From an optimization exercise on the open Yosys and OpenROAD flow, aimed at small area; shortcuts taken in it are not production practice.
At most, simulation tests tie the RTL to the original design; equivalence was not proved.
Not every run is shown, and edits may drop behaviour that the tests do not exercise.
Only the layout flow was run in runs 4 and 9; the RTL was not checked for function there.
Power figures rest on the tool's default switching activity, not on a simulated workload.

**config.mk**
```make
export PLATFORM = sky130hd
export DESIGN_NAME = Segway
export DESIGN_NICKNAME = Segway
export VERILOG_FILES = /design/flow/design.v
export SDC_FILE = /design/flow/constraint.sdc
export NUM_CORES = 4
export LEC_CHECK = 0
export CAP_MARGIN = 20
export CORE_MARGIN = 2
export CORE_UTILIZATION = 40
export CTS_BUF_LIST = sky130_fd_sc_hd__clkbuf_8
export CTS_CLUSTER_DIAMETER = 80
export CTS_CLUSTER_SIZE = 16
export PLACE_DENSITY = 0.6
export SLEW_MARGIN = 20
```
**constraint.sdc**
```tcl
create_clock -name core_clock -period 20.0 [get_ports {clk}]
set_input_delay 4.0000 -clock core_clock [delete_from_list [all_inputs] [get_ports {clk}]]
set_output_delay 4.0000 -clock core_clock [all_outputs]
set_load 0.01 [all_outputs]
```
**design.v**
```verilog
module rst_synch(RST_n, clk, rst_n);
input RST_n, clk;
output reg rst_n;
reg out1;
always @(posedge clk, negedge RST_n)
  if (!RST_n) begin
    out1 <= 1'b0;
    rst_n <= 1'b0;
  end else begin
    out1 <= 1'b1;
    rst_n <= out1;
  end
endmodule
module SPI_mstr16(clk, rst_n, wrt, MISO, SS_n, SCLK, busy, front, shft, bit_cnt, MISO_smpl, first_smpl);
input clk, rst_n, wrt, MISO;
output SS_n;
output SCLK;
output busy;			 
output front;			 
output reg shft;		 
output reg [3:0] bit_cnt;
output reg MISO_smpl;
output reg first_smpl;		 
localparam IDLE = 2'd0, FRONT = 2'd1, GO = 2'd2, BACK = 2'd3;
reg [1:0] state, nxt_state;
reg [4:0] sclk_div;
reg en_SCLK;
wire [8:0] cnt_inc;
wire cnt_co;
rc_inc #(9) u_cinc(.a({bit_cnt, sclk_div}), .ci(1'b1), .s(cnt_inc), .co(cnt_co));
wire sclk_all1 = &sclk_div;
wire bit_all1 = &bit_cnt;
assign SCLK = sclk_div[4];
wire smpl = ~sclk_div[4] & (&sclk_div[3:0]);
wire shft_nxt = sclk_all1;
assign busy = (state != IDLE);
assign SS_n = ~busy;
assign front = (state == FRONT);
always @(posedge clk, negedge rst_n)
	if(!rst_n)
		state <= IDLE;
	else
		state <= nxt_state;
always @(posedge clk, negedge rst_n)
	if(!rst_n)
		sclk_div[4] <= 1'b0;
	else if(SS_n)
		sclk_div[4] <= 1'b1;
	else if(en_SCLK)
		sclk_div[4] <= cnt_inc[4];
always @(posedge clk)
	if(SS_n)
		{bit_cnt, sclk_div[3:0]} <= 8'hF7;
	else if(en_SCLK)
		{bit_cnt, sclk_div[3:0]} <= {cnt_inc[8:5], cnt_inc[3:0]};
always @(posedge clk)
	if(smpl)
		MISO_smpl <= MISO;
always @(posedge clk, negedge rst_n)
	if(!rst_n)
		first_smpl <= 1'b0;
	else if(shft & (state == GO) & (bit_cnt == 4'h0))
		first_smpl <= MISO_smpl;
always @* begin
	nxt_state = state;
	shft = 1'b0;
	en_SCLK = 1'b0;
	case(state)
	  IDLE : if(wrt) nxt_state = FRONT;
	  FRONT : begin
		en_SCLK = 1'b1;
		if(shft_nxt) nxt_state = GO;
	  end
	  GO : begin
		if(bit_all1) nxt_state = BACK;
		else begin
			en_SCLK = 1'b1;
			shft = shft_nxt;
		end
	  end
	  default : begin	 
		if(shft_nxt) begin
			nxt_state = IDLE;
			shft = 1'b1;
		end else
			en_SCLK = 1'b1;
	  end
	endcase
end
endmodule
module A2D_intf(clk, rst_n, nxt, MISO, lft_ld, rght_ld, batt_low, a2d_SS_n, SCLK, MOSI);
input clk, rst_n, nxt;
input MISO;
output reg [11:0] lft_ld, rght_ld;
output batt_low;
output a2d_SS_n, SCLK, MOSI;
wire busy, shft, MISO_smpl, first_smpl;
wire [3:0] bit_cnt;
reg wrt, update;
reg [1:0] rnd_cnt;
reg [11:0] rd;		 
reg batt11;		 
wire done = ~busy;
SPI_mstr16 SPI(.clk(clk), .rst_n(rst_n), .wrt(wrt), .MISO(MISO), .SS_n(a2d_SS_n), .SCLK(SCLK),
		.busy(busy), .front(), .shft(shft), .bit_cnt(bit_cnt), .MISO_smpl(MISO_smpl), .first_smpl(first_smpl));
wire [2:0] chnl = {rnd_cnt[0] | rnd_cnt[1], 1'b0, rnd_cnt[1]};
reg cmd_bit;
always @* begin
	case(bit_cnt)
	  4'd2: cmd_bit = chnl[2];
	  4'd3: cmd_bit = chnl[1];
	  4'd4: cmd_bit = chnl[0];
	  default: cmd_bit = 1'b0;
	endcase
end
assign MOSI = busy ? cmd_bit : first_smpl;
always @(posedge clk)
	if(shft)
		rd <= {rd[10:0], MISO_smpl};
always @(posedge clk, negedge rst_n)
	if(!rst_n)
		rnd_cnt <= 2'b00;
	else if(update)
		rnd_cnt <= {rnd_cnt[0], ~rnd_cnt[0] & ~rnd_cnt[1]};
always @(posedge clk, negedge rst_n)
	if(!rst_n)
		lft_ld <= 12'h000;
	else if(update & ~rnd_cnt[0] & ~rnd_cnt[1])
		lft_ld <= rd;
always @(posedge clk, negedge rst_n)
	if(!rst_n)
		rght_ld <= 12'h000;
	else if(update & rnd_cnt[0])
		rght_ld <= rd;
always @(posedge clk, negedge rst_n)
	if(!rst_n)
		batt11 <= 1'b0;
	else if(update & rnd_cnt[1])
		batt11 <= rd[11];
assign batt_low = ~batt11;
localparam IDLE = 2'd0, SEND_1ST = 2'd1, WAIT_1 = 2'd2, SEND_2ND = 2'd3;
reg [1:0] state, nxt_state;
always @(posedge clk, negedge rst_n)
	if(!rst_n)
		state <= IDLE;
	else
		state <= nxt_state;
always @* begin
	nxt_state = state;
	wrt = 1'b0;
	update = 1'b0;
	case(state)
	  IDLE : if(nxt) begin nxt_state = SEND_1ST; wrt = 1'b1; end
	  SEND_1ST : if(done) nxt_state = WAIT_1;
	  WAIT_1 : begin nxt_state = SEND_2ND; wrt = 1'b1; end
	  default : if(done) begin nxt_state = IDLE; update = 1'b1; end
	endcase
end
endmodule
module UART_rcv(clk, rst_n, RX, clr_rdy, rdy_g, rdy_s);
input clk, rst_n;
input RX;
input clr_rdy;
output rdy_g, rdy_s;		 
reg state;			 
reg [3:0] bit_cnt;
reg [11:0] baud_cnt;
reg rx_ff1, rx_ff2;
reg gm, sm;			 
localparam [11:0] BAUD_END = 12'h800, BAUD_HALF = 12'h564, BAUD_FULL = 12'hE47;
wire shift = (baud_cnt == BAUD_END);
wire [11:0] baud_step = {baud_cnt[10:0], baud_cnt[11] ^ baud_cnt[10]};
wire [3:0] bit_inc;
wire bit_co;
rc_inc #(4) u_binc(.a(bit_cnt), .ci(1'b1), .s(bit_inc), .co(bit_co));
wire start = ~state & ~rx_ff2;
wire last = state & (bit_cnt == 4'b1010);
always @(posedge clk or negedge rst_n)
  if (!rst_n)
    state <= 1'b0;
  else if (start)
    state <= 1'b1;
  else if (last)
    state <= 1'b0;
always @(posedge clk)
  if (start)
    bit_cnt <= 4'b0000;
  else if (shift)
    bit_cnt <= bit_inc;
always @(posedge clk)
  if (start)
    baud_cnt <= BAUD_HALF;
  else if (shift)
    baud_cnt <= BAUD_FULL;
  else if (state)
    baud_cnt <= baud_step;
reg exp_g, exp_s, dbit;
always @* begin
  dbit = 1'b1;
  exp_g = 1'b0;
  exp_s = 1'b0;
  case (bit_cnt)
    4'd1: begin exp_g = 1'b1; exp_s = 1'b1; end
    4'd2: begin exp_g = 1'b1; exp_s = 1'b1; end
    4'd3: begin exp_g = 1'b1; exp_s = 1'b0; end
    4'd4: begin exp_g = 1'b0; exp_s = 1'b0; end
    4'd5: begin exp_g = 1'b0; exp_s = 1'b1; end
    4'd6: begin exp_g = 1'b1; exp_s = 1'b1; end
    4'd7: begin exp_g = 1'b1; exp_s = 1'b1; end
    4'd8: begin exp_g = 1'b0; exp_s = 1'b0; end
    default: dbit = 1'b0;
  endcase
end
always @(posedge clk or negedge rst_n)
  if (!rst_n) begin
    gm <= 1'b0;
    sm <= 1'b0;
  end else if (start) begin
    gm <= 1'b1;
    sm <= 1'b1;
  end else if (clr_rdy) begin
    gm <= 1'b0;
    sm <= 1'b0;
  end else if (shift & dbit) begin
    gm <= gm & (rx_ff2 == exp_g);
    sm <= sm & (rx_ff2 == exp_s);
  end
always_ff @(posedge clk or negedge rst_n)
  if (!rst_n)
    begin
      rx_ff1 <= 1'b1;
      rx_ff2 <= 1'b1;
    end
  else
    begin
      rx_ff1 <= RX;
      rx_ff2 <= rx_ff1;
    end
assign rdy_g = ~state & gm;
assign rdy_s = ~state & sm;
endmodule
module Auth_blk(clk, rst_n, RX, rider_off, pwr_up);
input clk, rst_n, RX, rider_off;
output reg pwr_up;
wire g, s;
reg clr_rx_rdy;
UART_rcv RCV(.clk(clk), .rst_n(rst_n), .RX(RX), .clr_rdy(clr_rx_rdy), .rdy_g(g), .rdy_s(s));
localparam OFF = 2'd0, PWR1 = 2'd1, PWR2 = 2'd2;
reg [1:0] state, nxt_state;
always @(posedge clk, negedge rst_n)
	if(!rst_n)
		state <= OFF;
	else
		state <= nxt_state;
always @* begin
	nxt_state = OFF;
	pwr_up = 1'b0;
	clr_rx_rdy = 1'b0;
	case(state)
	  OFF : if(g) begin nxt_state = PWR1; pwr_up = 1'b1; clr_rx_rdy = 1'b1; end
	  PWR1 : begin
		pwr_up = 1'b1;
		if(s) begin nxt_state = PWR2; clr_rx_rdy = 1'b1; end
		else nxt_state = PWR1;
	  end
	  PWR2 : begin
		if(g) begin nxt_state = PWR1; pwr_up = 1'b1; clr_rx_rdy = 1'b1; end
		else if(!rider_off) begin nxt_state = PWR2; pwr_up = 1'b1; end
	  end
	  default : ;
	endcase
end
endmodule
module PWM11(clk, rst_n, cnt, duty, PWM_sig);
input clk, rst_n;
input [10:0] cnt;
input [10:0] duty;
output reg PWM_sig;
wire ge;
rc_carry #(11) u_cmp(.a(cnt), .b(~duty), .ci(1'b1), .co(ge));
always @(posedge clk, negedge rst_n)
  if(!rst_n)
    PWM_sig <= 1'b0;
  else if(ge)
    PWM_sig <= 1'b0;
  else if(~|cnt)
    PWM_sig <= 1'b1;
endmodule
module mtr_drv(clk, rst_n, cnt, lft_spd, rght_spd, lft_rev, rght_rev, PWM_rev_lft, PWM_rev_rght, PWM_frwrd_lft, PWM_frwrd_rght);
input clk, rst_n;
input [10:0] cnt;
input [10:0] lft_spd, rght_spd;
input lft_rev, rght_rev;
output PWM_rev_lft, PWM_rev_rght;
output PWM_frwrd_lft, PWM_frwrd_rght;
wire lft_pwm_sig, rght_pwm_sig;
assign PWM_rev_lft = lft_rev & lft_pwm_sig;
assign PWM_frwrd_lft = ~lft_rev & lft_pwm_sig;
assign PWM_rev_rght = rght_rev & rght_pwm_sig;
assign PWM_frwrd_rght = ~rght_rev & rght_pwm_sig;
PWM11 l_pwm(.clk(clk), .rst_n(rst_n), .cnt(cnt), .duty(lft_spd), .PWM_sig(lft_pwm_sig)),
      r_pwm(.clk(clk), .rst_n(rst_n), .cnt(cnt), .duty(rght_spd), .PWM_sig(rght_pwm_sig));
endmodule
module Piezo_Timer(clk, rst_n, reset, steer_en_tmr_full, cnt);
input clk, rst_n, reset;
output steer_en_tmr_full;
output reg [26:0] cnt;
wire [26:0] nxt;
wire [27:0] c;
assign c[0] = 1'b1;
genvar i;
generate for (i = 0; i < 27; i = i + 1) begin : g
	assign nxt[i] = cnt[i] ^ c[i];
	assign c[i+1] = cnt[i] & c[i];
end endgenerate
assign steer_en_tmr_full = c[15];	 
always @(posedge clk, negedge rst_n)
	if(!rst_n)
		cnt <= 27'h0;
	else if(reset)
		cnt <= 27'h0;
	else
		cnt <= nxt;
endmodule
module piezo(clk, rst_n, en_steer, ovr_spd, batt_low, steer_en_clr_tmr, piezo, piezo_n, steer_en_tmr_full);
input clk, rst_n, en_steer, ovr_spd, batt_low, steer_en_clr_tmr;
output piezo, piezo_n, steer_en_tmr_full;
wire wave;
wire [26:0] cnt;
wire any = en_steer | ovr_spd | batt_low;
Piezo_Timer piezo_timer(.clk(clk), .rst_n(rst_n), .reset(~any & steer_en_clr_tmr), .cnt(cnt), .steer_en_tmr_full(steer_en_tmr_full));
assign wave = 	(ovr_spd) ? (~cnt[12] & ~cnt[24]) :
		(en_steer) ? (~cnt[14] & ~cnt[25] & ~cnt[26]) : 1'b0;
assign piezo = (wave | (batt_low & ~cnt[15] & cnt[26] & ~cnt[25]));
assign piezo_n = any & ~piezo;
endmodule
module inertial_integrator(clk, rst_n, vld, ld_cmp, ptch_rt, AZ, ptch);
input clk, rst_n, vld, ld_cmp;
input [15:0] ptch_rt, AZ;
output [15:0] ptch;
reg [26:0] ptch_int;
reg [16:0] inc;
reg cmp;
assign ptch = ptch_int[26:11];
wire [26:0] ptch_int_nxt;
wire pn_co;
rc_add #(27) u_pn(.a(ptch_int), .b({{10{inc[16]}}, inc}), .ci(1'b0), .s(ptch_int_nxt), .co(pn_co));
wire [15:0] ptch_nxt = ptch_int_nxt[26:11];
wire [15:0] A;
wire a_co;
rc_add #(16) u_a(.a(AZ), .b(16'h0180), .ci(1'b0), .s(A), .co(a_co));
wire [25:0] As = {{10{A[15]}}, A};
wire [25:0] t1, t2, P;
wire t1_co, t2_co, p_co;
rc_add #(26) u_t1(.a({As[22:0], 3'b000}), .b(~As), .ci(1'b1), .s(t1), .co(t1_co));	 
rc_add #(26) u_t2(.a(t1), .b({As[19:0], 6'b000000}), .ci(1'b0), .s(t2), .co(t2_co));	 
rc_add #(26) u_p(.a(t2), .b({As[17:0], 8'h00}), .ci(1'b0), .s(P), .co(p_co));		 
wire [15:0] acc = {{3{P[25]}}, P[25:13]};
wire ge;
rc_carry #(16) u_ge(.a({~ptch_nxt[15], ptch_nxt[14:0]}), .b(~{~acc[15], acc[14:0]}), .ci(1'b1), .co(ge));
always @(posedge clk)
	if(ld_cmp)
		cmp <= ~ge;
wire [15:0] rtc;
wire rtc_co;
rc_add #(16) u_rtc(.a(ptch_rt), .b(16'hFC3E), .ci(1'b0), .s(rtc), .co(rtc_co));
wire [16:0] inc_nxt;
wire in_co;
rc_add #(17) u_in(.a(~{rtc[15], rtc}), .b({{6{~cmp}}, 1'b1, 10'h000}), .ci(1'b1), .s(inc_nxt), .co(in_co));
always @(posedge clk, negedge rst_n)
	if(!rst_n) begin
		ptch_int <= 27'h0;
		inc <= 17'h007C2;
	end else if(vld) begin
		ptch_int <= ptch_int_nxt;
		inc <= inc_nxt;
	end
endmodule
module inert_intf(clk, rst_n, vld, ptch, SS_n, SCLK, MOSI, MISO, INT, init_go);
  input clk, rst_n;
  input INT;
  input init_go;		 
  output vld;
  output [15:0] ptch;
  input MISO;
  output SS_n, SCLK, MOSI;
  reg INT1, INT_stable;
  reg [7:0] ptchL, ptchH, AZL;
  reg [7:0] rd;			 
  localparam INIT1 = 4'd0, INIT2 = 4'd1, INIT3 = 4'd2, INIT4 = 4'd3, WAIT = 4'd4,
	     RD1 = 4'd5, RD2 = 4'd6, RD3 = 4'd7, RD4 = 4'd8;
  reg [3:0] state, nxt_state;
  wire done = ~busy & (state != INIT1);
  reg wrt;
  wire busy, front, shft, MISO_smpl, first_smpl;
  wire [3:0] bit_cnt;
  SPI_mstr16 iSPI(.clk(clk), .rst_n(rst_n), .wrt(wrt), .MISO(MISO), .SS_n(SS_n), .SCLK(SCLK),
		  .busy(busy), .front(front), .shft(shft), .bit_cnt(bit_cnt), .MISO_smpl(MISO_smpl), .first_smpl(first_smpl));
  inertial_integrator iINT(.clk(clk), .rst_n(rst_n), .vld(vld), .ld_cmp((state == RD3) & done),
			   .ptch_rt({ptchH, ptchL}), .AZ({rd, AZL}), .ptch(ptch));
  reg [15:0] cip;
  always @* begin
    case(state)
      INIT2: cip = 16'h0D02;
      INIT3: cip = 16'h1053;
      INIT4: cip = 16'h1150;
      WAIT:  cip = 16'h1460;
      RD1:   cip = 16'hA200;
      RD2:   cip = 16'hA300;
      RD3:   cip = 16'hAC00;
      RD4:   cip = 16'hAD00;
      default: cip = 16'h0D02;
    endcase
  end
  assign MOSI = busy ? cip[front ? 4'hF : ~bit_cnt] : first_smpl;
  always @(posedge clk)
    if(shft)
      rd <= {rd[6:0], MISO_smpl};
  always_ff@(posedge clk) begin
    INT1 <= INT;
    INT_stable <= INT1;
  end
  always_ff@(posedge clk, negedge rst_n)
    if(!rst_n)
      state <= INIT1;
    else
      state <= nxt_state;
  always_comb begin
    wrt = 1'b0;
    nxt_state = state;
    case(state)
      INIT1: if(init_go) begin wrt = 1'b1; nxt_state = INIT2; end
      INIT2: if(done) begin wrt = 1'b1; nxt_state = INIT3; end
      INIT3: if(done) begin wrt = 1'b1; nxt_state = INIT4; end
      INIT4: if(done) begin wrt = 1'b1; nxt_state = WAIT; end
      WAIT:  if(done & INT_stable) begin wrt = 1'b1; nxt_state = RD1; end
      RD1:   if(done) begin wrt = 1'b1; nxt_state = RD2; end
      RD2:   if(done) begin wrt = 1'b1; nxt_state = RD3; end
      RD3:   if(done) begin wrt = 1'b1; nxt_state = RD4; end
      RD4:   if(done) nxt_state = WAIT;
      default: nxt_state = INIT1;
    endcase
  end
  assign vld = (state == RD4) & done;
  always_ff@(posedge clk)
    if((state == WAIT) & done & INT_stable)
      ptchL <= rd;
  always_ff@(posedge clk)
    if((state == RD1) & done)
      ptchH <= rd;
  always_ff@(posedge clk)
    if((state == RD2) & done)
      AZL <= rd;
endmodule
module balance_cntrl(clk, rst_n, vld, pwr_up, ptch, ld_cell_diff, rider_off, en_steer,
		     lft_spd, lft_rev, rght_spd, rght_rev, too_fast);
  input clk, rst_n;
  input vld;
  input pwr_up;
  input [15:0] ptch;
  input [11:0] ld_cell_diff;
  input rider_off;
  input en_steer;
  output [10:0] lft_spd;
  output lft_rev;
  output [10:0] rght_spd;
  output rght_rev;
  output too_fast;
  reg [17:0] full_integrator;
  reg [9:0] prev_ptch_err, intermediate;
  wire [9:0] e = ptch[15] ? (&ptch[14:9] ? ptch[9:0] : 10'h200) :
			     (|ptch[14:9] ? 10'h1FF : ptch[9:0]);
  wire [17:0] next_integrator;
  wire ni_co;
  rc_add #(18) u_int(.a(full_integrator), .b({{8{e[9]}}, e}), .ci(1'b0), .s(next_integrator), .co(ni_co));
  wire ov = (e[9] & full_integrator[17] & ~next_integrator[17]) |
	    (~e[9] & ~full_integrator[17] & next_integrator[17]);
  always @(posedge clk)
	if(rider_off | ~pwr_up)
		full_integrator <= 18'h0;
	else if(vld & ~ov)
		full_integrator <= next_integrator;
  always @(posedge clk, negedge rst_n)
	if(!rst_n) begin
		prev_ptch_err <= 10'h0;
		intermediate <= 10'h0;
	end
	else if(vld) begin
		prev_ptch_err <= intermediate;
		intermediate <= e;
	end
  wire [9:0] dd;
  wire dd_co;
  rc_add #(10) u_dd(.a(e), .b(~prev_ptch_err), .ci(1'b1), .s(dd), .co(dd_co));
  wire [6:0] d = dd[9] ? (&dd[8:6] ? dd[6:0] : 7'h40) :
			 (|dd[8:6] ? 7'h3F : dd[6:0]);
  wire [11:0] I = full_integrator[13:2];
  wire [14:0] pid;
  pid_sum u_pid(.e(e), .d(d), .I(I), .y(pid));
  wire [11:0] dif = ld_cell_diff;
  wire [14:0] D8 = {{6{dif[11]}}, dif[11:3]};
  wire nz = |dif[2:0];
  wire neg = dif[11] & (|dif[10:0]);
  wire [14:0] st_l = en_steer ? (neg ? D8 : ~D8) : 15'h0;
  wire [14:0] st_r = en_steer ? (neg ? ~D8 : D8) : 15'h0;
  wire ci_l = en_steer & (neg ? nz : 1'b1);
  wire ci_r = en_steer & neg & ~nz;
  wire [10:0] lspd_n, rspd_n;
  wire lrev_n, rrev_n;
  torque_shape u_l(.pid(pid), .x(st_l), .ci(ci_l), .spd(lspd_n), .rev(lrev_n));
  torque_shape u_r(.pid(pid), .x(st_r), .ci(ci_r), .spd(rspd_n), .rev(rrev_n));
  reg [10:0] lspd_f, rspd_f;
  reg lft_rev_f, rght_rev_f;
  always_ff@(posedge clk) begin
		lft_rev_f <= lrev_n;
		lspd_f <= lspd_n;
		rght_rev_f <= rrev_n;
		rspd_f <= rspd_n;
  end
  assign lft_rev = lft_rev_f;
  assign rght_rev = rght_rev_f;
  assign lft_spd = pwr_up ? lspd_f : 11'h0;
  assign rght_spd = pwr_up ? rspd_f : 11'h0;
  assign too_fast = pwr_up & ((lspd_f[10] & lspd_f[9] & (|lspd_f[8:0])) |
			      (rspd_f[10] & rspd_f[9] & (|rspd_f[8:0])));
endmodule
module torque_shape(input [14:0] pid, input [14:0] x, input ci, output [10:0] spd, output rev);
  wire [14:0] t;
  wire t_co;
  rc_add #(15) u_t(.a(pid), .b(x), .ci(ci), .s(t), .co(t_co));
  assign rev = t[14];
  wire [13:0] oc = t[13:0] ^ {14{t[14]}};	 
  wire big = (|oc[13:7]) | (oc[6] & (oc[5] | oc[4] | oc[3] | (oc[2] & (oc[1] | (rev & oc[0])))));
  wire [10:0] adj;
  wire adj_co;
  rc_add #(11) u_adj(.a(oc[10:0]), .b(11'd980), .ci(rev), .s(adj), .co(adj_co));
  wire sat = adj_co | (|oc[13:11]);
  wire [6:0] a;
  wire a_co;
  rc_inc #(7) u_a(.a(oc[6:0]), .ci(rev), .s(a), .co(a_co));
  wire [10:0] m;
  wire m_co;
  rc_add #(11) u_m(.a({a, 4'b0000}), .b(~{4'b0000, a}), .ci(1'b1), .s(m), .co(m_co));
  assign spd = big ? (sat ? 11'h7FF : adj) : m;
endmodule
module pid_sum(input [9:0] e, input [6:0] d, input [11:0] I, output [14:0] y);
  wire s0 = ~e[0] ^ I[1] ^ 1'b1;
  wire c0 = (~e[0] & I[1]) | (~e[0] & 1'b1) | (I[1] & 1'b1);
  wire s1 = ~e[1] ^ d[0] ^ I[2];
  wire c1 = (~e[1] & d[0]) | (~e[1] & I[2]) | (d[0] & I[2]);
  wire s2 = ~e[2] ^ d[1] ^ I[3];
  wire c2 = (~e[2] & d[1]) | (~e[2] & I[3]) | (d[1] & I[3]);
  wire s3 = e[0] ^ ~e[3] ^ d[0];
  wire c3 = (e[0] & ~e[3]) | (e[0] & d[0]) | (~e[3] & d[0]);
  wire s4 = d[2] ^ I[4] ^ c2;
  wire c4 = (d[2] & I[4]) | (d[2] & c2) | (I[4] & c2);
  wire s5 = e[1] ^ ~e[4] ^ d[1];
  wire c5 = (e[1] & ~e[4]) | (e[1] & d[1]) | (~e[4] & d[1]);
  wire s6 = d[3] ^ I[5] ^ c3;
  wire c6 = (d[3] & I[5]) | (d[3] & c3) | (I[5] & c3);
  wire s7 = c4 ^ s5 ^ s6;
  wire c7 = (c4 & s5) | (c4 & s6) | (s5 & s6);
  wire s8 = e[2] ^ ~e[5] ^ d[2];
  wire c8 = (e[2] & ~e[5]) | (e[2] & d[2]) | (~e[5] & d[2]);
  wire s9 = d[4] ^ I[6] ^ c5;
  wire c9 = (d[4] & I[6]) | (d[4] & c5) | (I[6] & c5);
  wire s10 = c6 ^ c7 ^ s8;
  wire c10 = (c6 & c7) | (c6 & s8) | (c7 & s8);
  wire s11 = e[3] ^ ~e[6] ^ d[3];
  wire c11 = (e[3] & ~e[6]) | (e[3] & d[3]) | (~e[6] & d[3]);
  wire s12 = d[5] ^ I[7] ^ c8;
  wire c12 = (d[5] & I[7]) | (d[5] & c8) | (I[7] & c8);
  wire s13 = c9 ^ c10 ^ s11;
  wire c13 = (c9 & c10) | (c9 & s11) | (c10 & s11);
  wire s14 = e[4] ^ ~e[7] ^ d[4];
  wire c14 = (e[4] & ~e[7]) | (e[4] & d[4]) | (~e[7] & d[4]);
  wire s15 = ~d[6] ^ I[8] ^ 1'b1;
  wire c15 = (~d[6] & I[8]) | (~d[6] & 1'b1) | (I[8] & 1'b1);
  wire s16 = c11 ^ c12 ^ c13;
  wire c16 = (c11 & c12) | (c11 & c13) | (c12 & c13);
  wire s17 = s14 ^ s15 ^ s16;
  wire c17 = (s14 & s15) | (s14 & s16) | (s15 & s16);
  wire s18 = e[5] ^ ~e[8] ^ d[5];
  wire c18 = (e[5] & ~e[8]) | (e[5] & d[5]) | (~e[8] & d[5]);
  wire s19 = I[9] ^ 1'b1 ^ c14;
  wire c19 = (I[9] & 1'b1) | (I[9] & c14) | (1'b1 & c14);
  wire s20 = c15 ^ c16 ^ c17;
  wire c20 = (c15 & c16) | (c15 & c17) | (c16 & c17);
  wire s21 = s18 ^ s19 ^ s20;
  wire c21 = (s18 & s19) | (s18 & s20) | (s19 & s20);
  wire s22 = e[6] ^ e[9] ^ ~d[6];
  wire c22 = (e[6] & e[9]) | (e[6] & ~d[6]) | (e[9] & ~d[6]);
  wire s23 = I[10] ^ 1'b1 ^ c18;
  wire c23 = (I[10] & 1'b1) | (I[10] & c18) | (1'b1 & c18);
  wire s24 = c19 ^ c20 ^ c21;
  wire c24 = (c19 & c20) | (c19 & c21) | (c20 & c21);
  wire s25 = s22 ^ s23 ^ s24;
  wire c25 = (s22 & s23) | (s22 & s24) | (s23 & s24);
  wire s26 = e[7] ^ ~I[11] ^ 1'b1;
  wire c26 = (e[7] & ~I[11]) | (e[7] & 1'b1) | (~I[11] & 1'b1);
  wire s27 = c22 ^ c23 ^ c24;
  wire c27 = (c22 & c23) | (c22 & c24) | (c23 & c24);
  wire s28 = c25 ^ s26 ^ s27;
  wire c28 = (c25 & s26) | (c25 & s27) | (s26 & s27);
  wire s29 = e[8] ^ c26 ^ c27;
  wire c29 = (e[8] & c26) | (e[8] & c27) | (c26 & c27);
  wire [14:0] r1 = {1'b1, ~e[9], c28, s28, s25, s21, s17, s12, s9, s7, s3, c1, c0, s0, I[0]};
  wire [14:0] r2 = {1'b0, c29, s29, 1'b0, 1'b0, 1'b0, 1'b0, s13, s10, 1'b0, s4, s2, s1, 1'b0, 1'b0};
  wire co;
  rc_add #(15) u_add(.a(r1), .b(r2), .ci(1'b0), .s(y), .co(co));
endmodule
module steer_en_SM(clk, rst_n, lft_load, rght_load, tmr_full, en_steer, rider_off, clr_tmr, load_cell_diff);
  input clk;
  input rst_n;
  input [11:0] lft_load, rght_load;
  input tmr_full;
  output reg en_steer;
  output reg rider_off;
  output reg clr_tmr;
  output [11:0] load_cell_diff;
  localparam IDLE = 2'd0, WAIT = 2'd1, STEER = 2'd2;
  reg [1:0] state, nxt_state;
  wire [11:0] sum_lo;
  wire sum_hi;
  rc_add #(12) u_sum(.a(lft_load), .b(rght_load), .ci(1'b0), .s(sum_lo), .co(sum_hi));
  wire [12:0] sum = {sum_hi, sum_lo};
  wire sum_gt_min = sum > 13'h220;
  wire sum_lt_min = sum < 13'h1E0;
  wire [11:0] dif;
  wire dif_co;
  rc_add #(12) u_dif(.a(lft_load), .b(~rght_load), .ci(1'b1), .s(dif), .co(dif_co));
  wire sgn = dif[11];
  wire [11:0] dif_oc = dif ^ {12{sgn}};
  assign load_cell_diff = dif;	 
  wire diff_gt_1_4;
  rc_carry #(12) u_c14(.a(dif_oc), .b(~{1'b0, sum[12:2]}), .ci(sgn), .co(diff_gt_1_4));
  wire [8:0] q = sum[12:4];
  wire [11:0] y_lo;
  wire y_co;
  rc_add #(12) u_y(.a(dif_oc), .b({3'b000, q}), .ci(sgn), .s(y_lo), .co(y_co));
  wire [12:0] y = {y_co, y_lo};
  wire diff_gt_15_16;
  rc_carry #(9) u_c1516(.a(y[12:4]), .b(~q), .ci(|y[3:0]), .co(diff_gt_15_16));
  always_ff@(posedge clk, negedge rst_n)
    if(!rst_n)
      state <= IDLE;
    else
      state <= nxt_state;
  always_comb begin
    clr_tmr = 0;
    en_steer = 0;
    rider_off = 1;
    nxt_state = IDLE;
    case(state)
    IDLE: if(sum_gt_min) begin
      clr_tmr = 1;
      rider_off = 0;
      nxt_state = WAIT;
    end
    WAIT: if(sum_lt_min) begin
      rider_off = 1;
      nxt_state = IDLE;
    end
    else if(diff_gt_1_4) begin
      clr_tmr = 1;
      nxt_state = WAIT;
      rider_off = 0;
    end
    else if(tmr_full) begin
      en_steer = 1;
      nxt_state = STEER;
      rider_off = 0;
    end
    else begin
      nxt_state = WAIT;
      rider_off = 0;
    end
    STEER: if(sum_lt_min) begin
      rider_off = 1;
      nxt_state = IDLE;
    end
    else if(diff_gt_15_16) begin
      clr_tmr = 1;
      nxt_state = WAIT;
      rider_off = 0;
    end
    else begin
      en_steer = 1;
      nxt_state = STEER;
      rider_off = 0;
    end
    default: nxt_state = IDLE;
    endcase
  end
endmodule
module Segway(clk,RST_n,LED,INERT_SS_n,INERT_MOSI,
              INERT_SCLK,INERT_MISO,A2D_SS_n,A2D_MOSI,A2D_SCLK,
			  A2D_MISO,PWM_rev_rght,PWM_frwrd_rght,PWM_rev_lft,
			  PWM_frwrd_lft,piezo_n,piezo,INT,RX);
  input clk,RST_n;
  input INERT_MISO;
  input A2D_MISO;
  input INT;
  input RX;
  output [7:0] LED;
  output A2D_SS_n, INERT_SS_n;
  output A2D_MOSI, INERT_MOSI;
  output A2D_SCLK, INERT_SCLK;
  output PWM_rev_rght, PWM_frwrd_rght;
  output PWM_rev_lft, PWM_frwrd_lft;
  output piezo_n,piezo;
  wire rst_n;
  wire [11:0] lft_ld, rght_ld;
  wire batt_low;
  wire pwr_up;
  wire [15:0] ptch;
  wire vld;
  wire [10:0] lft_spd, rght_spd;
  wire lft_rev, rght_rev, too_fast;
  wire rider_off, en_steer;
  wire [11:0] load_cell_diff;
  wire steer_en_tmr_full, steer_en_clr_tmr;
  wire [15:0] tmr16;
  wire init_go;
  assign LED = ptch[15:8];
  free_tmr iTMR(.clk(clk), .rst_n(rst_n), .cnt(tmr16), .full(init_go));
  A2D_intf a2d_intf_DUT(.clk(clk), .rst_n(rst_n), .nxt(vld), .MISO(A2D_MISO),
			.lft_ld(lft_ld), .rght_ld(rght_ld), .batt_low(batt_low),
			.a2d_SS_n(A2D_SS_n), .SCLK(A2D_SCLK), .MOSI(A2D_MOSI));
  Auth_blk auth_blk_DUT(.clk(clk), .rst_n(rst_n), .RX(RX), .rider_off(rider_off), .pwr_up(pwr_up));
  mtr_drv mtr_drv_DUT(.clk(clk), .rst_n(rst_n), .cnt(tmr16[10:0]),
			.lft_spd(lft_spd), .rght_spd(rght_spd), .lft_rev(lft_rev), .rght_rev(rght_rev),
			.PWM_rev_lft(PWM_rev_lft), .PWM_rev_rght(PWM_rev_rght),
			.PWM_frwrd_lft(PWM_frwrd_lft), .PWM_frwrd_rght(PWM_frwrd_rght));
  piezo piezo_DUT(.clk(clk), .rst_n(rst_n), .en_steer(en_steer), .ovr_spd(too_fast),
			.batt_low(batt_low), .steer_en_clr_tmr(steer_en_clr_tmr),
			.piezo(piezo), .piezo_n(piezo_n), .steer_en_tmr_full(steer_en_tmr_full));
  inert_intf inert_intf_DUT(.clk(clk), .rst_n(rst_n), .INT(INT), .MISO(INERT_MISO), .init_go(init_go),
				.vld(vld), .ptch(ptch), .SS_n(INERT_SS_n), .SCLK(INERT_SCLK), .MOSI(INERT_MOSI));
  balance_cntrl balance_ctrl_DUT(.clk(clk), .rst_n(rst_n), .pwr_up(pwr_up), .vld(vld), .ptch(ptch),
				.ld_cell_diff(load_cell_diff), .rider_off(rider_off), .en_steer(en_steer),
				.lft_spd(lft_spd), .lft_rev(lft_rev), .rght_spd(rght_spd), .rght_rev(rght_rev),
				.too_fast(too_fast));
  steer_en_SM steer_en_DUT(.clk(clk), .rst_n(rst_n), .lft_load(lft_ld), .rght_load(rght_ld),
				.tmr_full(steer_en_tmr_full), .en_steer(en_steer), .rider_off(rider_off),
				.load_cell_diff(load_cell_diff), .clr_tmr(steer_en_clr_tmr));
  rst_synch iRST(.clk(clk), .RST_n(RST_n), .rst_n(rst_n));
endmodule
module rc_add #(parameter W = 8) (input [W-1:0] a, input [W-1:0] b, input ci, output [W-1:0] s, output co);
  wire [W:0] c;
  assign c[0] = ci;
  genvar i;
  generate for (i = 0; i < W; i = i + 1) begin : g
    wire p = a[i] ^ b[i];
    assign s[i] = p ^ c[i];
    assign c[i+1] = (a[i] & b[i]) | (p & c[i]);
  end endgenerate
  assign co = c[W];
endmodule
module rc_carry #(parameter W = 8) (input [W-1:0] a, input [W-1:0] b, input ci, output co);
  wire [W:0] c;
  assign c[0] = ci;
  genvar i;
  generate for (i = 0; i < W; i = i + 1) begin : g
    assign c[i+1] = (a[i] & b[i]) | ((a[i] | b[i]) & c[i]);
  end endgenerate
  assign co = c[W];
endmodule
module rc_inc #(parameter W = 8) (input [W-1:0] a, input ci, output [W-1:0] s, output co);
  wire [W:0] c;
  assign c[0] = ci;
  genvar i;
  generate for (i = 0; i < W; i = i + 1) begin : g
    assign s[i] = a[i] ^ c[i];
    assign c[i+1] = a[i] & c[i];
  end endgenerate
  assign co = c[W];
endmodule
module free_tmr(input clk, input rst_n, output reg [15:0] cnt, output full);
  wire [15:0] nxt;
  rc_inc #(16) u_inc(.a(cnt), .ci(1'b1), .s(nxt), .co(full));
  always @(posedge clk, negedge rst_n)
    if (!rst_n) cnt <= 16'h0;
    else cnt <= nxt;
endmodule
```
**run.sh**
```bash
#!/bin/bash
# synth_recipe.tcl (not shown) runs the flow's synth.tcl, then flattens the netlist and writes it again
# the make line also repeats each setting of config.mk as NAME=value (left out here)
make -C /OpenROAD-flow-scripts/flow DESIGN_CONFIG=/design/flow/config.mk WORK_HOME=/design/flow/orfs CLKGATE_MAP_FILE= SYNTH_SCRIPT=/design/flow/synth_recipe.tcl finish
```
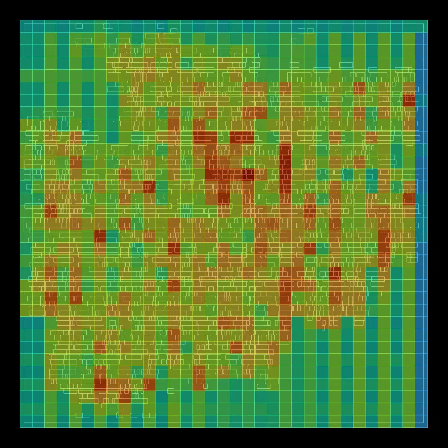
(run_1/congestion.png)
met2 Track Usage GR: 0.258
Routed WL per cell: 14.0 um
GR Util met1: 0.193
Util after Layout: 0.435
GRT Resource Usage Total: 0.146

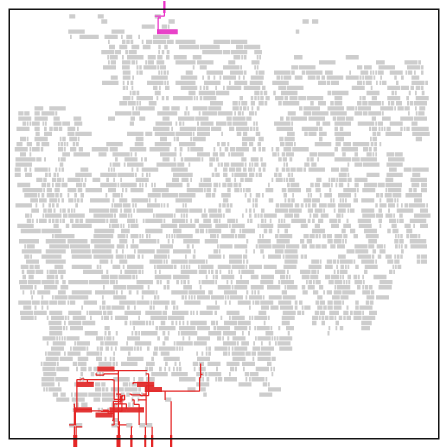
(run_1/io_fan.png)
color	port	direction	edge	end cells	buffers	wire
red	LED	output	south	8	8	438 um
magenta	A2D_MISO	input	north	1	1	19.0 um
Port Buffers: 25
io pins: 26

==> summary.md, run 1 <==
| Metric | Value |
|---|---|
| Status | timing/DRC/antenna clean |
| Placed insts | 2595 |
| CP most frequent cell | fa_1 |
| Drt drc | 0 |
| Largest family of logic cells by synthesized area | adder cells |
| Vias in the first global route | 13.3k |
| Post-synthesis xor/xnor area fraction | 0.0273 |
| Synth Area in Adders | 0.315 |
| Fin Hold WS | 0.143 ns |
| Largest net degree at the start of global routing | 97 |
| Buffers from clock root to sink, at most | 3 |
| Mapped Area | 20000 um^2 |
| Layout area overhead | 7.98% |
| Stages on the worst setup path | 69 |
| Static Leak | 9.78 nW |
| Dominant cells by area after synthesis | fa_1, dfrtp_1, ha_1 |
| Non-clock buffering overhead | 0.0203 |
| Mux contribution to synthesized area | 0.0202 |
| YS warnings | 12 |
| Biggest consumer | sequential cells |
| Switch share | 0.259 |
| Hpwl dp | 28600 um |
| Synth Area in Compound Gates | 0.101 |
| CP startpoint | a2d_intf_DUT.lft_ld[0] |
| Pwr dens | 48.4 nW/um^2 |
| Critical path peak fanout | 17 |
| Min Clock Period, post-route | 19.17 ns |
| Most frequent cells in the layout | inv_1, nand2_1, fa_1, ha_1, dfrtp_1 |
| CP startpoint kind | register |
| Maximum vdd drop | 0.0441 mV |
| Die Y | 228 um |
| Internal power | 0.777 mW |
| CTS Hold Bufs | 0 |
| First DRT Iteration DRCs | 607 |
| Fraction of registers with async set/reset | 0.561 |
| P_seq | 0.631 mW |
| Sw power | 0.271 mW |
| Gr ovfl total | 0 |
| Flop pwr share | 0.602 |
| Post-route clock period utilization | 0.958 |
| Starting Density | 0.403 |
| CP max stage cell | fa_1 |
| Layout cells sized above 1 | 0.0644 |
| Post-synthesis register bit count | 287 |
| Top cell type's share of synthesized area | 0.193 |
| Root Buffer | clkbuf_8 |
| Via/cell ratio | 4.92 |
| Simple-Gate Fraction of Synth Area | 0.113 |
| Remaining antenna violation count | 0 |
| Reg-to-reg startpoint | a2d_intf_DUT.lft_ld[0] |
| Signal buffers | 46 |
| Ant diodes | 0 |
| Commonest non-fill, non-tap cell in the layout | inv_1 |
| Largest delay share family, worst path | adder cells |
| Mapped Cells | 1944 |
| Seq/total area | 0.325 |
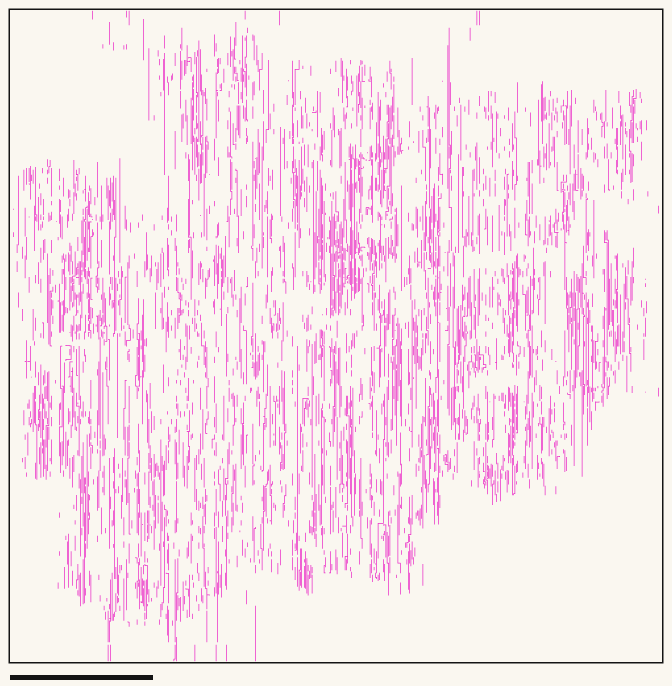
(run_1/layer_met2.png)
Bar = 50 um.
main direction	vertical
wire length on this layer	18300 um
nets with wire on the layer	1910
via count: 13.0k
final wirelength: 37100 um

## run 1: registers in the layout, indices dropped and copies added (netlist names), 10 cells and up
name and count:
a2d_intf_DUT.lft_ld 12, a2d_intf_DUT.rd 12, a2d_intf_DUT.rght_ld 12, auth_blk_DUT.RCV.baud_cnt 12, balance_ctrl_DUT.full_integrator 18, balance_ctrl_DUT.intermediate 10
balance_ctrl_DUT.lspd_f 11, balance_ctrl_DUT.prev_ptch_err 10, balance_ctrl_DUT.rspd_f 11, iTMR.cnt 16, inert_intf_DUT.iINT.inc 17, inert_intf_DUT.iINT.ptch_int 27
piezo_DUT.piezo_timer.cnt 27
## run 1: routing by layer
layer	track usage	up-vias	wire length, um
met5	0	-	0
met4	0.0275	0	666
met3	0.0183	42	940
met2	0.258	134	18300
met1	0.193	6409	17200
li1	-	6418	-
## run 1: timing repair
item	in CTS	in global routing
buffers inserted	0	0
endpoints found under the setup margin	0	2
resized for setup	0	12
## run 1: cells by family after synthesis
| kind of cell | count (synthesis) |
|---|---|
| AOI/OAI and AO/OA | 309 |
| xor gates and xnor gates | 60 |
| adders and majority gates | 391 |
| buffers and inverters | 373 |
| DFF | 287 |
| muxes | 38 |
| other | 1 |
| and+or+nand+nor | 485 |
## Run 2: what changed since run 1
==> flow/run.sh (new file) <==
#!/bin/bash
# The standard layout (standard.sh, unchanged synthesis, floorplan,
# placement and routing), with clock tree synthesis told not to add dummy
# loads.  Each tool's output stays in the ORFS logs under orfs/logs.
set -euo pipefail
bash standard.sh \
  "CTS_ARGS=-sink_clustering_enable -repair_clock_nets -sink_clustering_size 16 -sink_clustering_max_diameter 80 -buf_list sky130_fd_sc_hd__clkbuf_8 -dont_use_dummy_load" \
  finish > standard.log 2>&1
==> standard.sh (new file) <==
#!/bin/bash
# synth_recipe.tcl (not shown) runs the flow's synth.tcl, then flattens the netlist and writes it again
# the make line also repeats each setting of config.mk as NAME=value (left out here)
make -C /OpenROAD-flow-scripts/flow DESIGN_CONFIG=/design/flow/config.mk WORK_HOME=/design/flow/orfs CLKGATE_MAP_FILE= SYNTH_SCRIPT=/design/flow/synth_recipe.tcl "${@:-finish}"
removed: run.sh
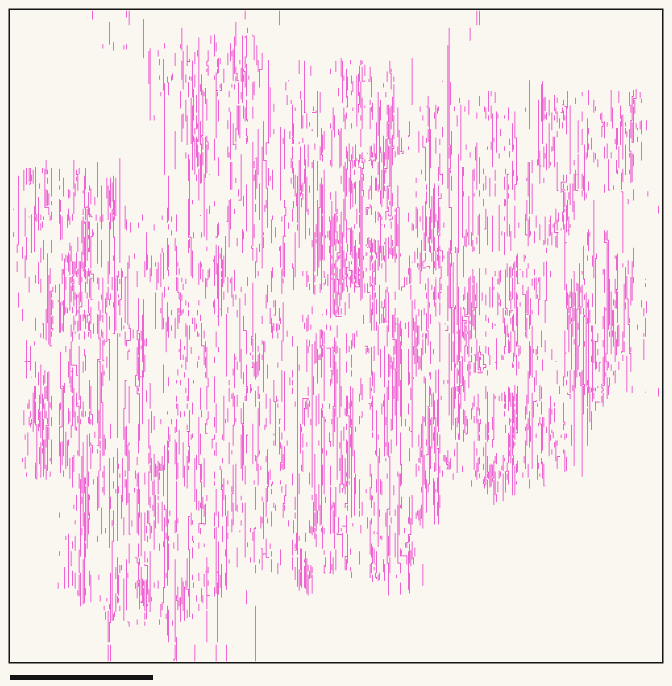
(run_2/layer_met2.png)
Bar = 50 um.
longest straight run	72.8 um
main direction	vertical
wire length on this layer	18200 um

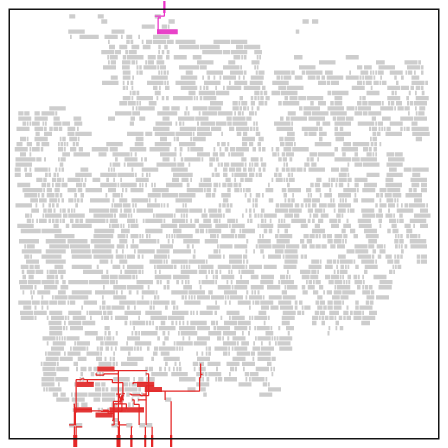
(run_2/io_fan.png)
color	port	direction	edge	end cells	buffers	wire
magenta	A2D_MISO	input	north	1	1	19.0 um
red	LED	output	south	8	8	435 um

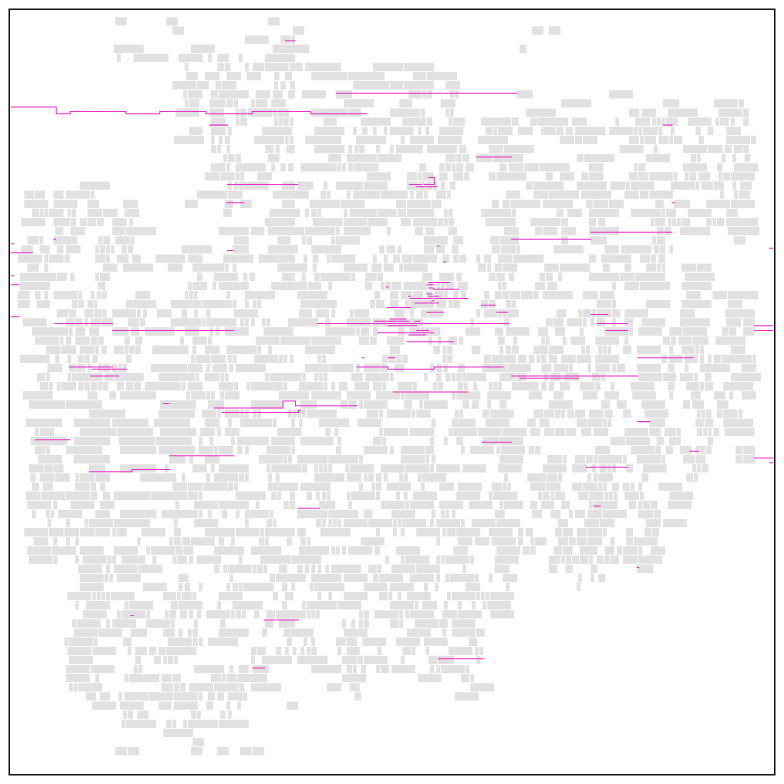
(run_2/layer_met3.png)
main direction	horizontal
nets with wire on the layer	51
share of all routed wire	2.5%

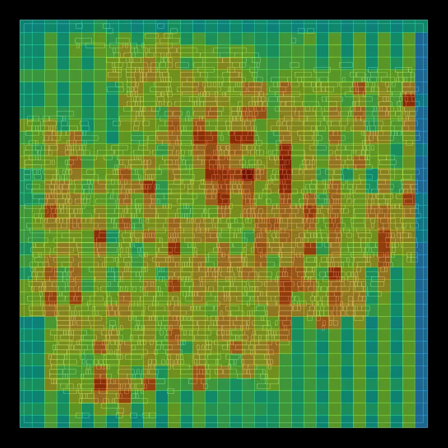
(run_2/congestion.png)
GR Util met1: 0.193
Util after Layout: 0.431
GR Layer Usage met3: 0.0181
Routed WL per cell: 14.1 um

==> summary.md, run 2 <==
| Metric | Value |
|---|---|
| Mapped Area | 20000 um^2 |
| Status | timing/DRC/antenna clean |
| GRT Resource Usage Total | 0.146 |
| Regs by FF count | inert_intf_DUT.iINT.ptch_int: 27 flops, piezo_DUT.piezo_timer.cnt: 27 flops, balance_ctrl_DUT.full_integrator: 18 flops |
| Dominant cells by area after synthesis | fa_1, dfrtp_1, ha_1 |
| Metal1 wirelength | 17100 um |
| Post-route clock period utilization | 0.960 |
| CP most frequent cell | fa_1 |
| Drt drc | 0 |
| Critical path peak fanout | 17 |
| Setup CP Type | reg -> reg |
| First DRT Iteration DRCs | 580 |
| Slew headroom | 0.307 |
| Hpwl dp | 28600 um |
| Io pins | 26 |
| Remaining antenna violation count | 0 |
| Root Buffer | clkbuf_8 |
| CTS clk-pin slew, worst paths | 0.11 ns |
| Largest net degree at the start of global routing | 97 |
| Commonest non-fill, non-tap cell in the layout | inv_1 |
| Post-CTS setup buffer count | 0 |
| Pwr dens | 46.2 nW/um^2 |
| Static Leak | 9.66 nW |
| Top cell type's share of synthesized area | 0.193 |
| Layout area overhead | 7.16% |
| Final Instance Area | 21500 um^2 |
| Max layer used | met4 |
| Min Clock Period, post-route | 19.21 ns |
| Port Buffers | 25 |
| Initial antenna violation count | 0 |
| CP startpoint kind | register |
| Non-clock buffering overhead | 0.0205 |
| Signal buffers | 46 |
| Switch share | 0.241 |
| Clock network power share | 0.309 |
| Full die area | 51900 um^2 |
| Ant diodes | 0 |
| Seq/total area | 0.328 |
| Fin Hold WS | 0.140 ns |
| Met3 WL | 929 um |
| Die Y | 228 um |
| Placed insts | 2595 |
| Via/cell ratio | 4.94 |
| CTS Hold Bufs | 0 |
| Internal power | 0.753 mW |
| Final wirelength | 37000 um |
| Area leader, netlist | fa_1 |
| Biggest consumer | sequential cells |
| YS warnings | 12 |
| Layout cells sized above 1 | 0.0600 |
| P_seq | 0.631 mW |
| Maximum vdd drop | 0.0378 mV |
| Flop pwr share | 0.636 |
| Sw power | 0.239 mW |
| First-pass GRT wire length | 64400 um |
| Resize count post-CTS | 0 |
| Met2 WL | 18200 um |
| Buffers from clock root to sink, at most | 3 |
| Most frequent cells in the layout | inv_1, nand2_1, fa_1, ha_1, dfrtp_1 |
| Mapped Cells | 1944 |
| Distinct cells, synth | 81 |
| Fraction of registers with async set/reset | 0.561 |
| Multi-input logic area | 11600 um^2 |
| Starting Density | 0.403 |
| Largest delay share family, worst path | adder cells |
[run 2: cells by family (layout without fill, tap and decap cells)]
kind of cell    after synthesis  in the layout  synth area share
simple gates                485            485             0.113
mux                          38             38            0.0202
flops                       287            287             0.351
fa+ha+maj                   391            391             0.315
compound gates              309            309             0.101
other cells                   1              1          0.000187
xor+xnor                     60             60            0.0273
buf+inv                     373            379            0.0720
[run 2: path summary, 6_finish.rpt]
kind                                        start                          end  slack, ns  depth (start not counted)
setup / recovery           a2d_intf_DUT.lft_ld[0]  balance_ctrl_DUT.rspd_f[10]       0.79                         69
hold / removal                         iRST.rst_n                 iTMR.cnt[11]       0.14                          0
setup reg to reg           a2d_intf_DUT.lft_ld[0]  balance_ctrl_DUT.rspd_f[10]       0.79                         69
hold reg to reg                        iRST.rst_n                 iTMR.cnt[11]       0.14                          0
max in group asynchronous                   RST_n                   iRST.rst_n      16.33                          1
min in group core_clock       inert_intf_DUT.INT1    inert_intf_DUT.INT_stable       0.34                          0
[run 2: per-layer routing]
metal | track usage | vias to the layer above
met5 | 0 | -
met4 | 0.0269 | 0
met3 | 0.0181 | 45
met2 | 0.257 | 126
met1 | 0.193 | 6395
li1 | - | 6389
## Run 3: what changed since run 2
--- a/design.v
+++ b/design.v
@@ -13,3 +13,3 @@
 endmodule
-module SPI_mstr16(clk, rst_n, wrt, MISO, SS_n, SCLK, busy, front, shft, bit_cnt, MISO_smpl, first_smpl);
+module SPI_mstr16(clk, rst_n, wrt, MISO, SS_n, SCLK, busy, front, shft, bit_cnt, sclk_cnt, MISO_smpl, first_smpl);
 input clk, rst_n, wrt, MISO;
@@ -21,2 +21,3 @@
 output reg [3:0] bit_cnt;
+output [4:0] sclk_cnt;		 
 output reg MISO_smpl;
@@ -33,2 +34,3 @@
 assign SCLK = sclk_div[4];
+assign sclk_cnt = sclk_div;
 wire smpl = ~sclk_div[4] & (&sclk_div[3:0]);
@@ -104,3 +106,3 @@
 SPI_mstr16 SPI(.clk(clk), .rst_n(rst_n), .wrt(wrt), .MISO(MISO), .SS_n(a2d_SS_n), .SCLK(SCLK),
-		.busy(busy), .front(), .shft(shft), .bit_cnt(bit_cnt), .MISO_smpl(MISO_smpl), .first_smpl(first_smpl));
+		.busy(busy), .front(), .shft(shft), .bit_cnt(bit_cnt), .sclk_cnt(), .MISO_smpl(MISO_smpl), .first_smpl(first_smpl));
 wire [2:0] chnl = {rnd_cnt[0] | rnd_cnt[1], 1'b0, rnd_cnt[1]};
@@ -194,3 +196,3 @@
     baud_cnt <= BAUD_FULL;
-  else if (state)
+  else
     baud_cnt <= baud_step;
@@ -223,3 +225,3 @@
     sm <= 1'b0;
-  end else if (shift & dbit) begin
+  end else if (shift & dbit & state) begin
     gm <= gm & (rx_ff2 == exp_g);
@@ -336,4 +338,7 @@
 endmodule
-module inertial_integrator(clk, rst_n, vld, ld_cmp, ptch_rt, AZ, ptch);
+module inertial_integrator(clk, rst_n, vld, ld_cmp, cmp_en, sclk_cnt, bit_cnt, ptch_rt, AZ, ptch);
 input clk, rst_n, vld, ld_cmp;
+input cmp_en;			 
+input [4:0] sclk_cnt;		 
+input [3:0] bit_cnt;		 
 input [15:0] ptch_rt, AZ;
@@ -347,18 +352,64 @@
 rc_add #(27) u_pn(.a(ptch_int), .b({{10{inc[16]}}, inc}), .ci(1'b0), .s(ptch_int_nxt), .co(pn_co));
-wire [15:0] ptch_nxt = ptch_int_nxt[26:11];
-wire [15:0] A;
-wire a_co;
-rc_add #(16) u_a(.a(AZ), .b(16'h0180), .ci(1'b0), .s(A), .co(a_co));
-wire [25:0] As = {{10{A[15]}}, A};
-wire [25:0] t1, t2, P;
-wire t1_co, t2_co, p_co;
-rc_add #(26) u_t1(.a({As[22:0], 3'b000}), .b(~As), .ci(1'b1), .s(t1), .co(t1_co));	 
-rc_add #(26) u_t2(.a(t1), .b({As[19:0], 6'b000000}), .ci(1'b0), .s(t2), .co(t2_co));	 
-rc_add #(26) u_p(.a(t2), .b({As[17:0], 8'h00}), .ci(1'b0), .s(P), .co(p_co));		 
-wire [15:0] acc = {{3{P[25]}}, P[25:13]};
-wire ge;
-rc_carry #(16) u_ge(.a({~ptch_nxt[15], ptch_nxt[14:0]}), .b(~{~acc[15], acc[14:0]}), .ci(1'b1), .co(ge));
-always @(posedge clk)
-	if(ld_cmp)
-		cmp <= ~ge;
+wire [15:0] p = ptch_int_nxt[26:11];
+reg [7:0] dl;			 
+reg oc;				 
+reg asgn;			 
+reg [2:0] sc;			 
+reg az_k, pb_k, off_k;
+always @* begin
+  az_k = asgn;
+  case (sclk_cnt)
+    5'd23: az_k = AZ[0];   5'd24: az_k = AZ[1];   5'd25: az_k = AZ[2];
+    5'd26: az_k = AZ[3];   5'd27: az_k = AZ[4];   5'd28: az_k = AZ[5];
+    5'd29: az_k = AZ[6];   5'd30: az_k = AZ[7];   5'd31: az_k = AZ[8];
+    5'd0:  az_k = AZ[9];   5'd1:  az_k = AZ[10];  5'd2:  az_k = AZ[11];
+    5'd3:  az_k = AZ[12];  5'd4:  az_k = AZ[13];  5'd5:  az_k = AZ[14];
+    5'd6:  az_k = AZ[15];
+    default: ;
+  endcase
+  off_k = (sclk_cnt == 5'd30) | (sclk_cnt == 5'd31);	 
+  pb_k = 1'b0;
+  case (sclk_cnt)
+    5'd4:  pb_k = ~p[0];   5'd5:  pb_k = ~p[1];   5'd6:  pb_k = ~p[2];
+    5'd7:  pb_k = ~p[3];   5'd8:  pb_k = ~p[4];   5'd9:  pb_k = ~p[5];
+    5'd10: pb_k = ~p[6];   5'd11: pb_k = ~p[7];   5'd12: pb_k = ~p[8];
+    5'd13: pb_k = ~p[9];   5'd14: pb_k = ~p[10];  5'd15: pb_k = ~p[11];
+    5'd16: pb_k = ~p[12];  5'd17: pb_k = ~p[13];  5'd18: pb_k = ~p[14];
+    5'd19: pb_k = ~p[15];  5'd20: pb_k = ~p[15];
+    default: ;
+  endcase
+end
+wire in_az = (sclk_cnt[4] & (sclk_cnt[3] | (sclk_cnt[2] & sclk_cnt[1] & sclk_cnt[0]))) |	 
+	     (~sclk_cnt[4] & ~sclk_cnt[3] & ~(sclk_cnt[2] & sclk_cnt[1] & sclk_cnt[0]));	 
+wire a_k = in_az ? (az_k ^ off_k ^ oc) : asgn;
+wire oc_n = (az_k & off_k) | (az_k & oc) | (off_k & oc);
+wire nak = ~a_k;
+wire f1s = dl[7] ^ dl[5] ^ dl[2];
+wire f1c = (dl[7] & dl[5]) | (dl[7] & dl[2]) | (dl[5] & dl[2]);
+wire f2s = nak ^ pb_k ^ sc[0];
+wire f2c = (nak & pb_k) | (nak & sc[0]) | (pb_k & sc[0]);
+wire x_k = f1s ^ f2s;			 
+wire h0c = f1s & f2s;
+wire f3s = f1c ^ f2c ^ h0c;
+wire f3c = (f1c & f2c) | (f1c & h0c) | (f2c & h0c);
+wire t1 = f3s ^ sc[1];
+wire h1c = f3s & sc[1];
+wire t2 = f3c ^ h1c ^ sc[2];
+wire t3 = (f3c & h1c) | (f3c & sc[2]) | (h1c & sc[2]);
+wire [2:0] sc_n = {t3, t2, t1};
+always @(posedge clk) begin
+  if (ld_cmp) begin
+    dl <= 8'h00;
+    oc <= 1'b0;
+    sc <= 3'd1;
+  end else begin
+    dl <= {dl[6:0], a_k};
+    oc <= oc_n;
+    sc <= sc_n;
+  end
+  if (sclk_cnt == 5'd6)
+    asgn <= a_k;
+  if (cmp_en & (bit_cnt == 4'd0) & (sclk_cnt == 5'd20))
+    cmp <= ~x_k;
+end
 wire [15:0] rtc;
@@ -396,5 +447,7 @@
   wire [3:0] bit_cnt;
+  wire [4:0] sclk_cnt;
   SPI_mstr16 iSPI(.clk(clk), .rst_n(rst_n), .wrt(wrt), .MISO(MISO), .SS_n(SS_n), .SCLK(SCLK),
-		  .busy(busy), .front(front), .shft(shft), .bit_cnt(bit_cnt), .MISO_smpl(MISO_smpl), .first_smpl(first_smpl));
+		  .busy(busy), .front(front), .shft(shft), .bit_cnt(bit_cnt), .sclk_cnt(sclk_cnt), .MISO_smpl(MISO_smpl), .first_smpl(first_smpl));
   inertial_integrator iINT(.clk(clk), .rst_n(rst_n), .vld(vld), .ld_cmp((state == RD3) & done),
+			   .cmp_en(state == RD4), .sclk_cnt(sclk_cnt), .bit_cnt(bit_cnt),
 			   .ptch_rt({ptchH, ptchL}), .AZ({rd, AZL}), .ptch(ptch));
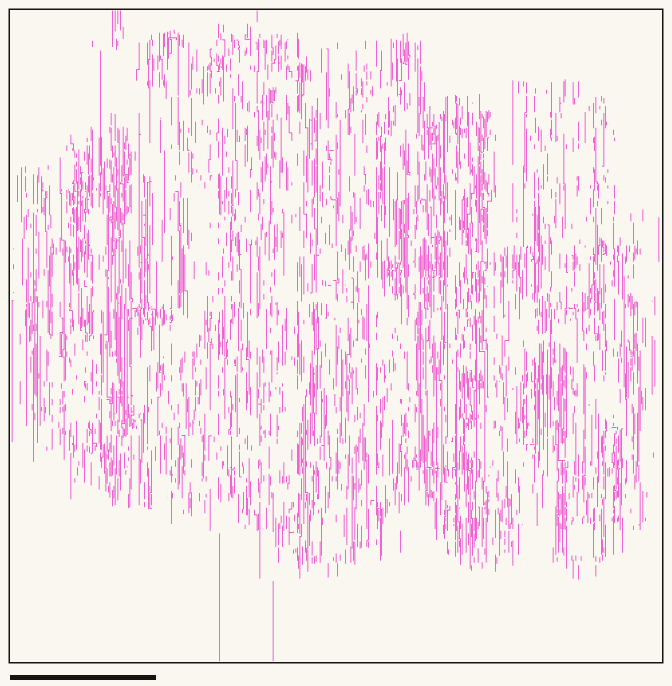
(run_3/layer_met2.png)
Bar = 50 um.
share of all routed wire	49%
longest straight run	55.8 um
nets with wire on the layer	1803
wire length on this layer	17900 um
main direction	vertical
via count: 12.5k
final wirelength: 36600 um
met2 Track Usage GR: 0.260

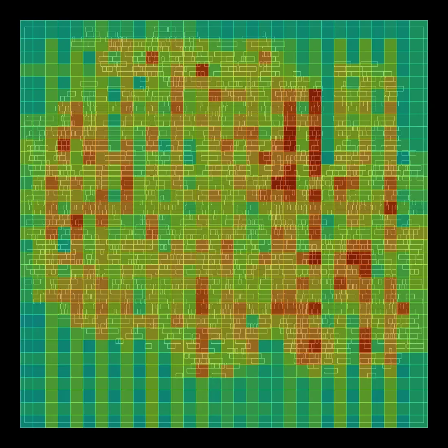
(run_3/congestion.png)
GRT Resource Usage Total: 0.151
GR Util met1: 0.204

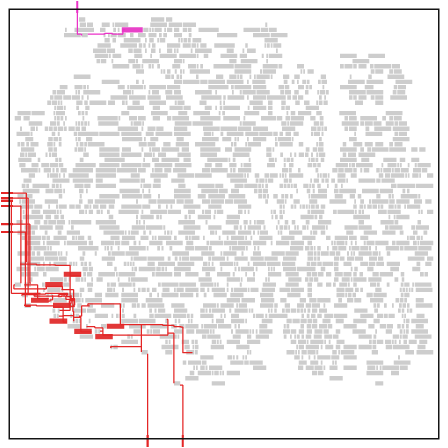
(run_3/io_fan.png)
color	port	direction	edge	end cells	buffers	wire
magenta	A2D_MISO	input	north	1	1	37.9 um
red	LED	output	6 west, 2 south	8	8	859 um

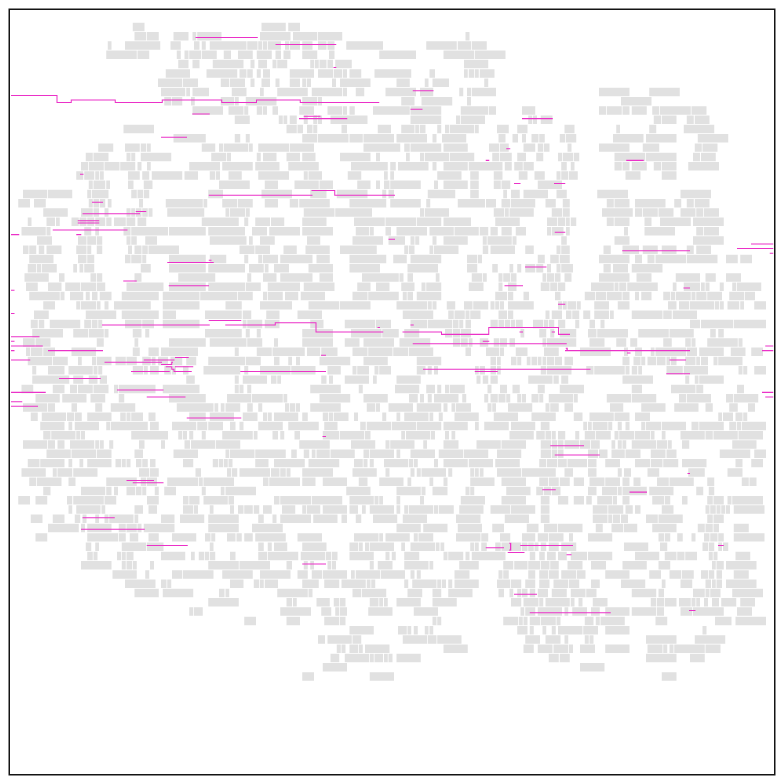
(run_3/layer_met3.png)
longest straight run	48.8 um
main direction	horizontal
GR Layer Usage met3: 0.0176

==> summary.md, run 3 <==
| Metric | Value |
|---|---|
| Switch share | 0.235 |
| Resize count post-CTS | 1 |
| Remaining antenna violation count | 0 |
| Signal buffers | 63 |
| Maximum vdd drop | 0.0509 mV |
| Regs by FF count | inert_intf_DUT.iINT.ptch_int: 27 flops, piezo_DUT.piezo_timer.cnt: 27 flops, balance_ctrl_DUT.full_integrator: 18 flops |
| Post-route clock period utilization | 0.962 |
| Mapped Area | 19300 um^2 |
| Internal power | 0.776 mW |
| Clock network power share | 0.301 |
| Sw power | 0.238 mW |
| Metal1 wirelength | 16800 um |
| Met3 WL | 1070 um |
| Static Leak | 9.37 nW |
| Min Clock Period, post-route | 19.24 ns |
| Root Buffer | clkbuf_8 |
| Mux contribution to synthesized area | 0.0435 |
| Slew headroom | 0.354 |
| Largest delay share family, worst path | adder cells |
| Pwr dens | 48.7 nW/um^2 |
| Routed WL per cell | 14.9 um |
| Mapped Cells | 1821 |
| Reg-to-reg startpoint | a2d_intf_DUT.lft_ld[0] |
| Post-synthesis register bit count | 300 |
| Seq/total area | 0.351 |
| Synth Area in Adders | 0.277 |
| Largest family of logic cells by synthesized area | adder cells |
| Distinct cells, synth | 85 |
| Status | timing/DRC/antenna clean |
| Non-clock buffering overhead | 0.0259 |
| Post-CTS setup buffer count | 0 |
| Port Buffers | 25 |
| Io pins | 26 |
| Buffers from clock root to sink, at most | 3 |
| Simple-Gate Fraction of Synth Area | 0.109 |
| Gr busiest metal | met2 |
| Layout cells sized above 1 | 0.0893 |
| Drt drc | 0 |
| Biggest consumer | sequential cells |
| CP max stage cell | fa_1 |
| Flop pwr share | 0.646 |
| Post-synthesis xor/xnor area fraction | 0.0292 |
-- run 3: cell count changes after synthesis, sizes merged, moves of 14 or more --
| cell | before | now |
|---|---|---|
| a21oi | 36 | 51 |
| and2 | 5 | 22 |
| fa | 193 | 154 |
| inv | 305 | 264 |
| mux2 | 19 | 56 |
| nand2 | 199 | 122 |
| nor2 | 105 | 91 |
| o21ai | 113 | 95 |
-- run 3: worst paths after layout --
kind                                                     to  slack, ns  cells past startpoint
worst max register to register  balance_ctrl_DUT.rspd_f[10]       0.76                     67
worst min-delay path            a2d_intf_DUT.SPI.first_smpl       0.22                      0
max in group asynchronous                         iRST.out1      16.34                      1
worst min register to register  a2d_intf_DUT.SPI.first_smpl       0.22                      0
min in group core_clock           inert_intf_DUT.INT_stable       0.33                      0
worst max-delay path            balance_ctrl_DUT.rspd_f[10]       0.76                     67
-- run 3: metrics by stage --
stage               instances   util  setup WS (ns)  setup TNS (ns)  cell area [um^2]
floorplan                1821      -          0.272               0             19300
global placement         2405  0.423          0.304               0             20200
detailed placement       2405  0.423        -0.0676          -0.146             20200
CTS                      2430  0.430        0.00876               0             20500
global route             2452  0.436       -0.00423        -0.00423             20800
finish                   2452  0.436          0.763               0             20800
## Run 4: what changed since run 3
--- a/design.v
+++ b/design.v
@@ -275,9 +275,7 @@
 endmodule
-module PWM11(clk, rst_n, cnt, duty, PWM_sig);
+module PWM11(clk, rst_n, cnt, clr, PWM_sig);
 input clk, rst_n;
 input [10:0] cnt;
-input [10:0] duty;
+input clr;
 output reg PWM_sig;
-wire ge;
-rc_carry #(11) u_cmp(.a(cnt), .b(~duty), .ci(1'b1), .co(ge));
 always @(posedge clk, negedge rst_n)
@@ -285,3 +283,3 @@
     PWM_sig <= 1'b0;
-  else if(ge)
+  else if(clr)
     PWM_sig <= 1'b0;
@@ -290,6 +288,7 @@
 endmodule
-module mtr_drv(clk, rst_n, cnt, lft_spd, rght_spd, lft_rev, rght_rev, PWM_rev_lft, PWM_rev_rght, PWM_frwrd_lft, PWM_frwrd_rght);
+module mtr_drv(clk, rst_n, cnt, pwr_up, lft_ge, rght_ge, lft_rev, rght_rev, PWM_rev_lft, PWM_rev_rght, PWM_frwrd_lft, PWM_frwrd_rght);
 input clk, rst_n;
 input [10:0] cnt;
-input [10:0] lft_spd, rght_spd;
+input pwr_up;			 
+input lft_ge, rght_ge;		 
 input lft_rev, rght_rev;
@@ -302,4 +301,4 @@
 assign PWM_frwrd_rght = ~rght_rev & rght_pwm_sig;
-PWM11 l_pwm(.clk(clk), .rst_n(rst_n), .cnt(cnt), .duty(lft_spd), .PWM_sig(lft_pwm_sig)),
-      r_pwm(.clk(clk), .rst_n(rst_n), .cnt(cnt), .duty(rght_spd), .PWM_sig(rght_pwm_sig));
+PWM11 l_pwm(.clk(clk), .rst_n(rst_n), .cnt(cnt), .clr(~pwr_up | lft_ge), .PWM_sig(lft_pwm_sig)),
+      r_pwm(.clk(clk), .rst_n(rst_n), .cnt(cnt), .clr(~pwr_up | rght_ge), .PWM_sig(rght_pwm_sig));
 endmodule
@@ -508,3 +507,3 @@
 module balance_cntrl(clk, rst_n, vld, pwr_up, ptch, ld_cell_diff, rider_off, en_steer,
-		     lft_spd, lft_rev, rght_spd, rght_rev, too_fast);
+		     cnt_nxt, lft_ge, lft_rev, rght_ge, rght_rev, too_fast);
   input clk, rst_n;
@@ -516,5 +515,6 @@
   input en_steer;
-  output [10:0] lft_spd;
+  input [10:0] cnt_nxt;		 
+  output lft_ge;		 
   output lft_rev;
-  output [10:0] rght_spd;
+  output rght_ge;
   output rght_rev;
@@ -560,25 +560,29 @@
   wire ci_r = en_steer & neg & ~nz;
+  wire [14:0] tl, tr;
+  wire tl_co, tr_co;
+  rc_add #(15) u_tl(.a(pid), .b(st_l), .ci(ci_l), .s(tl), .co(tl_co));
+  rc_add #(15) u_tr(.a(pid), .b(st_r), .ci(ci_r), .s(tr), .co(tr_co));
   wire [10:0] lspd_n, rspd_n;
   wire lrev_n, rrev_n;
-  torque_shape u_l(.pid(pid), .x(st_l), .ci(ci_l), .spd(lspd_n), .rev(lrev_n));
-  torque_shape u_r(.pid(pid), .x(st_r), .ci(ci_r), .spd(rspd_n), .rev(rrev_n));
-  reg [10:0] lspd_f, rspd_f;
-  reg lft_rev_f, rght_rev_f;
+  torque_shape u_l(.t(tl), .spd(lspd_n), .rev(lrev_n));
+  torque_shape u_r(.t(tr), .spd(rspd_n), .rev(rrev_n));
+  wire lge_n, rge_n;
+  rc_carry #(11) u_lge(.a(cnt_nxt), .b(~lspd_n), .ci(1'b1), .co(lge_n));
+  rc_carry #(11) u_rge(.a(cnt_nxt), .b(~rspd_n), .ci(1'b1), .co(rge_n));
+  wire tf_n = (lspd_n[10] & lspd_n[9] & (|lspd_n[8:0])) | (rspd_n[10] & rspd_n[9] & (|rspd_n[8:0]));
+  reg lft_ge_f, rght_ge_f, lft_rev_f, rght_rev_f, tf_f;
   always_ff@(posedge clk) begin
+		lft_ge_f <= lge_n;
+		rght_ge_f <= rge_n;
 		lft_rev_f <= lrev_n;
-		lspd_f <= lspd_n;
 		rght_rev_f <= rrev_n;
-		rspd_f <= rspd_n;
+		tf_f <= tf_n;
   end
+  assign lft_ge = lft_ge_f;
+  assign rght_ge = rght_ge_f;
   assign lft_rev = lft_rev_f;
   assign rght_rev = rght_rev_f;
-  assign lft_spd = pwr_up ? lspd_f : 11'h0;
-  assign rght_spd = pwr_up ? rspd_f : 11'h0;
-  assign too_fast = pwr_up & ((lspd_f[10] & lspd_f[9] & (|lspd_f[8:0])) |
-			      (rspd_f[10] & rspd_f[9] & (|rspd_f[8:0])));
-endmodule
-module torque_shape(input [14:0] pid, input [14:0] x, input ci, output [10:0] spd, output rev);
-  wire [14:0] t;
-  wire t_co;
-  rc_add #(15) u_t(.a(pid), .b(x), .ci(ci), .s(t), .co(t_co));
+  assign too_fast = pwr_up & tf_f;
+endmodule
+module torque_shape(input [14:0] t, output [10:0] spd, output rev);
   assign rev = t[14];
@@ -770,3 +774,2 @@
   wire vld;
-  wire [10:0] lft_spd, rght_spd;
   wire lft_rev, rght_rev, too_fast;
@@ -775,6 +778,7 @@
   wire steer_en_tmr_full, steer_en_clr_tmr;
-  wire [15:0] tmr16;
+  wire [15:0] tmr16, tmr16_nxt;
+  wire lft_ge, rght_ge;
   wire init_go;
   assign LED = ptch[15:8];
-  free_tmr iTMR(.clk(clk), .rst_n(rst_n), .cnt(tmr16), .full(init_go));
+  free_tmr iTMR(.clk(clk), .rst_n(rst_n), .cnt(tmr16), .nxt(tmr16_nxt), .full(init_go));
   A2D_intf a2d_intf_DUT(.clk(clk), .rst_n(rst_n), .nxt(vld), .MISO(A2D_MISO),
@@ -783,4 +787,4 @@
   Auth_blk auth_blk_DUT(.clk(clk), .rst_n(rst_n), .RX(RX), .rider_off(rider_off), .pwr_up(pwr_up));
-  mtr_drv mtr_drv_DUT(.clk(clk), .rst_n(rst_n), .cnt(tmr16[10:0]),
-			.lft_spd(lft_spd), .rght_spd(rght_spd), .lft_rev(lft_rev), .rght_rev(rght_rev),
+  mtr_drv mtr_drv_DUT(.clk(clk), .rst_n(rst_n), .cnt(tmr16[10:0]), .pwr_up(pwr_up),
+			.lft_ge(lft_ge), .rght_ge(rght_ge), .lft_rev(lft_rev), .rght_rev(rght_rev),
 			.PWM_rev_lft(PWM_rev_lft), .PWM_rev_rght(PWM_rev_rght),
@@ -794,3 +798,3 @@
 				.ld_cell_diff(load_cell_diff), .rider_off(rider_off), .en_steer(en_steer),
-				.lft_spd(lft_spd), .lft_rev(lft_rev), .rght_spd(rght_spd), .rght_rev(rght_rev),
+				.cnt_nxt(tmr16_nxt[10:0]), .lft_ge(lft_ge), .lft_rev(lft_rev), .rght_ge(rght_ge), .rght_rev(rght_rev),
 				.too_fast(too_fast));
@@ -831,4 +835,3 @@
 endmodule
-module free_tmr(input clk, input rst_n, output reg [15:0] cnt, output full);
-  wire [15:0] nxt;
+module free_tmr(input clk, input rst_n, output reg [15:0] cnt, output [15:0] nxt, output full);
   rc_inc #(16) u_inc(.a(cnt), .ci(1'b1), .s(nxt), .co(full));
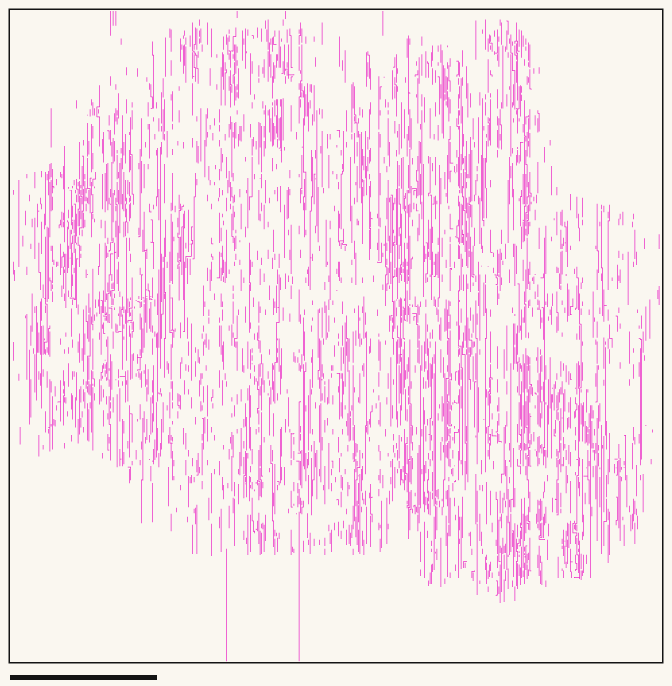
(run_4/layer_met2.png)
Bar = 50 um.
main direction	vertical
longest straight run	75.5 um
share of all routed wire	49%
wire length on this layer	18100 um
final wirelength: 37300 um
via count: 12.6k
met2 Track Usage GR: 0.269

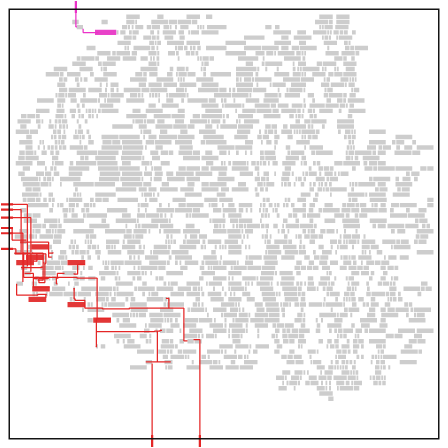
(run_4/io_fan.png)
color	port	direction	edge	end cells	buffers	wire
magenta	A2D_MISO	input	north	1	1	18.8 um
red	LED	output	6 west, 2 south	8	8	688 um

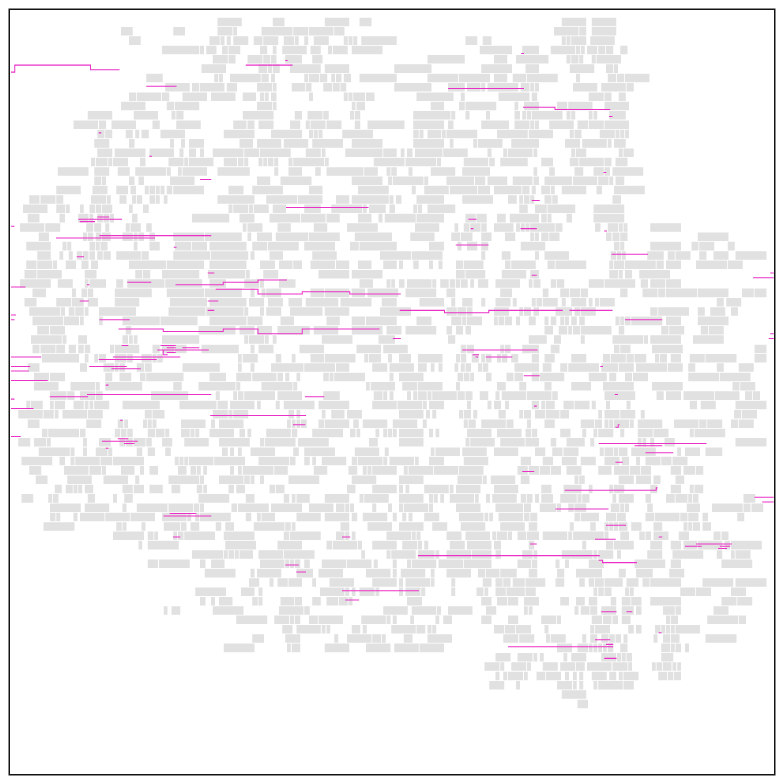
(run_4/layer_met3.png)
nets with wire on the layer	77
main direction	horizontal
GR Layer Usage met3: 0.0200

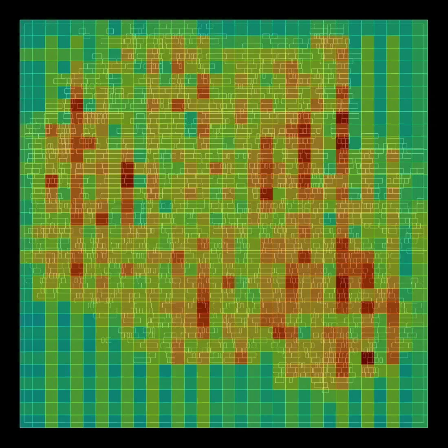
(run_4/congestion.png)
Routed WL per cell: 15.2 um
gr busiest metal: met2

==> summary.md, run 4 <==
| Metric | Value |
|---|---|
| Slowest stage delay, CP | 0.45 ns |
| Switch share | 0.240 |
| Pwr dens | 46.5 nW/um^2 |
| Final Instance Area | 20600 um^2 |
| Initial antenna violation count | 0 |
| Post-synthesis register bit count | 281 |
| Dominant cells by area after synthesis | dfrtp_1, fa_1, ha_1 |
| Regs by FF count | inert_intf_DUT.iINT.ptch_int: 27 flops, piezo_DUT.piezo_timer.cnt: 27 flops, balance_ctrl_DUT.full_integrator: 18 flops |
| Rows | 80 |
| CTS Hold Bufs | 0 |
| Ys flop type | dfrtp_1 |
| Crit path buffers/inverters | 13 |
| Sw power | 0.230 mW |
| Hpwl dp | 28800 um |
| Min Clock Period, post-route | 19.14 ns |
| Mapped Nets | 2150 |
| Layout cells sized above 1 | 0.105 |
| Fin Hold WS | 0.215 ns |
| Full die area | 49500 um^2 |
| Critical path peak fanout | 13 |
| Total clock buffers created by CTS | 23 |
| Final #Nets | 2180 |
| Clk. pwr | 0.291 mW |
| Ant diodes | 0 |
| Core box area | 47400 um^2 |
| DR pass1 iterations | 6 |
| Worst setup EP type | register |
| H-tree levels | 1 |
| # setup viols final | 0 |
| Static Leak | 9.36 nW |
| CTS Sinks | 281 |
| Max-slew violation count | 0 |
| Largest net degree at the start of global routing | 84 |
| Die Y | 222 um |
| Crit path to | balance_ctrl_DUT.lft_ge_f |
| Root Buffer | clkbuf_8 |
| Non-Filler Instances | 2460 |
| Layout area overhead | 7.95% |
| Multi-input logic area | 11000 um^2 |
| YS warnings | 12 |
| Starting Density | 0.402 |
| Flop pwr share | 0.644 |
| CP most frequent cell | fa_1 |
| Most common cell in the netlist | inv_1 |
| Setup TNS | 0 ns |
| Top cell type's share of synthesized area | 0.201 |
| CP max stage cell | fa_2 |
| Dpl cell area | 20100 um^2 |
| Setup CP Type | reg -> reg |
| Simple-Gate Fraction of Synth Area | 0.109 |
| Area leader, netlist | dfrtp_1 |
| Internal power | 0.727 mW |
| Mux contribution to synthesized area | 0.0428 |
| Mapped Area | 19100 um^2 |
| Worst skew pair latency | 0.62 ns |
| Number of flops mapped to enable cells by yosys | 48 |
| Reg-to-reg startpoint | a2d_intf_DUT.lft_ld[0] |
| CP startpoint kind | register |
| Remaining antenna violation count | 0 |
| Combinational cell power | 0.0505 mW |
| Drt drc | 0 |
| P_seq | 0.616 mW |
| Post-route clock period utilization | 0.957 |
| Most frequent cells in the layout | inv_1, ha_1, dfrtp_1, fa_1, nor2_1 |
| Clock network power share | 0.304 |
| Largest family of logic cells by synthesized area | adder cells |
| Gate power share | 0.053 |
| Util after Layout | 0.434 |
| Fraction of registers with async set/reset | 0.573 |
| First DRT Iteration DRCs | 681 |
| Layout Skew | 0.109 ns |
| Max_cap viols | 0 |
| Slew headroom | 0.311 |
| Stages on the worst setup path | 78 |
| First-pass GRT wire length | 64800 um |
| Post-synthesis xor/xnor area fraction | 0.0300 |
| Worst path required time | 20.46 ns |
| Vias in the first global route | 13.1k |
| Placed insts | 2432 |
| Synth Area in Adders | 0.277 |
| Mapped Cells | 1817 |
| Distinct cells, synth | 91 |
| CTS clk-pin slew, worst paths | 0.10 ns |
| CP startpoint | a2d_intf_DUT.lft_ld[0] |
| FF-to-FF End | balance_ctrl_DUT.lft_ge_f |
| Status | timing/DRC/antenna clean |
| Avg Inst Size Synth | 10.5 um^2 |
| Largest delay share family, worst path | adder cells |
| GRT Resource Usage Total | 0.156 |
| Maximum vdd drop | 0.0401 mV |
| Worst reg2reg path depth | 78 |
| Port Buffers | 25 |
| Final critical-path setup slack | 0.856 ns |
| Biggest consumer | sequential cells |
| Buffers from clock root to sink, at most | 3 |
| Gr ovfl total | 0 |
| Io pins | 26 |
| Synth Area in Compound Gates | 0.108 |
| Place WS | -0.257 ns |
| Worst reg-to-reg setup slack | 0.86 ns |
| Via/cell ratio | 5.12 |
| Gp weighted congestion | 0.858 |
| Final total power | 0.958 mW |
| Commonest non-fill, non-tap cell in the layout | inv_1 |
-- run 4: changes by cell type after synthesis, sizes merged, moves of 15 or more --
cell / change
and2: +24
dfxtp: -19
nand2: -15
nor2: +31
nor2b: -24
-- run 4: cell families (layout without fill, tap and decap cells) --
group                      after synthesis  count (layout)
AOI/OAI and AO/OA                      310             310
xor gates and xnor gates                56              56
adders and majority gates              330             330
buffers and inverters                  340             368
DFF                                    281             281
muxes                                   73              73
other                                    1               1
and+or+nand+nor                        426             426
-- run 4: layout make-up --
type,count,area share
repair buffers,72,0.0295
flip-flops and latches,281,0.336
clock buffers,23,0.0154
well taps,615,0.0374
multi-input cells,1196,0.532
inverters,273,0.0497
-- run 4: layer usage --
metal	GRT usage	vias up	wire, um
met4	0.0416	0	952
met1	0.209	6205	17100
met2	0.269	179	18100
met5	0	-	0
li1	-	6143	-
met3	0.0200	63	1090
-- run 4: repair_timing --
action | 4_1_cts | 5_1_grt
resized for setup | 9 | 27
endpoints found under the setup margin | 3 | 3
pin swaps | 2 | 13
setup buffers | 2 | 2
## Run 5: what changed since run 4
--- a/design.v
+++ b/design.v
@@ -304,5 +304,6 @@
 endmodule
-module Piezo_Timer(clk, rst_n, reset, steer_en_tmr_full, cnt);
+module Piezo_Timer(clk, rst_n, reset, steer_en_tmr_full, cnt16_full, cnt);
 input clk, rst_n, reset;
 output steer_en_tmr_full;
+output cnt16_full;
 output reg [26:0] cnt;
@@ -317,2 +318,3 @@
 assign steer_en_tmr_full = c[15];	 
+assign cnt16_full = c[16];		 
 always @(posedge clk, negedge rst_n)
@@ -325,5 +327,5 @@
 endmodule
-module piezo(clk, rst_n, en_steer, ovr_spd, batt_low, steer_en_clr_tmr, piezo, piezo_n, steer_en_tmr_full);
+module piezo(clk, rst_n, en_steer, ovr_spd, batt_low, steer_en_clr_tmr, piezo, piezo_n, steer_en_tmr_full, cnt16_full);
 input clk, rst_n, en_steer, ovr_spd, batt_low, steer_en_clr_tmr;
-output piezo, piezo_n, steer_en_tmr_full;
+output piezo, piezo_n, steer_en_tmr_full, cnt16_full;
 wire wave;
@@ -331,3 +333,3 @@
 wire any = en_steer | ovr_spd | batt_low;
-Piezo_Timer piezo_timer(.clk(clk), .rst_n(rst_n), .reset(~any & steer_en_clr_tmr), .cnt(cnt), .steer_en_tmr_full(steer_en_tmr_full));
+Piezo_Timer piezo_timer(.clk(clk), .rst_n(rst_n), .reset(~any & steer_en_clr_tmr), .cnt(cnt), .steer_en_tmr_full(steer_en_tmr_full), .cnt16_full(cnt16_full));
 assign wave = 	(ovr_spd) ? (~cnt[12] & ~cnt[24]) :
@@ -778,3 +780,3 @@
   wire steer_en_tmr_full, steer_en_clr_tmr;
-  wire [15:0] tmr16, tmr16_nxt;
+  wire [10:0] tmr16, tmr16_nxt;
   wire lft_ge, rght_ge;
@@ -782,3 +784,3 @@
   assign LED = ptch[15:8];
-  free_tmr iTMR(.clk(clk), .rst_n(rst_n), .cnt(tmr16), .nxt(tmr16_nxt), .full(init_go));
+  free_tmr iTMR(.clk(clk), .rst_n(rst_n), .cnt(tmr16), .nxt(tmr16_nxt));
   A2D_intf a2d_intf_DUT(.clk(clk), .rst_n(rst_n), .nxt(vld), .MISO(A2D_MISO),
@@ -793,3 +795,3 @@
 			.batt_low(batt_low), .steer_en_clr_tmr(steer_en_clr_tmr),
-			.piezo(piezo), .piezo_n(piezo_n), .steer_en_tmr_full(steer_en_tmr_full));
+			.piezo(piezo), .piezo_n(piezo_n), .steer_en_tmr_full(steer_en_tmr_full), .cnt16_full(init_go));
   inert_intf inert_intf_DUT(.clk(clk), .rst_n(rst_n), .INT(INT), .MISO(INERT_MISO), .init_go(init_go),
@@ -835,6 +837,7 @@
 endmodule
-module free_tmr(input clk, input rst_n, output reg [15:0] cnt, output [15:0] nxt, output full);
-  rc_inc #(16) u_inc(.a(cnt), .ci(1'b1), .s(nxt), .co(full));
+module free_tmr(input clk, input rst_n, output reg [10:0] cnt, output [10:0] nxt);
+  wire co;
+  rc_inc #(11) u_inc(.a(cnt), .ci(1'b1), .s(nxt), .co(co));
   always @(posedge clk, negedge rst_n)
-    if (!rst_n) cnt <= 16'h0;
+    if (!rst_n) cnt <= 11'h0;
     else cnt <= nxt;
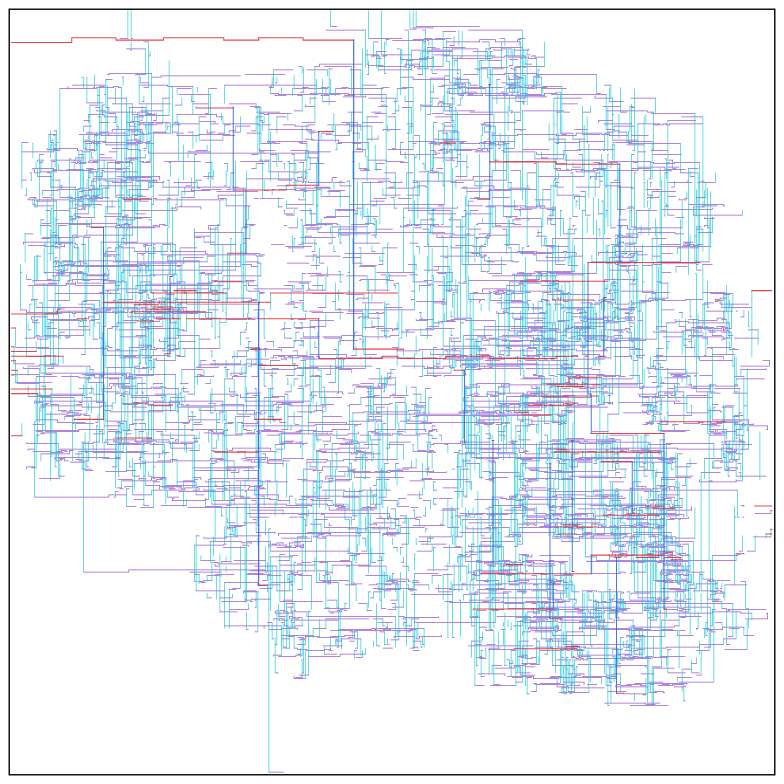
(run_5/wires.png)
color	layer	wire length
blue	metal 4	707 um
red	metal 3	1070 um
purple	metal 1	17300 um
cyan	metal 2	17800 um

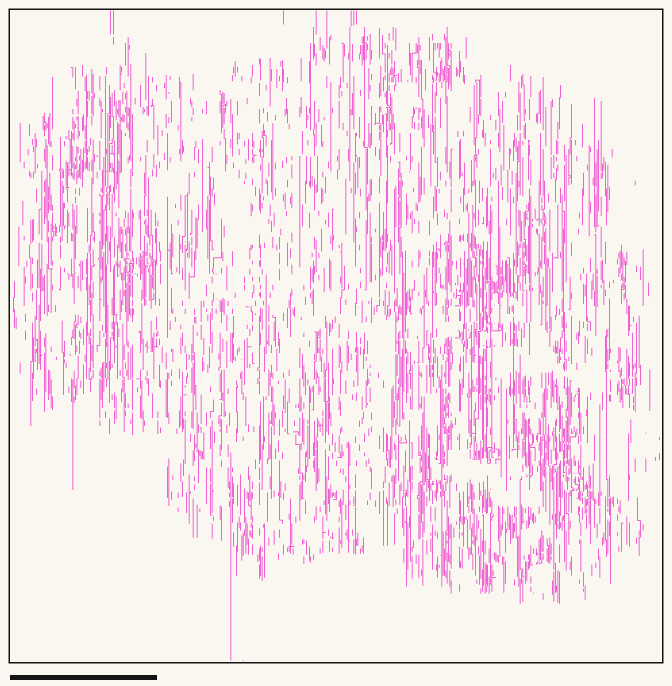
(run_5/layer_met2.png)
Bar = 50 um.
wire length on this layer	17800 um
share of all routed wire	48%
met2 Track Usage GR: 0.262
via count: 12.6k
final wirelength: 36900 um

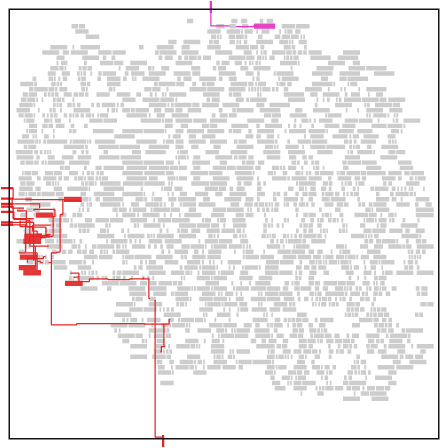
(run_5/io_fan.png)
color	port	direction	edge	end cells	buffers	wire
red	LED	output	7 west, 1 south	8	8	629 um
magenta	A2D_MISO	input	north	1	1	29.2 um

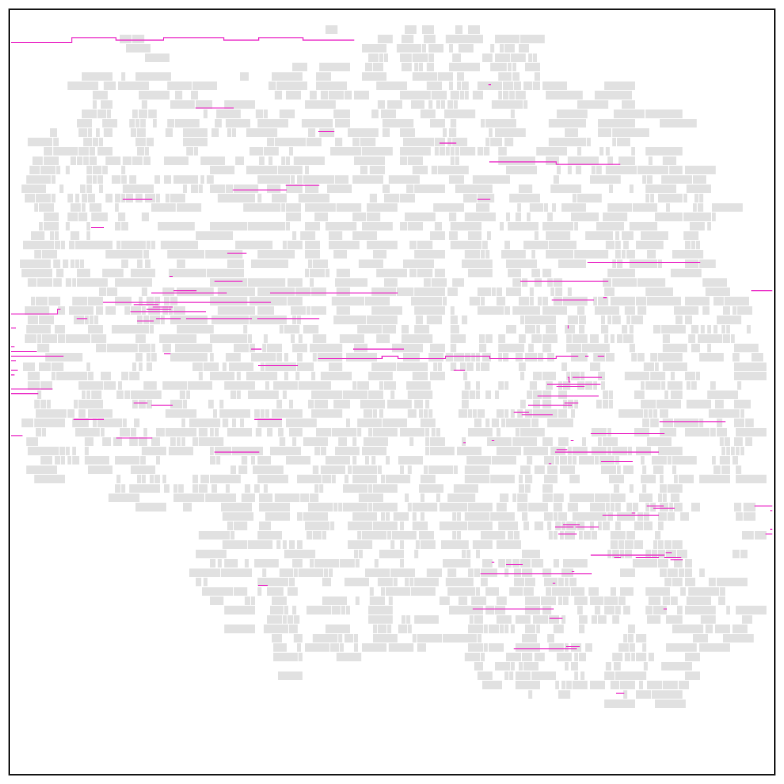
(run_5/layer_met3.png)
main direction	horizontal
longest straight run	48.5 um
share of all routed wire	2.9%
nets with wire on the layer	71

==> summary.md, run 5 <==
| Metric | Value |
|---|---|
| Post-synthesis xor/xnor area fraction | 0.0331 |
| Clkbuf count | 23 |
| Hpwl dp | 28200 um |
| Post-route clock period utilization | 0.961 |
| Util after Layout | 0.438 |
| YS warnings | 12 |
| Reg-to-reg startpoint | a2d_intf_DUT.lft_ld[0] |
| Distinct cells, synth | 89 |
| Non-Filler Instances | 2433 |
| Core box area | 46800 um^2 |
| Top cell type's share of synthesized area | 0.195 |
| Setup CP Type | reg -> reg |
| Total clock buffers created by CTS | 23 |
| Worst path required time | 20.46 ns |
| CTS Hold Bufs | 0 |
| Worst setup EP type | register |
| Die Y | 222 um |
| Fraction of area in multi-input gates | 0.542 |
| Final Instance Area | 20500 um^2 |
| Mapped Cells | 1815 |
| Max_cap viols | 0 |
| Via/cell ratio | 5.16 |
| First DRT Iteration DRCs | 815 |
| First-pass GRT wire length | 63500 um |
| Tapcell Cnt | 607 |
| Min Clock Period, post-route | 19.21 ns |
| Worst reg2reg path depth | 76 |
| # setup viols final | 0 |
| Multi-input gate count | 1208 |
| CP startpoint | a2d_intf_DUT.lft_ld[0] |
| Largest family of logic cells by synthesized area | adder cells |
| Slowest stage delay, CP | 0.47 ns |
| Multi-input logic area | 11100 um^2 |
| Place WS | -0.252 ns |
| Status | timing/DRC/antenna clean |
| Most frequent cells in the layout | inv_1, ha_1, dfrtp_1, fa_1, nand2_1 |
| Fin Hold WS | 0.220 ns |
| Non-clock buffering overhead | 0.0245 |
| Crit path to | balance_ctrl_DUT.lft_ge_f |
| Crit path buffers/inverters | 11 |
| Rows | 79 |
| Setup TNS | 0 ns |
| Worst skew pair latency | 0.61 ns |
| Routed WL per cell | 15.2 um |
| H-tree levels | 1 |
| Maximum vdd drop | 0.0388 mV |
| Gp weighted congestion | 0.856 |
| Placed insts | 2406 |
| Seq_cells | 276 |
| Largest net degree at the start of global routing | 76 |
| Layout cells sized above 1 | 0.105 |
| Full die area | 49300 um^2 |
| CTS Sinks | 276 |
| Port Buffers | 25 |
| Max-slew violation count | 0 |
| Area leader, netlist | dfrtp_1 |
| Largest delay share family, worst path | adder cells |
| Io pins | 26 |
| Root Buffer | clkbuf_8 |
| Seq/total area | 0.332 |
| Simple-Gate Fraction of Synth Area | 0.112 |
| Dpl cell area | 20000 um^2 |
| Synth Area in Adders | 0.275 |
| Post-synthesis register bit count | 276 |
| Gr ovfl total | 0 |
| Layout Skew | 0.0893 ns |
| Static Leak | 9.00 nW |
| Final #Nets | 2154 |
| CP max stage cell | fa_2 |
| Dominant cells by area after synthesis | dfrtp_1, fa_1, ha_1 |
| Drt drc | 0 |
| Worst reg-to-reg setup slack | 0.79 ns |
| Commonest non-fill, non-tap cell in the layout | inv_1 |
| DR pass1 iterations | 5 |
| Ant diodes | 0 |
| Most instantiated cells after synthesis | inv_1, ha_1, fa_1 |
| Vias in the first global route | 12.8k |
| CTS clk-pin slew, worst paths | 0.11 ns |
| FF-to-FF End | balance_ctrl_DUT.lft_ge_f |
| Most common cell in the netlist | inv_1 |
| Stages on the worst setup path | 76 |
| Mux contribution to synthesized area | 0.0368 |
| Largest cell class by area | multi-input combinational cells |
| Starting Density | 0.406 |
| Inverters excl. clock | 261 |
| CP most frequent cell | fa_1 |
| Fraction of registers with async set/reset | 0.565 |
| Final critical-path setup slack | 0.786 ns |
| Mapped Nets | 2141 |
| Remaining antenna violation count | 0 |
| Pwr dens | 46.1 nW/um^2 |
| Buffers from clock root to sink, at most | 3 |
| Critical path peak fanout | 11 |
| Regs by FF count | inert_intf_DUT.iINT.ptch_int: 27 flops, piezo_DUT.piezo_timer.cnt: 27 flops, balance_ctrl_DUT.full_integrator: 18 flops |
| Layout area overhead | 7.67% |
| Avg Inst Size Synth | 10.5 um^2 |
| Final total power | 0.943 mW |
| ClkCell Share | 0.0155 |
| Mapped Area | 19000 um^2 |
| Number of flops mapped to enable cells by yosys | 48 |
| Signal buffers | 58 |
| Initial antenna violation count | 0 |
| Synth Area in Compound Gates | 0.116 |
==> run 5: cell count changes after synthesis, moves of 9 or more <==
| cell | before | now |
|---|---|---|
| nor3_1 | 23 | 34 |
| and2_1 | 44 | 16 |
| nor2b_1 | 20 | 43 |
| nor2_1 | 120 | 105 |
| inv_1 | 273 | 259 |
| nand2_1 | 106 | 115 |
==> run 5: kinds of logic after synthesis <==
group,Yosys count
buffers and inverters,331
and+or+nand+nor,431
xor gates and xnor gates,59
muxes,63
DFF,276
adders and majority gates,326
other,1
AOI/OAI and AO/OA,328
==> run 5: routing by layer <==
metal,share of wire,global-route usage,vias up
met3,0.029,0.0208,48
met1,0.47,0.208,6215
met5,0,0,-
met2,0.48,0.262,160
met4,0.019,0.0344,0
li1,-,-,6127
==> run 5: repair_timing <==
item	4_1_cts	5_1_grt
buffers inserted	1	2
pin swaps	3	9
resized for setup	4	30
endpoints found under the setup margin	3	3
==> run 5: where the power goes <==
group | internal (mW) | total [mW] | switching [mW]
logic | 0.0242 | 0.0522 | 0.0280
clock network | 0.103 | 0.284 | 0.181
registers | 0.592 | 0.607 | 0.0150
## Run 6: what changed since run 5
--- a/config.mk
+++ b/config.mk
@@ -9,3 +9,3 @@
 export CORE_MARGIN = 2
-export CORE_UTILIZATION = 40
+export CORE_UTILIZATION = 60
 export CTS_BUF_LIST = sky130_fd_sc_hd__clkbuf_8
@@ -13,3 +13,3 @@
 export CTS_CLUSTER_SIZE = 16
-export PLACE_DENSITY = 0.6
+export PLACE_DENSITY = 0.75
 export SLEW_MARGIN = 20
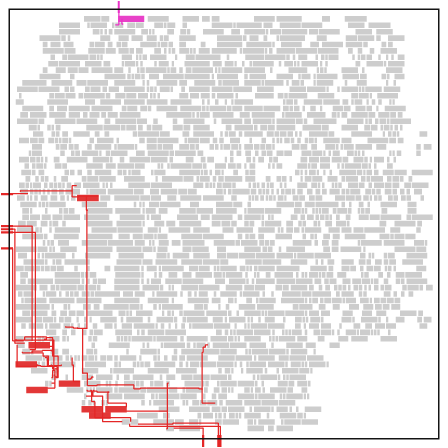
(run_6/io_fan.png)
color	port	direction	edge	end cells	buffers	wire
magenta	A2D_MISO	input	north	1	1	10.1 um
red	LED	output	5 west, 3 south	8	8	839 um

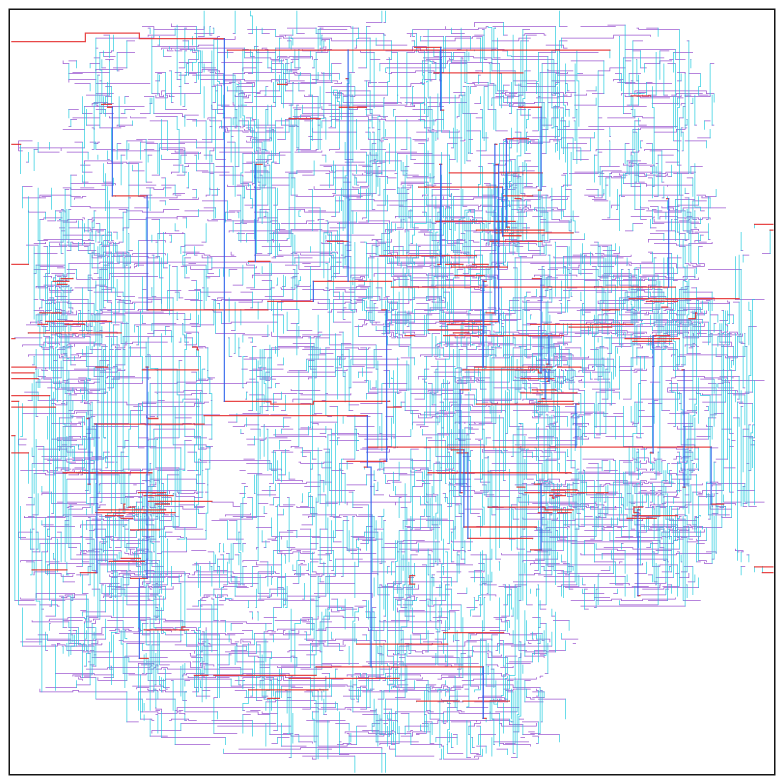
(run_6/wires.png)
color	layer	wire length
red	metal 3	1640 um
blue	metal 4	875 um
purple	metal 1	15500 um
cyan	metal 2	18100 um
GRT Resource Usage Total: 0.226
Routed WL per cell: 16.2 um
final wirelength: 36200 um
via count: 12.8k

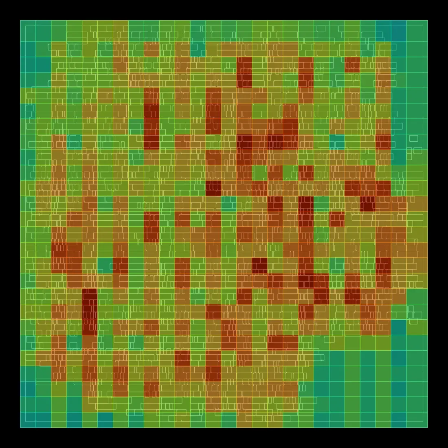
(run_6/congestion.png)
met2 Track Usage GR: 0.399
GR Util met1: 0.295
Util after Layout: 0.644
GR Layer Usage met3: 0.0307

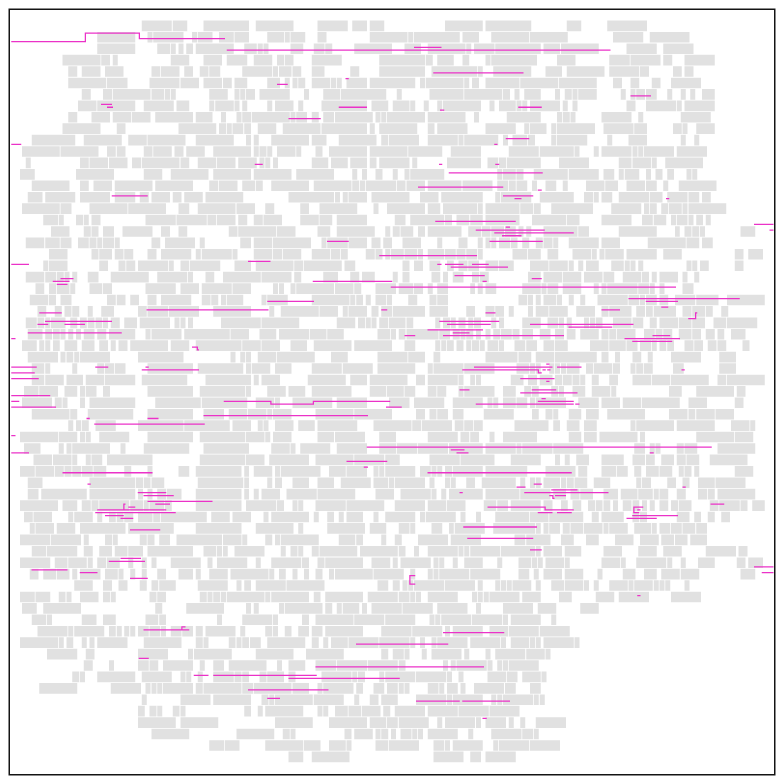
(run_6/layer_met3.png)
longest straight run	91.1 um
main direction	horizontal
share of all routed wire	4.6%
wire length on this layer	1640 um

==> summary.md, run 6 <==
| Metric | Value |
|---|---|
| Status | timing/DRC/antenna clean |
| Gr ovfl total | 0 |
| DR pass1 iterations | 8 |
| Worst setup EP type | register |
| Layout cells sized above 1 | 0.108 |
| Post-CTS setup buffer count | 1 |
| Resize count post-CTS | 8 |
| Seq/total area | 0.336 |
| Dominant cells by area after synthesis | dfrtp_1, fa_1, ha_1 |
| Slowest stage delay, CP | 0.48 ns |
| Post-route clock period utilization | 0.961 |
| Max_cap viols | 0 |
| First-pass GRT wire length | 61900 um |
| Reg-to-reg startpoint | a2d_intf_DUT.lft_ld[0] |
| Clock network power share | 0.297 |
| Via/cell ratio | 5.75 |
| FF-to-FF End | balance_ctrl_DUT.rght_ge_f |
| Final total power | 0.936 mW |
| # setup viols final | 0 |
| Worst path required time | 20.42 ns |
| Non-clock buffering overhead | 0.0256 |
| CP max stage cell | fa_2 |
| Synth Area in Compound Gates | 0.116 |
| Starting Density | 0.605 |
| Most frequent cells in the layout | inv_1, ha_1, dfrtp_1, fa_1, nand2_1 |
| CP startpoint kind | register |
| CTS clk-pin slew, worst paths | 0.10 ns |
| Sw power | 0.217 mW |
| Clkbuf count | 23 |
| Io pins | 26 |
| Biggest consumer | sequential cells |
| Largest net degree at the start of global routing | 77 |
| Flop pwr share | 0.649 |
| CTS Sinks | 276 |
| Distinct cells, synth | 89 |
| Mux contribution to synthesized area | 0.0368 |
| Min Clock Period, post-route | 19.22 ns |
| First DRT Iteration DRCs | 588 |
| Avg Inst Size Synth | 10.5 um^2 |
| YS warnings | 12 |
| Core box area | 31400 um^2 |
| Most instantiated cells after synthesis | inv_1, ha_1, fa_1 |
| Fin Hold WS | 0.336 ns |
| Post-synthesis xor/xnor area fraction | 0.0331 |
| Regs by FF count | inert_intf_DUT.iINT.ptch_int: 27 flops, piezo_DUT.piezo_timer.cnt: 27 flops, balance_ctrl_DUT.full_integrator: 18 flops |
| Worst reg2reg path depth | 78 |
| Buffers from clock root to sink, at most | 3 |
| Layout area overhead | 6.43% |
| Simple-Gate Fraction of Synth Area | 0.112 |
| Post-synthesis register bit count | 276 |
| Clk. pwr | 0.278 mW |
| Multi-input gate count | 1208 |
| Remaining antenna violation count | 0 |
| Top cell type's share of synthesized area | 0.195 |
| Dpl cell area | 19700 um^2 |
| Worst reg-to-reg setup slack | 0.78 ns |
| H-tree levels | 1 |
| Tapcell Cnt | 402 |
| Area leader, netlist | dfrtp_1 |
| Placed insts | 2200 |
| P_seq | 0.607 mW |
| Mapped Area | 19000 um^2 |
| Internal power | 0.719 mW |
| ClkCell Share | 0.0157 |
| Switch share | 0.232 |
| Ant diodes | 0 |
| Gp weighted congestion | 0.913 |
| Most common cell in the netlist | inv_1 |
| CP startpoint | a2d_intf_DUT.lft_ld[0] |
| Final #Nets | 2156 |
| Slew headroom | 0.403 |
| Pwr dens | 46.3 nW/um^2 |
| Signal buffers | 60 |
| Hpwl dp | 28000 um |
| Multi-input logic area | 11100 um^2 |
| Largest cell class by area | multi-input combinational cells |
| Final critical-path setup slack | 0.782 ns |
| Seq_cells | 276 |
| Drt drc | 0 |
| Static Leak | 8.99 nW |
| Port Buffers | 25 |
| Layout Skew | 0.0533 ns |
| Setup CP Type | reg -> reg |
| Critical path peak fanout | 6 |
| Root Buffer | clkbuf_8 |
| Gate power share | 0.054 |
| Die Y | 182 um |
| Non-Filler Instances | 2230 |
[run 6: cell counts after synthesis]
No cell type changed its count.
[run 6: worst max-delay path by stage]
stage	endpoint	slack, ns	depth (start not counted)
2_1_floorplan	balance_ctrl_DUT.rght_ge_f	0.08	80
6_report	balance_ctrl_DUT.rght_ge_f	0.78	78
4_1_cts	balance_ctrl_DUT.rght_ge_f	0.05	78
5_1_grt	balance_ctrl_DUT.lft_ge_f	0.0003	83
3_5_place_dp	balance_ctrl_DUT.rght_ge_f	-0.41	78
3_3_place_gp	balance_ctrl_DUT.rght_ge_f	0.18	78
[run 6: worst max-delay path: cells and delay by family (launching register included)]
family / cells / cell delay (ns)
AO/OA/AOI/OAI: 7 / 1.09
XOR/XNOR: 4 / 0.74
adder cells (fa/ha/maj): 47 / 14.91
buffers and inverters: 10 / 0.52
flip-flops: 1 / 0.39
multiplexers: 1 / 0.30
AND/OR/NAND/NOR: 9 / 1.09
[run 6: metal layers]
metal / vias up / GRT usage / routed length, um
met3: 76 / 0.0307 / 1640
met2: 272 / 0.399 / 18100
met1: 6335 / 0.295 / 15500
met5: - / 0 / 0
li1: 6132 / - / -
met4: 0 / 0.0613 / 874
## Run 7: what changed since run 6
==> flow/run.sh (replaced) <==
#!/bin/bash
# The standard layout (standard.sh: unchanged synthesis, floorplan,
# power grid, placement, routing), with two changes: clock tree synthesis
# adds no dummy loads, and the port buffers use the smallest buffer cell.
# Each tool's output stays in the ORFS logs under orfs/logs.
set -euo pipefail
bash standard.sh \
  "CTS_ARGS=-sink_clustering_enable -repair_clock_nets -sink_clustering_size 16 -sink_clustering_max_diameter 80 -buf_list sky130_fd_sc_hd__clkbuf_8 -dont_use_dummy_load" \
  "BUFFER_PORTS_ARGS=-buffer_cell sky130_fd_sc_hd__buf_1" \
  finish > standard.log 2>&1
--- a/config.mk
+++ b/config.mk
@@ -9,3 +9,3 @@
 export CORE_MARGIN = 2
-export CORE_UTILIZATION = 60
+export CORE_UTILIZATION = 40
 export CTS_BUF_LIST = sky130_fd_sc_hd__clkbuf_8
@@ -13,3 +13,3 @@
 export CTS_CLUSTER_SIZE = 16
-export PLACE_DENSITY = 0.75
+export PLACE_DENSITY = 0.6
 export SLEW_MARGIN = 20
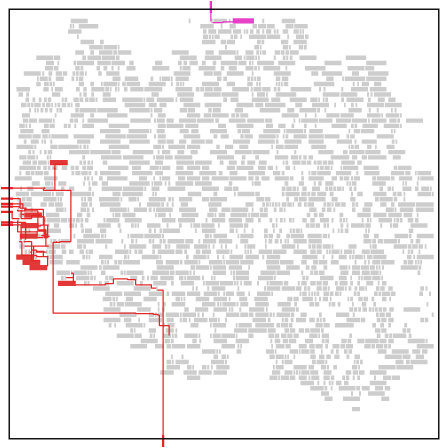
(run_7/io_fan.png)
color	port	direction	edge	end cells	buffers	wire
magenta	A2D_MISO	input	north	1	1	18.1 um
red	LED	output	7 west, 1 south	8	8	611 um

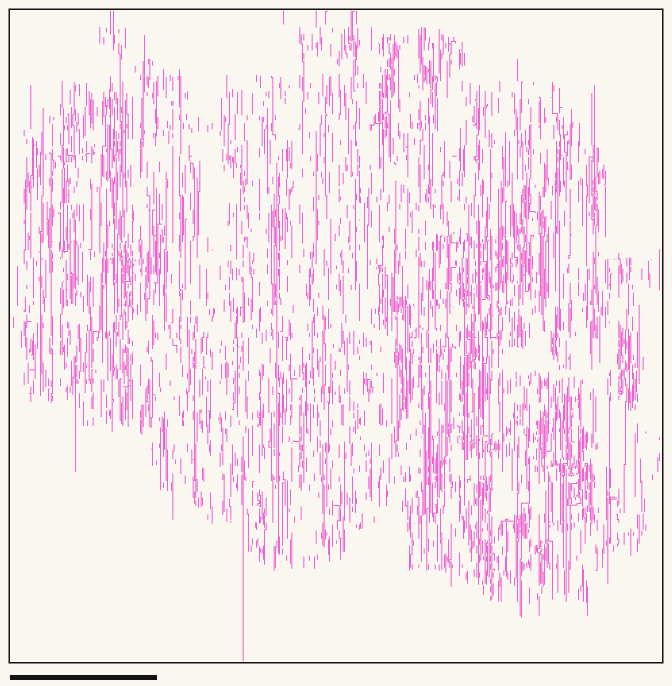
(run_7/layer_met2.png)
Bar = 50 um.
share of all routed wire	48%
nets with wire on the layer	1801
longest straight run	109 um

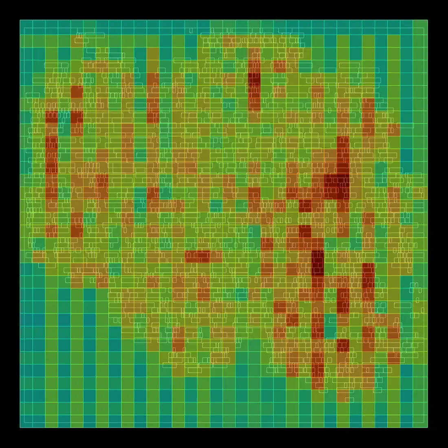
(run_7/congestion.png)
Util after Layout: 0.434
GRT Resource Usage Total: 0.154
GR Util met1: 0.208
Routed WL per cell: 15.3 um

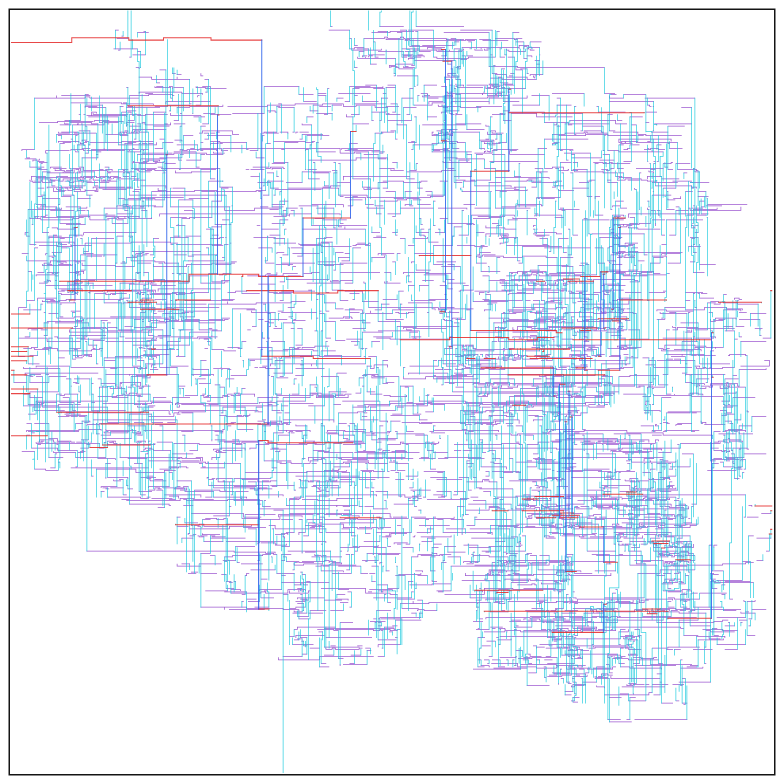
(run_7/wires.png)
color	layer	wire length
red	metal 3	1150 um
purple	metal 1	17400 um
cyan	metal 2	17700 um
blue	metal 4	977 um

==> summary.md, run 7 <==
| Metric | Value |
|---|---|
| Status | timing/DRC/antenna clean |
| Most common cell in the netlist | inv_1 |
| Final wirelength | 37200 um |
| Slew headroom | 0.330 |
| Gp weighted congestion | 0.866 |
| Max-slew violation count | 0 |
| Pwr dens | 46.9 nW/um^2 |
| CP max stage cell | fa_2 |
| Distinct cells, synth | 89 |
| Ant diodes | 0 |
| Combinational cell power | 0.0513 mW |
| Synth Area in Adders | 0.275 |
| Worst setup EP type | register |
| Clock network power share | 0.307 |
| Initial antenna violation count | 0 |
| Synth Area in Compound Gates | 0.116 |
| Area leader, netlist | dfrtp_1 |
| Core box area | 46800 um^2 |
| Full die area | 49300 um^2 |
| CP startpoint kind | register |
| Number of flops mapped to enable cells by yosys | 48 |
| Largest family of logic cells by synthesized area | adder cells |
| Switch share | 0.241 |
| Mapped Cells | 1815 |
| Setup CP Type | reg -> reg |
| DR pass1 iterations | 8 |
| Crit path buffers/inverters | 10 |
| Placed insts | 2406 |
| Mapped Area | 19000 um^2 |
| Worst reg-to-reg setup slack | 0.78 ns |
| Avg Inst Size Synth | 10.5 um^2 |
| Worst skew pair latency | 0.62 ns |
| Via count | 12.6k |
| Rows | 79 |
| FF-to-FF End | balance_ctrl_DUT.rght_ge_f |
| Fin Hold WS | 0.317 ns |
| CTS clk-pin slew, worst paths | 0.11 ns |
| Critical path peak fanout | 6 |
| Final #Nets | 2154 |
| Largest delay share family, worst path | adder cells |
| Final total power | 0.952 mW |
| Worst reg2reg path depth | 78 |
| Gr ovfl total | 0 |
| Most instantiated cells after synthesis | inv_1, ha_1, fa_1 |
| Mux contribution to synthesized area | 0.0368 |
| CTS Sinks | 276 |
| P_seq | 0.608 mW |
| Final critical-path setup slack | 0.776 ns |
| Clk. pwr | 0.293 mW |
| Die Y | 222 um |
| Mapped Nets | 2141 |
| Slowest stage delay, CP | 0.47 ns |
| Layout area overhead | 6.76% |
| First DRT Iteration DRCs | 805 |
| YS warnings | 12 |
| Flop pwr share | 0.639 |
| # setup viols final | 0 |
| Resize count post-CTS | 4 |
| Sw power | 0.229 mW |
| Post-synthesis xor/xnor area fraction | 0.0331 |
| Post-synthesis register bit count | 276 |
| Commonest non-fill, non-tap cell in the layout | inv_1 |
| Dominant cells by area after synthesis | dfrtp_1, fa_1, ha_1 |
| Layout cells sized above 1 | 0.103 |
| Maximum vdd drop | 0.0546 mV |
| Dpl cell area | 19800 um^2 |
| Port Buffers | 25 |
-- run 7: cell count changes in the layout (fill, tap and decap cells not counted), sizes merged --
cell	change
buf	+22
clkbuf	+1
clkdlybuf4s50	-25
-- run 7: layer usage --
metal	part of all wire	track usage
met5	0	0
met4	0.026	0.0412
met3	0.031	0.0221
met2	0.48	0.259
met1	0.47	0.208
-- run 7: cell type report --
class	instances	area [um^2]
flip-flops and latches	276	6800
inverters	261	987
well taps	607	759
fillers	4426	26500
clock buffers	24	330
multi-input cells	1208	11100
repair buffers	57	334
-- run 7: worst min path at each step --
stage | from | to | slack (ns) | cells after the start
2_1_floorplan | inert_intf_DUT.INT1 | inert_intf_DUT.INT_stable | 0.31 | 0
3_3_place_gp | inert_intf_DUT.INT1 | inert_intf_DUT.INT_stable | 0.32 | 0
3_5_place_dp | inert_intf_DUT.INT1 | inert_intf_DUT.INT_stable | 0.32 | 0
4_1_cts | inert_intf_DUT.INT1 | inert_intf_DUT.INT_stable | 0.35 | 0
5_1_grt | inert_intf_DUT.INT1 | inert_intf_DUT.INT_stable | 0.35 | 0
6_report | iRST.rst_n | inert_intf_DUT.state[0] | 0.32 | 0
## Run 8: what changed since run 7
--- a/config.mk
+++ b/config.mk
@@ -7,3 +7,3 @@
 export LEC_CHECK = 0
-export CAP_MARGIN = 20
+export CAP_MARGIN = 0
 export CORE_MARGIN = 2
@@ -14,2 +14,2 @@
 export PLACE_DENSITY = 0.6
-export SLEW_MARGIN = 20
+export SLEW_MARGIN = 0
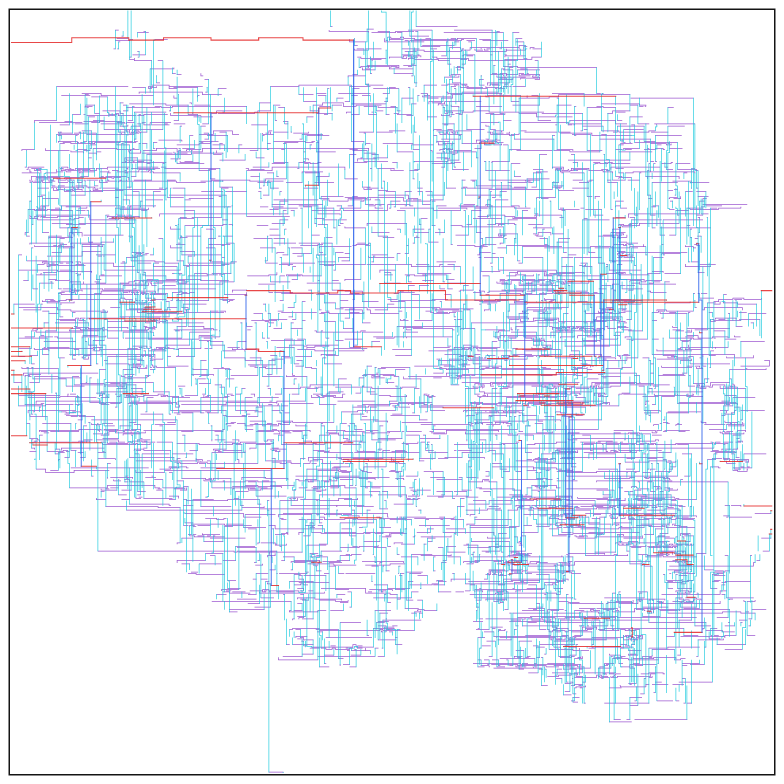
(run_8/wires.png)
color	layer	wire length
blue	metal 4	816 um
cyan	metal 2	17700 um
purple	metal 1	17300 um
red	metal 3	1120 um

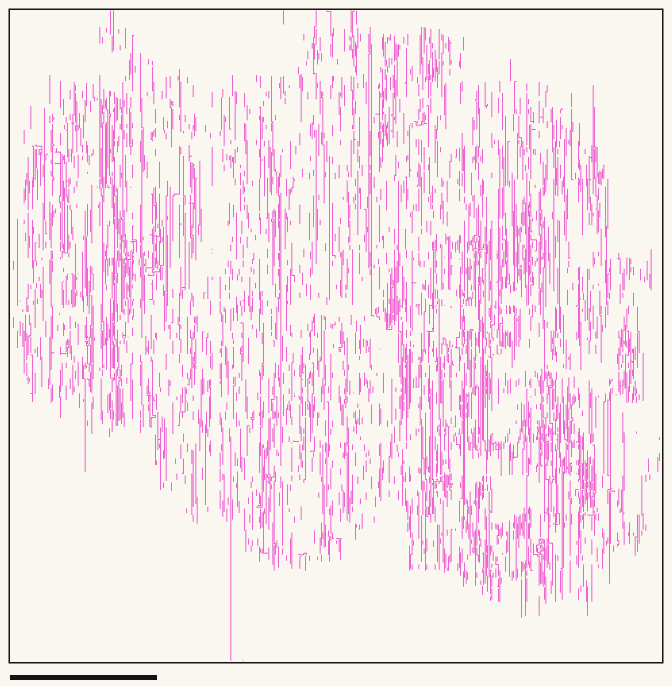
(run_8/layer_met2.png)
Bar = 50 um.
longest straight run	92.8 um
nets with wire on the layer	1799
share of all routed wire	48%
main direction	vertical

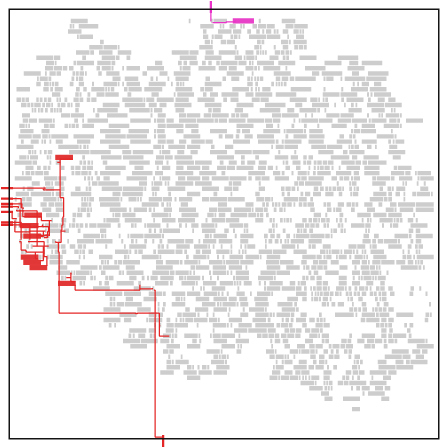
(run_8/io_fan.png)
color	port	direction	edge	end cells	buffers	wire
magenta	A2D_MISO	input	north	1	1	18.1 um
red	LED	output	7 west, 1 south	8	8	581 um

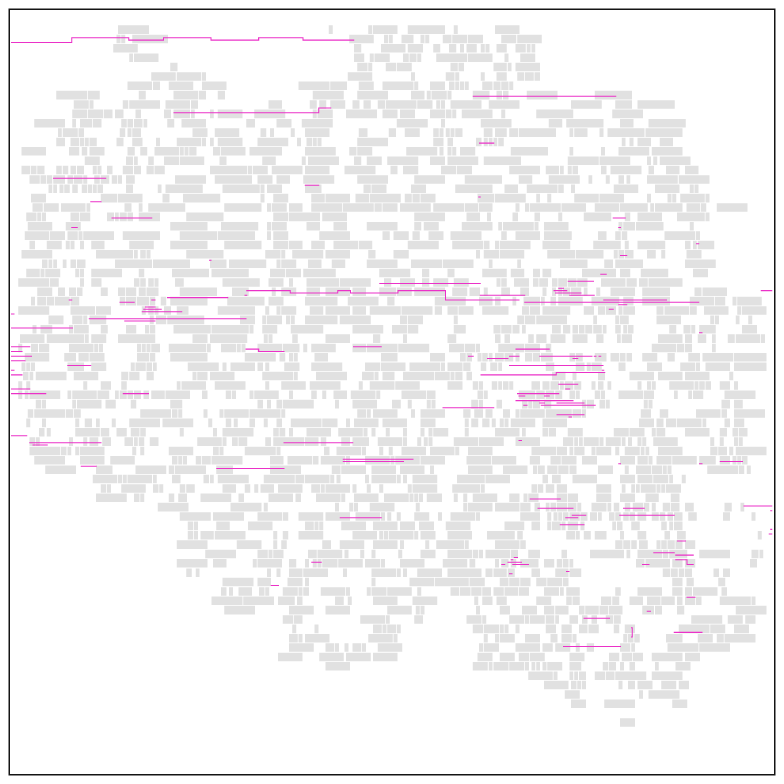
(run_8/layer_met3.png)
longest straight run	50.6 um
share of all routed wire	3.0%
wire length on this layer	1120 um
nets with wire on the layer	86
final wirelength: 36900 um
via count: 12.6k
GR Layer Usage met3: 0.0191

==> summary.md, run 8 <==
| Metric | Value |
|---|---|
| Status | timing/DRC/antenna clean |
| CP max stage cell | fa_2 |
| Initial antenna violation count | 0 |
| Worst skew pair latency | 0.60 ns |
| Worst setup EP type | register |
| Most common cell in the netlist | inv_1 |
| Commonest non-fill, non-tap cell in the layout | inv_1 |
| Routed WL per cell | 15.2 um |
| Met3 WL | 1120 um |
| Slowest stage delay, CP | 0.47 ns |
| Most instantiated cells after synthesis | inv_1, ha_1, fa_1 |
| Reg-to-reg startpoint | a2d_intf_DUT.lft_ld[0] |
| Worst reg2reg path depth | 78 |
| Via/cell ratio | 5.16 |
| Flop pwr share | 0.639 |
| Final critical-path setup slack | 0.792 ns |
| Avg Inst Size Synth | 10.5 um^2 |
| Mapped Cells | 1815 |
| Buffers from clock root to sink, at most | 3 |
| Rows | 79 |
| Clk. pwr | 0.293 mW |
| Sequential Area | 6800 um^2 |
| Combinational cell power | 0.0513 mW |
| CP startpoint kind | register |
| YS warnings | 12 |
| Min Clock Period, post-route | 19.21 ns |
| Crit path to | balance_ctrl_DUT.rght_ge_f |
| Layout cells sized above 1 | 0.102 |
| Port Buffers | 25 |
| Gr ovfl total | 0 |
| Setup CP Type | reg -> reg |
| Distinct cells, synth | 89 |
| Full die area | 49300 um^2 |
| Static Leak | 8.95 nW |
| Number of flops mapped to enable cells by yosys | 48 |
| P_seq | 0.608 mW |
| Root Buffer | clkbuf_8 |
| Max layer used | met4 |
| Post-synthesis register bit count | 276 |
| Met2 WL | 17700 um |
| Sw power | 0.228 mW |
| Mapped Nets | 2141 |
| Fraction of registers with async set/reset | 0.565 |
| Max-slew violation count | 0 |
| Internal power | 0.723 mW |
| Max_cap viols | 0 |
| Remaining antenna violation count | 0 |
| Largest net degree at the start of global routing | 89 |
| Non-Filler Instances | 2434 |
| Core box area | 46800 um^2 |
| Post-route clock period utilization | 0.960 |
| Die Y | 222 um |
| Drt drc | 0 |
| Dominant cells by area after synthesis | dfrtp_1, fa_1, ha_1 |
| # setup viols final | 0 |
| Placed insts | 2406 |
| Ys flop type | dfrtp_1 |
| Hpwl dp | 28200 um |
| Mapped Area | 19000 um^2 |
| H-tree levels | 1 |
| Top cell type's share of synthesized area | 0.195 |
| CP most frequent cell | fa_2 |
| Die X | 222 um |
| CTS clk-pin slew, worst paths | 0.11 ns |
| DR pass1 iterations | 5 |
| Critical path peak fanout | 6 |
| Io pins | 26 |
| Final #Nets | 2155 |
| Largest delay share family, worst path | adder cells |
| Gp weighted congestion | 0.866 |
| Multi-input logic area | 11100 um^2 |
| Starting Density | 0.406 |
| CTS Hold Bufs | 0 |
| GR Util met1 | 0.213 |
| Worst path required time | 20.45 ns |
| Vias in the first global route | 12.9k |
| Pwr dens | 46.9 nW/um^2 |
| FF-to-FF End | balance_ctrl_DUT.rght_ge_f |
| Met2 Track Usage GR | 0.261 |
| Maximum vdd drop | 0.0395 mV |
| Worst reg-to-reg setup slack | 0.79 ns |
| Regs by FF count | inert_intf_DUT.iINT.ptch_int: 27 flops, piezo_DUT.piezo_timer.cnt: 27 flops, balance_ctrl_DUT.full_integrator: 18 flops |
| Metal1 wirelength | 17300 um |
| CTS Sinks | 276 |
| Fillers | 4448 |
| CP startpoint | a2d_intf_DUT.lft_ld[0] |
| GRT Resource Usage Total | 0.155 |
| Area leader, netlist | dfrtp_1 |
| Clock network power share | 0.307 |
| Ant diodes | 0 |
| Layout Skew | 0.0603 ns |
| Slew headroom | 0.184 |
| Crit path buffers/inverters | 10 |
| Total clock buffers created by CTS | 24 |
| First-pass GRT wire length | 64300 um |
| Switch share | 0.240 |
| Biggest consumer | sequential cells |
| Place WS | -0.219 ns |
| Layout area overhead | 6.78% |
| Most frequent cells in the layout | inv_1, ha_1, dfrtp_1, fa_1, nand2_1 |
| Gate power share | 0.054 |
| First DRT Iteration DRCs | 883 |
| Stages on the worst setup path | 78 |
[run 8: changes by cell type in the layout (fill, tap and decap cells not counted), sizes merged]
cell  before  now
buf       57   58
[run 8: per-stage QoR]
| step | utilization | TNS [ns] | cell area, um^2 | hold WS (ns) |
|---|---|---|---|---|
| 6_report | 0.434 | 0 | 20300 | 0.296 |
| 5_1_grt | 0.434 | -0.0781 | 20300 | 0.341 |
| 4_1_cts | 0.431 | 0 | 20100 | 0.334 |
| 3_5_place_dp | 0.423 | -0.354 | 19800 | 0.314 |
| 3_3_place_gp | 0.423 | 0 | 19800 | 0.316 |
| 2_1_floorplan | - | 0 | 19000 | 0.310 |
[run 8: area by class of cell]
type / instances / area share
multi-input combinational: 1208 / 0.546
sequential: 276 / 0.335
inverter: 261 / 0.0487
tap: 607 / 0.0374
timing repair buffer: 58 / 0.0168
clock buffer: 24 / 0.0163
[run 8: logic make-up after synthesis]
kind of cell / share of synthesized area
other cells: 0.000197
fa+ha+maj: 0.275
simple gates: 0.112
flops: 0.358
mux: 0.0368
xor+xnor: 0.0331
compound gates: 0.116
buf+inv: 0.0690
[run 8: repair_timing]
action,in CTS,in global routing
pin swaps,3,10
setup endpoints to repair,2,3
setup buffers,1,3
resized for setup,3,26
## Run 9: what changed since run 8
--- a/design.v
+++ b/design.v
@@ -339,3 +339,3 @@
 endmodule
-module inertial_integrator(clk, rst_n, vld, ld_cmp, cmp_en, sclk_cnt, bit_cnt, ptch_rt, AZ, ptch);
+module inertial_integrator(clk, rst_n, vld, ld_cmp, cmp_en, sclk_cnt, bit_cnt, ptch_rt_n, AZ_n, ptch);
 input clk, rst_n, vld, ld_cmp;
@@ -344,3 +344,3 @@
 input [3:0] bit_cnt;		 
-input [15:0] ptch_rt, AZ;
+input [15:0] ptch_rt_n, AZ_n;	 
 output [15:0] ptch;
@@ -362,8 +362,8 @@
   case (sclk_cnt)
-    5'd23: az_k = AZ[0];   5'd24: az_k = AZ[1];   5'd25: az_k = AZ[2];
-    5'd26: az_k = AZ[3];   5'd27: az_k = AZ[4];   5'd28: az_k = AZ[5];
-    5'd29: az_k = AZ[6];   5'd30: az_k = AZ[7];   5'd31: az_k = AZ[8];
-    5'd0:  az_k = AZ[9];   5'd1:  az_k = AZ[10];  5'd2:  az_k = AZ[11];
-    5'd3:  az_k = AZ[12];  5'd4:  az_k = AZ[13];  5'd5:  az_k = AZ[14];
-    5'd6:  az_k = AZ[15];
+    5'd23: az_k = ~AZ_n[0];   5'd24: az_k = ~AZ_n[1];   5'd25: az_k = ~AZ_n[2];
+    5'd26: az_k = ~AZ_n[3];   5'd27: az_k = ~AZ_n[4];   5'd28: az_k = ~AZ_n[5];
+    5'd29: az_k = ~AZ_n[6];   5'd30: az_k = ~AZ_n[7];   5'd31: az_k = ~AZ_n[8];
+    5'd0:  az_k = ~AZ_n[9];   5'd1:  az_k = ~AZ_n[10];  5'd2:  az_k = ~AZ_n[11];
+    5'd3:  az_k = ~AZ_n[12];  5'd4:  az_k = ~AZ_n[13];  5'd5:  az_k = ~AZ_n[14];
+    5'd6:  az_k = ~AZ_n[15];
     default: ;
@@ -415,8 +415,7 @@
 end
-wire [15:0] rtc;
-wire rtc_co;
-rc_add #(16) u_rtc(.a(ptch_rt), .b(16'hFC3E), .ci(1'b0), .s(rtc), .co(rtc_co));
-wire [16:0] inc_nxt;
+wire w = ~ptch_rt_n[15] & (ptch_rt_n[14:0] > 15'h7C3D);	 
+wire [16:0] inc_s;
 wire in_co;
-rc_add #(17) u_in(.a(~{rtc[15], rtc}), .b({{6{~cmp}}, 1'b1, 10'h000}), .ci(1'b1), .s(inc_nxt), .co(in_co));
+rc_add #(17) u_in(.a({ptch_rt_n[15], ptch_rt_n}), .b({{6{~cmp}}, 11'h7C3}), .ci(1'b0), .s(inc_s), .co(in_co));
+wire [16:0] inc_nxt = {inc_s[16] ^ w, inc_s[15:0]};
 always @(posedge clk, negedge rst_n)
@@ -453,3 +452,3 @@
 			   .cmp_en(state == RD4), .sclk_cnt(sclk_cnt), .bit_cnt(bit_cnt),
-			   .ptch_rt({ptchH, ptchL}), .AZ({rd, AZL}), .ptch(ptch));
+			   .ptch_rt_n({ptchH, ptchL}), .AZ_n({rd, AZL}), .ptch(ptch));
   reg [15:0] cip;
@@ -471,3 +470,3 @@
     if(shft)
-      rd <= {rd[6:0], MISO_smpl};
+      rd <= {rd[6:0], ~MISO_smpl};
   always_ff@(posedge clk) begin
--- a/config.mk
+++ b/config.mk
@@ -7,3 +7,3 @@
 export LEC_CHECK = 0
-export CAP_MARGIN = 0
+export CAP_MARGIN = 20
 export CORE_MARGIN = 2
@@ -14,2 +14,2 @@
 export PLACE_DENSITY = 0.6
-export SLEW_MARGIN = 0
+export SLEW_MARGIN = 20
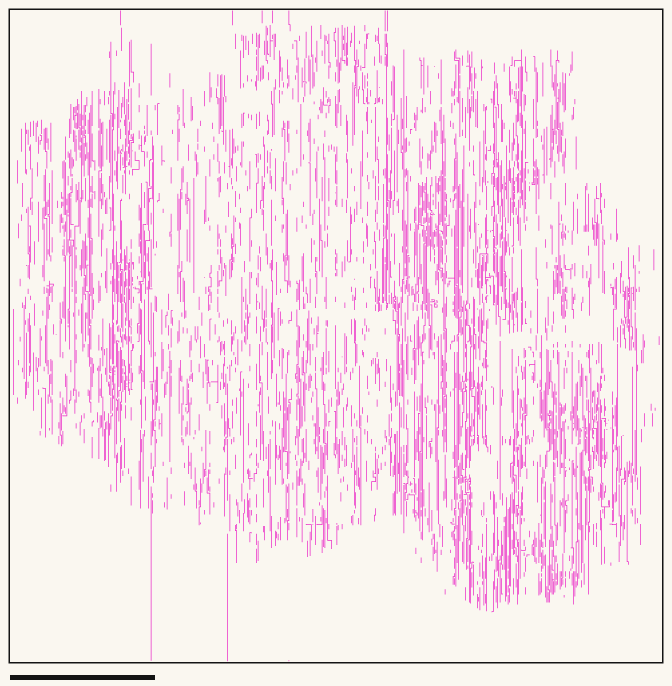
(run_9/layer_met2.png)
Bar = 50 um.
share of all routed wire	50%
nets with wire on the layer	1871
longest straight run	85.5 um
main direction	vertical
final wirelength: 39600 um
via count: 13.4k
met2 Track Usage GR: 0.291

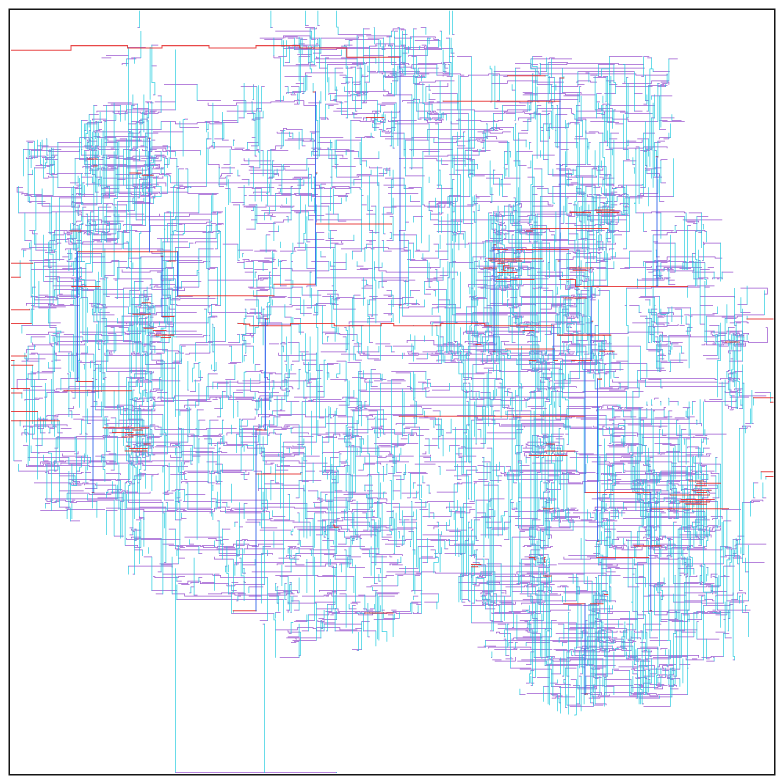
(run_9/wires.png)
color	layer	wire length
red	metal 3	1050 um
cyan	metal 2	19800 um
purple	metal 1	18200 um
blue	metal 4	658 um
Routed WL per cell: 15.6 um
GRT Resource Usage Total: 0.162

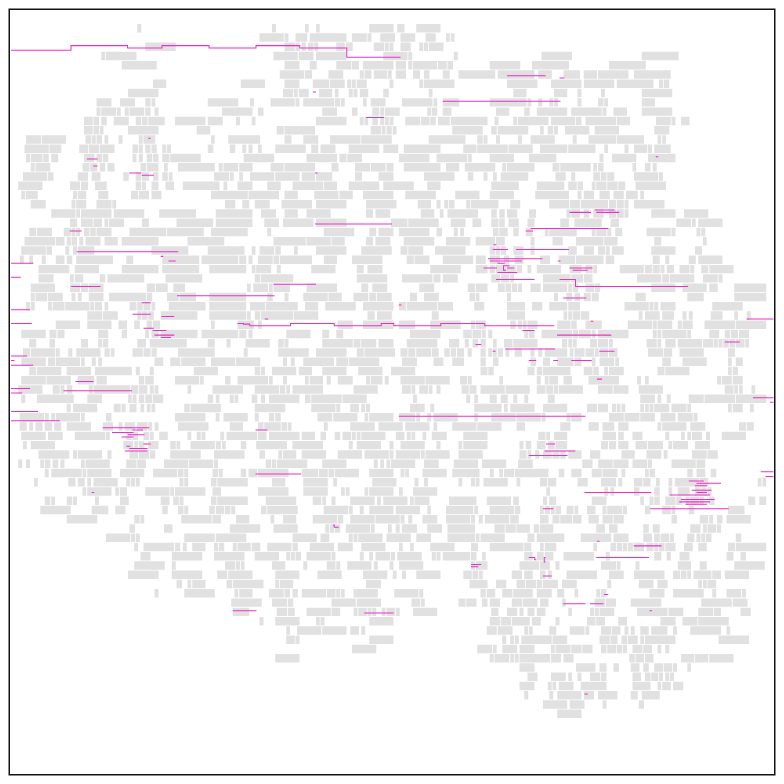
(run_9/layer_met3.png)
wire length on this layer	1050 um
main direction	horizontal
share of all routed wire	2.6%
nets with wire on the layer	91
longest straight run	54.5 um

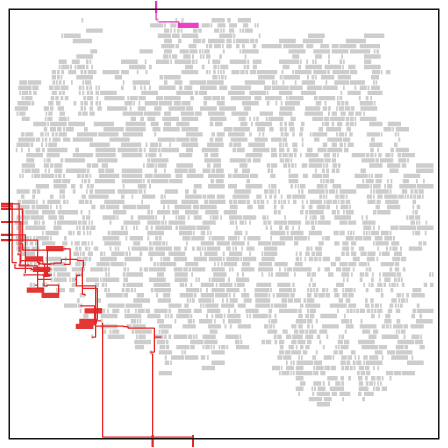
(run_9/io_fan.png)
color	port	direction	edge	end cells	buffers	wire
red	LED	output	6 west, 2 south	8	8	711 um
magenta	A2D_MISO	input	north	1	1	19.5 um

==> summary.md, run 9 <==
| Metric | Value |
|---|---|
| Status | timing/DRC/antenna clean |
| Total clock buffers created by CTS | 24 |
| Biggest consumer | sequential cells |
| Internal power | 0.722 mW |
| Final #Nets | 2239 |
| Worst setup EP type | register |
| Slowest stage delay, CP | 0.44 ns |
| Signal buffers | 56 |
| Min Clock Period, post-route | 19.29 ns |
| Commonest non-fill, non-tap cell in the layout | inv_1 |
| Simple-Gate Fraction of Synth Area | 0.125 |
| Pwr dens | 45.7 nW/um^2 |
| Sequential Area | 6800 um^2 |
| Worst reg2reg path depth | 74 |
| Met3 WL | 1050 um |
| Fin Hold WS | 0.196 ns |
| Multi-input logic area | 11500 um^2 |
| Gp weighted congestion | 0.883 |
| Post-synthesis xor/xnor area fraction | 0.0296 |
| Fraction of area in multi-input gates | 0.555 |
| Largest delay share family, worst path | adder cells |
| Metal1 wirelength | 18200 um |
| Initial antenna violation count | 0 |
| Clock network power share | 0.308 |
| Crit path buffers/inverters | 9 |
| Dominant cells by area after synthesis | dfrtp_1, fa_1, ha_1 |
| Remaining antenna violation count | 0 |
| Clkbuf count | 24 |
| Tapcell Cnt | 615 |
| ClkCell Share | 0.0159 |
| Setup TNS | 0 ns |
| Sw power | 0.228 mW |
| Synth Area in Compound Gates | 0.124 |
| Critical path peak fanout | 5 |
| Met2 WL | 19800 um |
| Gr busiest metal | met2 |
| Hpwl dp | 30300 um |
| Gate power share | 0.053 |
| Seq_cells | 276 |
| Buffers from clock root to sink, at most | 3 |
| Worst path required time | 20.44 ns |
| Largest family of logic cells by synthesized area | adder cells |
| Setup CP Type | reg -> reg |
| First-pass GRT wire length | 68600 um |
| Util after Layout | 0.434 |
| First DRT Iteration DRCs | 826 |
| Mapped Nets | 2233 |
| Port Buffers | 25 |
| Post-route clock period utilization | 0.964 |
| Final critical-path setup slack | 0.711 ns |
| Most instantiated cells after synthesis | inv_1, ha_1, fa_1 |
| Vias in the first global route | 13.7k |
| Regs by FF count | inert_intf_DUT.iINT.ptch_int: 27 flops, piezo_DUT.piezo_timer.cnt: 27 flops, balance_ctrl_DUT.full_integrator: 18 flops |
| Avg Inst Size Synth | 10.1 um^2 |
| Max-slew violation count | 0 |
| Worst skew pair latency | 0.60 ns |
| H-tree levels | 1 |
| GR Layer Usage met3 | 0.0184 |
| Combinational cell power | 0.0505 mW |
| Post-synthesis register bit count | 276 |
| Via/cell ratio | 5.27 |
| Max_cap viols | 0 |
| Place WS | -0.287 ns |
| Root Buffer | clkbuf_8 |
| Most frequent cells in the layout | inv_1, ha_1, dfrtp_1, nand2_1, fa_1 |
| Core box area | 47800 um^2 |
| Mux contribution to synthesized area | 0.0400 |
| CTS Sinks | 276 |
| GR Util met1 | 0.214 |
| Area leader, netlist | dfrtp_1 |
| Drt drc | 0 |
| Max layer used | met4 |
| DR pass1 iterations | 5 |
| Final Instance Area | 20800 um^2 |
| Ant diodes | 0 |
| Layout cells sized above 1 | 0.0989 |
| # setup viols final | 0 |
| CTS Hold Bufs | 0 |
| Layout area overhead | 6.93% |
| Ys flop type | dfrtp_1 |
| Non-clock buffering overhead | 0.0159 |
| Starting Density | 0.406 |
| CP max stage cell | fa_2 |
| Maximum vdd drop | 0.0496 mV |
| Static Leak | 8.94 nW |
| Top cell type's share of synthesized area | 0.191 |
| Clk. pwr | 0.292 mW |
| Final total power | 0.950 mW |
| Number of flops mapped to enable cells by yosys | 48 |
| Largest net degree at the start of global routing | 85 |
| Full die area | 50300 um^2 |
| CP startpoint kind | register |
| Non-Filler Instances | 2537 |
| CTS clk-pin slew, worst paths | 0.11 ns |
## run 9: cell types whose count changed in the layout (fill, tap and decap cells not counted), sizes merged, moves of 10 or more
cell,before,now
and2,16,43
ha,167,155
mux2i,11,21
nand2,115,145
nor2,107,123
nor2b,43,19
o211ai,9,19
o21ai,98,119
## run 9: what timing repair did
item | CTS | global route
buffers inserted | 7 | 3
pin swaps | 5 | 10
setup endpoints to repair | 1 | 2
resized for setup | 9 | 24
hold endpoints to repair | 0 | 0
gates cloned | 0 | 0
## run 9: worst paths after layout
kind                                        start                         end  slack (ns)
setup / recovery           a2d_intf_DUT.lft_ld[0]  balance_ctrl_DUT.rght_ge_f        0.71
hold / removal                         iRST.rst_n     inert_intf_DUT.state[1]        0.20
setup reg to reg           a2d_intf_DUT.lft_ld[0]  balance_ctrl_DUT.rght_ge_f        0.71
hold reg to reg                        iRST.rst_n     inert_intf_DUT.state[1]        0.20
max in group asynchronous                   RST_n                  iRST.rst_n       16.70
min in group core_clock       inert_intf_DUT.INT1   inert_intf_DUT.INT_stable        0.35
## Run 10: what changed since run 9
--- a/design.v
+++ b/design.v
@@ -339,8 +339,9 @@
 endmodule
-module inertial_integrator(clk, rst_n, vld, ld_cmp, cmp_en, sclk_cnt, bit_cnt, ptch_rt_n, AZ_n, ptch);
+module inertial_integrator(clk, rst_n, vld, ld_cmp, cmp_en, inc_en, sclk_cnt, bit_cnt, ptch_rt, AZ, ptch);
 input clk, rst_n, vld, ld_cmp;
 input cmp_en;			 
+input inc_en;			 
 input [4:0] sclk_cnt;		 
 input [3:0] bit_cnt;		 
-input [15:0] ptch_rt_n, AZ_n;	 
+input [15:0] ptch_rt, AZ;
 output [15:0] ptch;
@@ -362,8 +363,8 @@
   case (sclk_cnt)
-    5'd23: az_k = ~AZ_n[0];   5'd24: az_k = ~AZ_n[1];   5'd25: az_k = ~AZ_n[2];
-    5'd26: az_k = ~AZ_n[3];   5'd27: az_k = ~AZ_n[4];   5'd28: az_k = ~AZ_n[5];
-    5'd29: az_k = ~AZ_n[6];   5'd30: az_k = ~AZ_n[7];   5'd31: az_k = ~AZ_n[8];
-    5'd0:  az_k = ~AZ_n[9];   5'd1:  az_k = ~AZ_n[10];  5'd2:  az_k = ~AZ_n[11];
-    5'd3:  az_k = ~AZ_n[12];  5'd4:  az_k = ~AZ_n[13];  5'd5:  az_k = ~AZ_n[14];
-    5'd6:  az_k = ~AZ_n[15];
+    5'd23: az_k = AZ[0];   5'd24: az_k = AZ[1];   5'd25: az_k = AZ[2];
+    5'd26: az_k = AZ[3];   5'd27: az_k = AZ[4];   5'd28: az_k = AZ[5];
+    5'd29: az_k = AZ[6];   5'd30: az_k = AZ[7];   5'd31: az_k = AZ[8];
+    5'd0:  az_k = AZ[9];   5'd1:  az_k = AZ[10];  5'd2:  az_k = AZ[11];
+    5'd3:  az_k = AZ[12];  5'd4:  az_k = AZ[13];  5'd5:  az_k = AZ[14];
+    5'd6:  az_k = AZ[15];
     default: ;
@@ -412,10 +413,28 @@
     asgn <= a_k;
-  if (cmp_en & (bit_cnt == 4'd0) & (sclk_cnt == 5'd20))
-    cmp <= ~x_k;
 end
-wire w = ~ptch_rt_n[15] & (ptch_rt_n[14:0] > 15'h7C3D);	 
-wire [16:0] inc_s;
-wire in_co;
-rc_add #(17) u_in(.a({ptch_rt_n[15], ptch_rt_n}), .b({{6{~cmp}}, 11'h7C3}), .ci(1'b0), .s(inc_s), .co(in_co));
-wire [16:0] inc_nxt = {inc_s[16] ^ w, inc_s[15:0]};
+always @(posedge clk, negedge rst_n)
+  if (!rst_n)
+    cmp <= 1'b1;
+  else if (cmp_en & (bit_cnt == 4'd0) & (sclk_cnt == 5'd20))
+    cmp <= ~x_k;
+localparam [15:0] RTC_K = 16'hFC3E;
+wire [4:0] j = sclk_cnt;
+wire inc_step = inc_en & (bit_cnt == 4'd0) & ~j[4] | inc_en & (bit_cnt == 4'd0) & (j == 5'd16);
+wire first = (j == 5'd0);
+reg c1, c2, rl;
+wire c1e = c1 & ~first;
+wire c2e = c2 | first;
+wire kc = j[4] ? 1'b0 : RTC_K[j[3:0]];
+wire rtc_j = j[4] ? rl : (inc[0] ^ kc ^ c1e);
+wire c1n = (inc[0] & kc) | (inc[0] & c1e) | (kc & c1e);
+wire kk = (j == 5'd10) | (~cmp & ((j[3] & (j[2] | (j[1] & j[0]))) | j[4]));	 
+wire nr = ~rtc_j;
+wire inc_j = kk ^ nr ^ c2e;
+wire c2n = (kk & nr) | (kk & c2e) | (nr & c2e);
+always @(posedge clk)
+  if (inc_step) begin
+    c1 <= c1n;
+    c2 <= c2n;
+    rl <= rtc_j;
+  end
 always @(posedge clk, negedge rst_n)
@@ -423,7 +442,8 @@
 		ptch_int <= 27'h0;
-		inc <= 17'h007C2;
+		inc <= 17'h00000;
 	end else if(vld) begin
 		ptch_int <= ptch_int_nxt;
-		inc <= inc_nxt;
-	end
+		inc <= {ptch_rt[15], ptch_rt};
+	end else if(inc_step)
+		inc <= {inc_j, inc[16:1]};
 endmodule
@@ -451,4 +471,4 @@
   inertial_integrator iINT(.clk(clk), .rst_n(rst_n), .vld(vld), .ld_cmp((state == RD3) & done),
-			   .cmp_en(state == RD4), .sclk_cnt(sclk_cnt), .bit_cnt(bit_cnt),
-			   .ptch_rt_n({ptchH, ptchL}), .AZ_n({rd, AZL}), .ptch(ptch));
+			   .cmp_en(state == RD4), .inc_en(state == RD1), .sclk_cnt(sclk_cnt), .bit_cnt(bit_cnt),
+			   .ptch_rt({ptchH, ptchL}), .AZ({rd, AZL}), .ptch(ptch));
   reg [15:0] cip;
@@ -470,3 +490,3 @@
     if(shft)
-      rd <= {rd[6:0], ~MISO_smpl};
+      rd <= {rd[6:0], MISO_smpl};
   always_ff@(posedge clk) begin
--- a/flow/run.sh
+++ b/flow/run.sh
@@ -7,3 +7,3 @@
 bash standard.sh \
-  "CTS_ARGS=-sink_clustering_enable -repair_clock_nets -sink_clustering_size 16 -sink_clustering_max_diameter 80 -buf_list sky130_fd_sc_hd__clkbuf_8 -dont_use_dummy_load" \
+  "CTS_ARGS=-sink_clustering_enable -repair_clock_nets -sink_clustering_size 10 -sink_clustering_max_diameter 50 -buf_list sky130_fd_sc_hd__clkbuf_4 -dont_use_dummy_load" \
   "BUFFER_PORTS_ARGS=-buffer_cell sky130_fd_sc_hd__buf_1" \
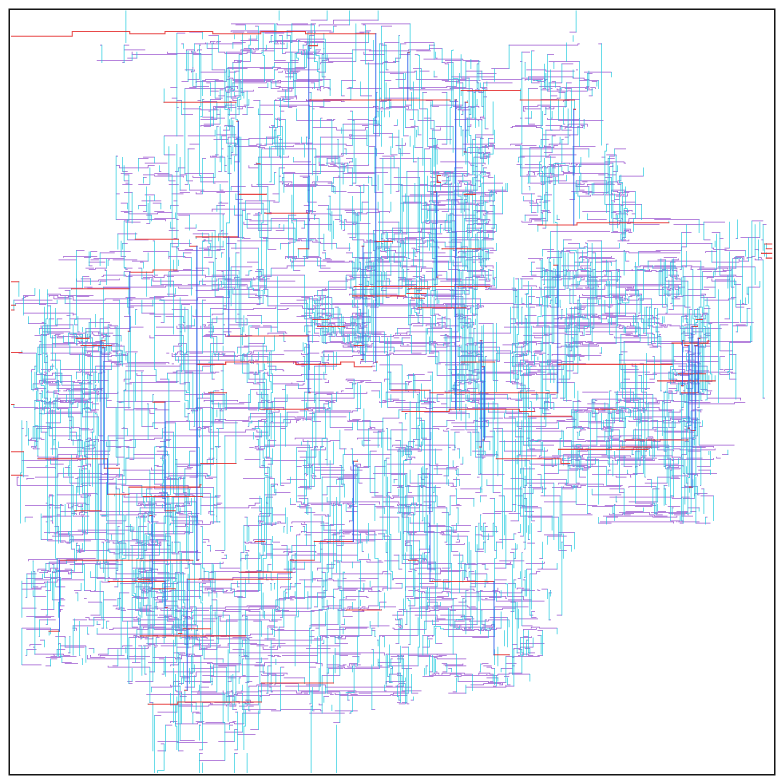
(run_10/wires.png)
color	layer	wire length
blue	metal 4	1060 um
purple	metal 1	17400 um
cyan	metal 2	18300 um
red	metal 3	1220 um
Routed WL per cell: 15.2 um
via count: 12.9k
final wirelength: 38000 um

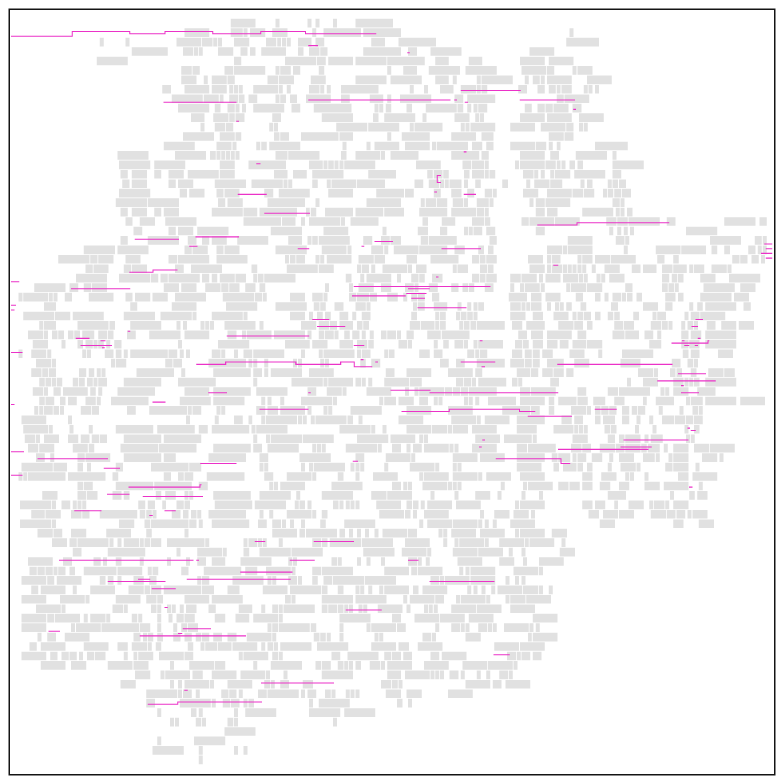
(run_10/layer_met3.png)
main direction	horizontal
wire length on this layer	1220 um
share of all routed wire	3.2%
GR Layer Usage met3: 0.0250

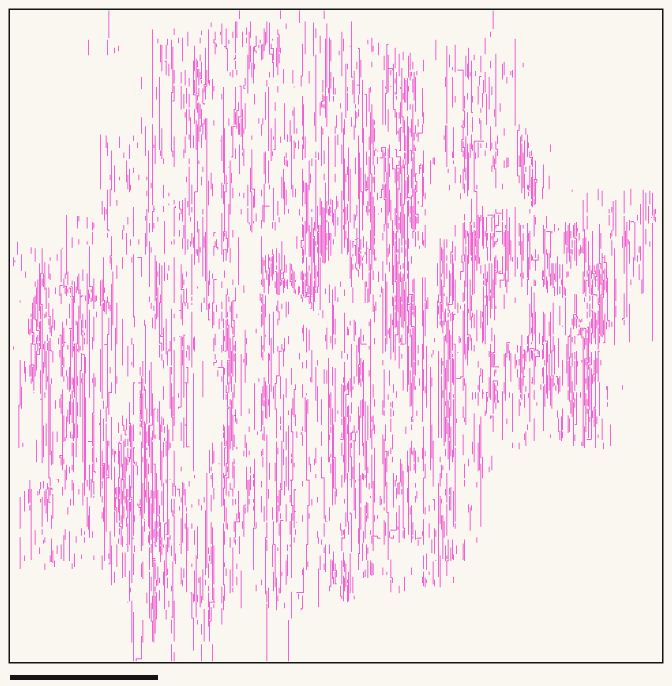
(run_10/layer_met2.png)
Bar = 50 um.
wire length on this layer	18300 um
nets with wire on the layer	1772

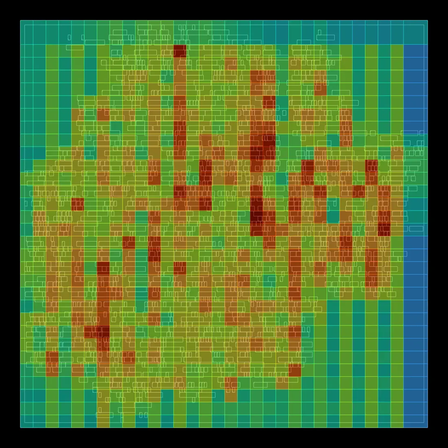
(run_10/congestion.png)
met2 Track Usage GR: 0.276
GRT Resource Usage Total: 0.164
GR Util met1: 0.214
Util after Layout: 0.430

==> summary.md, run 10 <==
| Metric | Value |
|---|---|
| CP startpoint | a2d_intf_DUT.lft_ld[0] |
| Worst path required time | 20.60 ns |
| Static Leak | 9.00 nW |
| Final Instance Area | 20000 um^2 |
| Multi-input logic area | 10800 um^2 |
| Max-slew violation count | 0 |
| Resize count post-CTS | 4 |
| Gr busiest metal | met2 |
| Non-clock buffering overhead | 0.0164 |
| Core box area | 46400 um^2 |
| Full die area | 48400 um^2 |
| Max_cap viols | 0 |
| Fraction of registers with async set/reset | 0.563 |
| Gp weighted congestion | 0.887 |
| First DRT Iteration DRCs | 796 |
| CP startpoint kind | register |
| CP most frequent cell | fa_2 |
| CTS clk-pin slew, worst paths | 0.11 ns |
| Dpl cell area | 19400 um^2 |
| Commonest non-fill, non-tap cell in the layout | inv_1 |
| Critical path peak fanout | 4 |
| Top cell type's share of synthesized area | 0.206 |
| Slowest stage delay, CP | 0.43 ns |
| Crit path buffers/inverters | 10 |
| Regs by FF count | inert_intf_DUT.iINT.ptch_int: 27 flops, piezo_DUT.piezo_timer.cnt: 27 flops, balance_ctrl_DUT.full_integrator: 18 flops |
| Port Buffers | 25 |
| Gr ovfl total | 0 |
| Final total power | 0.954 mW |
| Reg-to-reg startpoint | a2d_intf_DUT.lft_ld[0] |
| Die X | 220 um |
| Status | timing/DRC/antenna clean |
| Inverters excl. clock | 239 |
| Sequential Area | 6880 um^2 |
| Metal1 wirelength | 17400 um |
| Largest delay share family, worst path | adder cells |
| Layout Skew | 0.142 ns |
| Most common cell in the netlist | inv_1 |
| CTS Hold Bufs | 0 |
| Total clock buffers created by CTS | 42 |
| Fillers | 4397 |
| Area leader, netlist | dfrtp_1 |
| Maximum vdd drop | 0.0353 mV |
| Largest cell class by area | multi-input combinational cells |
| DR pass1 iterations | 5 |
| Worst skew pair latency | 0.81 ns |
| Setup CP Type | reg -> reg |
| Met2 WL | 18300 um |
| Most instantiated cells after synthesis | inv_1, nand2_1, dfrtp_1 |
| Initial antenna violation count | 1 |
| Largest net degree at the start of global routing | 74 |
| Most frequent cells in the layout | inv_1, nand2_1, dfrtp_1, ha_1, fa_1 |
| CTS Sinks | 279 |
| Distinct cells, synth | 88 |
| Ys flop type | dfrtp_1 |
| Post-CTS setup buffer count | 3 |
| Layout area overhead | 6.88% |
| FF-to-FF End | balance_ctrl_DUT.rght_ge_f |
| Seq_cells | 279 |
| Mapped Nets | 2163 |
| Worst reg-to-reg setup slack | 0.77 ns |
| Drt drc | 0 |
| Mapped Cells | 1862 |
| Crit path to | balance_ctrl_DUT.rght_ge_f |
| H-tree levels | 2 |
| Pwr dens | 47.8 nW/um^2 |
| Layout cells sized above 1 | 0.0880 |
| Min Clock Period, post-route | 19.23 ns |
| Dominant cells by area after synthesis | dfrtp_1, fa_1, ha_1 |
| Slew headroom | 0.290 |
| Signal buffers | 56 |
| Fraction of area in multi-input gates | 0.540 |
| Final #Nets | 2189 |
[run 10: cell types whose count changed after synthesis, sizes merged, moves of 8 or more]
cell,previous run,this run
a22oi,9,23
inv,267,237
and3,13,21
ha,155,145
o211ai,19,6
nand3,25,35
a211oi,34,24
o21ai,119,89
mux2,50,25
nand2,145,206
[run 10: report_power, final]
group          internal, mW  switching [mW]
logic                0.0247          0.0267
clock network        0.0960           0.192
registers             0.598          0.0164
total                 0.719           0.235
[run 10: per-stage QoR]
| step | util | hold slack, ns | instances | setup WS [ns] | TNS, ns |
|---|---|---|---|---|---|
| floorplan | - | 0.310 | 1862 | 0.0281 | 0 |
| global placement | 0.419 | 0.318 | 2443 | 0.173 | 0 |
| detailed placement | 0.419 | 0.330 | 2443 | -0.187 | -0.187 |
| CTS | 0.427 | 0.314 | 2488 | 0.00828 | 0 |
| global route | 0.430 | 0.348 | 2494 | -0.0392 | -0.0392 |
| finish | 0.430 | 0.279 | 2494 | 0.772 | 0 |
[run 10: kinds of logic after synthesis]
family	synth area share
xor gates and xnor gates	0.0284
muxes	0.0255
DFF	0.368
other	0.000201
AOI/OAI and AO/OA	0.114
adders and majority gates	0.260
buffers and inverters	0.0652
and+or+nand+nor	0.139
## Run 11: what changed since run 10
--- a/flow/run.sh
+++ b/flow/run.sh
@@ -7,3 +7,3 @@
 bash standard.sh \
-  "CTS_ARGS=-sink_clustering_enable -repair_clock_nets -sink_clustering_size 10 -sink_clustering_max_diameter 50 -buf_list sky130_fd_sc_hd__clkbuf_4 -dont_use_dummy_load" \
+  "CTS_ARGS=-sink_clustering_enable -repair_clock_nets -sink_clustering_size 20 -sink_clustering_max_diameter 60 -buf_list sky130_fd_sc_hd__clkbuf_8 -dont_use_dummy_load" \
   "BUFFER_PORTS_ARGS=-buffer_cell sky130_fd_sc_hd__buf_1" \
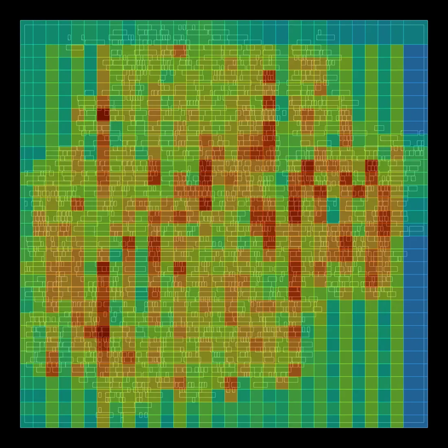
(run_11/congestion.png)
Util after Layout: 0.432
GRT Resource Usage Total: 0.162
GR Util met1: 0.217
met2 Track Usage GR: 0.276

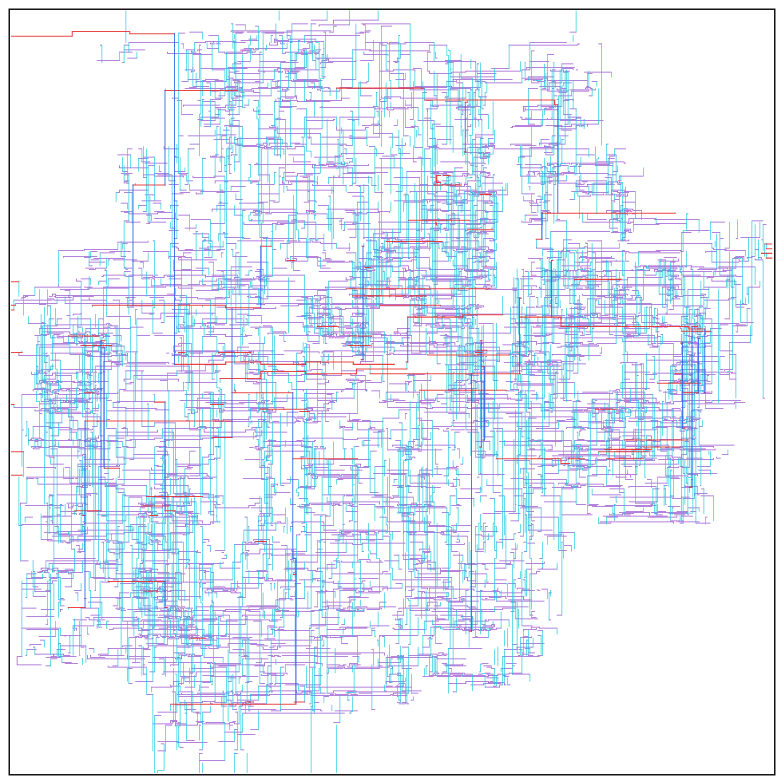
(run_11/wires.png)
color	layer	wire length
cyan	metal 2	18300 um
blue	metal 4	846 um
purple	metal 1	17500 um
red	metal 3	1130 um
final wirelength: 37800 um
Routed WL per cell: 15.2 um
via count: 12.9k

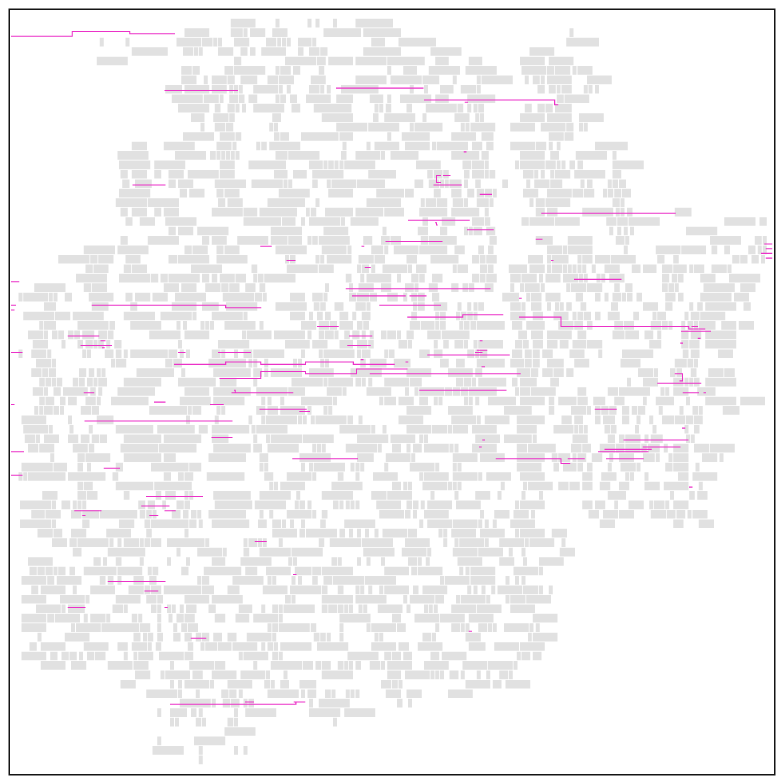
(run_11/layer_met3.png)
wire length on this layer	1130 um
nets with wire on the layer	73
main direction	horizontal
longest straight run	43.2 um

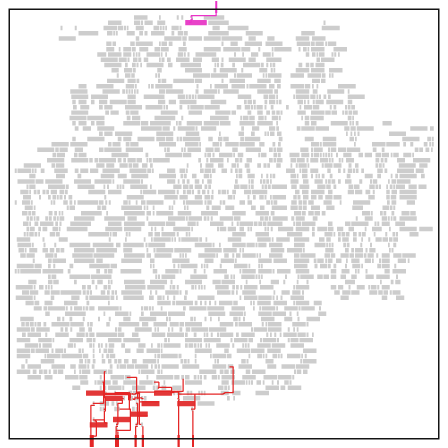
(run_11/io_fan.png)
color	port	direction	edge	end cells	buffers	wire
magenta	A2D_MISO	input	north	1	1	20.4 um
red	LED	output	south	8	8	411 um

==> summary.md, run 11 <==
| Metric | Value |
|---|---|
| DR pass1 iterations | 5 |
| Drt drc | 0 |
| Non-Filler Instances | 2479 |
| Setup CP Type | reg -> reg |
| Max_cap viols | 0 |
| Starting Density | 0.403 |
| Number of flops mapped to enable cells by yosys | 50 |
| Fraction of registers with async set/reset | 0.563 |
| Gr busiest metal | met2 |
| Post-route clock period utilization | 0.961 |
| YS warnings | 12 |
| Mapped Cells | 1862 |
| Reg-to-reg startpoint | a2d_intf_DUT.lft_ld[0] |
| Layout cells sized above 1 | 0.0823 |
| Area leader, netlist | dfrtp_1 |
| Avg Inst Size Synth | 10.0 um^2 |
| GR Layer Usage met3 | 0.0221 |
| Distinct cells, synth | 88 |
| Buffers from clock root to sink, at most | 3 |
| Via/cell ratio | 5.18 |
| Worst reg2reg path depth | 78 |
| Die Y | 220 um |
| Remaining antenna violation count | 0 |
| Commonest non-fill, non-tap cell in the layout | inv_1 |
| Layout Skew | 0.113 ns |
| Worst reg-to-reg setup slack | 0.79 ns |
| CP startpoint | a2d_intf_DUT.lft_ld[0] |
| Worst path required time | 20.45 ns |
| Status | timing/DRC/antenna clean |
| Crit path to | balance_ctrl_DUT.rght_ge_f |
| Final #Nets | 2175 |
| Largest net degree at the start of global routing | 74 |
| Max-slew violation count | 0 |
| Regs by FF count | inert_intf_DUT.iINT.ptch_int: 27 flops, piezo_DUT.piezo_timer.cnt: 27 flops, balance_ctrl_DUT.full_integrator: 18 flops |
| Final critical-path setup slack | 0.786 ns |
| Dominant cells by area after synthesis | dfrtp_1, fa_1, ha_1 |
| Die X | 220 um |
| Fin Hold WS | 0.339 ns |
| Worst skew pair latency | 0.65 ns |
| Most common cell in the netlist | inv_1 |
| Slowest stage delay, CP | 0.47 ns |
| Largest delay share family, worst path | adder cells |
| First DRT Iteration DRCs | 769 |
| CP max stage cell | o41a_1 |
| Multi-input logic area | 10800 um^2 |
| Layout area overhead | 7.31% |
| Critical path peak fanout | 4 |
| Setup TNS | 0 ns |
| Post-synthesis register bit count | 279 |
| Max layer used | met4 |
| Most instantiated cells after synthesis | inv_1, nand2_1, dfrtp_1 |
| Sequential Area | 6880 um^2 |
| Top cell type's share of synthesized area | 0.206 |
| Static Leak | 9.02 nW |
| Fillers | 4386 |
| CP startpoint kind | register |
| Full die area | 48400 um^2 |
| Worst setup EP type | register |
==> run 11: cell counts after synthesis <==
Identical to the previous run, type by type.
==> run 11: timing repair <==
| action | CTS | global route |
|---|---|---|
| buffers inserted | 3 | 3 |
| endpoints found under the setup margin | 2 | 3 |
| hold buffers | 0 | 0 |
| pin swaps | 3 | 13 |
| resized for setup | 5 | 36 |
==> run 11: cells by family after synthesis <==
group | share of synthesized area
xor gates and xnor gates | 0.0284
DFF | 0.368
adders and majority gates | 0.260
AOI/OAI and AO/OA | 0.114
other | 0.000201
muxes | 0.0255
buffers and inverters | 0.0652
and+or+nand+nor | 0.139
==> run 11: power by group <==
part | switching, mW | internal, mW | total [mW]
logic | 0.0270 | 0.0247 | 0.0517
registers | 0.0170 | 0.599 | 0.616
clock network | 0.187 | 0.128 | 0.315
==> run 11: cell type report <==
| cell class | instances | area share |
|---|---|---|
| multi-input combinational | 1270 | 0.538 |
| inverter | 239 | 0.0448 |
| timing repair buffer | 55 | 0.0159 |
| sequential | 279 | 0.343 |
| clock buffer | 29 | 0.0199 |
| tap | 607 | 0.0379 |
## Run 12: what changed since run 11
--- a/flow/run.sh
+++ b/flow/run.sh
@@ -7,3 +7,3 @@
 bash standard.sh \
-  "CTS_ARGS=-sink_clustering_enable -repair_clock_nets -sink_clustering_size 20 -sink_clustering_max_diameter 60 -buf_list sky130_fd_sc_hd__clkbuf_8 -dont_use_dummy_load" \
+  "CTS_ARGS=-sink_clustering_enable -repair_clock_nets -sink_clustering_size 16 -sink_clustering_max_diameter 80 -buf_list sky130_fd_sc_hd__clkbuf_8 -dont_use_dummy_load" \
   "BUFFER_PORTS_ARGS=-buffer_cell sky130_fd_sc_hd__buf_1" \
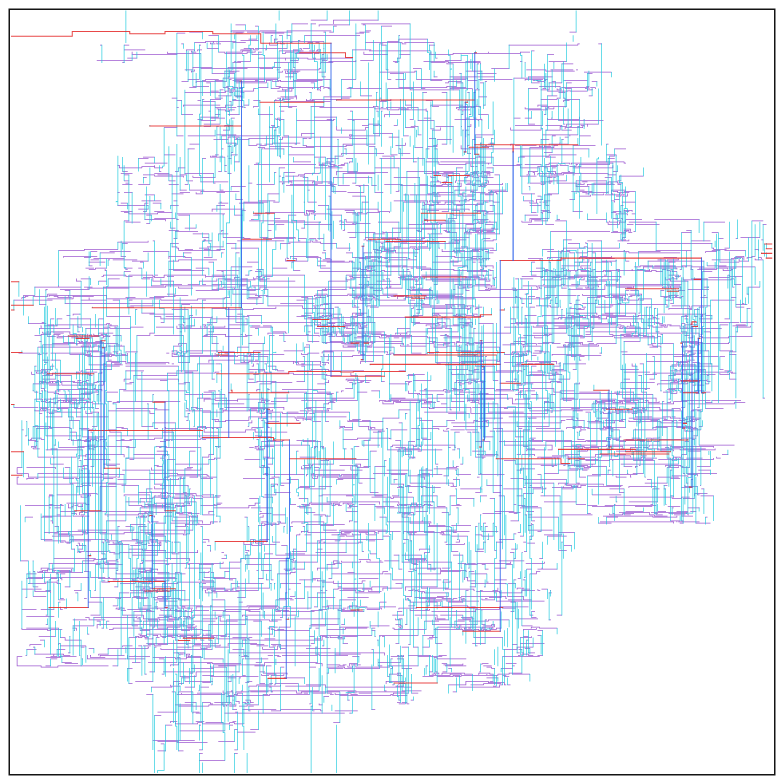
(run_12/wires.png)
color	layer	wire length
purple	metal 1	17500 um
blue	metal 4	908 um
red	metal 3	1130 um
cyan	metal 2	18300 um
final wirelength: 37800 um
via count: 12.8k
GRT Resource Usage Total: 0.161

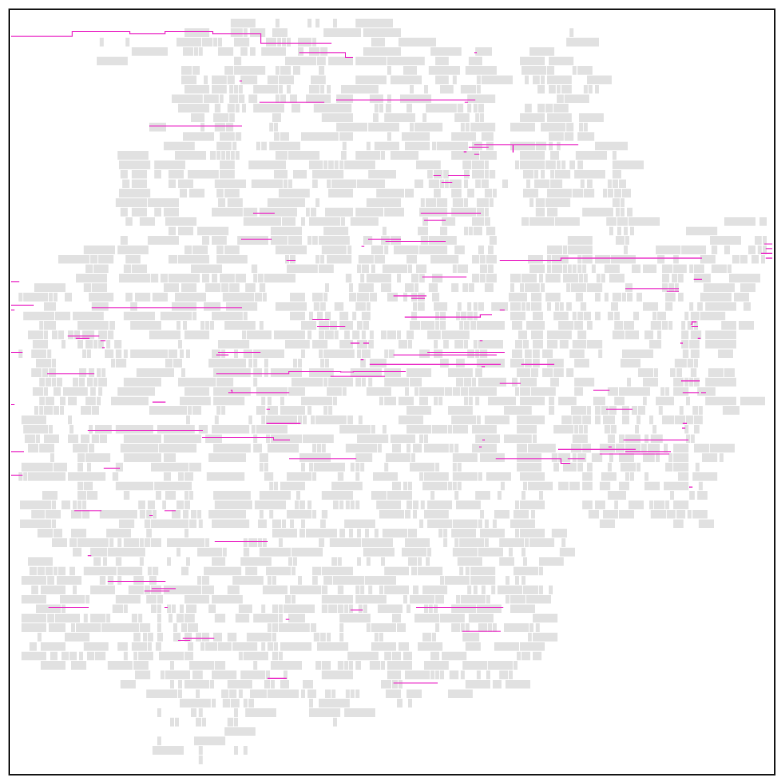
(run_12/layer_met3.png)
longest straight run	43.0 um
nets with wire on the layer	71
share of all routed wire	3.0%
main direction	horizontal
GR Layer Usage met3: 0.0217

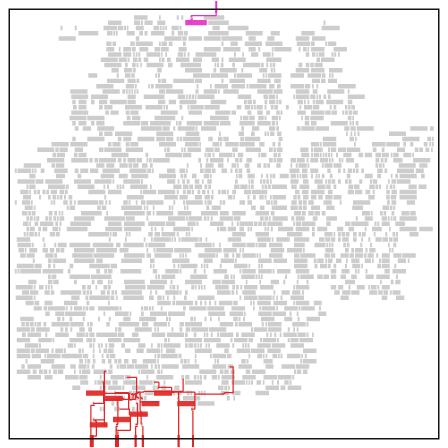
(run_12/io_fan.png)
color	port	direction	edge	end cells	buffers	wire
red	LED	output	south	8	8	414 um
magenta	A2D_MISO	input	north	1	1	20.4 um

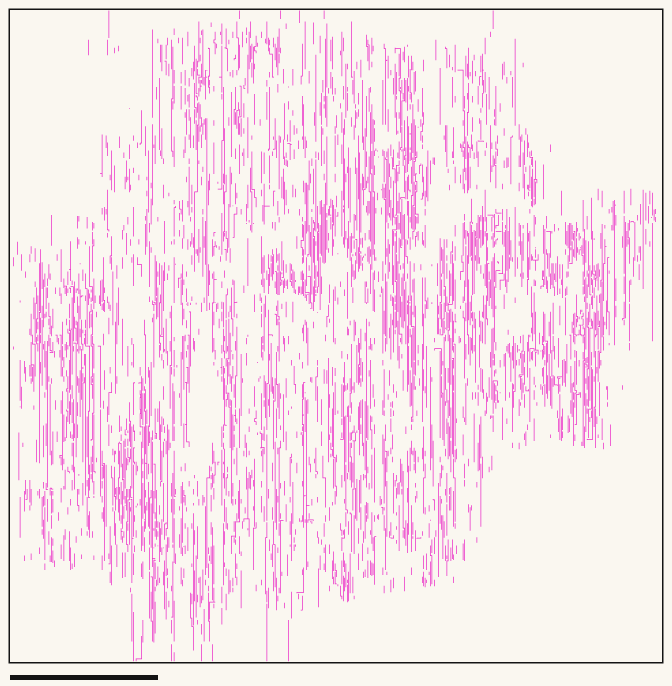
(run_12/layer_met2.png)
Bar = 50 um.
longest straight run	64.9 um
wire length on this layer	18300 um
nets with wire on the layer	1762

==> summary.md, run 12 <==
| Metric | Value |
|---|---|
| Rows | 79 |
| Root Buffer | clkbuf_8 |
| Port Buffers | 25 |
| Mapped Nets | 2163 |
| Place WS | -0.187 ns |
| Stages on the worst setup path | 78 |
| Die X | 220 um |
| Static Leak | 9.00 nW |
| Util after Layout | 0.431 |
| Layout Skew | 0.0886 ns |
| Clock network power share | 0.309 |
| Setup TNS | 0 ns |
| Switch share | 0.235 |
| Post-synthesis register bit count | 279 |
| Vias in the first global route | 13.0k |
| CTS Sinks | 279 |
| # setup viols final | 0 |
| Hpwl dp | 28700 um |
| Final #Nets | 2173 |
| Ys flop type | dfrtp_1 |
| CTS clk-pin slew, worst paths | 0.09 ns |
| Avg Inst Size Synth | 10.0 um^2 |
| CP max stage cell | fa_2 |
| Fillers | 4372 |
| Critical path peak fanout | 4 |
| Initial antenna violation count | 0 |
| Dominant cells by area after synthesis | dfrtp_1, fa_1, ha_1 |
| Crit path buffers/inverters | 10 |
| Reg-to-reg startpoint | a2d_intf_DUT.lft_ld[0] |
| Most instantiated cells after synthesis | inv_1, nand2_1, dfrtp_1 |
| Dpl cell area | 19400 um^2 |
| Fraction of registers with async set/reset | 0.563 |
| Max-slew violation count | 0 |
| Mapped Cells | 1862 |
| Largest net degree at the start of global routing | 74 |
| Hold path endpoint | inert_intf_DUT.INT_stable |
| Post-route clock period utilization | 0.961 |
| Starting Density | 0.403 |
| Number of flops mapped to enable cells by yosys | 50 |
| Flop pwr share | 0.638 |
| FMAX | 52.0 MHz |
| Placed insts | 2443 |
| DR pass1 iterations | 5 |
| Mapped Area | 18700 um^2 |
| Combinational cell power | 0.0514 mW |
| Most common cell in the netlist | inv_1 |
| Die Y | 220 um |
| FF-to-FF End | balance_ctrl_DUT.rght_ge_f |
| Sw power | 0.226 mW |
| Final Instance Area | 20000 um^2 |
| Clk. pwr | 0.298 mW |
| Slowest stage delay, CP | 0.43 ns |
| First-pass GRT wire length | 64400 um |
| Ant diodes | 0 |
| Total clock buffers created by CTS | 26 |
| Distinct cells, synth | 88 |
| Largest delay share family, worst path | adder cells |
| CP startpoint kind | register |
| Io pins | 26 |
| H-tree levels | 1 |
| Drt drc | 0 |
| Status | timing/DRC/antenna clean |
| Most frequent cells in the layout | inv_1, nand2_1, dfrtp_1, ha_1, fa_1 |
| Gate power share | 0.053 |
| Crit path to | balance_ctrl_DUT.rght_ge_f |
| CP most frequent cell | fa_2 |
| Via/cell ratio | 5.18 |
| Multi-input logic area | 10800 um^2 |
| Sequential Area | 6880 um^2 |
| Hold depth | 0 |
| Min Clock Period, post-route | 19.23 ns |
| Worst reg2reg path depth | 78 |
| Fin Hold WS | 0.353 ns |
| Worst reg-to-reg setup slack | 0.77 ns |
| Routed WL per cell | 15.3 um |
| Final total power | 0.965 mW |
| Pwr dens | 48.2 nW/um^2 |
| Setup CP Type | reg -> reg |
| Final critical-path setup slack | 0.773 ns |
| Full die area | 48400 um^2 |
| Top cell type's share of synthesized area | 0.206 |
| Max_cap viols | 0 |
| Regs by FF count | inert_intf_DUT.iINT.ptch_int: 27 flops, piezo_DUT.piezo_timer.cnt: 27 flops, balance_ctrl_DUT.full_integrator: 18 flops |
| Slew headroom | 0.277 |
| Biggest consumer | sequential cells |
| Worst setup EP type | register |
| CP startpoint | a2d_intf_DUT.lft_ld[0] |
| P_seq | 0.615 mW |
| Core box area | 46400 um^2 |
| Worst skew pair latency | 0.60 ns |
| Layout area overhead | 7.12% |
| Remaining antenna violation count | 0 |
| Layout cells sized above 1 | 0.0802 |
| Area leader, netlist | dfrtp_1 |
| Gp weighted congestion | 0.887 |
| Internal power | 0.738 mW |
| Buffers from clock root to sink, at most | 3 |
| Hold path startpoint | inert_intf_DUT.INT1 |
| Non-Filler Instances | 2477 |
| Worst path required time | 20.47 ns |
[run 12: cell type report]
cell class                 count  share of cell area
multi-input combinational   1270               0.539
sequential                   279               0.344
inverter                     239              0.0449
tap                          607              0.0380
clock buffer                  26              0.0179
timing repair buffer          56              0.0163
[run 12: logic make-up after synthesis]
| group | Yosys count | synth area share |
|---|---|---|
| AO/OA/AOI/OAI | 320 | 0.114 |
| XOR/XNOR | 59 | 0.0284 |
| adder cells (fa/ha/maj) | 298 | 0.260 |
| buffers and inverters | 313 | 0.0652 |
| flip-flops | 279 | 0.368 |
| multiplexers | 44 | 0.0255 |
| other | 1 | 0.000201 |
| AND/OR/NAND/NOR | 548 | 0.139 |
[run 12: routing by layer]
layer / vias to the layer above / GRT usage / wire [um]
met3: 59 / 0.0217 / 1130
met1: 6317 / 0.215 / 17500
met5: - / 0 / 0
li1: 6285 / - / -
met4: 0 / 0.0441 / 908
met2: 166 / 0.275 / 18300
[run 12: repair_timing]
action	CTS	global route
endpoints found under the hold margin	0	0
setup endpoints to repair	1	3
resized for setup	4	34
pin swaps	3	10
hold buffers	0	0
setup buffers	3	4
## Run 13: what changed since run 12
==> flow/run.sh (replaced) <==
#!/bin/bash
# The standard layout (standard.sh) with three changes:
#  1. after the standard synthesis, the combinational cells (all but the
#     flip-flops, adder cells and tie cells) are re-mapped by ABC with an
#     area-leaning script (resynth.tcl, abc_resynth.script);
#  2. clock tree synthesis adds no dummy loads;
#  3. the port buffers use the smallest buffer cell.
# Each tool's output goes to a log file in this folder (and ORFS's own logs).
set -euo pipefail
R=$PWD/orfs/results/$FLOW_PLATFORM/Segway/base
bash standard.sh synth > standard_synth.log 2>&1
cp $R/1_2_yosys.v $R/1_2_yosys_std.v
RESYNTH_RESULTS=$R yosys -c flow/resynth.tcl > resynth.log 2>&1
rm -f $R/1_synth.odb $R/1_synth.sdc
bash standard.sh \
  "CTS_ARGS=-sink_clustering_enable -repair_clock_nets -sink_clustering_size 16 -sink_clustering_max_diameter 80 -buf_list sky130_fd_sc_hd__clkbuf_8 -dont_use_dummy_load" \
  "BUFFER_PORTS_ARGS=-buffer_cell sky130_fd_sc_hd__buf_1" \
  finish > standard.log 2>&1
==> flow/abc_resynth.script (new file) <==
&get -n
&st
&dch
&nf -R 1000
&st
&dch -f
&nf -R 1000
&st
&dch -f
&nf -R 1000
&st
&dch -f
&nf -R 1000
&put
==> flow/resynth.tcl (new file) <==
# Re-map the combinational logic of the standard synthesis with an
# area-leaning ABC script.  Flip-flops, full/half adders and tie cells of the
# standard netlist are kept as they are (same instances, names and cell
# types); every other cell is read as its liberty function and re-mapped.
set lib $::env(FLOW_HOME)/platforms/sky130hd/lib/sky130_fd_sc_hd__tt_025C_1v80.lib
set res $::env(RESYNTH_RESULTS)
yosys read_liberty -ignore_miss_func $lib
foreach c {conb_1 dfrtp_1 dfrtp_2 dfrtp_4 dfstp_1 dfstp_2 dfstp_4 dfxtp_1 dfxtp_2 dfxtp_4 edfxtp_1 fa_1 fa_2 fa_4 ha_1 ha_2 ha_4 dfrbp_1 dfrbp_2 dfsbp_1 dfsbp_2 dfxbp_1 dfxbp_2 edfxbp_1 dlxtp_1} {
  yosys setattr -mod -set blackbox 1 sky130_fd_sc_hd__$c
}
yosys read_verilog $res/1_2_yosys_std.v
yosys hierarchy -top $::env(FLOW_TOP)
yosys tee -o resynth_before.txt stat -liberty $lib
yosys flatten
# nets named after the flattened cells' pins are internal
yosys rename -hide w:_*
yosys opt_clean -purge
set f [open abc.constr w]
puts $f "set_driving_cell sky130_fd_sc_hd__buf_1"
puts $f "set_load 5"
close $f
yosys abc -script [file normalize flow/abc_resynth.script] -liberty $lib -constr [file normalize abc.constr] \
  -dont_use sky130_fd_sc_hd__probe_p_8 -dont_use sky130_fd_sc_hd__probec_p_8 -dont_use sky130_fd_sc_hd__lpflow_*
yosys splitnets
yosys opt_clean -purge
# as ORFS: buffer nets that go straight from a cell or input to an output port
yosys insbuf -buf sky130_fd_sc_hd__buf_4 A X
yosys tee -o resynth_after.txt stat -liberty $lib
yosys write_verilog -noattr -nohex -nodec $res/1_2_yosys.v
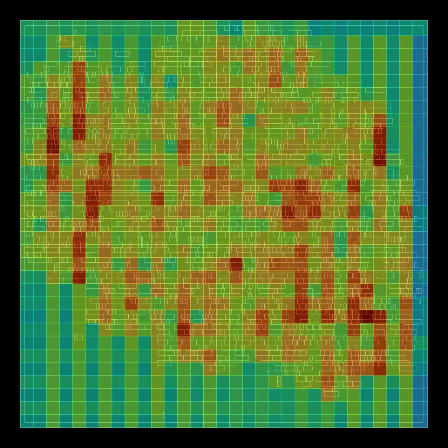
(run_13/congestion.png)
GRT Resource Usage Total: 0.161
met2 Track Usage GR: 0.271
Util after Layout: 0.440

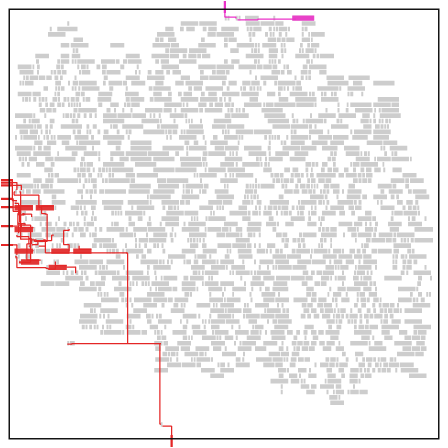
(run_13/io_fan.png)
color	port	direction	edge	end cells	buffers	wire
red	LED	output	7 west, 1 south	8	8	541 um
magenta	A2D_MISO	input	north	1	1	39.0 um

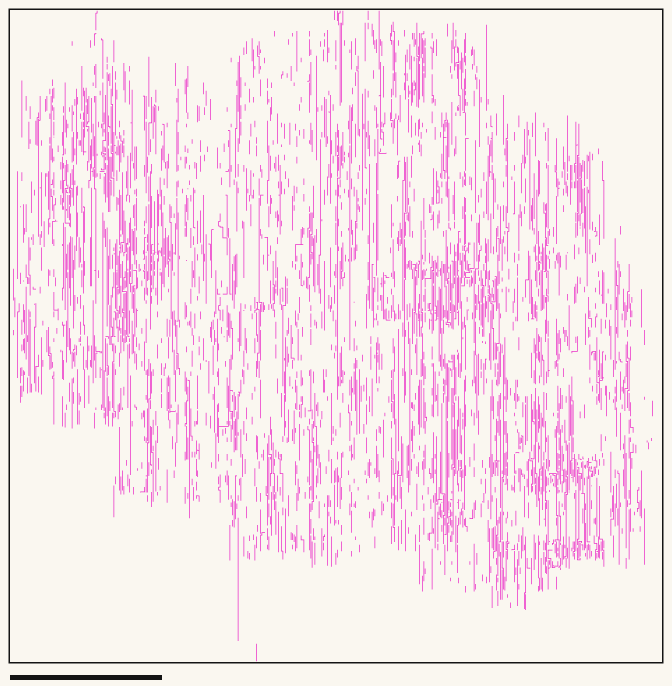
(run_13/layer_met2.png)
Bar = 50 um.
longest straight run	72.9 um
nets with wire on the layer	1744
final wirelength: 36600 um
via count: 12.5k

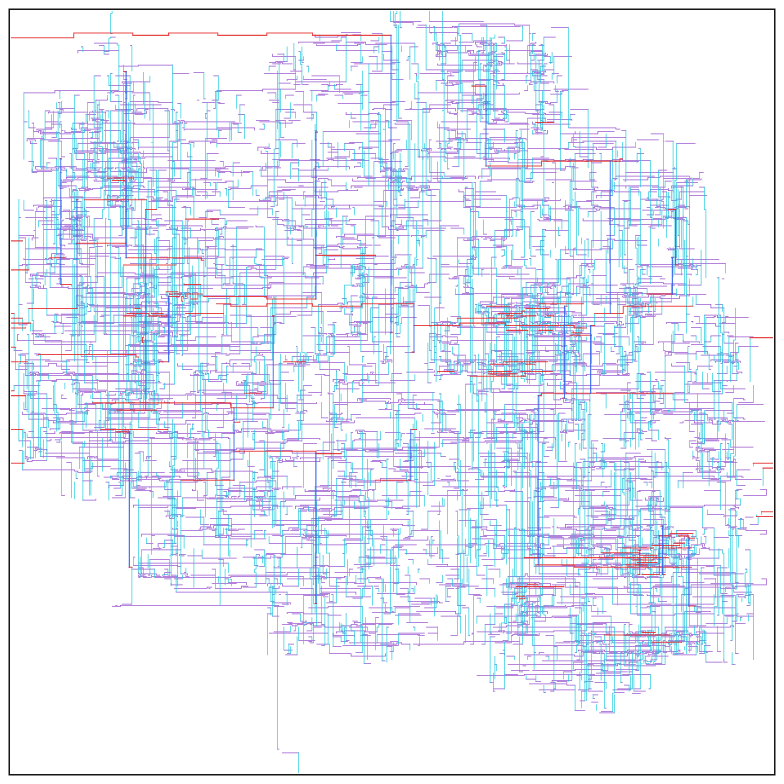
(run_13/wires.png)
color	layer	wire length
cyan	metal 2	17300 um
blue	metal 4	712 um
purple	metal 1	17400 um
red	metal 3	1180 um

==> summary.md, run 13 <==
| Metric | Value |
|---|---|
| Gp weighted congestion | 0.836 |
| Combinational cell power | 0.0448 mW |
| FMAX | 52.1 MHz |
| Internal power | 0.718 mW |
| Avg Inst Size Synth | 10.2 um^2 |
| Maximum vdd drop | 0.0399 mV |
| Routed WL per cell | 15.2 um |
| Fillers | 4218 |
| Hpwl dp | 27400 um |
| Max-slew violation count | 0 |
| Slew headroom | 0.437 |
| CP max stage cell | fa_1 |
| Port Buffers | 25 |
| Clk. pwr | 0.289 mW |
| Static Leak | 8.03 nW |
| Max_cap viols | 0 |
| Final #Nets | 2124 |
| Pwr dens | 48.6 nW/um^2 |
| Most frequent cells in the layout | clkinv_1, nor2_1, dfrtp_1, ha_1, nand2_1 |
| Placed insts | 2382 |
| Gate power share | 0.048 |
| Multi-input logic area | 10200 um^2 |
| Seq_cells | 279 |
| Mapped Nets | 2051 |
| Min Clock Period, post-route | 19.19 ns |
| Initial antenna violation count | 0 |
| YS warnings | 12 |
| Drt drc | 0 |
| Sw power | 0.224 mW |
| DR pass1 iterations | 5 |
| Total clock buffers created by CTS | 23 |
| Worst path required time | 20.46 ns |
| Switch share | 0.238 |
| Critical path peak fanout | 12 |
| Status | timing/DRC/antenna clean |
| Signal buffers | 56 |
| Commonest non-fill, non-tap cell in the layout | clkinv_1 |
| Layout area overhead | 8.89% |
| Io pins | 26 |
| Fraction of area in multi-input gates | 0.528 |
| Setup CP Type | reg -> reg |
| Buffers from clock root to sink, at most | 3 |
| P_seq | 0.609 mW |
| Mapped Area | 17800 um^2 |
| Root Buffer | clkbuf_8 |
| Via/cell ratio | 5.18 |
| Core box area | 44000 um^2 |
| Seq/total area | 0.355 |
| Biggest consumer | sequential cells |
| Starting Density | 0.404 |
| Non-Filler Instances | 2413 |
| Place WS | 0.0255 ns |
| Layout cells sized above 1 | 0.0588 |
| Inverters excl. clock | 230 |
| CP most frequent cell | fa_1 |
| Crit path buffers/inverters | 11 |
| Vias in the first global route | 12.6k |
| Worst setup EP type | register |
| H-tree levels | 1 |
| CTS Sinks | 279 |
| Die X | 215 um |
| Layout Skew | 0.107 ns |
| Clock network power share | 0.306 |
| Regs by FF count | inert_intf_DUT.iINT.ptch_int: 27 flops, piezo_DUT.piezo_timer.cnt: 27 flops, balance_ctrl_DUT.full_integrator: 18 flops |
| Mapped Cells | 1750 |
| CTS clk-pin slew, worst paths | 0.10 ns |
| Largest net degree at the start of global routing | 65 |
| CTS Hold Bufs | 0 |
| Final critical-path setup slack | 0.812 ns |
| First DRT Iteration DRCs | 715 |
| Rows | 77 |
| Setup TNS | 0 ns |
| Gr ovfl total | 0 |
| Slowest stage delay, CP | 0.45 ns |
| ClkCell Share | 0.0163 |
| Non-clock buffering overhead | 0.0172 |
| Flop pwr share | 0.646 |
| Post-route clock period utilization | 0.959 |
| Die Y | 215 um |
| Ant diodes | 0 |
| CP startpoint kind | register |
| Worst reg-to-reg setup slack | 0.81 ns |
| First-pass GRT wire length | 62900 um |
| Multi-input gate count | 1233 |
| Tapcell Cnt | 592 |
-- run 13: routing by layer --
layer  up-vias  GRT usage  wire, um
met5         -          0         0
li1       6093          -         -
met1      6146      0.223     17400
met4         0     0.0363       711
met3        53     0.0214      1180
met2       203      0.271     17300
-- run 13: stage by stage --
step                instance area, um^2  power, mW   util  hold WS, ns
floorplan                         17900      0.654      -        0.310
global placement                  18800      0.665  0.428        0.280
detailed placement                18800      0.667  0.428        0.276
CTS                               19100      0.958  0.435        0.289
global route                      19400      0.987  0.440        0.317
finish                            19400      0.942  0.440        0.260
-- run 13: path summary, 6_finish.rpt --
kind / startpoint / endpoint / cells after the start
setup / recovery: a2d_intf_DUT.lft_ld[0] / balance_ctrl_DUT.rght_ge_f / 72
hold / removal: iRST.rst_n / inert_intf_DUT.state[1] / 0
setup reg to reg: a2d_intf_DUT.lft_ld[0] / balance_ctrl_DUT.rght_ge_f / 72
hold reg to reg: iRST.rst_n / inert_intf_DUT.state[1] / 0
max in group asynchronous: RST_n / iRST.rst_n / 1
min in group core_clock: inert_intf_DUT.INT1 / inert_intf_DUT.INT_stable / 0
-- run 13: what timing repair did --
item                       CTS  global route
setup buffers                0             7
setup endpoints to repair    0             3
resized for setup            0            37
## Run 14: what changed since run 13
==> flow/abc_resynth.script (replaced) <==
&get -n
&st
&dch
&nf -R 1000
&st
&syn2
&if -g -K 6
&synch2
&nf -R 1000
&st
&syn2
&if -g -K 6
&synch2
&nf -R 1000
&st
&syn2
&if -g -K 6
&synch2
&nf -R 1000
&st
&syn2
&if -g -K 6
&synch2
&nf -R 1000
&st
&syn2
&if -g -K 6
&synch2
&nf -R 1000
&put
--- a/flow/resynth.tcl
+++ b/flow/resynth.tcl
@@ -14,5 +14,3 @@
 yosys flatten
-# nets named after the flattened cells' pins are internal
-yosys rename -hide w:_*
-yosys opt_clean -purge
+yosys opt_clean
 set f [open abc.constr w]
@@ -25,4 +23,2 @@
 yosys opt_clean -purge
-# as ORFS: buffer nets that go straight from a cell or input to an output port
-yosys insbuf -buf sky130_fd_sc_hd__buf_4 A X
 yosys tee -o resynth_after.txt stat -liberty $lib
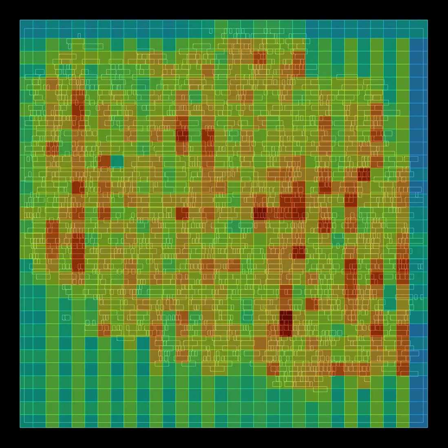
(run_14/congestion.png)
met2 Track Usage GR: 0.279
GRT Resource Usage Total: 0.164

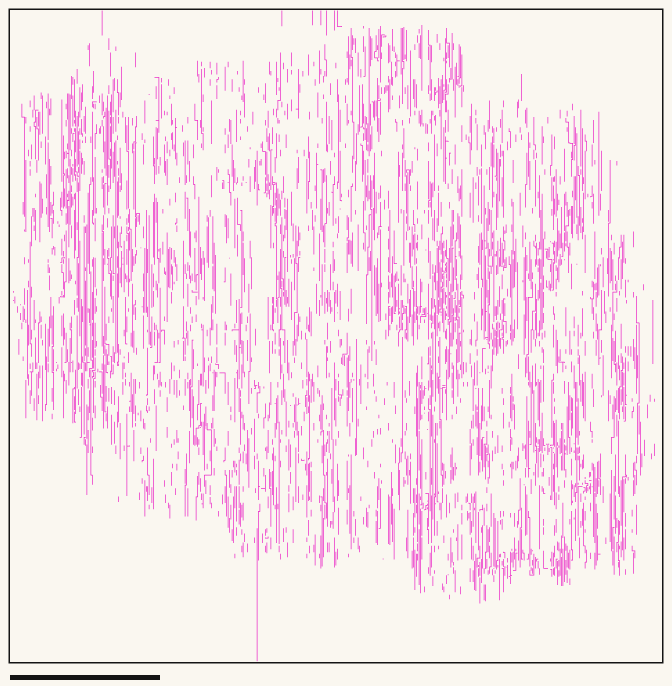
(run_14/layer_met2.png)
Bar = 50 um.
longest straight run	70.7 um
wire length on this layer	17800 um
main direction	vertical
nets with wire on the layer	1753
share of all routed wire	48%

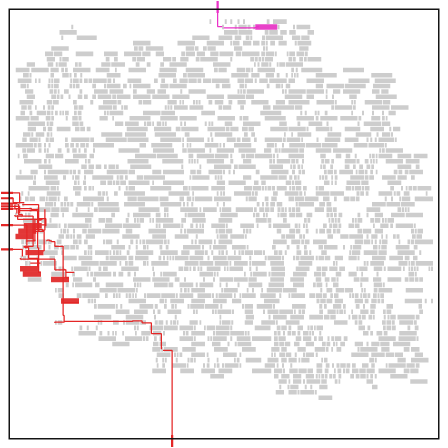
(run_14/io_fan.png)
color	port	direction	edge	end cells	buffers	wire
red	LED	output	7 west, 1 south	8	8	487 um
magenta	A2D_MISO	input	north	1	1	28.8 um

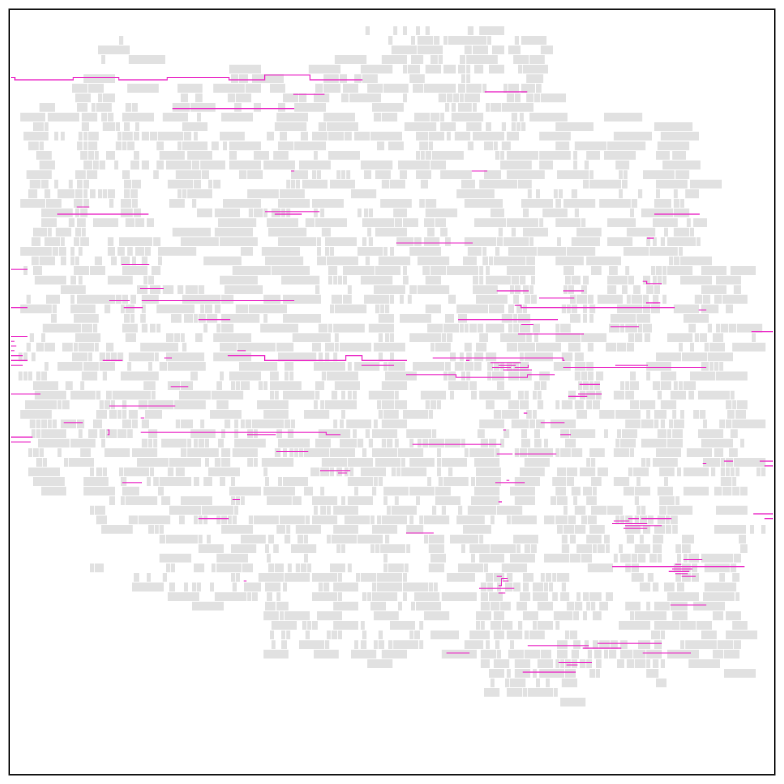
(run_14/layer_met3.png)
share of all routed wire	3.2%
nets with wire on the layer	89
main direction	horizontal
wire length on this layer	1200 um
longest straight run	52.4 um
GR Layer Usage met3: 0.0204
via count: 12.6k
final wirelength: 37200 um

==> summary.md, run 14 <==
| Metric | Value |
|---|---|
| First-pass GRT wire length | 64600 um |
| Pwr dens | 46.5 nW/um^2 |
| Drt drc | 0 |
| DR pass1 iterations | 5 |
| Final Instance Area | 19700 um^2 |
| CP startpoint | a2d_intf_DUT.lft_ld[0] |
| Remaining antenna violation count | 0 |
| FF-to-FF End | balance_ctrl_DUT.rght_ge_f |
| Worst reg-to-reg setup slack | 0.83 ns |
| Post-route clock period utilization | 0.959 |
| CTS clk-pin slew, worst paths | 0.10 ns |
| Total clock buffers created by CTS | 23 |
| Regs by FF count | inert_intf_DUT.iINT.ptch_int: 27 flops, piezo_DUT.piezo_timer.cnt: 27 flops, balance_ctrl_DUT.full_integrator: 18 flops |
| Rows | 77 |
| Commonest non-fill, non-tap cell in the layout | clkinv_1 |
| Most frequent cells in the layout | clkinv_1, nand2_1, dfrtp_1, ha_1, fa_1 |
| Hpwl dp | 28100 um |
| Layout area overhead | 8.82% |
| CP max stage cell | fa_2 |
| CTS Hold Bufs | 0 |
| Crit path to | balance_ctrl_DUT.rght_ge_f |
| Gr ovfl total | 0 |
| Port Buffers | 25 |
| Die Y | 217 um |
| H-tree levels | 1 |
| Min Clock Period, post-route | 19.17 ns |
| Buffers from clock root to sink, at most | 3 |
| FMAX | 52.2 MHz |
| First DRT Iteration DRCs | 853 |
| Via/cell ratio | 5.18 |
| Root Buffer | clkbuf_8 |
| Crit path buffers/inverters | 8 |
| Post-CTS setup buffer count | 3 |
| Worst reg2reg path depth | 69 |
| Stages on the worst setup path | 69 |
| Gp weighted congestion | 0.832 |
| Vias in the first global route | 12.9k |
| Worst setup EP type | register |
| Non-Filler Instances | 2439 |
| Slowest stage delay, CP | 0.46 ns |
| Final critical-path setup slack | 0.826 ns |
| Layout Skew | 0.0494 ns |
| Mapped Nets | 2069 |
| Final total power | 0.916 mW |
| Status | timing/DRC/antenna clean |
| Place WS | -0.262 ns |
| Io pins | 26 |
| Ant diodes | 0 |
| Mapped Cells | 1768 |
| Resize count post-CTS | 7 |
| Worst path required time | 20.48 ns |
| CP most frequent cell | fa_2 |
| YS warnings | 12 |
| Dpl cell area | 19200 um^2 |
| CP startpoint kind | register |
| Maximum vdd drop | 0.0446 mV |
| Mapped Area | 18100 um^2 |
==> run 14: cell types whose count changed in the layout (fill, tap and decap cells not counted), moves of 14 or more <==
| cell | delta |
|---|---|
| mux2_1 | +14 |
| nand2_1 | +70 |
| o21ai_0 | +25 |
| a211oi_1 | -15 |
| nor2_1 | -94 |
| a21oi_1 | -30 |
| mux2i_1 | +14 |
==> run 14: layout make-up <==
class	count	area [um^2]
fillers	4228	24700
multi-input cells	1249	10500
flip-flops and latches	279	6880
inverters	240	901
well taps	592	741
repair buffers	56	330
clock buffers	23	317
==> run 14: power by group <==
part / internal (mW) / switching [mW]
Combinational: 0.0114 / 0.0149
Sequential: 0.591 / 0.0103
Clock: 0.103 / 0.185
Total: 0.706 / 0.210
==> run 14: metal layers <==
layer  vias to the layer above  routed length (um)  share of wire  GRT usage
li1                       6161                   -              -          -
met1                      6217               17400           0.47      0.225
met2                       204               17800           0.48      0.279
met3                        41                1200          0.032     0.0204
met4                         0                 747          0.020     0.0356
met5                         -                   0              0          0
## Run 15: what changed since run 14
==> flow/abc_resynth.script (replaced) <==
&get -n
&st
&dch
&nf -R 1000
&st
&dch -f
&nf -R 1000
&st
&dch -f
&nf -R 1000
&st
&dch -f
&nf -R 1000
&put
--- a/flow/resynth.tcl
+++ b/flow/resynth.tcl
@@ -1,3 +1,3 @@
 # Re-map the combinational logic of the standard synthesis with an
-# area-leaning ABC script.  Flip-flops, full/half adders and tie cells of the
+# area-leaning ABC script.  Flip-flops, full adders and tie cells of the
 # standard netlist are kept as they are (same instances, names and cell
@@ -7,3 +7,3 @@
 yosys read_liberty -ignore_miss_func $lib
-foreach c {conb_1 dfrtp_1 dfrtp_2 dfrtp_4 dfstp_1 dfstp_2 dfstp_4 dfxtp_1 dfxtp_2 dfxtp_4 edfxtp_1 fa_1 fa_2 fa_4 ha_1 ha_2 ha_4 dfrbp_1 dfrbp_2 dfsbp_1 dfsbp_2 dfxbp_1 dfxbp_2 edfxbp_1 dlxtp_1} {
+foreach c {conb_1 dfrtp_1 dfrtp_2 dfrtp_4 dfstp_1 dfstp_2 dfstp_4 dfxtp_1 dfxtp_2 dfxtp_4 edfxtp_1 fa_1 fa_2 fa_4 dfrbp_1 dfrbp_2 dfsbp_1 dfsbp_2 dfxbp_1 dfxbp_2 edfxbp_1 dlxtp_1} {
   yosys setattr -mod -set blackbox 1 sky130_fd_sc_hd__$c
@@ -14,3 +14,5 @@
 yosys flatten
-yosys opt_clean
+# nets named after the flattened cells' pins are internal
+yosys rename -hide w:_*
+yosys opt_clean -purge
 set f [open abc.constr w]
@@ -23,2 +25,4 @@
 yosys opt_clean -purge
+# as ORFS: buffer nets that go straight from a cell or input to an output port
+yosys insbuf -buf sky130_fd_sc_hd__buf_4 A X
 yosys tee -o resynth_after.txt stat -liberty $lib
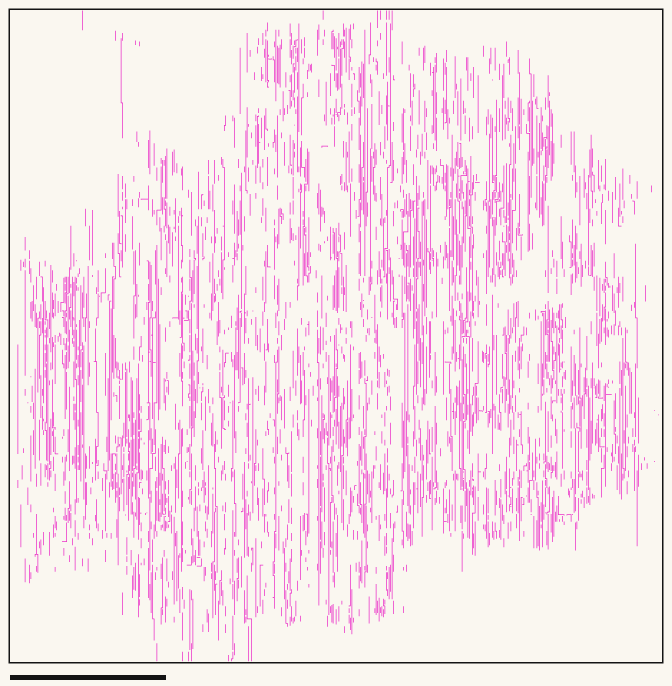
(run_15/layer_met2.png)
Bar = 50 um.
nets with wire on the layer	1604
longest straight run	78.9 um
main direction	vertical

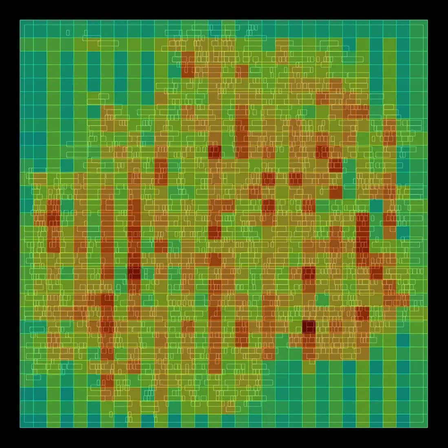
(run_15/congestion.png)
met2 Track Usage GR: 0.299
GR Util met1: 0.214
GR Layer Usage met3: 0.0177
Routed WL per cell: 15.0 um
Util after Layout: 0.438

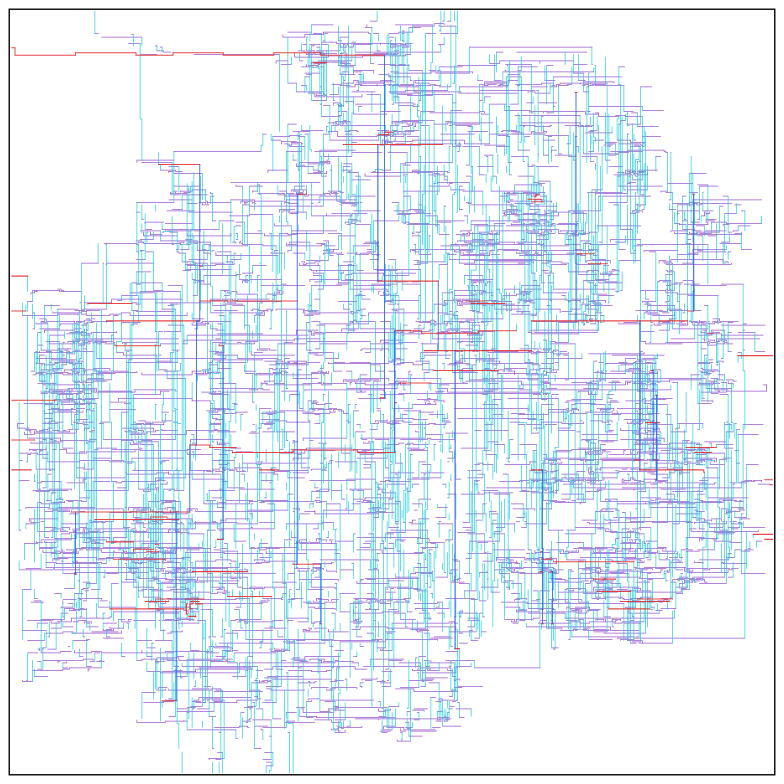
(run_15/wires.png)
color	layer	wire length
blue	metal 4	840 um
cyan	metal 2	17800 um
purple	metal 1	15800 um
red	metal 3	838 um

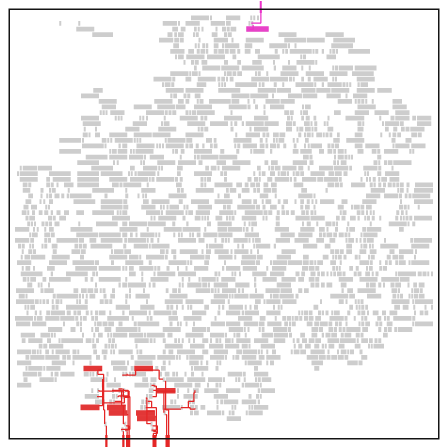
(run_15/io_fan.png)
color	port	direction	edge	end cells	buffers	wire
magenta	A2D_MISO	input	north	1	1	14.4 um
red	LED	output	south	8	8	369 um

==> summary.md, run 15 <==
| Metric | Value |
|---|---|
| GRT Resource Usage Total | 0.166 |
| Total clock buffers created by CTS | 24 |
| Met3 WL | 837 um |
| Die Y | 209 um |
| Fillers | 4033 |
| FF-to-FF End | balance_ctrl_DUT.rght_ge_f |
| CTS Sinks | 279 |
| Worst skew pair latency | 0.60 ns |
| FMAX | 52.0 MHz |
| CP startpoint | a2d_intf_DUT.lft_ld[0] |
| CP most frequent cell | fa_1 |
| Most frequent cells in the layout | nor2_1, clkinv_1, dfrtp_1, fa_1, a21oi_1 |
| Reg-to-reg startpoint | a2d_intf_DUT.lft_ld[0] |
| Sequential Area | 6880 um^2 |
| Starting Density | 0.403 |
| Core box area | 41800 um^2 |
| Mapped Cells | 1733 |
| Initial antenna violation count | 0 |
| Vias in the first global route | 12.4k |
| Sw power | 0.215 mW |
| Port Buffers | 25 |
| Rows | 75 |
| Layout cells sized above 1 | 0.0471 |
| Internal power | 0.711 mW |
| Mapped Nets | 1889 |
| Layout area overhead | 8.46% |
| Max_cap viols | 0 |
| Die X | 209 um |
| Final total power | 0.926 mW |
| Io pins | 26 |
| Gr ovfl total | 0 |
| Critical path peak fanout | 7 |
| Min Clock Period, post-route | 19.23 ns |
| Mapped Area | 16800 um^2 |
| Commonest non-fill, non-tap cell in the layout | nor2_1 |
| Regs by FF count | inert_intf_DUT.iINT.ptch_int: 27 flops, piezo_DUT.piezo_timer.cnt: 27 flops, balance_ctrl_DUT.full_integrator: 18 flops |
| CP startpoint kind | register |
| # setup viols final | 0 |
| First DRT Iteration DRCs | 643 |
| Largest delay share family, worst path | adder cells |
| Static Leak | 7.18 nW |
| Root Buffer | clkbuf_8 |
| Setup TNS | 0 ns |
| DR pass1 iterations | 5 |
| Layout Skew | 0.0638 ns |
| CTS clk-pin slew, worst paths | 0.10 ns |
| Avg Inst Size Synth | 9.72 um^2 |
| First-pass GRT wire length | 60600 um |
| Status | timing/DRC/antenna clean |
| Clock network power share | 0.316 |
| Final #Nets | 1963 |
| Met2 WL | 17800 um |
| Gp weighted congestion | 0.897 |
| Worst reg-to-reg setup slack | 0.77 ns |
| Metal1 wirelength | 15800 um |
| Worst setup EP type | register |
| CP max stage cell | fa_1 |
## run 15: power by group through the flow
stage	combinational [mW]	clock (mW)	sequential, mW
4_1_cts	0.0300	0.310	0.605
2_1_floorplan	0.0196	0	0.616
5_1_grt	0.0336	0.324	0.608
6_report	0.0291	0.292	0.605
3_3_place_gp	0.0288	0	0.616
3_5_place_dp	0.0301	0	0.617
## run 15: layout make-up
class | instances | share of cell area
clock buffer | 24 | 0.0181
sequential | 279 | 0.377
inverter | 169 | 0.0347
multi-input combinational | 1277 | 0.516
timing repair buffer | 56 | 0.0179
tap | 539 | 0.0369
## run 15: what timing repair did
item | 4_1_cts | 5_1_grt
resized for setup | 0 | 23
endpoints found under the hold margin | 0 | 0
endpoints found under the setup margin | 0 | 3
buffers inserted | 0 | 6
## run 15: metrics by stage
step	util	std cells	setup slack, ns	hold slack [ns]	area [um^2]
global placement	0.426	2314	0.533	0.314	17800
CTS	0.434	2338	0.221	0.335	18100
finish	0.438	2344	0.773	0.309	18300
floorplan	-	1733	0.132	0.310	16900
detailed placement	0.426	2314	0.254	0.312	17800
global route	0.438	2344	-0.0590	0.364	18300
## Run 16: what changed since run 15
--- a/design.v
+++ b/design.v
@@ -339,6 +339,5 @@
 endmodule
-module inertial_integrator(clk, rst_n, vld, ld_cmp, cmp_en, inc_en, sclk_cnt, bit_cnt, ptch_rt, AZ, ptch);
+module inertial_integrator(clk, rst_n, vld, ld_cmp, cmp_en, sclk_cnt, bit_cnt, ptch_rt, AZ, ptch);
 input clk, rst_n, vld, ld_cmp;
 input cmp_en;			 
-input inc_en;			 
 input [4:0] sclk_cnt;		 
@@ -413,28 +412,11 @@
     asgn <= a_k;
-end
-always @(posedge clk, negedge rst_n)
-  if (!rst_n)
-    cmp <= 1'b1;
-  else if (cmp_en & (bit_cnt == 4'd0) & (sclk_cnt == 5'd20))
+  if (cmp_en & (bit_cnt == 4'd0) & (sclk_cnt == 5'd20))
     cmp <= ~x_k;
-localparam [15:0] RTC_K = 16'hFC3E;
-wire [4:0] j = sclk_cnt;
-wire inc_step = inc_en & (bit_cnt == 4'd0) & ~j[4] | inc_en & (bit_cnt == 4'd0) & (j == 5'd16);
-wire first = (j == 5'd0);
-reg c1, c2, rl;
-wire c1e = c1 & ~first;
-wire c2e = c2 | first;
-wire kc = j[4] ? 1'b0 : RTC_K[j[3:0]];
-wire rtc_j = j[4] ? rl : (inc[0] ^ kc ^ c1e);
-wire c1n = (inc[0] & kc) | (inc[0] & c1e) | (kc & c1e);
-wire kk = (j == 5'd10) | (~cmp & ((j[3] & (j[2] | (j[1] & j[0]))) | j[4]));	 
-wire nr = ~rtc_j;
-wire inc_j = kk ^ nr ^ c2e;
-wire c2n = (kk & nr) | (kk & c2e) | (nr & c2e);
-always @(posedge clk)
-  if (inc_step) begin
-    c1 <= c1n;
-    c2 <= c2n;
-    rl <= rtc_j;
-  end
+end
+wire [15:0] rtc;
+wire rtc_co;
+rc_add #(16) u_rtc(.a(ptch_rt), .b(16'hFC3E), .ci(1'b0), .s(rtc), .co(rtc_co));
+wire [16:0] inc_nxt;
+wire in_co;
+rc_add #(17) u_in(.a(~{rtc[15], rtc}), .b({{6{~cmp}}, 1'b1, 10'h000}), .ci(1'b1), .s(inc_nxt), .co(in_co));
 always @(posedge clk, negedge rst_n)
@@ -442,8 +424,7 @@
 		ptch_int <= 27'h0;
-		inc <= 17'h00000;
+		inc <= 17'h007C2;
 	end else if(vld) begin
 		ptch_int <= ptch_int_nxt;
-		inc <= {ptch_rt[15], ptch_rt};
-	end else if(inc_step)
-		inc <= {inc_j, inc[16:1]};
+		inc <= inc_nxt;
+	end
 endmodule
@@ -471,3 +452,3 @@
   inertial_integrator iINT(.clk(clk), .rst_n(rst_n), .vld(vld), .ld_cmp((state == RD3) & done),
-			   .cmp_en(state == RD4), .inc_en(state == RD1), .sclk_cnt(sclk_cnt), .bit_cnt(bit_cnt),
+			   .cmp_en(state == RD4), .sclk_cnt(sclk_cnt), .bit_cnt(bit_cnt),
 			   .ptch_rt({ptchH, ptchL}), .AZ({rd, AZL}), .ptch(ptch));
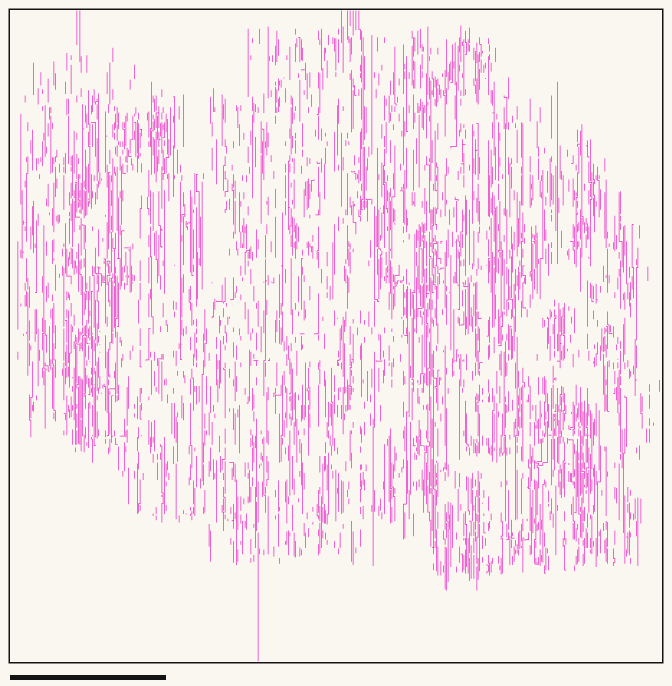
(run_16/layer_met2.png)
Bar = 50 um.
main direction	vertical
share of all routed wire	48%
longest straight run	58.1 um
nets with wire on the layer	1624
final wirelength: 34900 um
via count: 12.1k
met2 Track Usage GR: 0.280

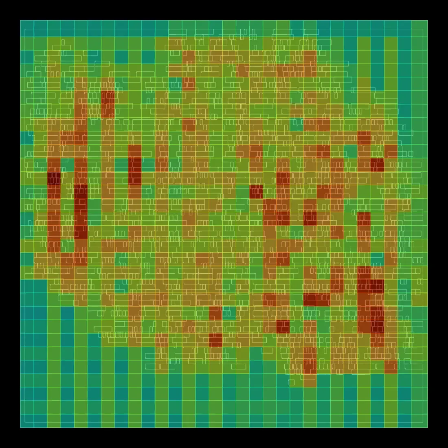
(run_16/congestion.png)
Routed WL per cell: 15.1 um
GR Util met1: 0.225
Util after Layout: 0.441
GR Layer Usage met3: 0.0219
GRT Resource Usage Total: 0.166

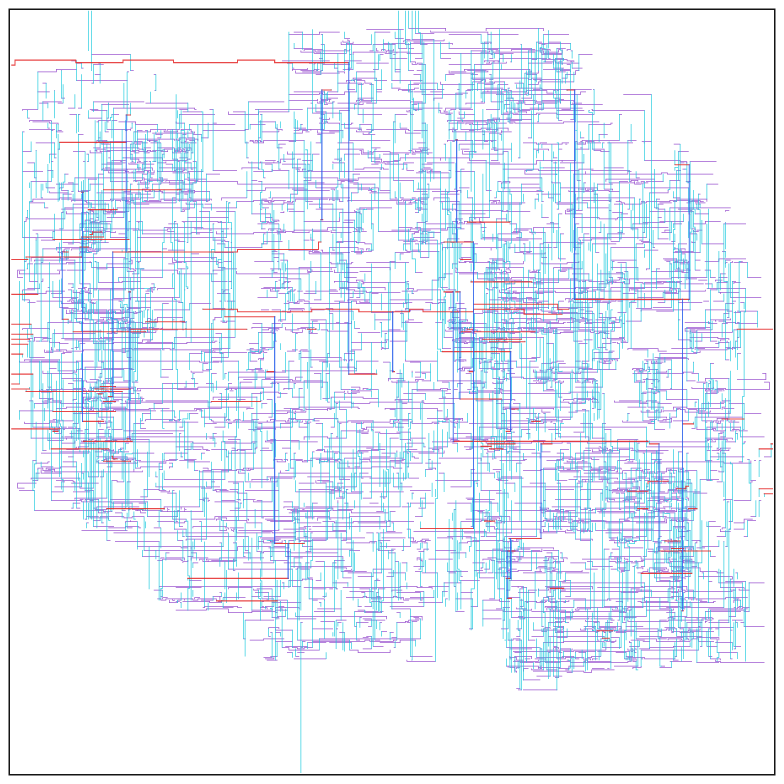
(run_16/wires.png)
color	layer	wire length
purple	metal 1	16200 um
blue	metal 4	862 um
cyan	metal 2	16700 um
red	metal 3	1080 um

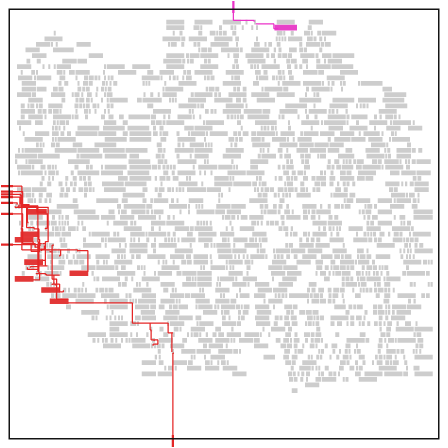
(run_16/io_fan.png)
color	port	direction	edge	end cells	buffers	wire
magenta	A2D_MISO	input	north	1	1	28.7 um
red	LED	output	7 west, 1 south	8	8	566 um

==> summary.md, run 16 <==
| Metric | Value |
|---|---|
| Final total power | 0.907 mW |
| Total clock buffers created by CTS | 22 |
| CP max stage cell | fa_1 |
| Non-Filler Instances | 2306 |
| Commonest non-fill, non-tap cell in the layout | nor2_1 |
| YS warnings | 12 |
| Flop pwr share | 0.658 |
| Sw power | 0.211 mW |
| Crit path buffers/inverters | 5 |
| Io pins | 26 |
| Layout cells sized above 1 | 0.0485 |
| Gp weighted congestion | 0.850 |
| CP most frequent cell | fa_1 |
| Maximum vdd drop | 0.0561 mV |
| P_seq | 0.597 mW |
| Combinational cell power | 0.0281 mW |
| Layout Skew | 0.0481 ns |
| Pwr dens | 50.1 nW/um^2 |
| CTS clk-pin slew, worst paths | 0.10 ns |
| Final Instance Area | 18100 um^2 |
| Dpl cell area | 17600 um^2 |
| Starting Density | 0.408 |
| CP startpoint kind | register |
| Max_cap viols | 0 |
| Mapped Area | 16700 um^2 |
| Sequential Area | 6800 um^2 |
| Die Y | 209 um |
| Worst path required time | 20.48 ns |
| Status | timing/DRC/antenna clean |
| Switch share | 0.233 |
| Fillers | 3973 |
| Setup CP Type | reg -> reg |
| Core box area | 41000 um^2 |
| Via/cell ratio | 5.23 |
| Buffers from clock root to sink, at most | 3 |
| # setup viols final | 0 |
| Remaining antenna violation count | 0 |
| Die X | 209 um |
| Initial antenna violation count | 0 |
| Mapped Cells | 1708 |
| Hpwl dp | 26100 um |
| Largest delay share family, worst path | adder cells |
| Static Leak | 7.09 nW |
| Min Clock Period, post-route | 19.12 ns |
| Gate power share | 0.031 |
| Root Buffer | clkbuf_8 |
| Avg Inst Size Synth | 9.79 um^2 |
| Max-slew violation count | 0 |
| Place WS | -0.502 ns |
| DR pass1 iterations | 5 |
| CTS Hold Bufs | 0 |
| Largest net degree at the start of global routing | 75 |
| Slew headroom | 0.306 |
| Worst setup EP type | register |
| Slowest stage delay, CP | 0.52 ns |
-- run 16: layer usage --
metal / GRT usage / wire, um / vias up
li1: - / - / 5927
met1: 0.225 / 16200 / 5921
met2: 0.280 / 16700 / 168
met3: 0.0219 / 1080 / 51
met4: 0.0444 / 861 / 0
met5: 0 / 0 / -
-- run 16: final cells by class --
type	instances	area share
Inverter	170	0.0353
Clock buffer	22	0.0167
Tap cell	532	0.0368
Timing Repair Buffer	52	0.0166
Sequential cell	276	0.376
Multi-Input combinational cell	1254	0.519
-- run 16: path summary, 6_finish.rpt --
check	endpoint	slack, ns	depth (start not counted)
worst min-delay path	inert_intf_DUT.state[0]	0.31	0
worst max register to register	balance_ctrl_DUT.rght_ge_f	0.88	67
worst min register to register	inert_intf_DUT.state[0]	0.31	0
worst max-delay path	balance_ctrl_DUT.rght_ge_f	0.88	67
max in group asynchronous	iRST.rst_n	16.68	1
min in group core_clock	inert_intf_DUT.INT_stable	0.34	0
-- run 16: repair_timing --
item	CTS	global route
setup buffers	2	3
pin swaps	1	9
gates resized for setup	5	26
endpoints found under the setup margin	2	3
cloned	0	0
## Run 17: what changed since run 16
--- a/flow/run.sh
+++ b/flow/run.sh
@@ -15,3 +15,3 @@
 bash standard.sh \
-  "CTS_ARGS=-sink_clustering_enable -repair_clock_nets -sink_clustering_size 16 -sink_clustering_max_diameter 80 -buf_list sky130_fd_sc_hd__clkbuf_8 -dont_use_dummy_load" \
+  "CTS_ARGS=-sink_clustering_enable -repair_clock_nets -sink_clustering_size 10 -sink_clustering_max_diameter 50 -buf_list sky130_fd_sc_hd__clkbuf_4 -dont_use_dummy_load" \
   "BUFFER_PORTS_ARGS=-buffer_cell sky130_fd_sc_hd__buf_1" \
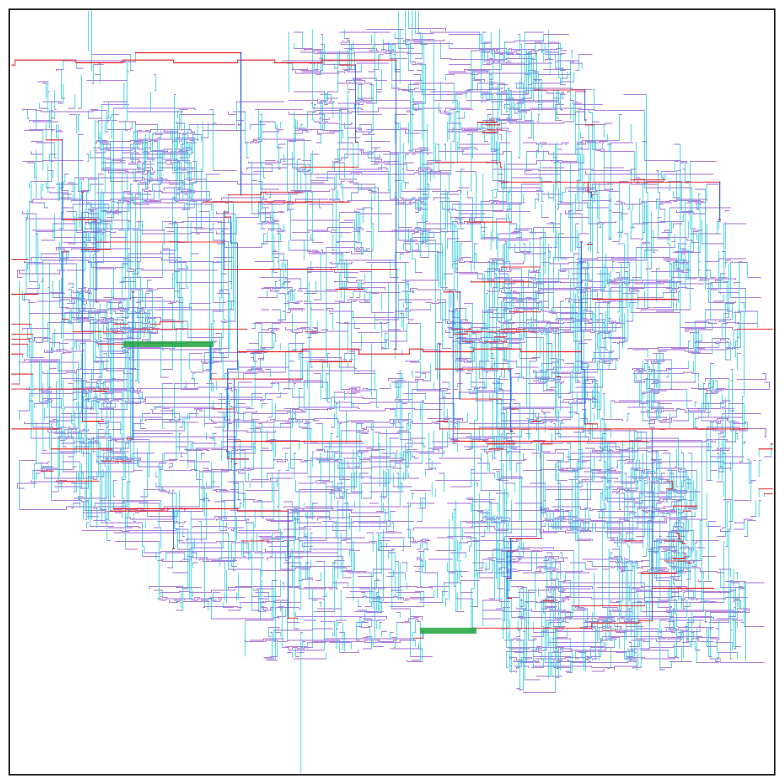
(run_17/wires.png)
color	layer	wire length
cyan	metal 2	16700 um
red	metal 3	1420 um
green	metal 5	36.8 um
purple	metal 1	16100 um
blue	metal 4	760 um

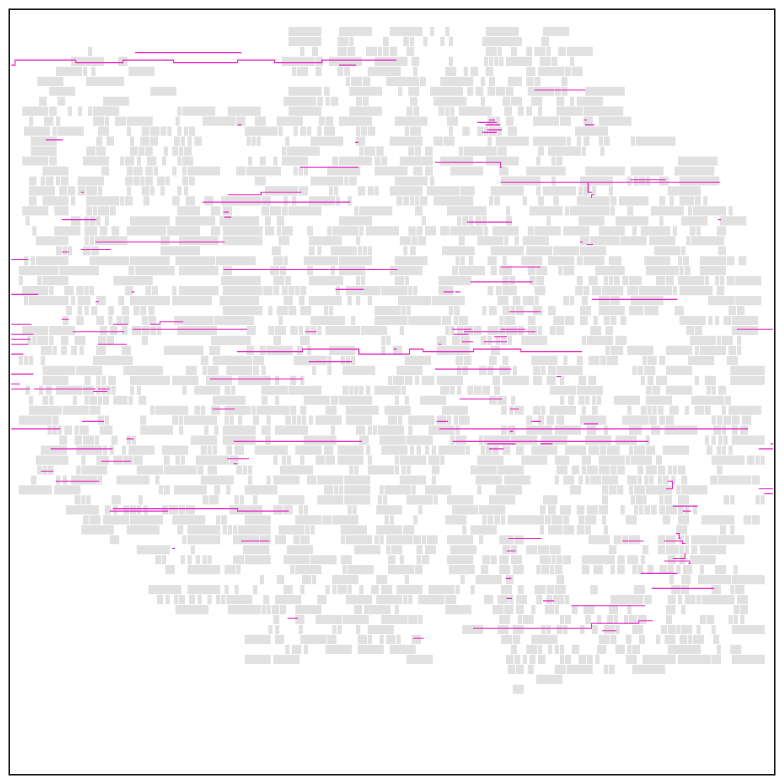
(run_17/layer_met3.png)
share of all routed wire	4.0%
nets with wire on the layer	78
longest straight run	84.0 um

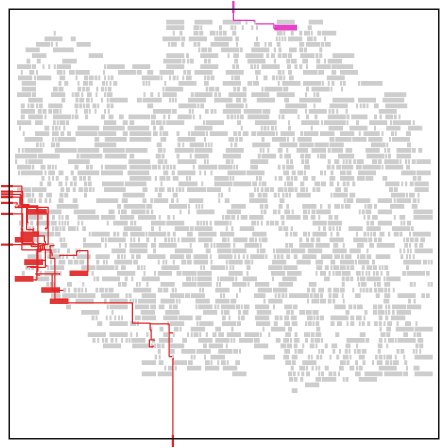
(run_17/io_fan.png)
color	port	direction	edge	end cells	buffers	wire
red	LED	output	7 west, 1 south	8	8	563 um
magenta	A2D_MISO	input	north	1	1	28.7 um

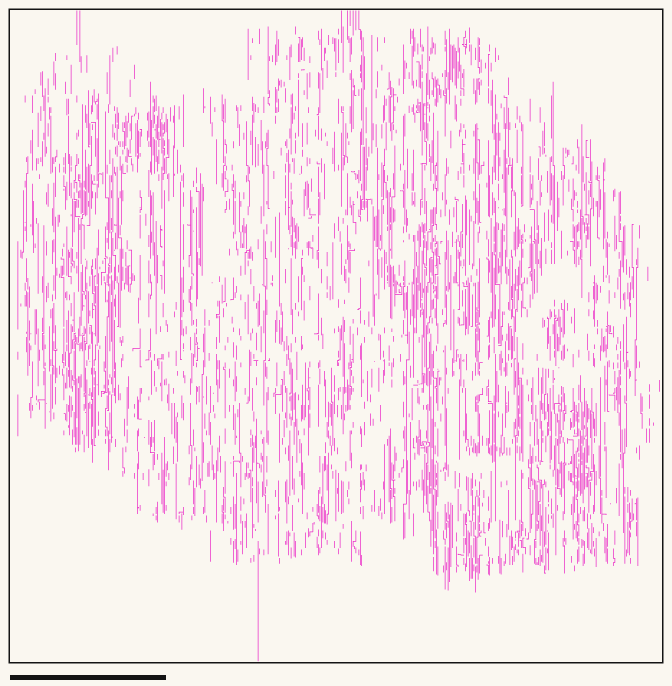
(run_17/layer_met2.png)
Bar = 50 um.
main direction	vertical
wire length on this layer	16700 um
nets with wire on the layer	1641

==> summary.md, run 17 <==
| Metric | Value |
|---|---|
| Rows | 74 |
| Drt drc | 0 |
| Inverters excl. clock | 170 |
| Status | timing/DRC/antenna clean |
| Remaining antenna violation count | 0 |
| Port Buffers | 25 |
| Sequential Area | 6800 um^2 |
| Clk. pwr | 0.270 mW |
| Met2 WL | 16700 um |
| Slew headroom | 0.282 |
| Critical path peak fanout | 10 |
| Die Y | 209 um |
| Multi-input logic area | 9370 um^2 |
| Dpl cell area | 17600 um^2 |
| Initial antenna violation count | 3 |
| Most frequent cells in the layout | nor2_1, clkinv_1, fa_1, dfrtp_1, nand2_1 |
| Fraction of area in multi-input gates | 0.519 |
| Largest cell class by area | multi-input combinational cells |
| Gr ovfl total | 0 |
| Mapped Area | 16700 um^2 |
| Final wirelength | 35000 um |
| Via count | 12.2k |
| Crit path to | balance_ctrl_DUT.rght_ge_f |
| CP max stage cell | fa_1 |
| Clkbuf count | 37 |
| GRT Resource Usage Total | 0.167 |
| Non-Filler Instances | 2322 |
| Internal power | 0.682 mW |
| CTS Sinks | 276 |
| Clock network power share | 0.302 |
| Signal buffers | 52 |
| Ant diodes | 1 |
| Fillers | 4001 |
| Core box area | 41000 um^2 |
| # setup viols final | 0 |
| Layout cells sized above 1 | 0.0553 |
| P_seq | 0.597 mW |
| Worst skew pair latency | 0.74 ns |
| Multi-input gate count | 1254 |
| Worst setup EP type | register |
| Io pins | 26 |
| Full die area | 43500 um^2 |
| Regs by FF count | inert_intf_DUT.iINT.ptch_int: 27 flops, piezo_DUT.piezo_timer.cnt: 27 flops, balance_ctrl_DUT.full_integrator: 18 flops |
| Avg Inst Size Synth | 9.79 um^2 |
| Worst reg2reg path depth | 64 |
## run 17: changes by cell type in the layout (fill, tap and decap cells not counted), sizes merged
cell    before  now
clkbuf      22   37
diode        0    1
## run 17: worst max-delay path, delay by kind of cell, from the launching register on
kind | cells | cell delay (ns)
flops | 1 | 0.42
compound gates | 12 | 1.78
fa+ha+maj | 35 | 13.87
xor+xnor | 7 | 1.62
buf+inv | 3 | 0.25
simple gates | 7 | 1.15
## run 17: repair_timing
action,in CTS,in global routing
pin swaps,1,9
gates resized for setup,3,26
cloned,0,0
buffers inserted,2,3
setup endpoints to repair,2,3
## run 17: worst min-delay path by stage
stage          cells past startpoint           startpoint  slack (ns)                           end
3_5_place_dp                       0  inert_intf_DUT.INT1        0.32     inert_intf_DUT.INT_stable
3_3_place_gp                       0  inert_intf_DUT.INT1        0.32     inert_intf_DUT.INT_stable
6_report                           0           iRST.rst_n        0.29  inert_intf_DUT.iSPI.state[0]
4_1_cts                            0           iRST.rst_n        0.34  inert_intf_DUT.iSPI.state[0]
5_1_grt                            0  inert_intf_DUT.INT1        0.35     inert_intf_DUT.INT_stable
2_1_floorplan                      0  inert_intf_DUT.INT1        0.31     inert_intf_DUT.INT_stable
## Run 18: what changed since run 17
--- a/design.v
+++ b/design.v
@@ -554,10 +554,7 @@
   pid_sum u_pid(.e(e), .d(d), .I(I), .y(pid));
-  wire [11:0] dif = ld_cell_diff;
-  wire [14:0] D8 = {{6{dif[11]}}, dif[11:3]};
-  wire nz = |dif[2:0];
-  wire neg = dif[11] & (|dif[10:0]);
-  wire [14:0] st_l = en_steer ? (neg ? D8 : ~D8) : 15'h0;
-  wire [14:0] st_r = en_steer ? (neg ? ~D8 : D8) : 15'h0;
-  wire ci_l = en_steer & (neg ? nz : 1'b1);
-  wire ci_r = en_steer & neg & ~nz;
+  wire [8:0] st = ld_cell_diff[11:3];
+  wire [14:0] st_l = en_steer ? ~{{6{st[8]}}, st} : 15'h0;	 
+  wire [14:0] st_r = en_steer ?  {{6{st[8]}}, st} : 15'h0;
+  wire ci_l = en_steer;
+  wire ci_r = 1'b0;
   wire [14:0] tl, tr;
@@ -692,5 +689,6 @@
   wire [11:0] dif_oc = dif ^ {12{sgn}};
-  assign load_cell_diff = dif;	 
+  wire abs_co;
+  rc_inc #(12) u_abs(.a(dif_oc), .ci(sgn), .s(load_cell_diff), .co(abs_co));
   wire diff_gt_1_4;
-  rc_carry #(12) u_c14(.a(dif_oc), .b(~{1'b0, sum[12:2]}), .ci(sgn), .co(diff_gt_1_4));
+  rc_carry #(12) u_c14(.a(load_cell_diff), .b(~{1'b0, sum[12:2]}), .ci(1'b0), .co(diff_gt_1_4));
   wire [8:0] q = sum[12:4];
@@ -698,3 +696,3 @@
   wire y_co;
-  rc_add #(12) u_y(.a(dif_oc), .b({3'b000, q}), .ci(sgn), .s(y_lo), .co(y_co));
+  rc_add #(12) u_y(.a(load_cell_diff), .b({3'b000, q}), .ci(1'b0), .s(y_lo), .co(y_co));
   wire [12:0] y = {y_co, y_lo};
--- a/flow/run.sh
+++ b/flow/run.sh
@@ -15,3 +15,3 @@
 bash standard.sh \
-  "CTS_ARGS=-sink_clustering_enable -repair_clock_nets -sink_clustering_size 10 -sink_clustering_max_diameter 50 -buf_list sky130_fd_sc_hd__clkbuf_4 -dont_use_dummy_load" \
+  "CTS_ARGS=-sink_clustering_enable -repair_clock_nets -sink_clustering_size 16 -sink_clustering_max_diameter 80 -buf_list sky130_fd_sc_hd__clkbuf_8 -dont_use_dummy_load" \
   "BUFFER_PORTS_ARGS=-buffer_cell sky130_fd_sc_hd__buf_1" \
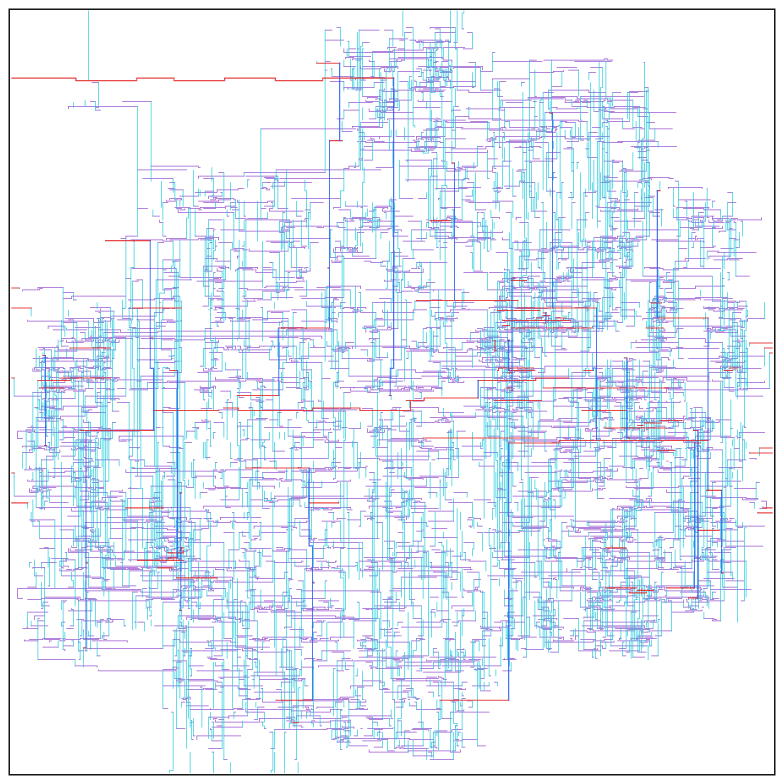
(run_18/wires.png)
color	layer	wire length
red	metal 3	890 um
blue	metal 4	916 um
purple	metal 1	14800 um
cyan	metal 2	16700 um

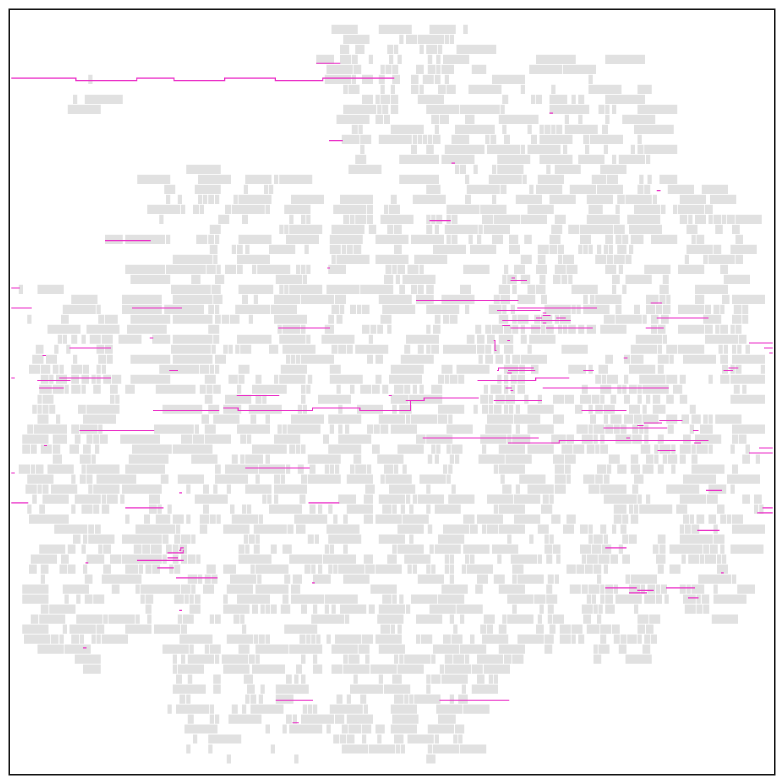
(run_18/layer_met3.png)
nets with wire on the layer	65
longest straight run	40.5 um

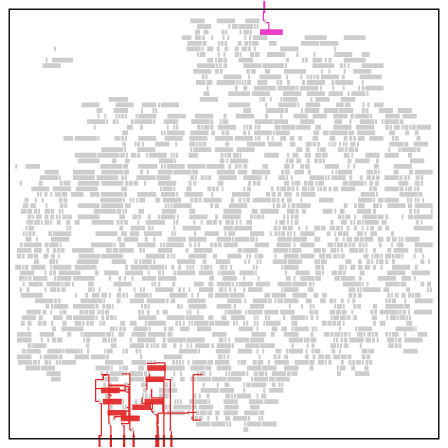
(run_18/io_fan.png)
color	port	direction	edge	end cells	buffers	wire
red	LED	output	south	8	8	396 um
magenta	A2D_MISO	input	north	1	1	14.2 um

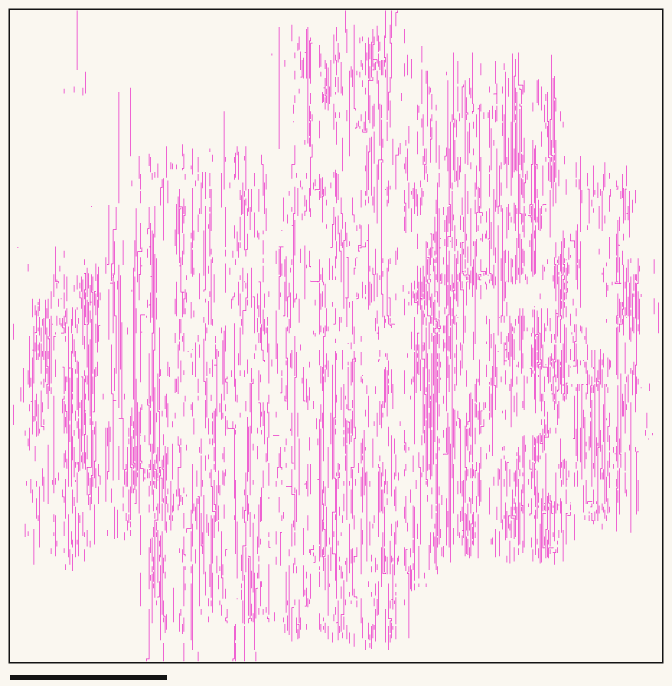
(run_18/layer_met2.png)
Bar = 50 um.
longest straight run	58.8 um
share of all routed wire	50%
main direction	vertical
wire length on this layer	16700 um
nets with wire on the layer	1605

==> summary.md, run 18 <==
| Metric | Value |
|---|---|
| P_seq | 0.601 mW |
| Buffers from clock root to sink, at most | 3 |
| Static Leak | 6.97 nW |
| First-pass GRT wire length | 57600 um |
| Place WS | 0.351 ns |
| Internal power | 0.719 mW |
| Dpl cell area | 17500 um^2 |
| Remaining antenna violation count | 0 |
| H-tree levels | 1 |
| # setup viols final | 0 |
| Via/cell ratio | 5.21 |
| Hpwl dp | 25200 um |
| Met2 Track Usage GR | 0.281 |
| Max_cap viols | 0 |
| Final critical-path setup slack | 1.02 ns |
| Reg-to-reg startpoint | a2d_intf_DUT.lft_ld[0] |
| Largest delay share family, worst path | adder cells |
| GR Layer Usage met3 | 0.0195 |
| YS warnings | 12 |
| FMAX | 52.7 MHz |
| Drt drc | 0 |
| Avg Inst Size Synth | 9.90 um^2 |
| Max-slew violation count | 0 |
| Worst reg-to-reg setup slack | 1.02 ns |
| Met2 WL | 16700 um |
| Fin Hold WS | 0.182 ns |
| Layout area overhead | 7.66% |
| Pwr dens | 52.5 nW/um^2 |
| CP startpoint kind | register |
| Switch share | 0.235 |
| Fillers | 3969 |
| Metal1 wirelength | 14800 um |
| Regs by FF count | inert_intf_DUT.iINT.ptch_int: 27 flops, piezo_DUT.piezo_timer.cnt: 27 flops, balance_ctrl_DUT.full_integrator: 18 flops |
| Final wirelength | 33300 um |
| Worst skew pair latency | 0.60 ns |
| Maximum vdd drop | 0.0493 mV |
| Status | timing/DRC/antenna clean |
| Rows | 74 |
| Largest net degree at the start of global routing | 78 |
| Setup CP Type | reg -> reg |
| Non-Filler Instances | 2276 |
| Layout cells sized above 1 | 0.0390 |
| DR pass1 iterations | 5 |
| Most frequent cells in the layout | nor2_1, clkinv_1, fa_1, dfrtp_1, nand2_1 |
| Util after Layout | 0.438 |
| Crit path buffers/inverters | 6 |
| Gate power share | 0.039 |
| Full die area | 43200 um^2 |
| Layout Skew | 0.0567 ns |
| Slew headroom | 0.285 |
| Io pins | 26 |
| Placed insts | 2248 |
| FF-to-FF End | balance_ctrl_DUT.lft_ge_f |
| Die Y | 208 um |
| CTS clk-pin slew, worst paths | 0.10 ns |
| Mapped Nets | 1840 |
| Total clock buffers created by CTS | 26 |
| Gp weighted congestion | 0.874 |
| Min Clock Period, post-route | 18.98 ns |
| GR Util met1 | 0.201 |
| Starting Density | 0.407 |
| Biggest consumer | sequential cells |
| Clk. pwr | 0.303 mW |
| Met3 WL | 890 um |
| Final #Nets | 1905 |
| Critical path peak fanout | 15 |
| CTS Hold Bufs | 0 |
| Initial antenna violation count | 0 |
| Gr ovfl total | 0 |
| Routed WL per cell | 14.6 um |
| Post-route clock period utilization | 0.949 |
| Ant diodes | 0 |
| Clock network power share | 0.322 |
## run 18: worst max path at each step
stage	startpoint	endpoint	slack, ns	cells after the start
2_1_floorplan	a2d_intf_DUT.lft_ld[0]	balance_ctrl_DUT.lft_ge_f	0.48	64
3_3_place_gp	a2d_intf_DUT.lft_ld[0]	balance_ctrl_DUT.lft_ge_f	0.88	65
3_5_place_dp	a2d_intf_DUT.lft_ld[0]	balance_ctrl_DUT.lft_ge_f	0.35	65
4_1_cts	a2d_intf_DUT.lft_ld[0]	balance_ctrl_DUT.lft_ge_f	0.36	65
5_1_grt	a2d_intf_DUT.lft_ld[0]	balance_ctrl_DUT.rght_ge_f	0.02	72
6_report	a2d_intf_DUT.lft_ld[0]	balance_ctrl_DUT.lft_ge_f	1.02	67
## run 18: final cells by class
cell class | count | area (um^2) | share of cell area
multi-input cells | 1233 | 9220 | 0.515
flip-flops and latches | 276 | 6800 | 0.380
well taps | 532 | 666 | 0.0372
inverters | 164 | 619 | 0.0346
clock buffers | 26 | 358 | 0.0200
repair buffers | 45 | 244 | 0.0136
## run 18: repair_timing
item	CTS	global route
gates resized for setup	0	8
buffers inserted	0	2
endpoints found under the setup margin	0	3
## Run 19: what changed since run 18
--- a/design.v
+++ b/design.v
@@ -13,3 +13,3 @@
 endmodule
-module SPI_mstr16(clk, rst_n, wrt, MISO, SS_n, SCLK, busy, front, shft, bit_cnt, sclk_cnt, MISO_smpl, first_smpl);
+module SPI_mstr16(clk, rst_n, wrt, MISO, SS_n, SCLK, busy, front, smpl, bit_cnt, sclk_cnt, first_smpl);
 input clk, rst_n, wrt, MISO;
@@ -19,6 +19,5 @@
 output front;			 
-output reg shft;		 
+output smpl;			 
 output reg [3:0] bit_cnt;
 output [4:0] sclk_cnt;		 
-output reg MISO_smpl;
 output reg first_smpl;		 
@@ -35,3 +34,4 @@
 assign sclk_cnt = sclk_div;
-wire smpl = ~sclk_div[4] & (&sclk_div[3:0]);
+assign smpl = ~sclk_div[4] & (&sclk_div[3:0]);
+reg shft;
 wire shft_nxt = sclk_all1;
@@ -57,5 +57,2 @@
 		{bit_cnt, sclk_div[3:0]} <= {cnt_inc[8:5], cnt_inc[3:0]};
-always @(posedge clk)
-	if(smpl)
-		MISO_smpl <= MISO;
 always @(posedge clk, negedge rst_n)
@@ -63,4 +60,4 @@
 		first_smpl <= 1'b0;
-	else if(shft & (state == GO) & (bit_cnt == 4'h0))
-		first_smpl <= MISO_smpl;
+	else if(smpl & (state == GO) & (bit_cnt == 4'h0))
+		first_smpl <= MISO;
 always @* begin
@@ -98,3 +95,3 @@
 output a2d_SS_n, SCLK, MOSI;
-wire busy, shft, MISO_smpl, first_smpl;
+wire busy, smpl, first_smpl;
 wire [3:0] bit_cnt;
@@ -106,3 +103,3 @@
 SPI_mstr16 SPI(.clk(clk), .rst_n(rst_n), .wrt(wrt), .MISO(MISO), .SS_n(a2d_SS_n), .SCLK(SCLK),
-		.busy(busy), .front(), .shft(shft), .bit_cnt(bit_cnt), .sclk_cnt(), .MISO_smpl(MISO_smpl), .first_smpl(first_smpl));
+		.busy(busy), .front(), .smpl(smpl), .bit_cnt(bit_cnt), .sclk_cnt(), .first_smpl(first_smpl));
 wire [2:0] chnl = {rnd_cnt[0] | rnd_cnt[1], 1'b0, rnd_cnt[1]};
@@ -119,4 +116,4 @@
 always @(posedge clk)
-	if(shft)
-		rd <= {rd[10:0], MISO_smpl};
+	if(smpl)
+		rd <= {rd[10:0], MISO};
 always @(posedge clk, negedge rst_n)
@@ -446,3 +443,3 @@
   reg wrt;
-  wire busy, front, shft, MISO_smpl, first_smpl;
+  wire busy, front, smpl, first_smpl;
   wire [3:0] bit_cnt;
@@ -450,3 +447,3 @@
   SPI_mstr16 iSPI(.clk(clk), .rst_n(rst_n), .wrt(wrt), .MISO(MISO), .SS_n(SS_n), .SCLK(SCLK),
-		  .busy(busy), .front(front), .shft(shft), .bit_cnt(bit_cnt), .sclk_cnt(sclk_cnt), .MISO_smpl(MISO_smpl), .first_smpl(first_smpl));
+		  .busy(busy), .front(front), .smpl(smpl), .bit_cnt(bit_cnt), .sclk_cnt(sclk_cnt), .first_smpl(first_smpl));
   inertial_integrator iINT(.clk(clk), .rst_n(rst_n), .vld(vld), .ld_cmp((state == RD3) & done),
@@ -470,4 +467,4 @@
   always @(posedge clk)
-    if(shft)
-      rd <= {rd[6:0], MISO_smpl};
+    if(smpl)
+      rd <= {rd[6:0], MISO};
   always_ff@(posedge clk) begin
--- a/config.mk
+++ b/config.mk
@@ -13,2 +13,3 @@
 export CTS_CLUSTER_SIZE = 16
+export GPL_TIMING_DRIVEN = 0
 export PLACE_DENSITY = 0.6
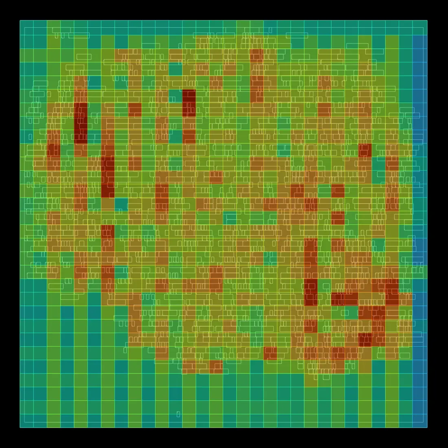
(run_19/congestion.png)
met2 Track Usage GR: 0.274
GRT Resource Usage Total: 0.157
Util after Layout: 0.442
Routed WL per cell: 14.6 um

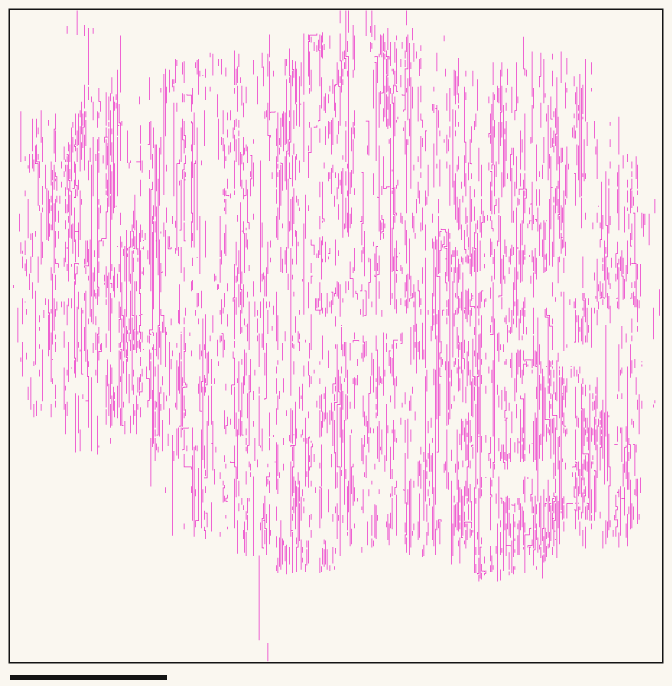
(run_19/layer_met2.png)
Bar = 50 um.
nets with wire on the layer	1609
main direction	vertical
longest straight run	58.5 um
share of all routed wire	50%
wire length on this layer	16400 um

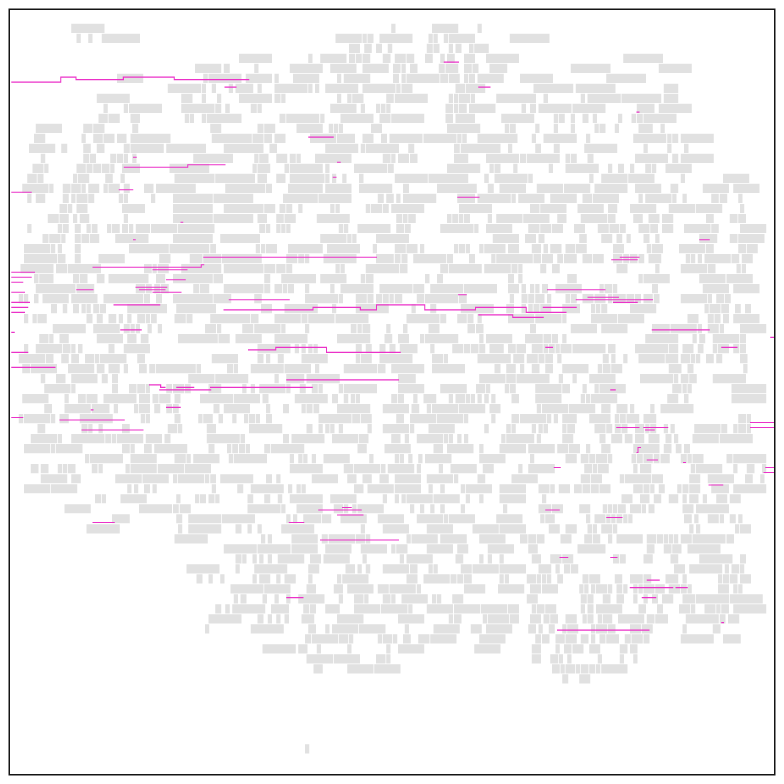
(run_19/layer_met3.png)
longest straight run	46.9 um
main direction	horizontal
via count: 11.8k
final wirelength: 33100 um
GR Layer Usage met3: 0.0189

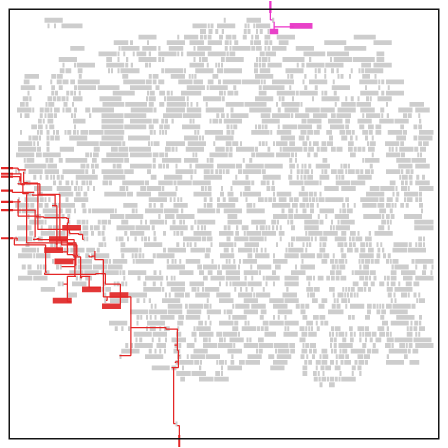
(run_19/io_fan.png)
color	port	direction	edge	end cells	buffers	wire
red	LED	output	7 west, 1 south	8	16	725 um
magenta	A2D_MISO	input	north	2	1	18.6 um

==> summary.md, run 19 <==
| Metric | Value |
|---|---|
| Status | timing/DRC/antenna clean |
| Worst path required time | 20.48 ns |
| Max_cap viols | 0 |
| Worst setup EP type | register |
| Buffers from clock root to sink, at most | 3 |
| Layout area overhead | 9.00% |
| Rows | 74 |
| CTS Hold Bufs | 0 |
| CP startpoint kind | register |
| Mapped Cells | 1667 |
| CP most frequent cell | fa_1 |
| Remaining antenna violation count | 0 |
| Placed insts | 2232 |
| Fin Hold WS | 0.290 ns |
| Reg-to-reg startpoint | a2d_intf_DUT.lft_ld[0] |
| Most frequent cells in the layout | nor2_1, clkinv_1, fa_1, dfrtp_1, nand2_1 |
| Layout cells sized above 1 | 0.0477 |
| Crit path to | balance_ctrl_DUT.rght_ge_f |
| Maximum vdd drop | 0.0546 mV |
| Setup CP Type | reg -> reg |
| Via/cell ratio | 5.19 |
| Full die area | 43100 um^2 |
| Starting Density | 0.405 |
| Worst reg-to-reg setup slack | 1.10 ns |
| Die X | 208 um |
| Final Instance Area | 18100 um^2 |
| Post-route clock period utilization | 0.945 |
| YS warnings | 12 |
| Initial antenna violation count | 0 |
| Static Leak | 6.90 nW |
| Min Clock Period, post-route | 18.90 ns |
| Mapped Area | 16600 um^2 |
| FMAX | 52.9 MHz |
| Slowest stage delay, CP | 0.47 ns |
| CTS Sinks | 274 |
| DR pass1 iterations | 6 |
| CP max stage cell | fa_1 |
| CP startpoint | a2d_intf_DUT.lft_ld[0] |
| Final critical-path setup slack | 1.10 ns |
| Commonest non-fill, non-tap cell in the layout | nor2_1 |
| CTS clk-pin slew, worst paths | 0.11 ns |
| Dpl cell area | 17500 um^2 |
| Total clock buffers created by CTS | 23 |
| First-pass GRT wire length | 57700 um |
| Worst reg2reg path depth | 69 |
| Root Buffer | clkbuf_8 |
| # setup viols final | 0 |
| Layout Skew | 0.103 ns |
| Final #Nets | 1901 |
| Worst skew pair latency | 0.61 ns |
| Max-slew violation count | 0 |
| Port Buffers | 25 |
| Gr ovfl total | 0 |
| Final total power | 0.919 mW |
| Pwr dens | 50.8 nW/um^2 |
| Core box area | 40900 um^2 |
| Setup TNS | 0 ns |
[run 19: layout make-up]
type,instances,area [um^2]
fillers,3979,22800
multi-input cells,1215,9270
flip-flops and latches,274,6740
well taps,532,666
inverters,170,643
repair buffers,50,379
clock buffers,23,317
plain buffers,8,60.1
[run 19: where the power goes]
part / internal (mW) / switching, mW / total (mW)
combinational: 0.0166 / 0.0185 / 0.0352
sequential: 0.584 / 0.0145 / 0.599
clock: 0.103 / 0.182 / 0.285
total: 0.704 / 0.215 / 0.919
[run 19: what timing repair did]
action | CTS | global route
pin swaps | 1 | 2
buffers inserted | 1 | 14
resized for setup | 3 | 11
endpoints found under the setup margin | 3 | 3
[run 19: routing by layer]
metal	global-route usage	vias to the layer above	share of wire
met4	0.0374	0	0.022
met3	0.0189	43	0.026
li1	-	5791	-
met2	0.274	137	0.50
met5	0	-	0
met1	0.208	5826	0.46
[run 19: worst max-delay path: cells and delay by family (launching register included)]
family	cells	cell delay, ns
AOI/OAI and AO/OA	6	1.09
DFF	1	0.46
buffers and inverters	9	0.96
xor gates and xnor gates	5	1.36
adders and majority gates	35	12.76
and+or+nand+nor	14	2.18
## Run 20: what changed since run 19
--- a/config.mk
+++ b/config.mk
@@ -13,3 +13,2 @@
 export CTS_CLUSTER_SIZE = 16
-export GPL_TIMING_DRIVEN = 0
 export PLACE_DENSITY = 0.6
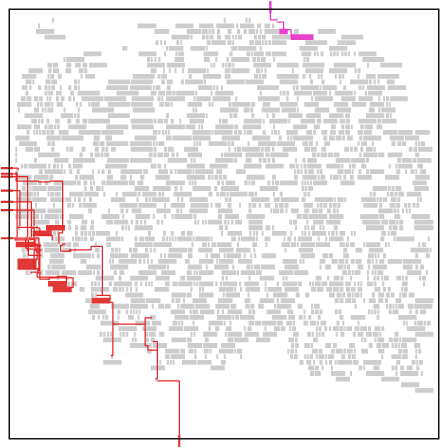
(run_20/io_fan.png)
color	port	direction	edge	end cells	buffers	wire
magenta	A2D_MISO	input	north	2	1	23.2 um
red	LED	output	7 west, 1 south	8	8	597 um

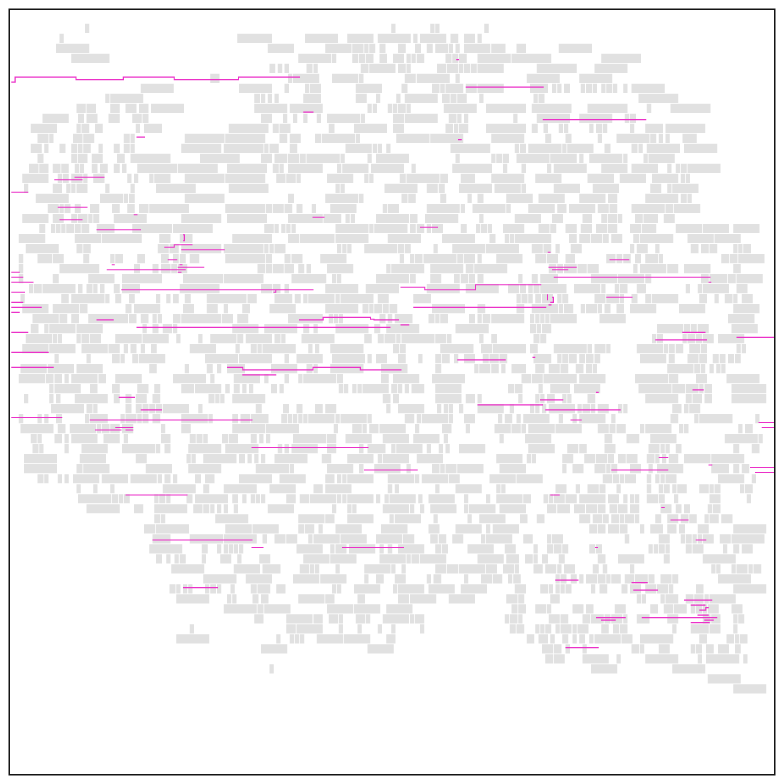
(run_20/layer_met3.png)
main direction	horizontal
nets with wire on the layer	76
longest straight run	68.8 um
wire length on this layer	1070 um
share of all routed wire	3.2%
GR Layer Usage met3: 0.0225
final wirelength: 33300 um
via count: 11.7k

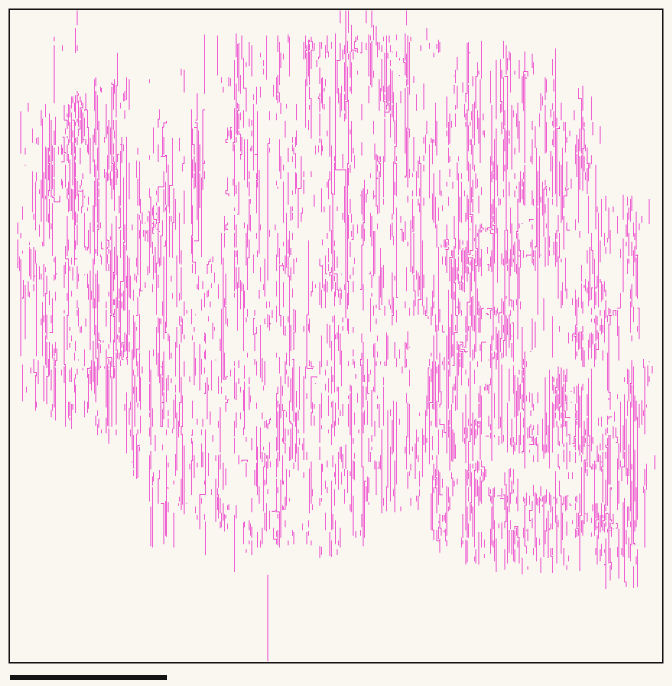
(run_20/layer_met2.png)
Bar = 50 um.
main direction	vertical
nets with wire on the layer	1574

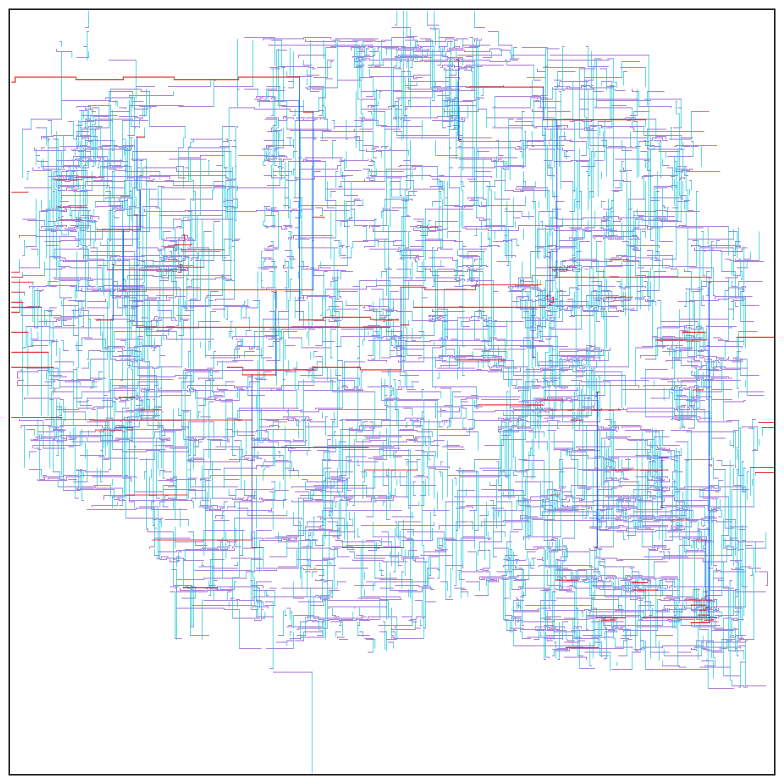
(run_20/wires.png)
color	layer	wire length
red	metal 3	1070 um
purple	metal 1	15400 um
blue	metal 4	562 um
cyan	metal 2	16300 um

==> summary.md, run 20 <==
| Metric | Value |
|---|---|
| Internal power | 0.699 mW |
| Sw power | 0.209 mW |
| FMAX | 53.0 MHz |
| Largest delay share family, worst path | adder cells |
| Mapped Cells | 1667 |
| Layout area overhead | 7.54% |
| Max_cap viols | 0 |
| Routed WL per cell | 14.7 um |
| Place WS | 0.0858 ns |
| CTS Hold Bufs | 0 |
| H-tree levels | 1 |
| Layout cells sized above 1 | 0.0376 |
| Maximum vdd drop | 0.0371 mV |
| Metal1 wirelength | 15400 um |
| Hpwl dp | 25300 um |
| Die Y | 208 um |
| Switch share | 0.230 |
| Mapped Area | 16600 um^2 |
| Met2 WL | 16300 um |
| Util after Layout | 0.436 |
| Post-route clock period utilization | 0.944 |
| # setup viols final | 0 |
| Biggest consumer | sequential cells |
| Tapcell Cnt | 532 |
| Clkbuf count | 22 |
| Crit path buffers/inverters | 6 |
| Stages on the worst setup path | 68 |
| Flop pwr share | 0.660 |
| Multi-input gate count | 1215 |
| Setup TNS | 0 ns |
| Rows | 74 |
| Core box area | 40900 um^2 |
| CTS Sinks | 274 |
| Layout Skew | 0.0777 ns |
| CP most frequent cell | fa_1 |
| CP startpoint | a2d_intf_DUT.lft_ld[0] |
| Commonest non-fill, non-tap cell in the layout | nor2_1 |
| Regs by FF count | inert_intf_DUT.iINT.ptch_int: 27 flops, piezo_DUT.piezo_timer.cnt: 27 flops, balance_ctrl_DUT.full_integrator: 18 flops |
| Worst skew pair latency | 0.59 ns |
| Total clock buffers created by CTS | 22 |
| Gate power share | 0.038 |
| Static Leak | 6.79 nW |
| Worst path required time | 20.49 ns |
| Slew headroom | 0.358 |
| Status | timing/DRC/antenna clean |
| Mapped Nets | 1826 |
| Clock network power share | 0.302 |
| Drt drc | 0 |
| Max layer used | met4 |
| DR pass1 iterations | 6 |
| Crit path to | balance_ctrl_DUT.lft_ge_f |
| Vias in the first global route | 11.6k |
| FF-to-FF End | balance_ctrl_DUT.lft_ge_f |
| Remaining antenna violation count | 0 |
| Multi-input logic area | 9230 um^2 |
| CP startpoint kind | register |
| Largest cell class by area | multi-input combinational cells |
| Non-clock buffering overhead | 0.0145 |
| Inverters excl. clock | 170 |
| First-pass GRT wire length | 57500 um |
| Ant diodes | 0 |
| Io pins | 26 |
| Gr busiest metal | met2 |
| Combinational cell power | 0.0345 mW |
| Root Buffer | clkbuf_8 |
| Reg-to-reg startpoint | a2d_intf_DUT.lft_ld[0] |
run 20: through the flow:
stage | hold slack [ns] | area [um^2] | total power, mW
after global routing | 0.316 | 17800 | 0.951
after CTS | 0.301 | 17800 | 0.925
final | 0.274 | 17800 | 0.908
after global placement | 0.294 | 17400 | 0.644
after floorplan | 0.310 | 16600 | 0.634
after detailed placement | 0.298 | 17400 | 0.646
run 20: worst min-delay path by stage:
stage               slack (ns)                   endpoint  depth (start not counted)                start
floorplan                 0.31  inert_intf_DUT.INT_stable                          0  inert_intf_DUT.INT1
global placement          0.29    inert_intf_DUT.state[2]                          0           iRST.rst_n
detailed placement        0.30    inert_intf_DUT.state[2]                          0           iRST.rst_n
CTS                       0.30    inert_intf_DUT.state[1]                          0           iRST.rst_n
global route              0.32    inert_intf_DUT.state[1]                          0           iRST.rst_n
finish                    0.27    inert_intf_DUT.state[1]                          0           iRST.rst_n
run 20: timing repair:
item,4_1_cts,5_1_grt
endpoints found under the setup margin,0,3
buffers inserted,0,4
resized for setup,0,8
endpoints found under the hold margin,0,0

separate check: timing with driven ports:
Ports are ideal in the flow. The routed layouts listed here were re-timed in OpenROAD.
Step 1 assumes that a clkbuf_16 drives the clock port and a buf_2 every other input.
Step 2 adds t to the input delays and takes it off the output delays; t is the mean of the earliest and latest rising clock arrival at the registers after step 1. Input paths then give back, and output paths get back, about the clock's delay inside the block.
a / b / c = ideal / step 1 / step 2; a / b = the first two.
run	shift t [ns]	setup WS [ns]	slew at the worst register clock pin (ns)	worst slew at a driven data input, ns
run 1	0.652	0.833 / 0.833 / 0.833	0.12 / 0.12	0.03
run 2	0.624	0.794 / 0.794 / 0.794	0.11 / 0.11	0.03
run 3	0.619	0.763 / 0.763 / 0.763	0.11 / 0.11	0.03
run 4	0.614	0.856 / 0.856 / 0.856	0.11 / 0.11	0.03
run 5	0.614	0.786 / 0.786 / 0.786	0.11 / 0.11	0.04
run 6	0.597	0.782 / 0.782 / 0.782	0.11 / 0.11	0.03
run 7	0.623	0.776 / 0.776 / 0.776	0.11 / 0.11	0.04
run 8	0.621	0.792 / 0.792 / 0.792	0.11 / 0.11	0.03
run 9	0.613	0.711 / 0.711 / 0.711	0.11 / 0.11	0.03
run 10	0.792	0.772 / 0.772 / 0.772	0.11 / 0.11	0.04
run 11	0.641	0.786 / 0.786 / 0.786	0.11 / 0.11	0.04
run 12	0.612	0.773 / 0.773 / 0.773	0.10 / 0.10	0.04
run 13	0.613	0.812 / 0.812 / 0.812	0.11 / 0.11	0.03
run 14	0.611	0.826 / 0.826 / 0.826	0.11 / 0.11	0.04
run 15	0.623	0.773 / 0.773 / 0.773	0.10 / 0.10	0.03
run 16	0.615	0.877 / 0.877 / 0.877	0.11 / 0.11	0.04
run 17	0.730	0.840 / 0.840 / 0.840	0.12 / 0.12	0.04
run 18	0.625	1.016 / 1.016 / 1.016	0.11 / 0.11	0.03
run 19	0.606	1.097 / 1.097 / 1.097	0.11 / 0.11	0.03
run 20	0.593	1.124 / 1.124 / 1.124	0.11 / 0.11	0.03
After both steps every run listed still meets setup and hold.
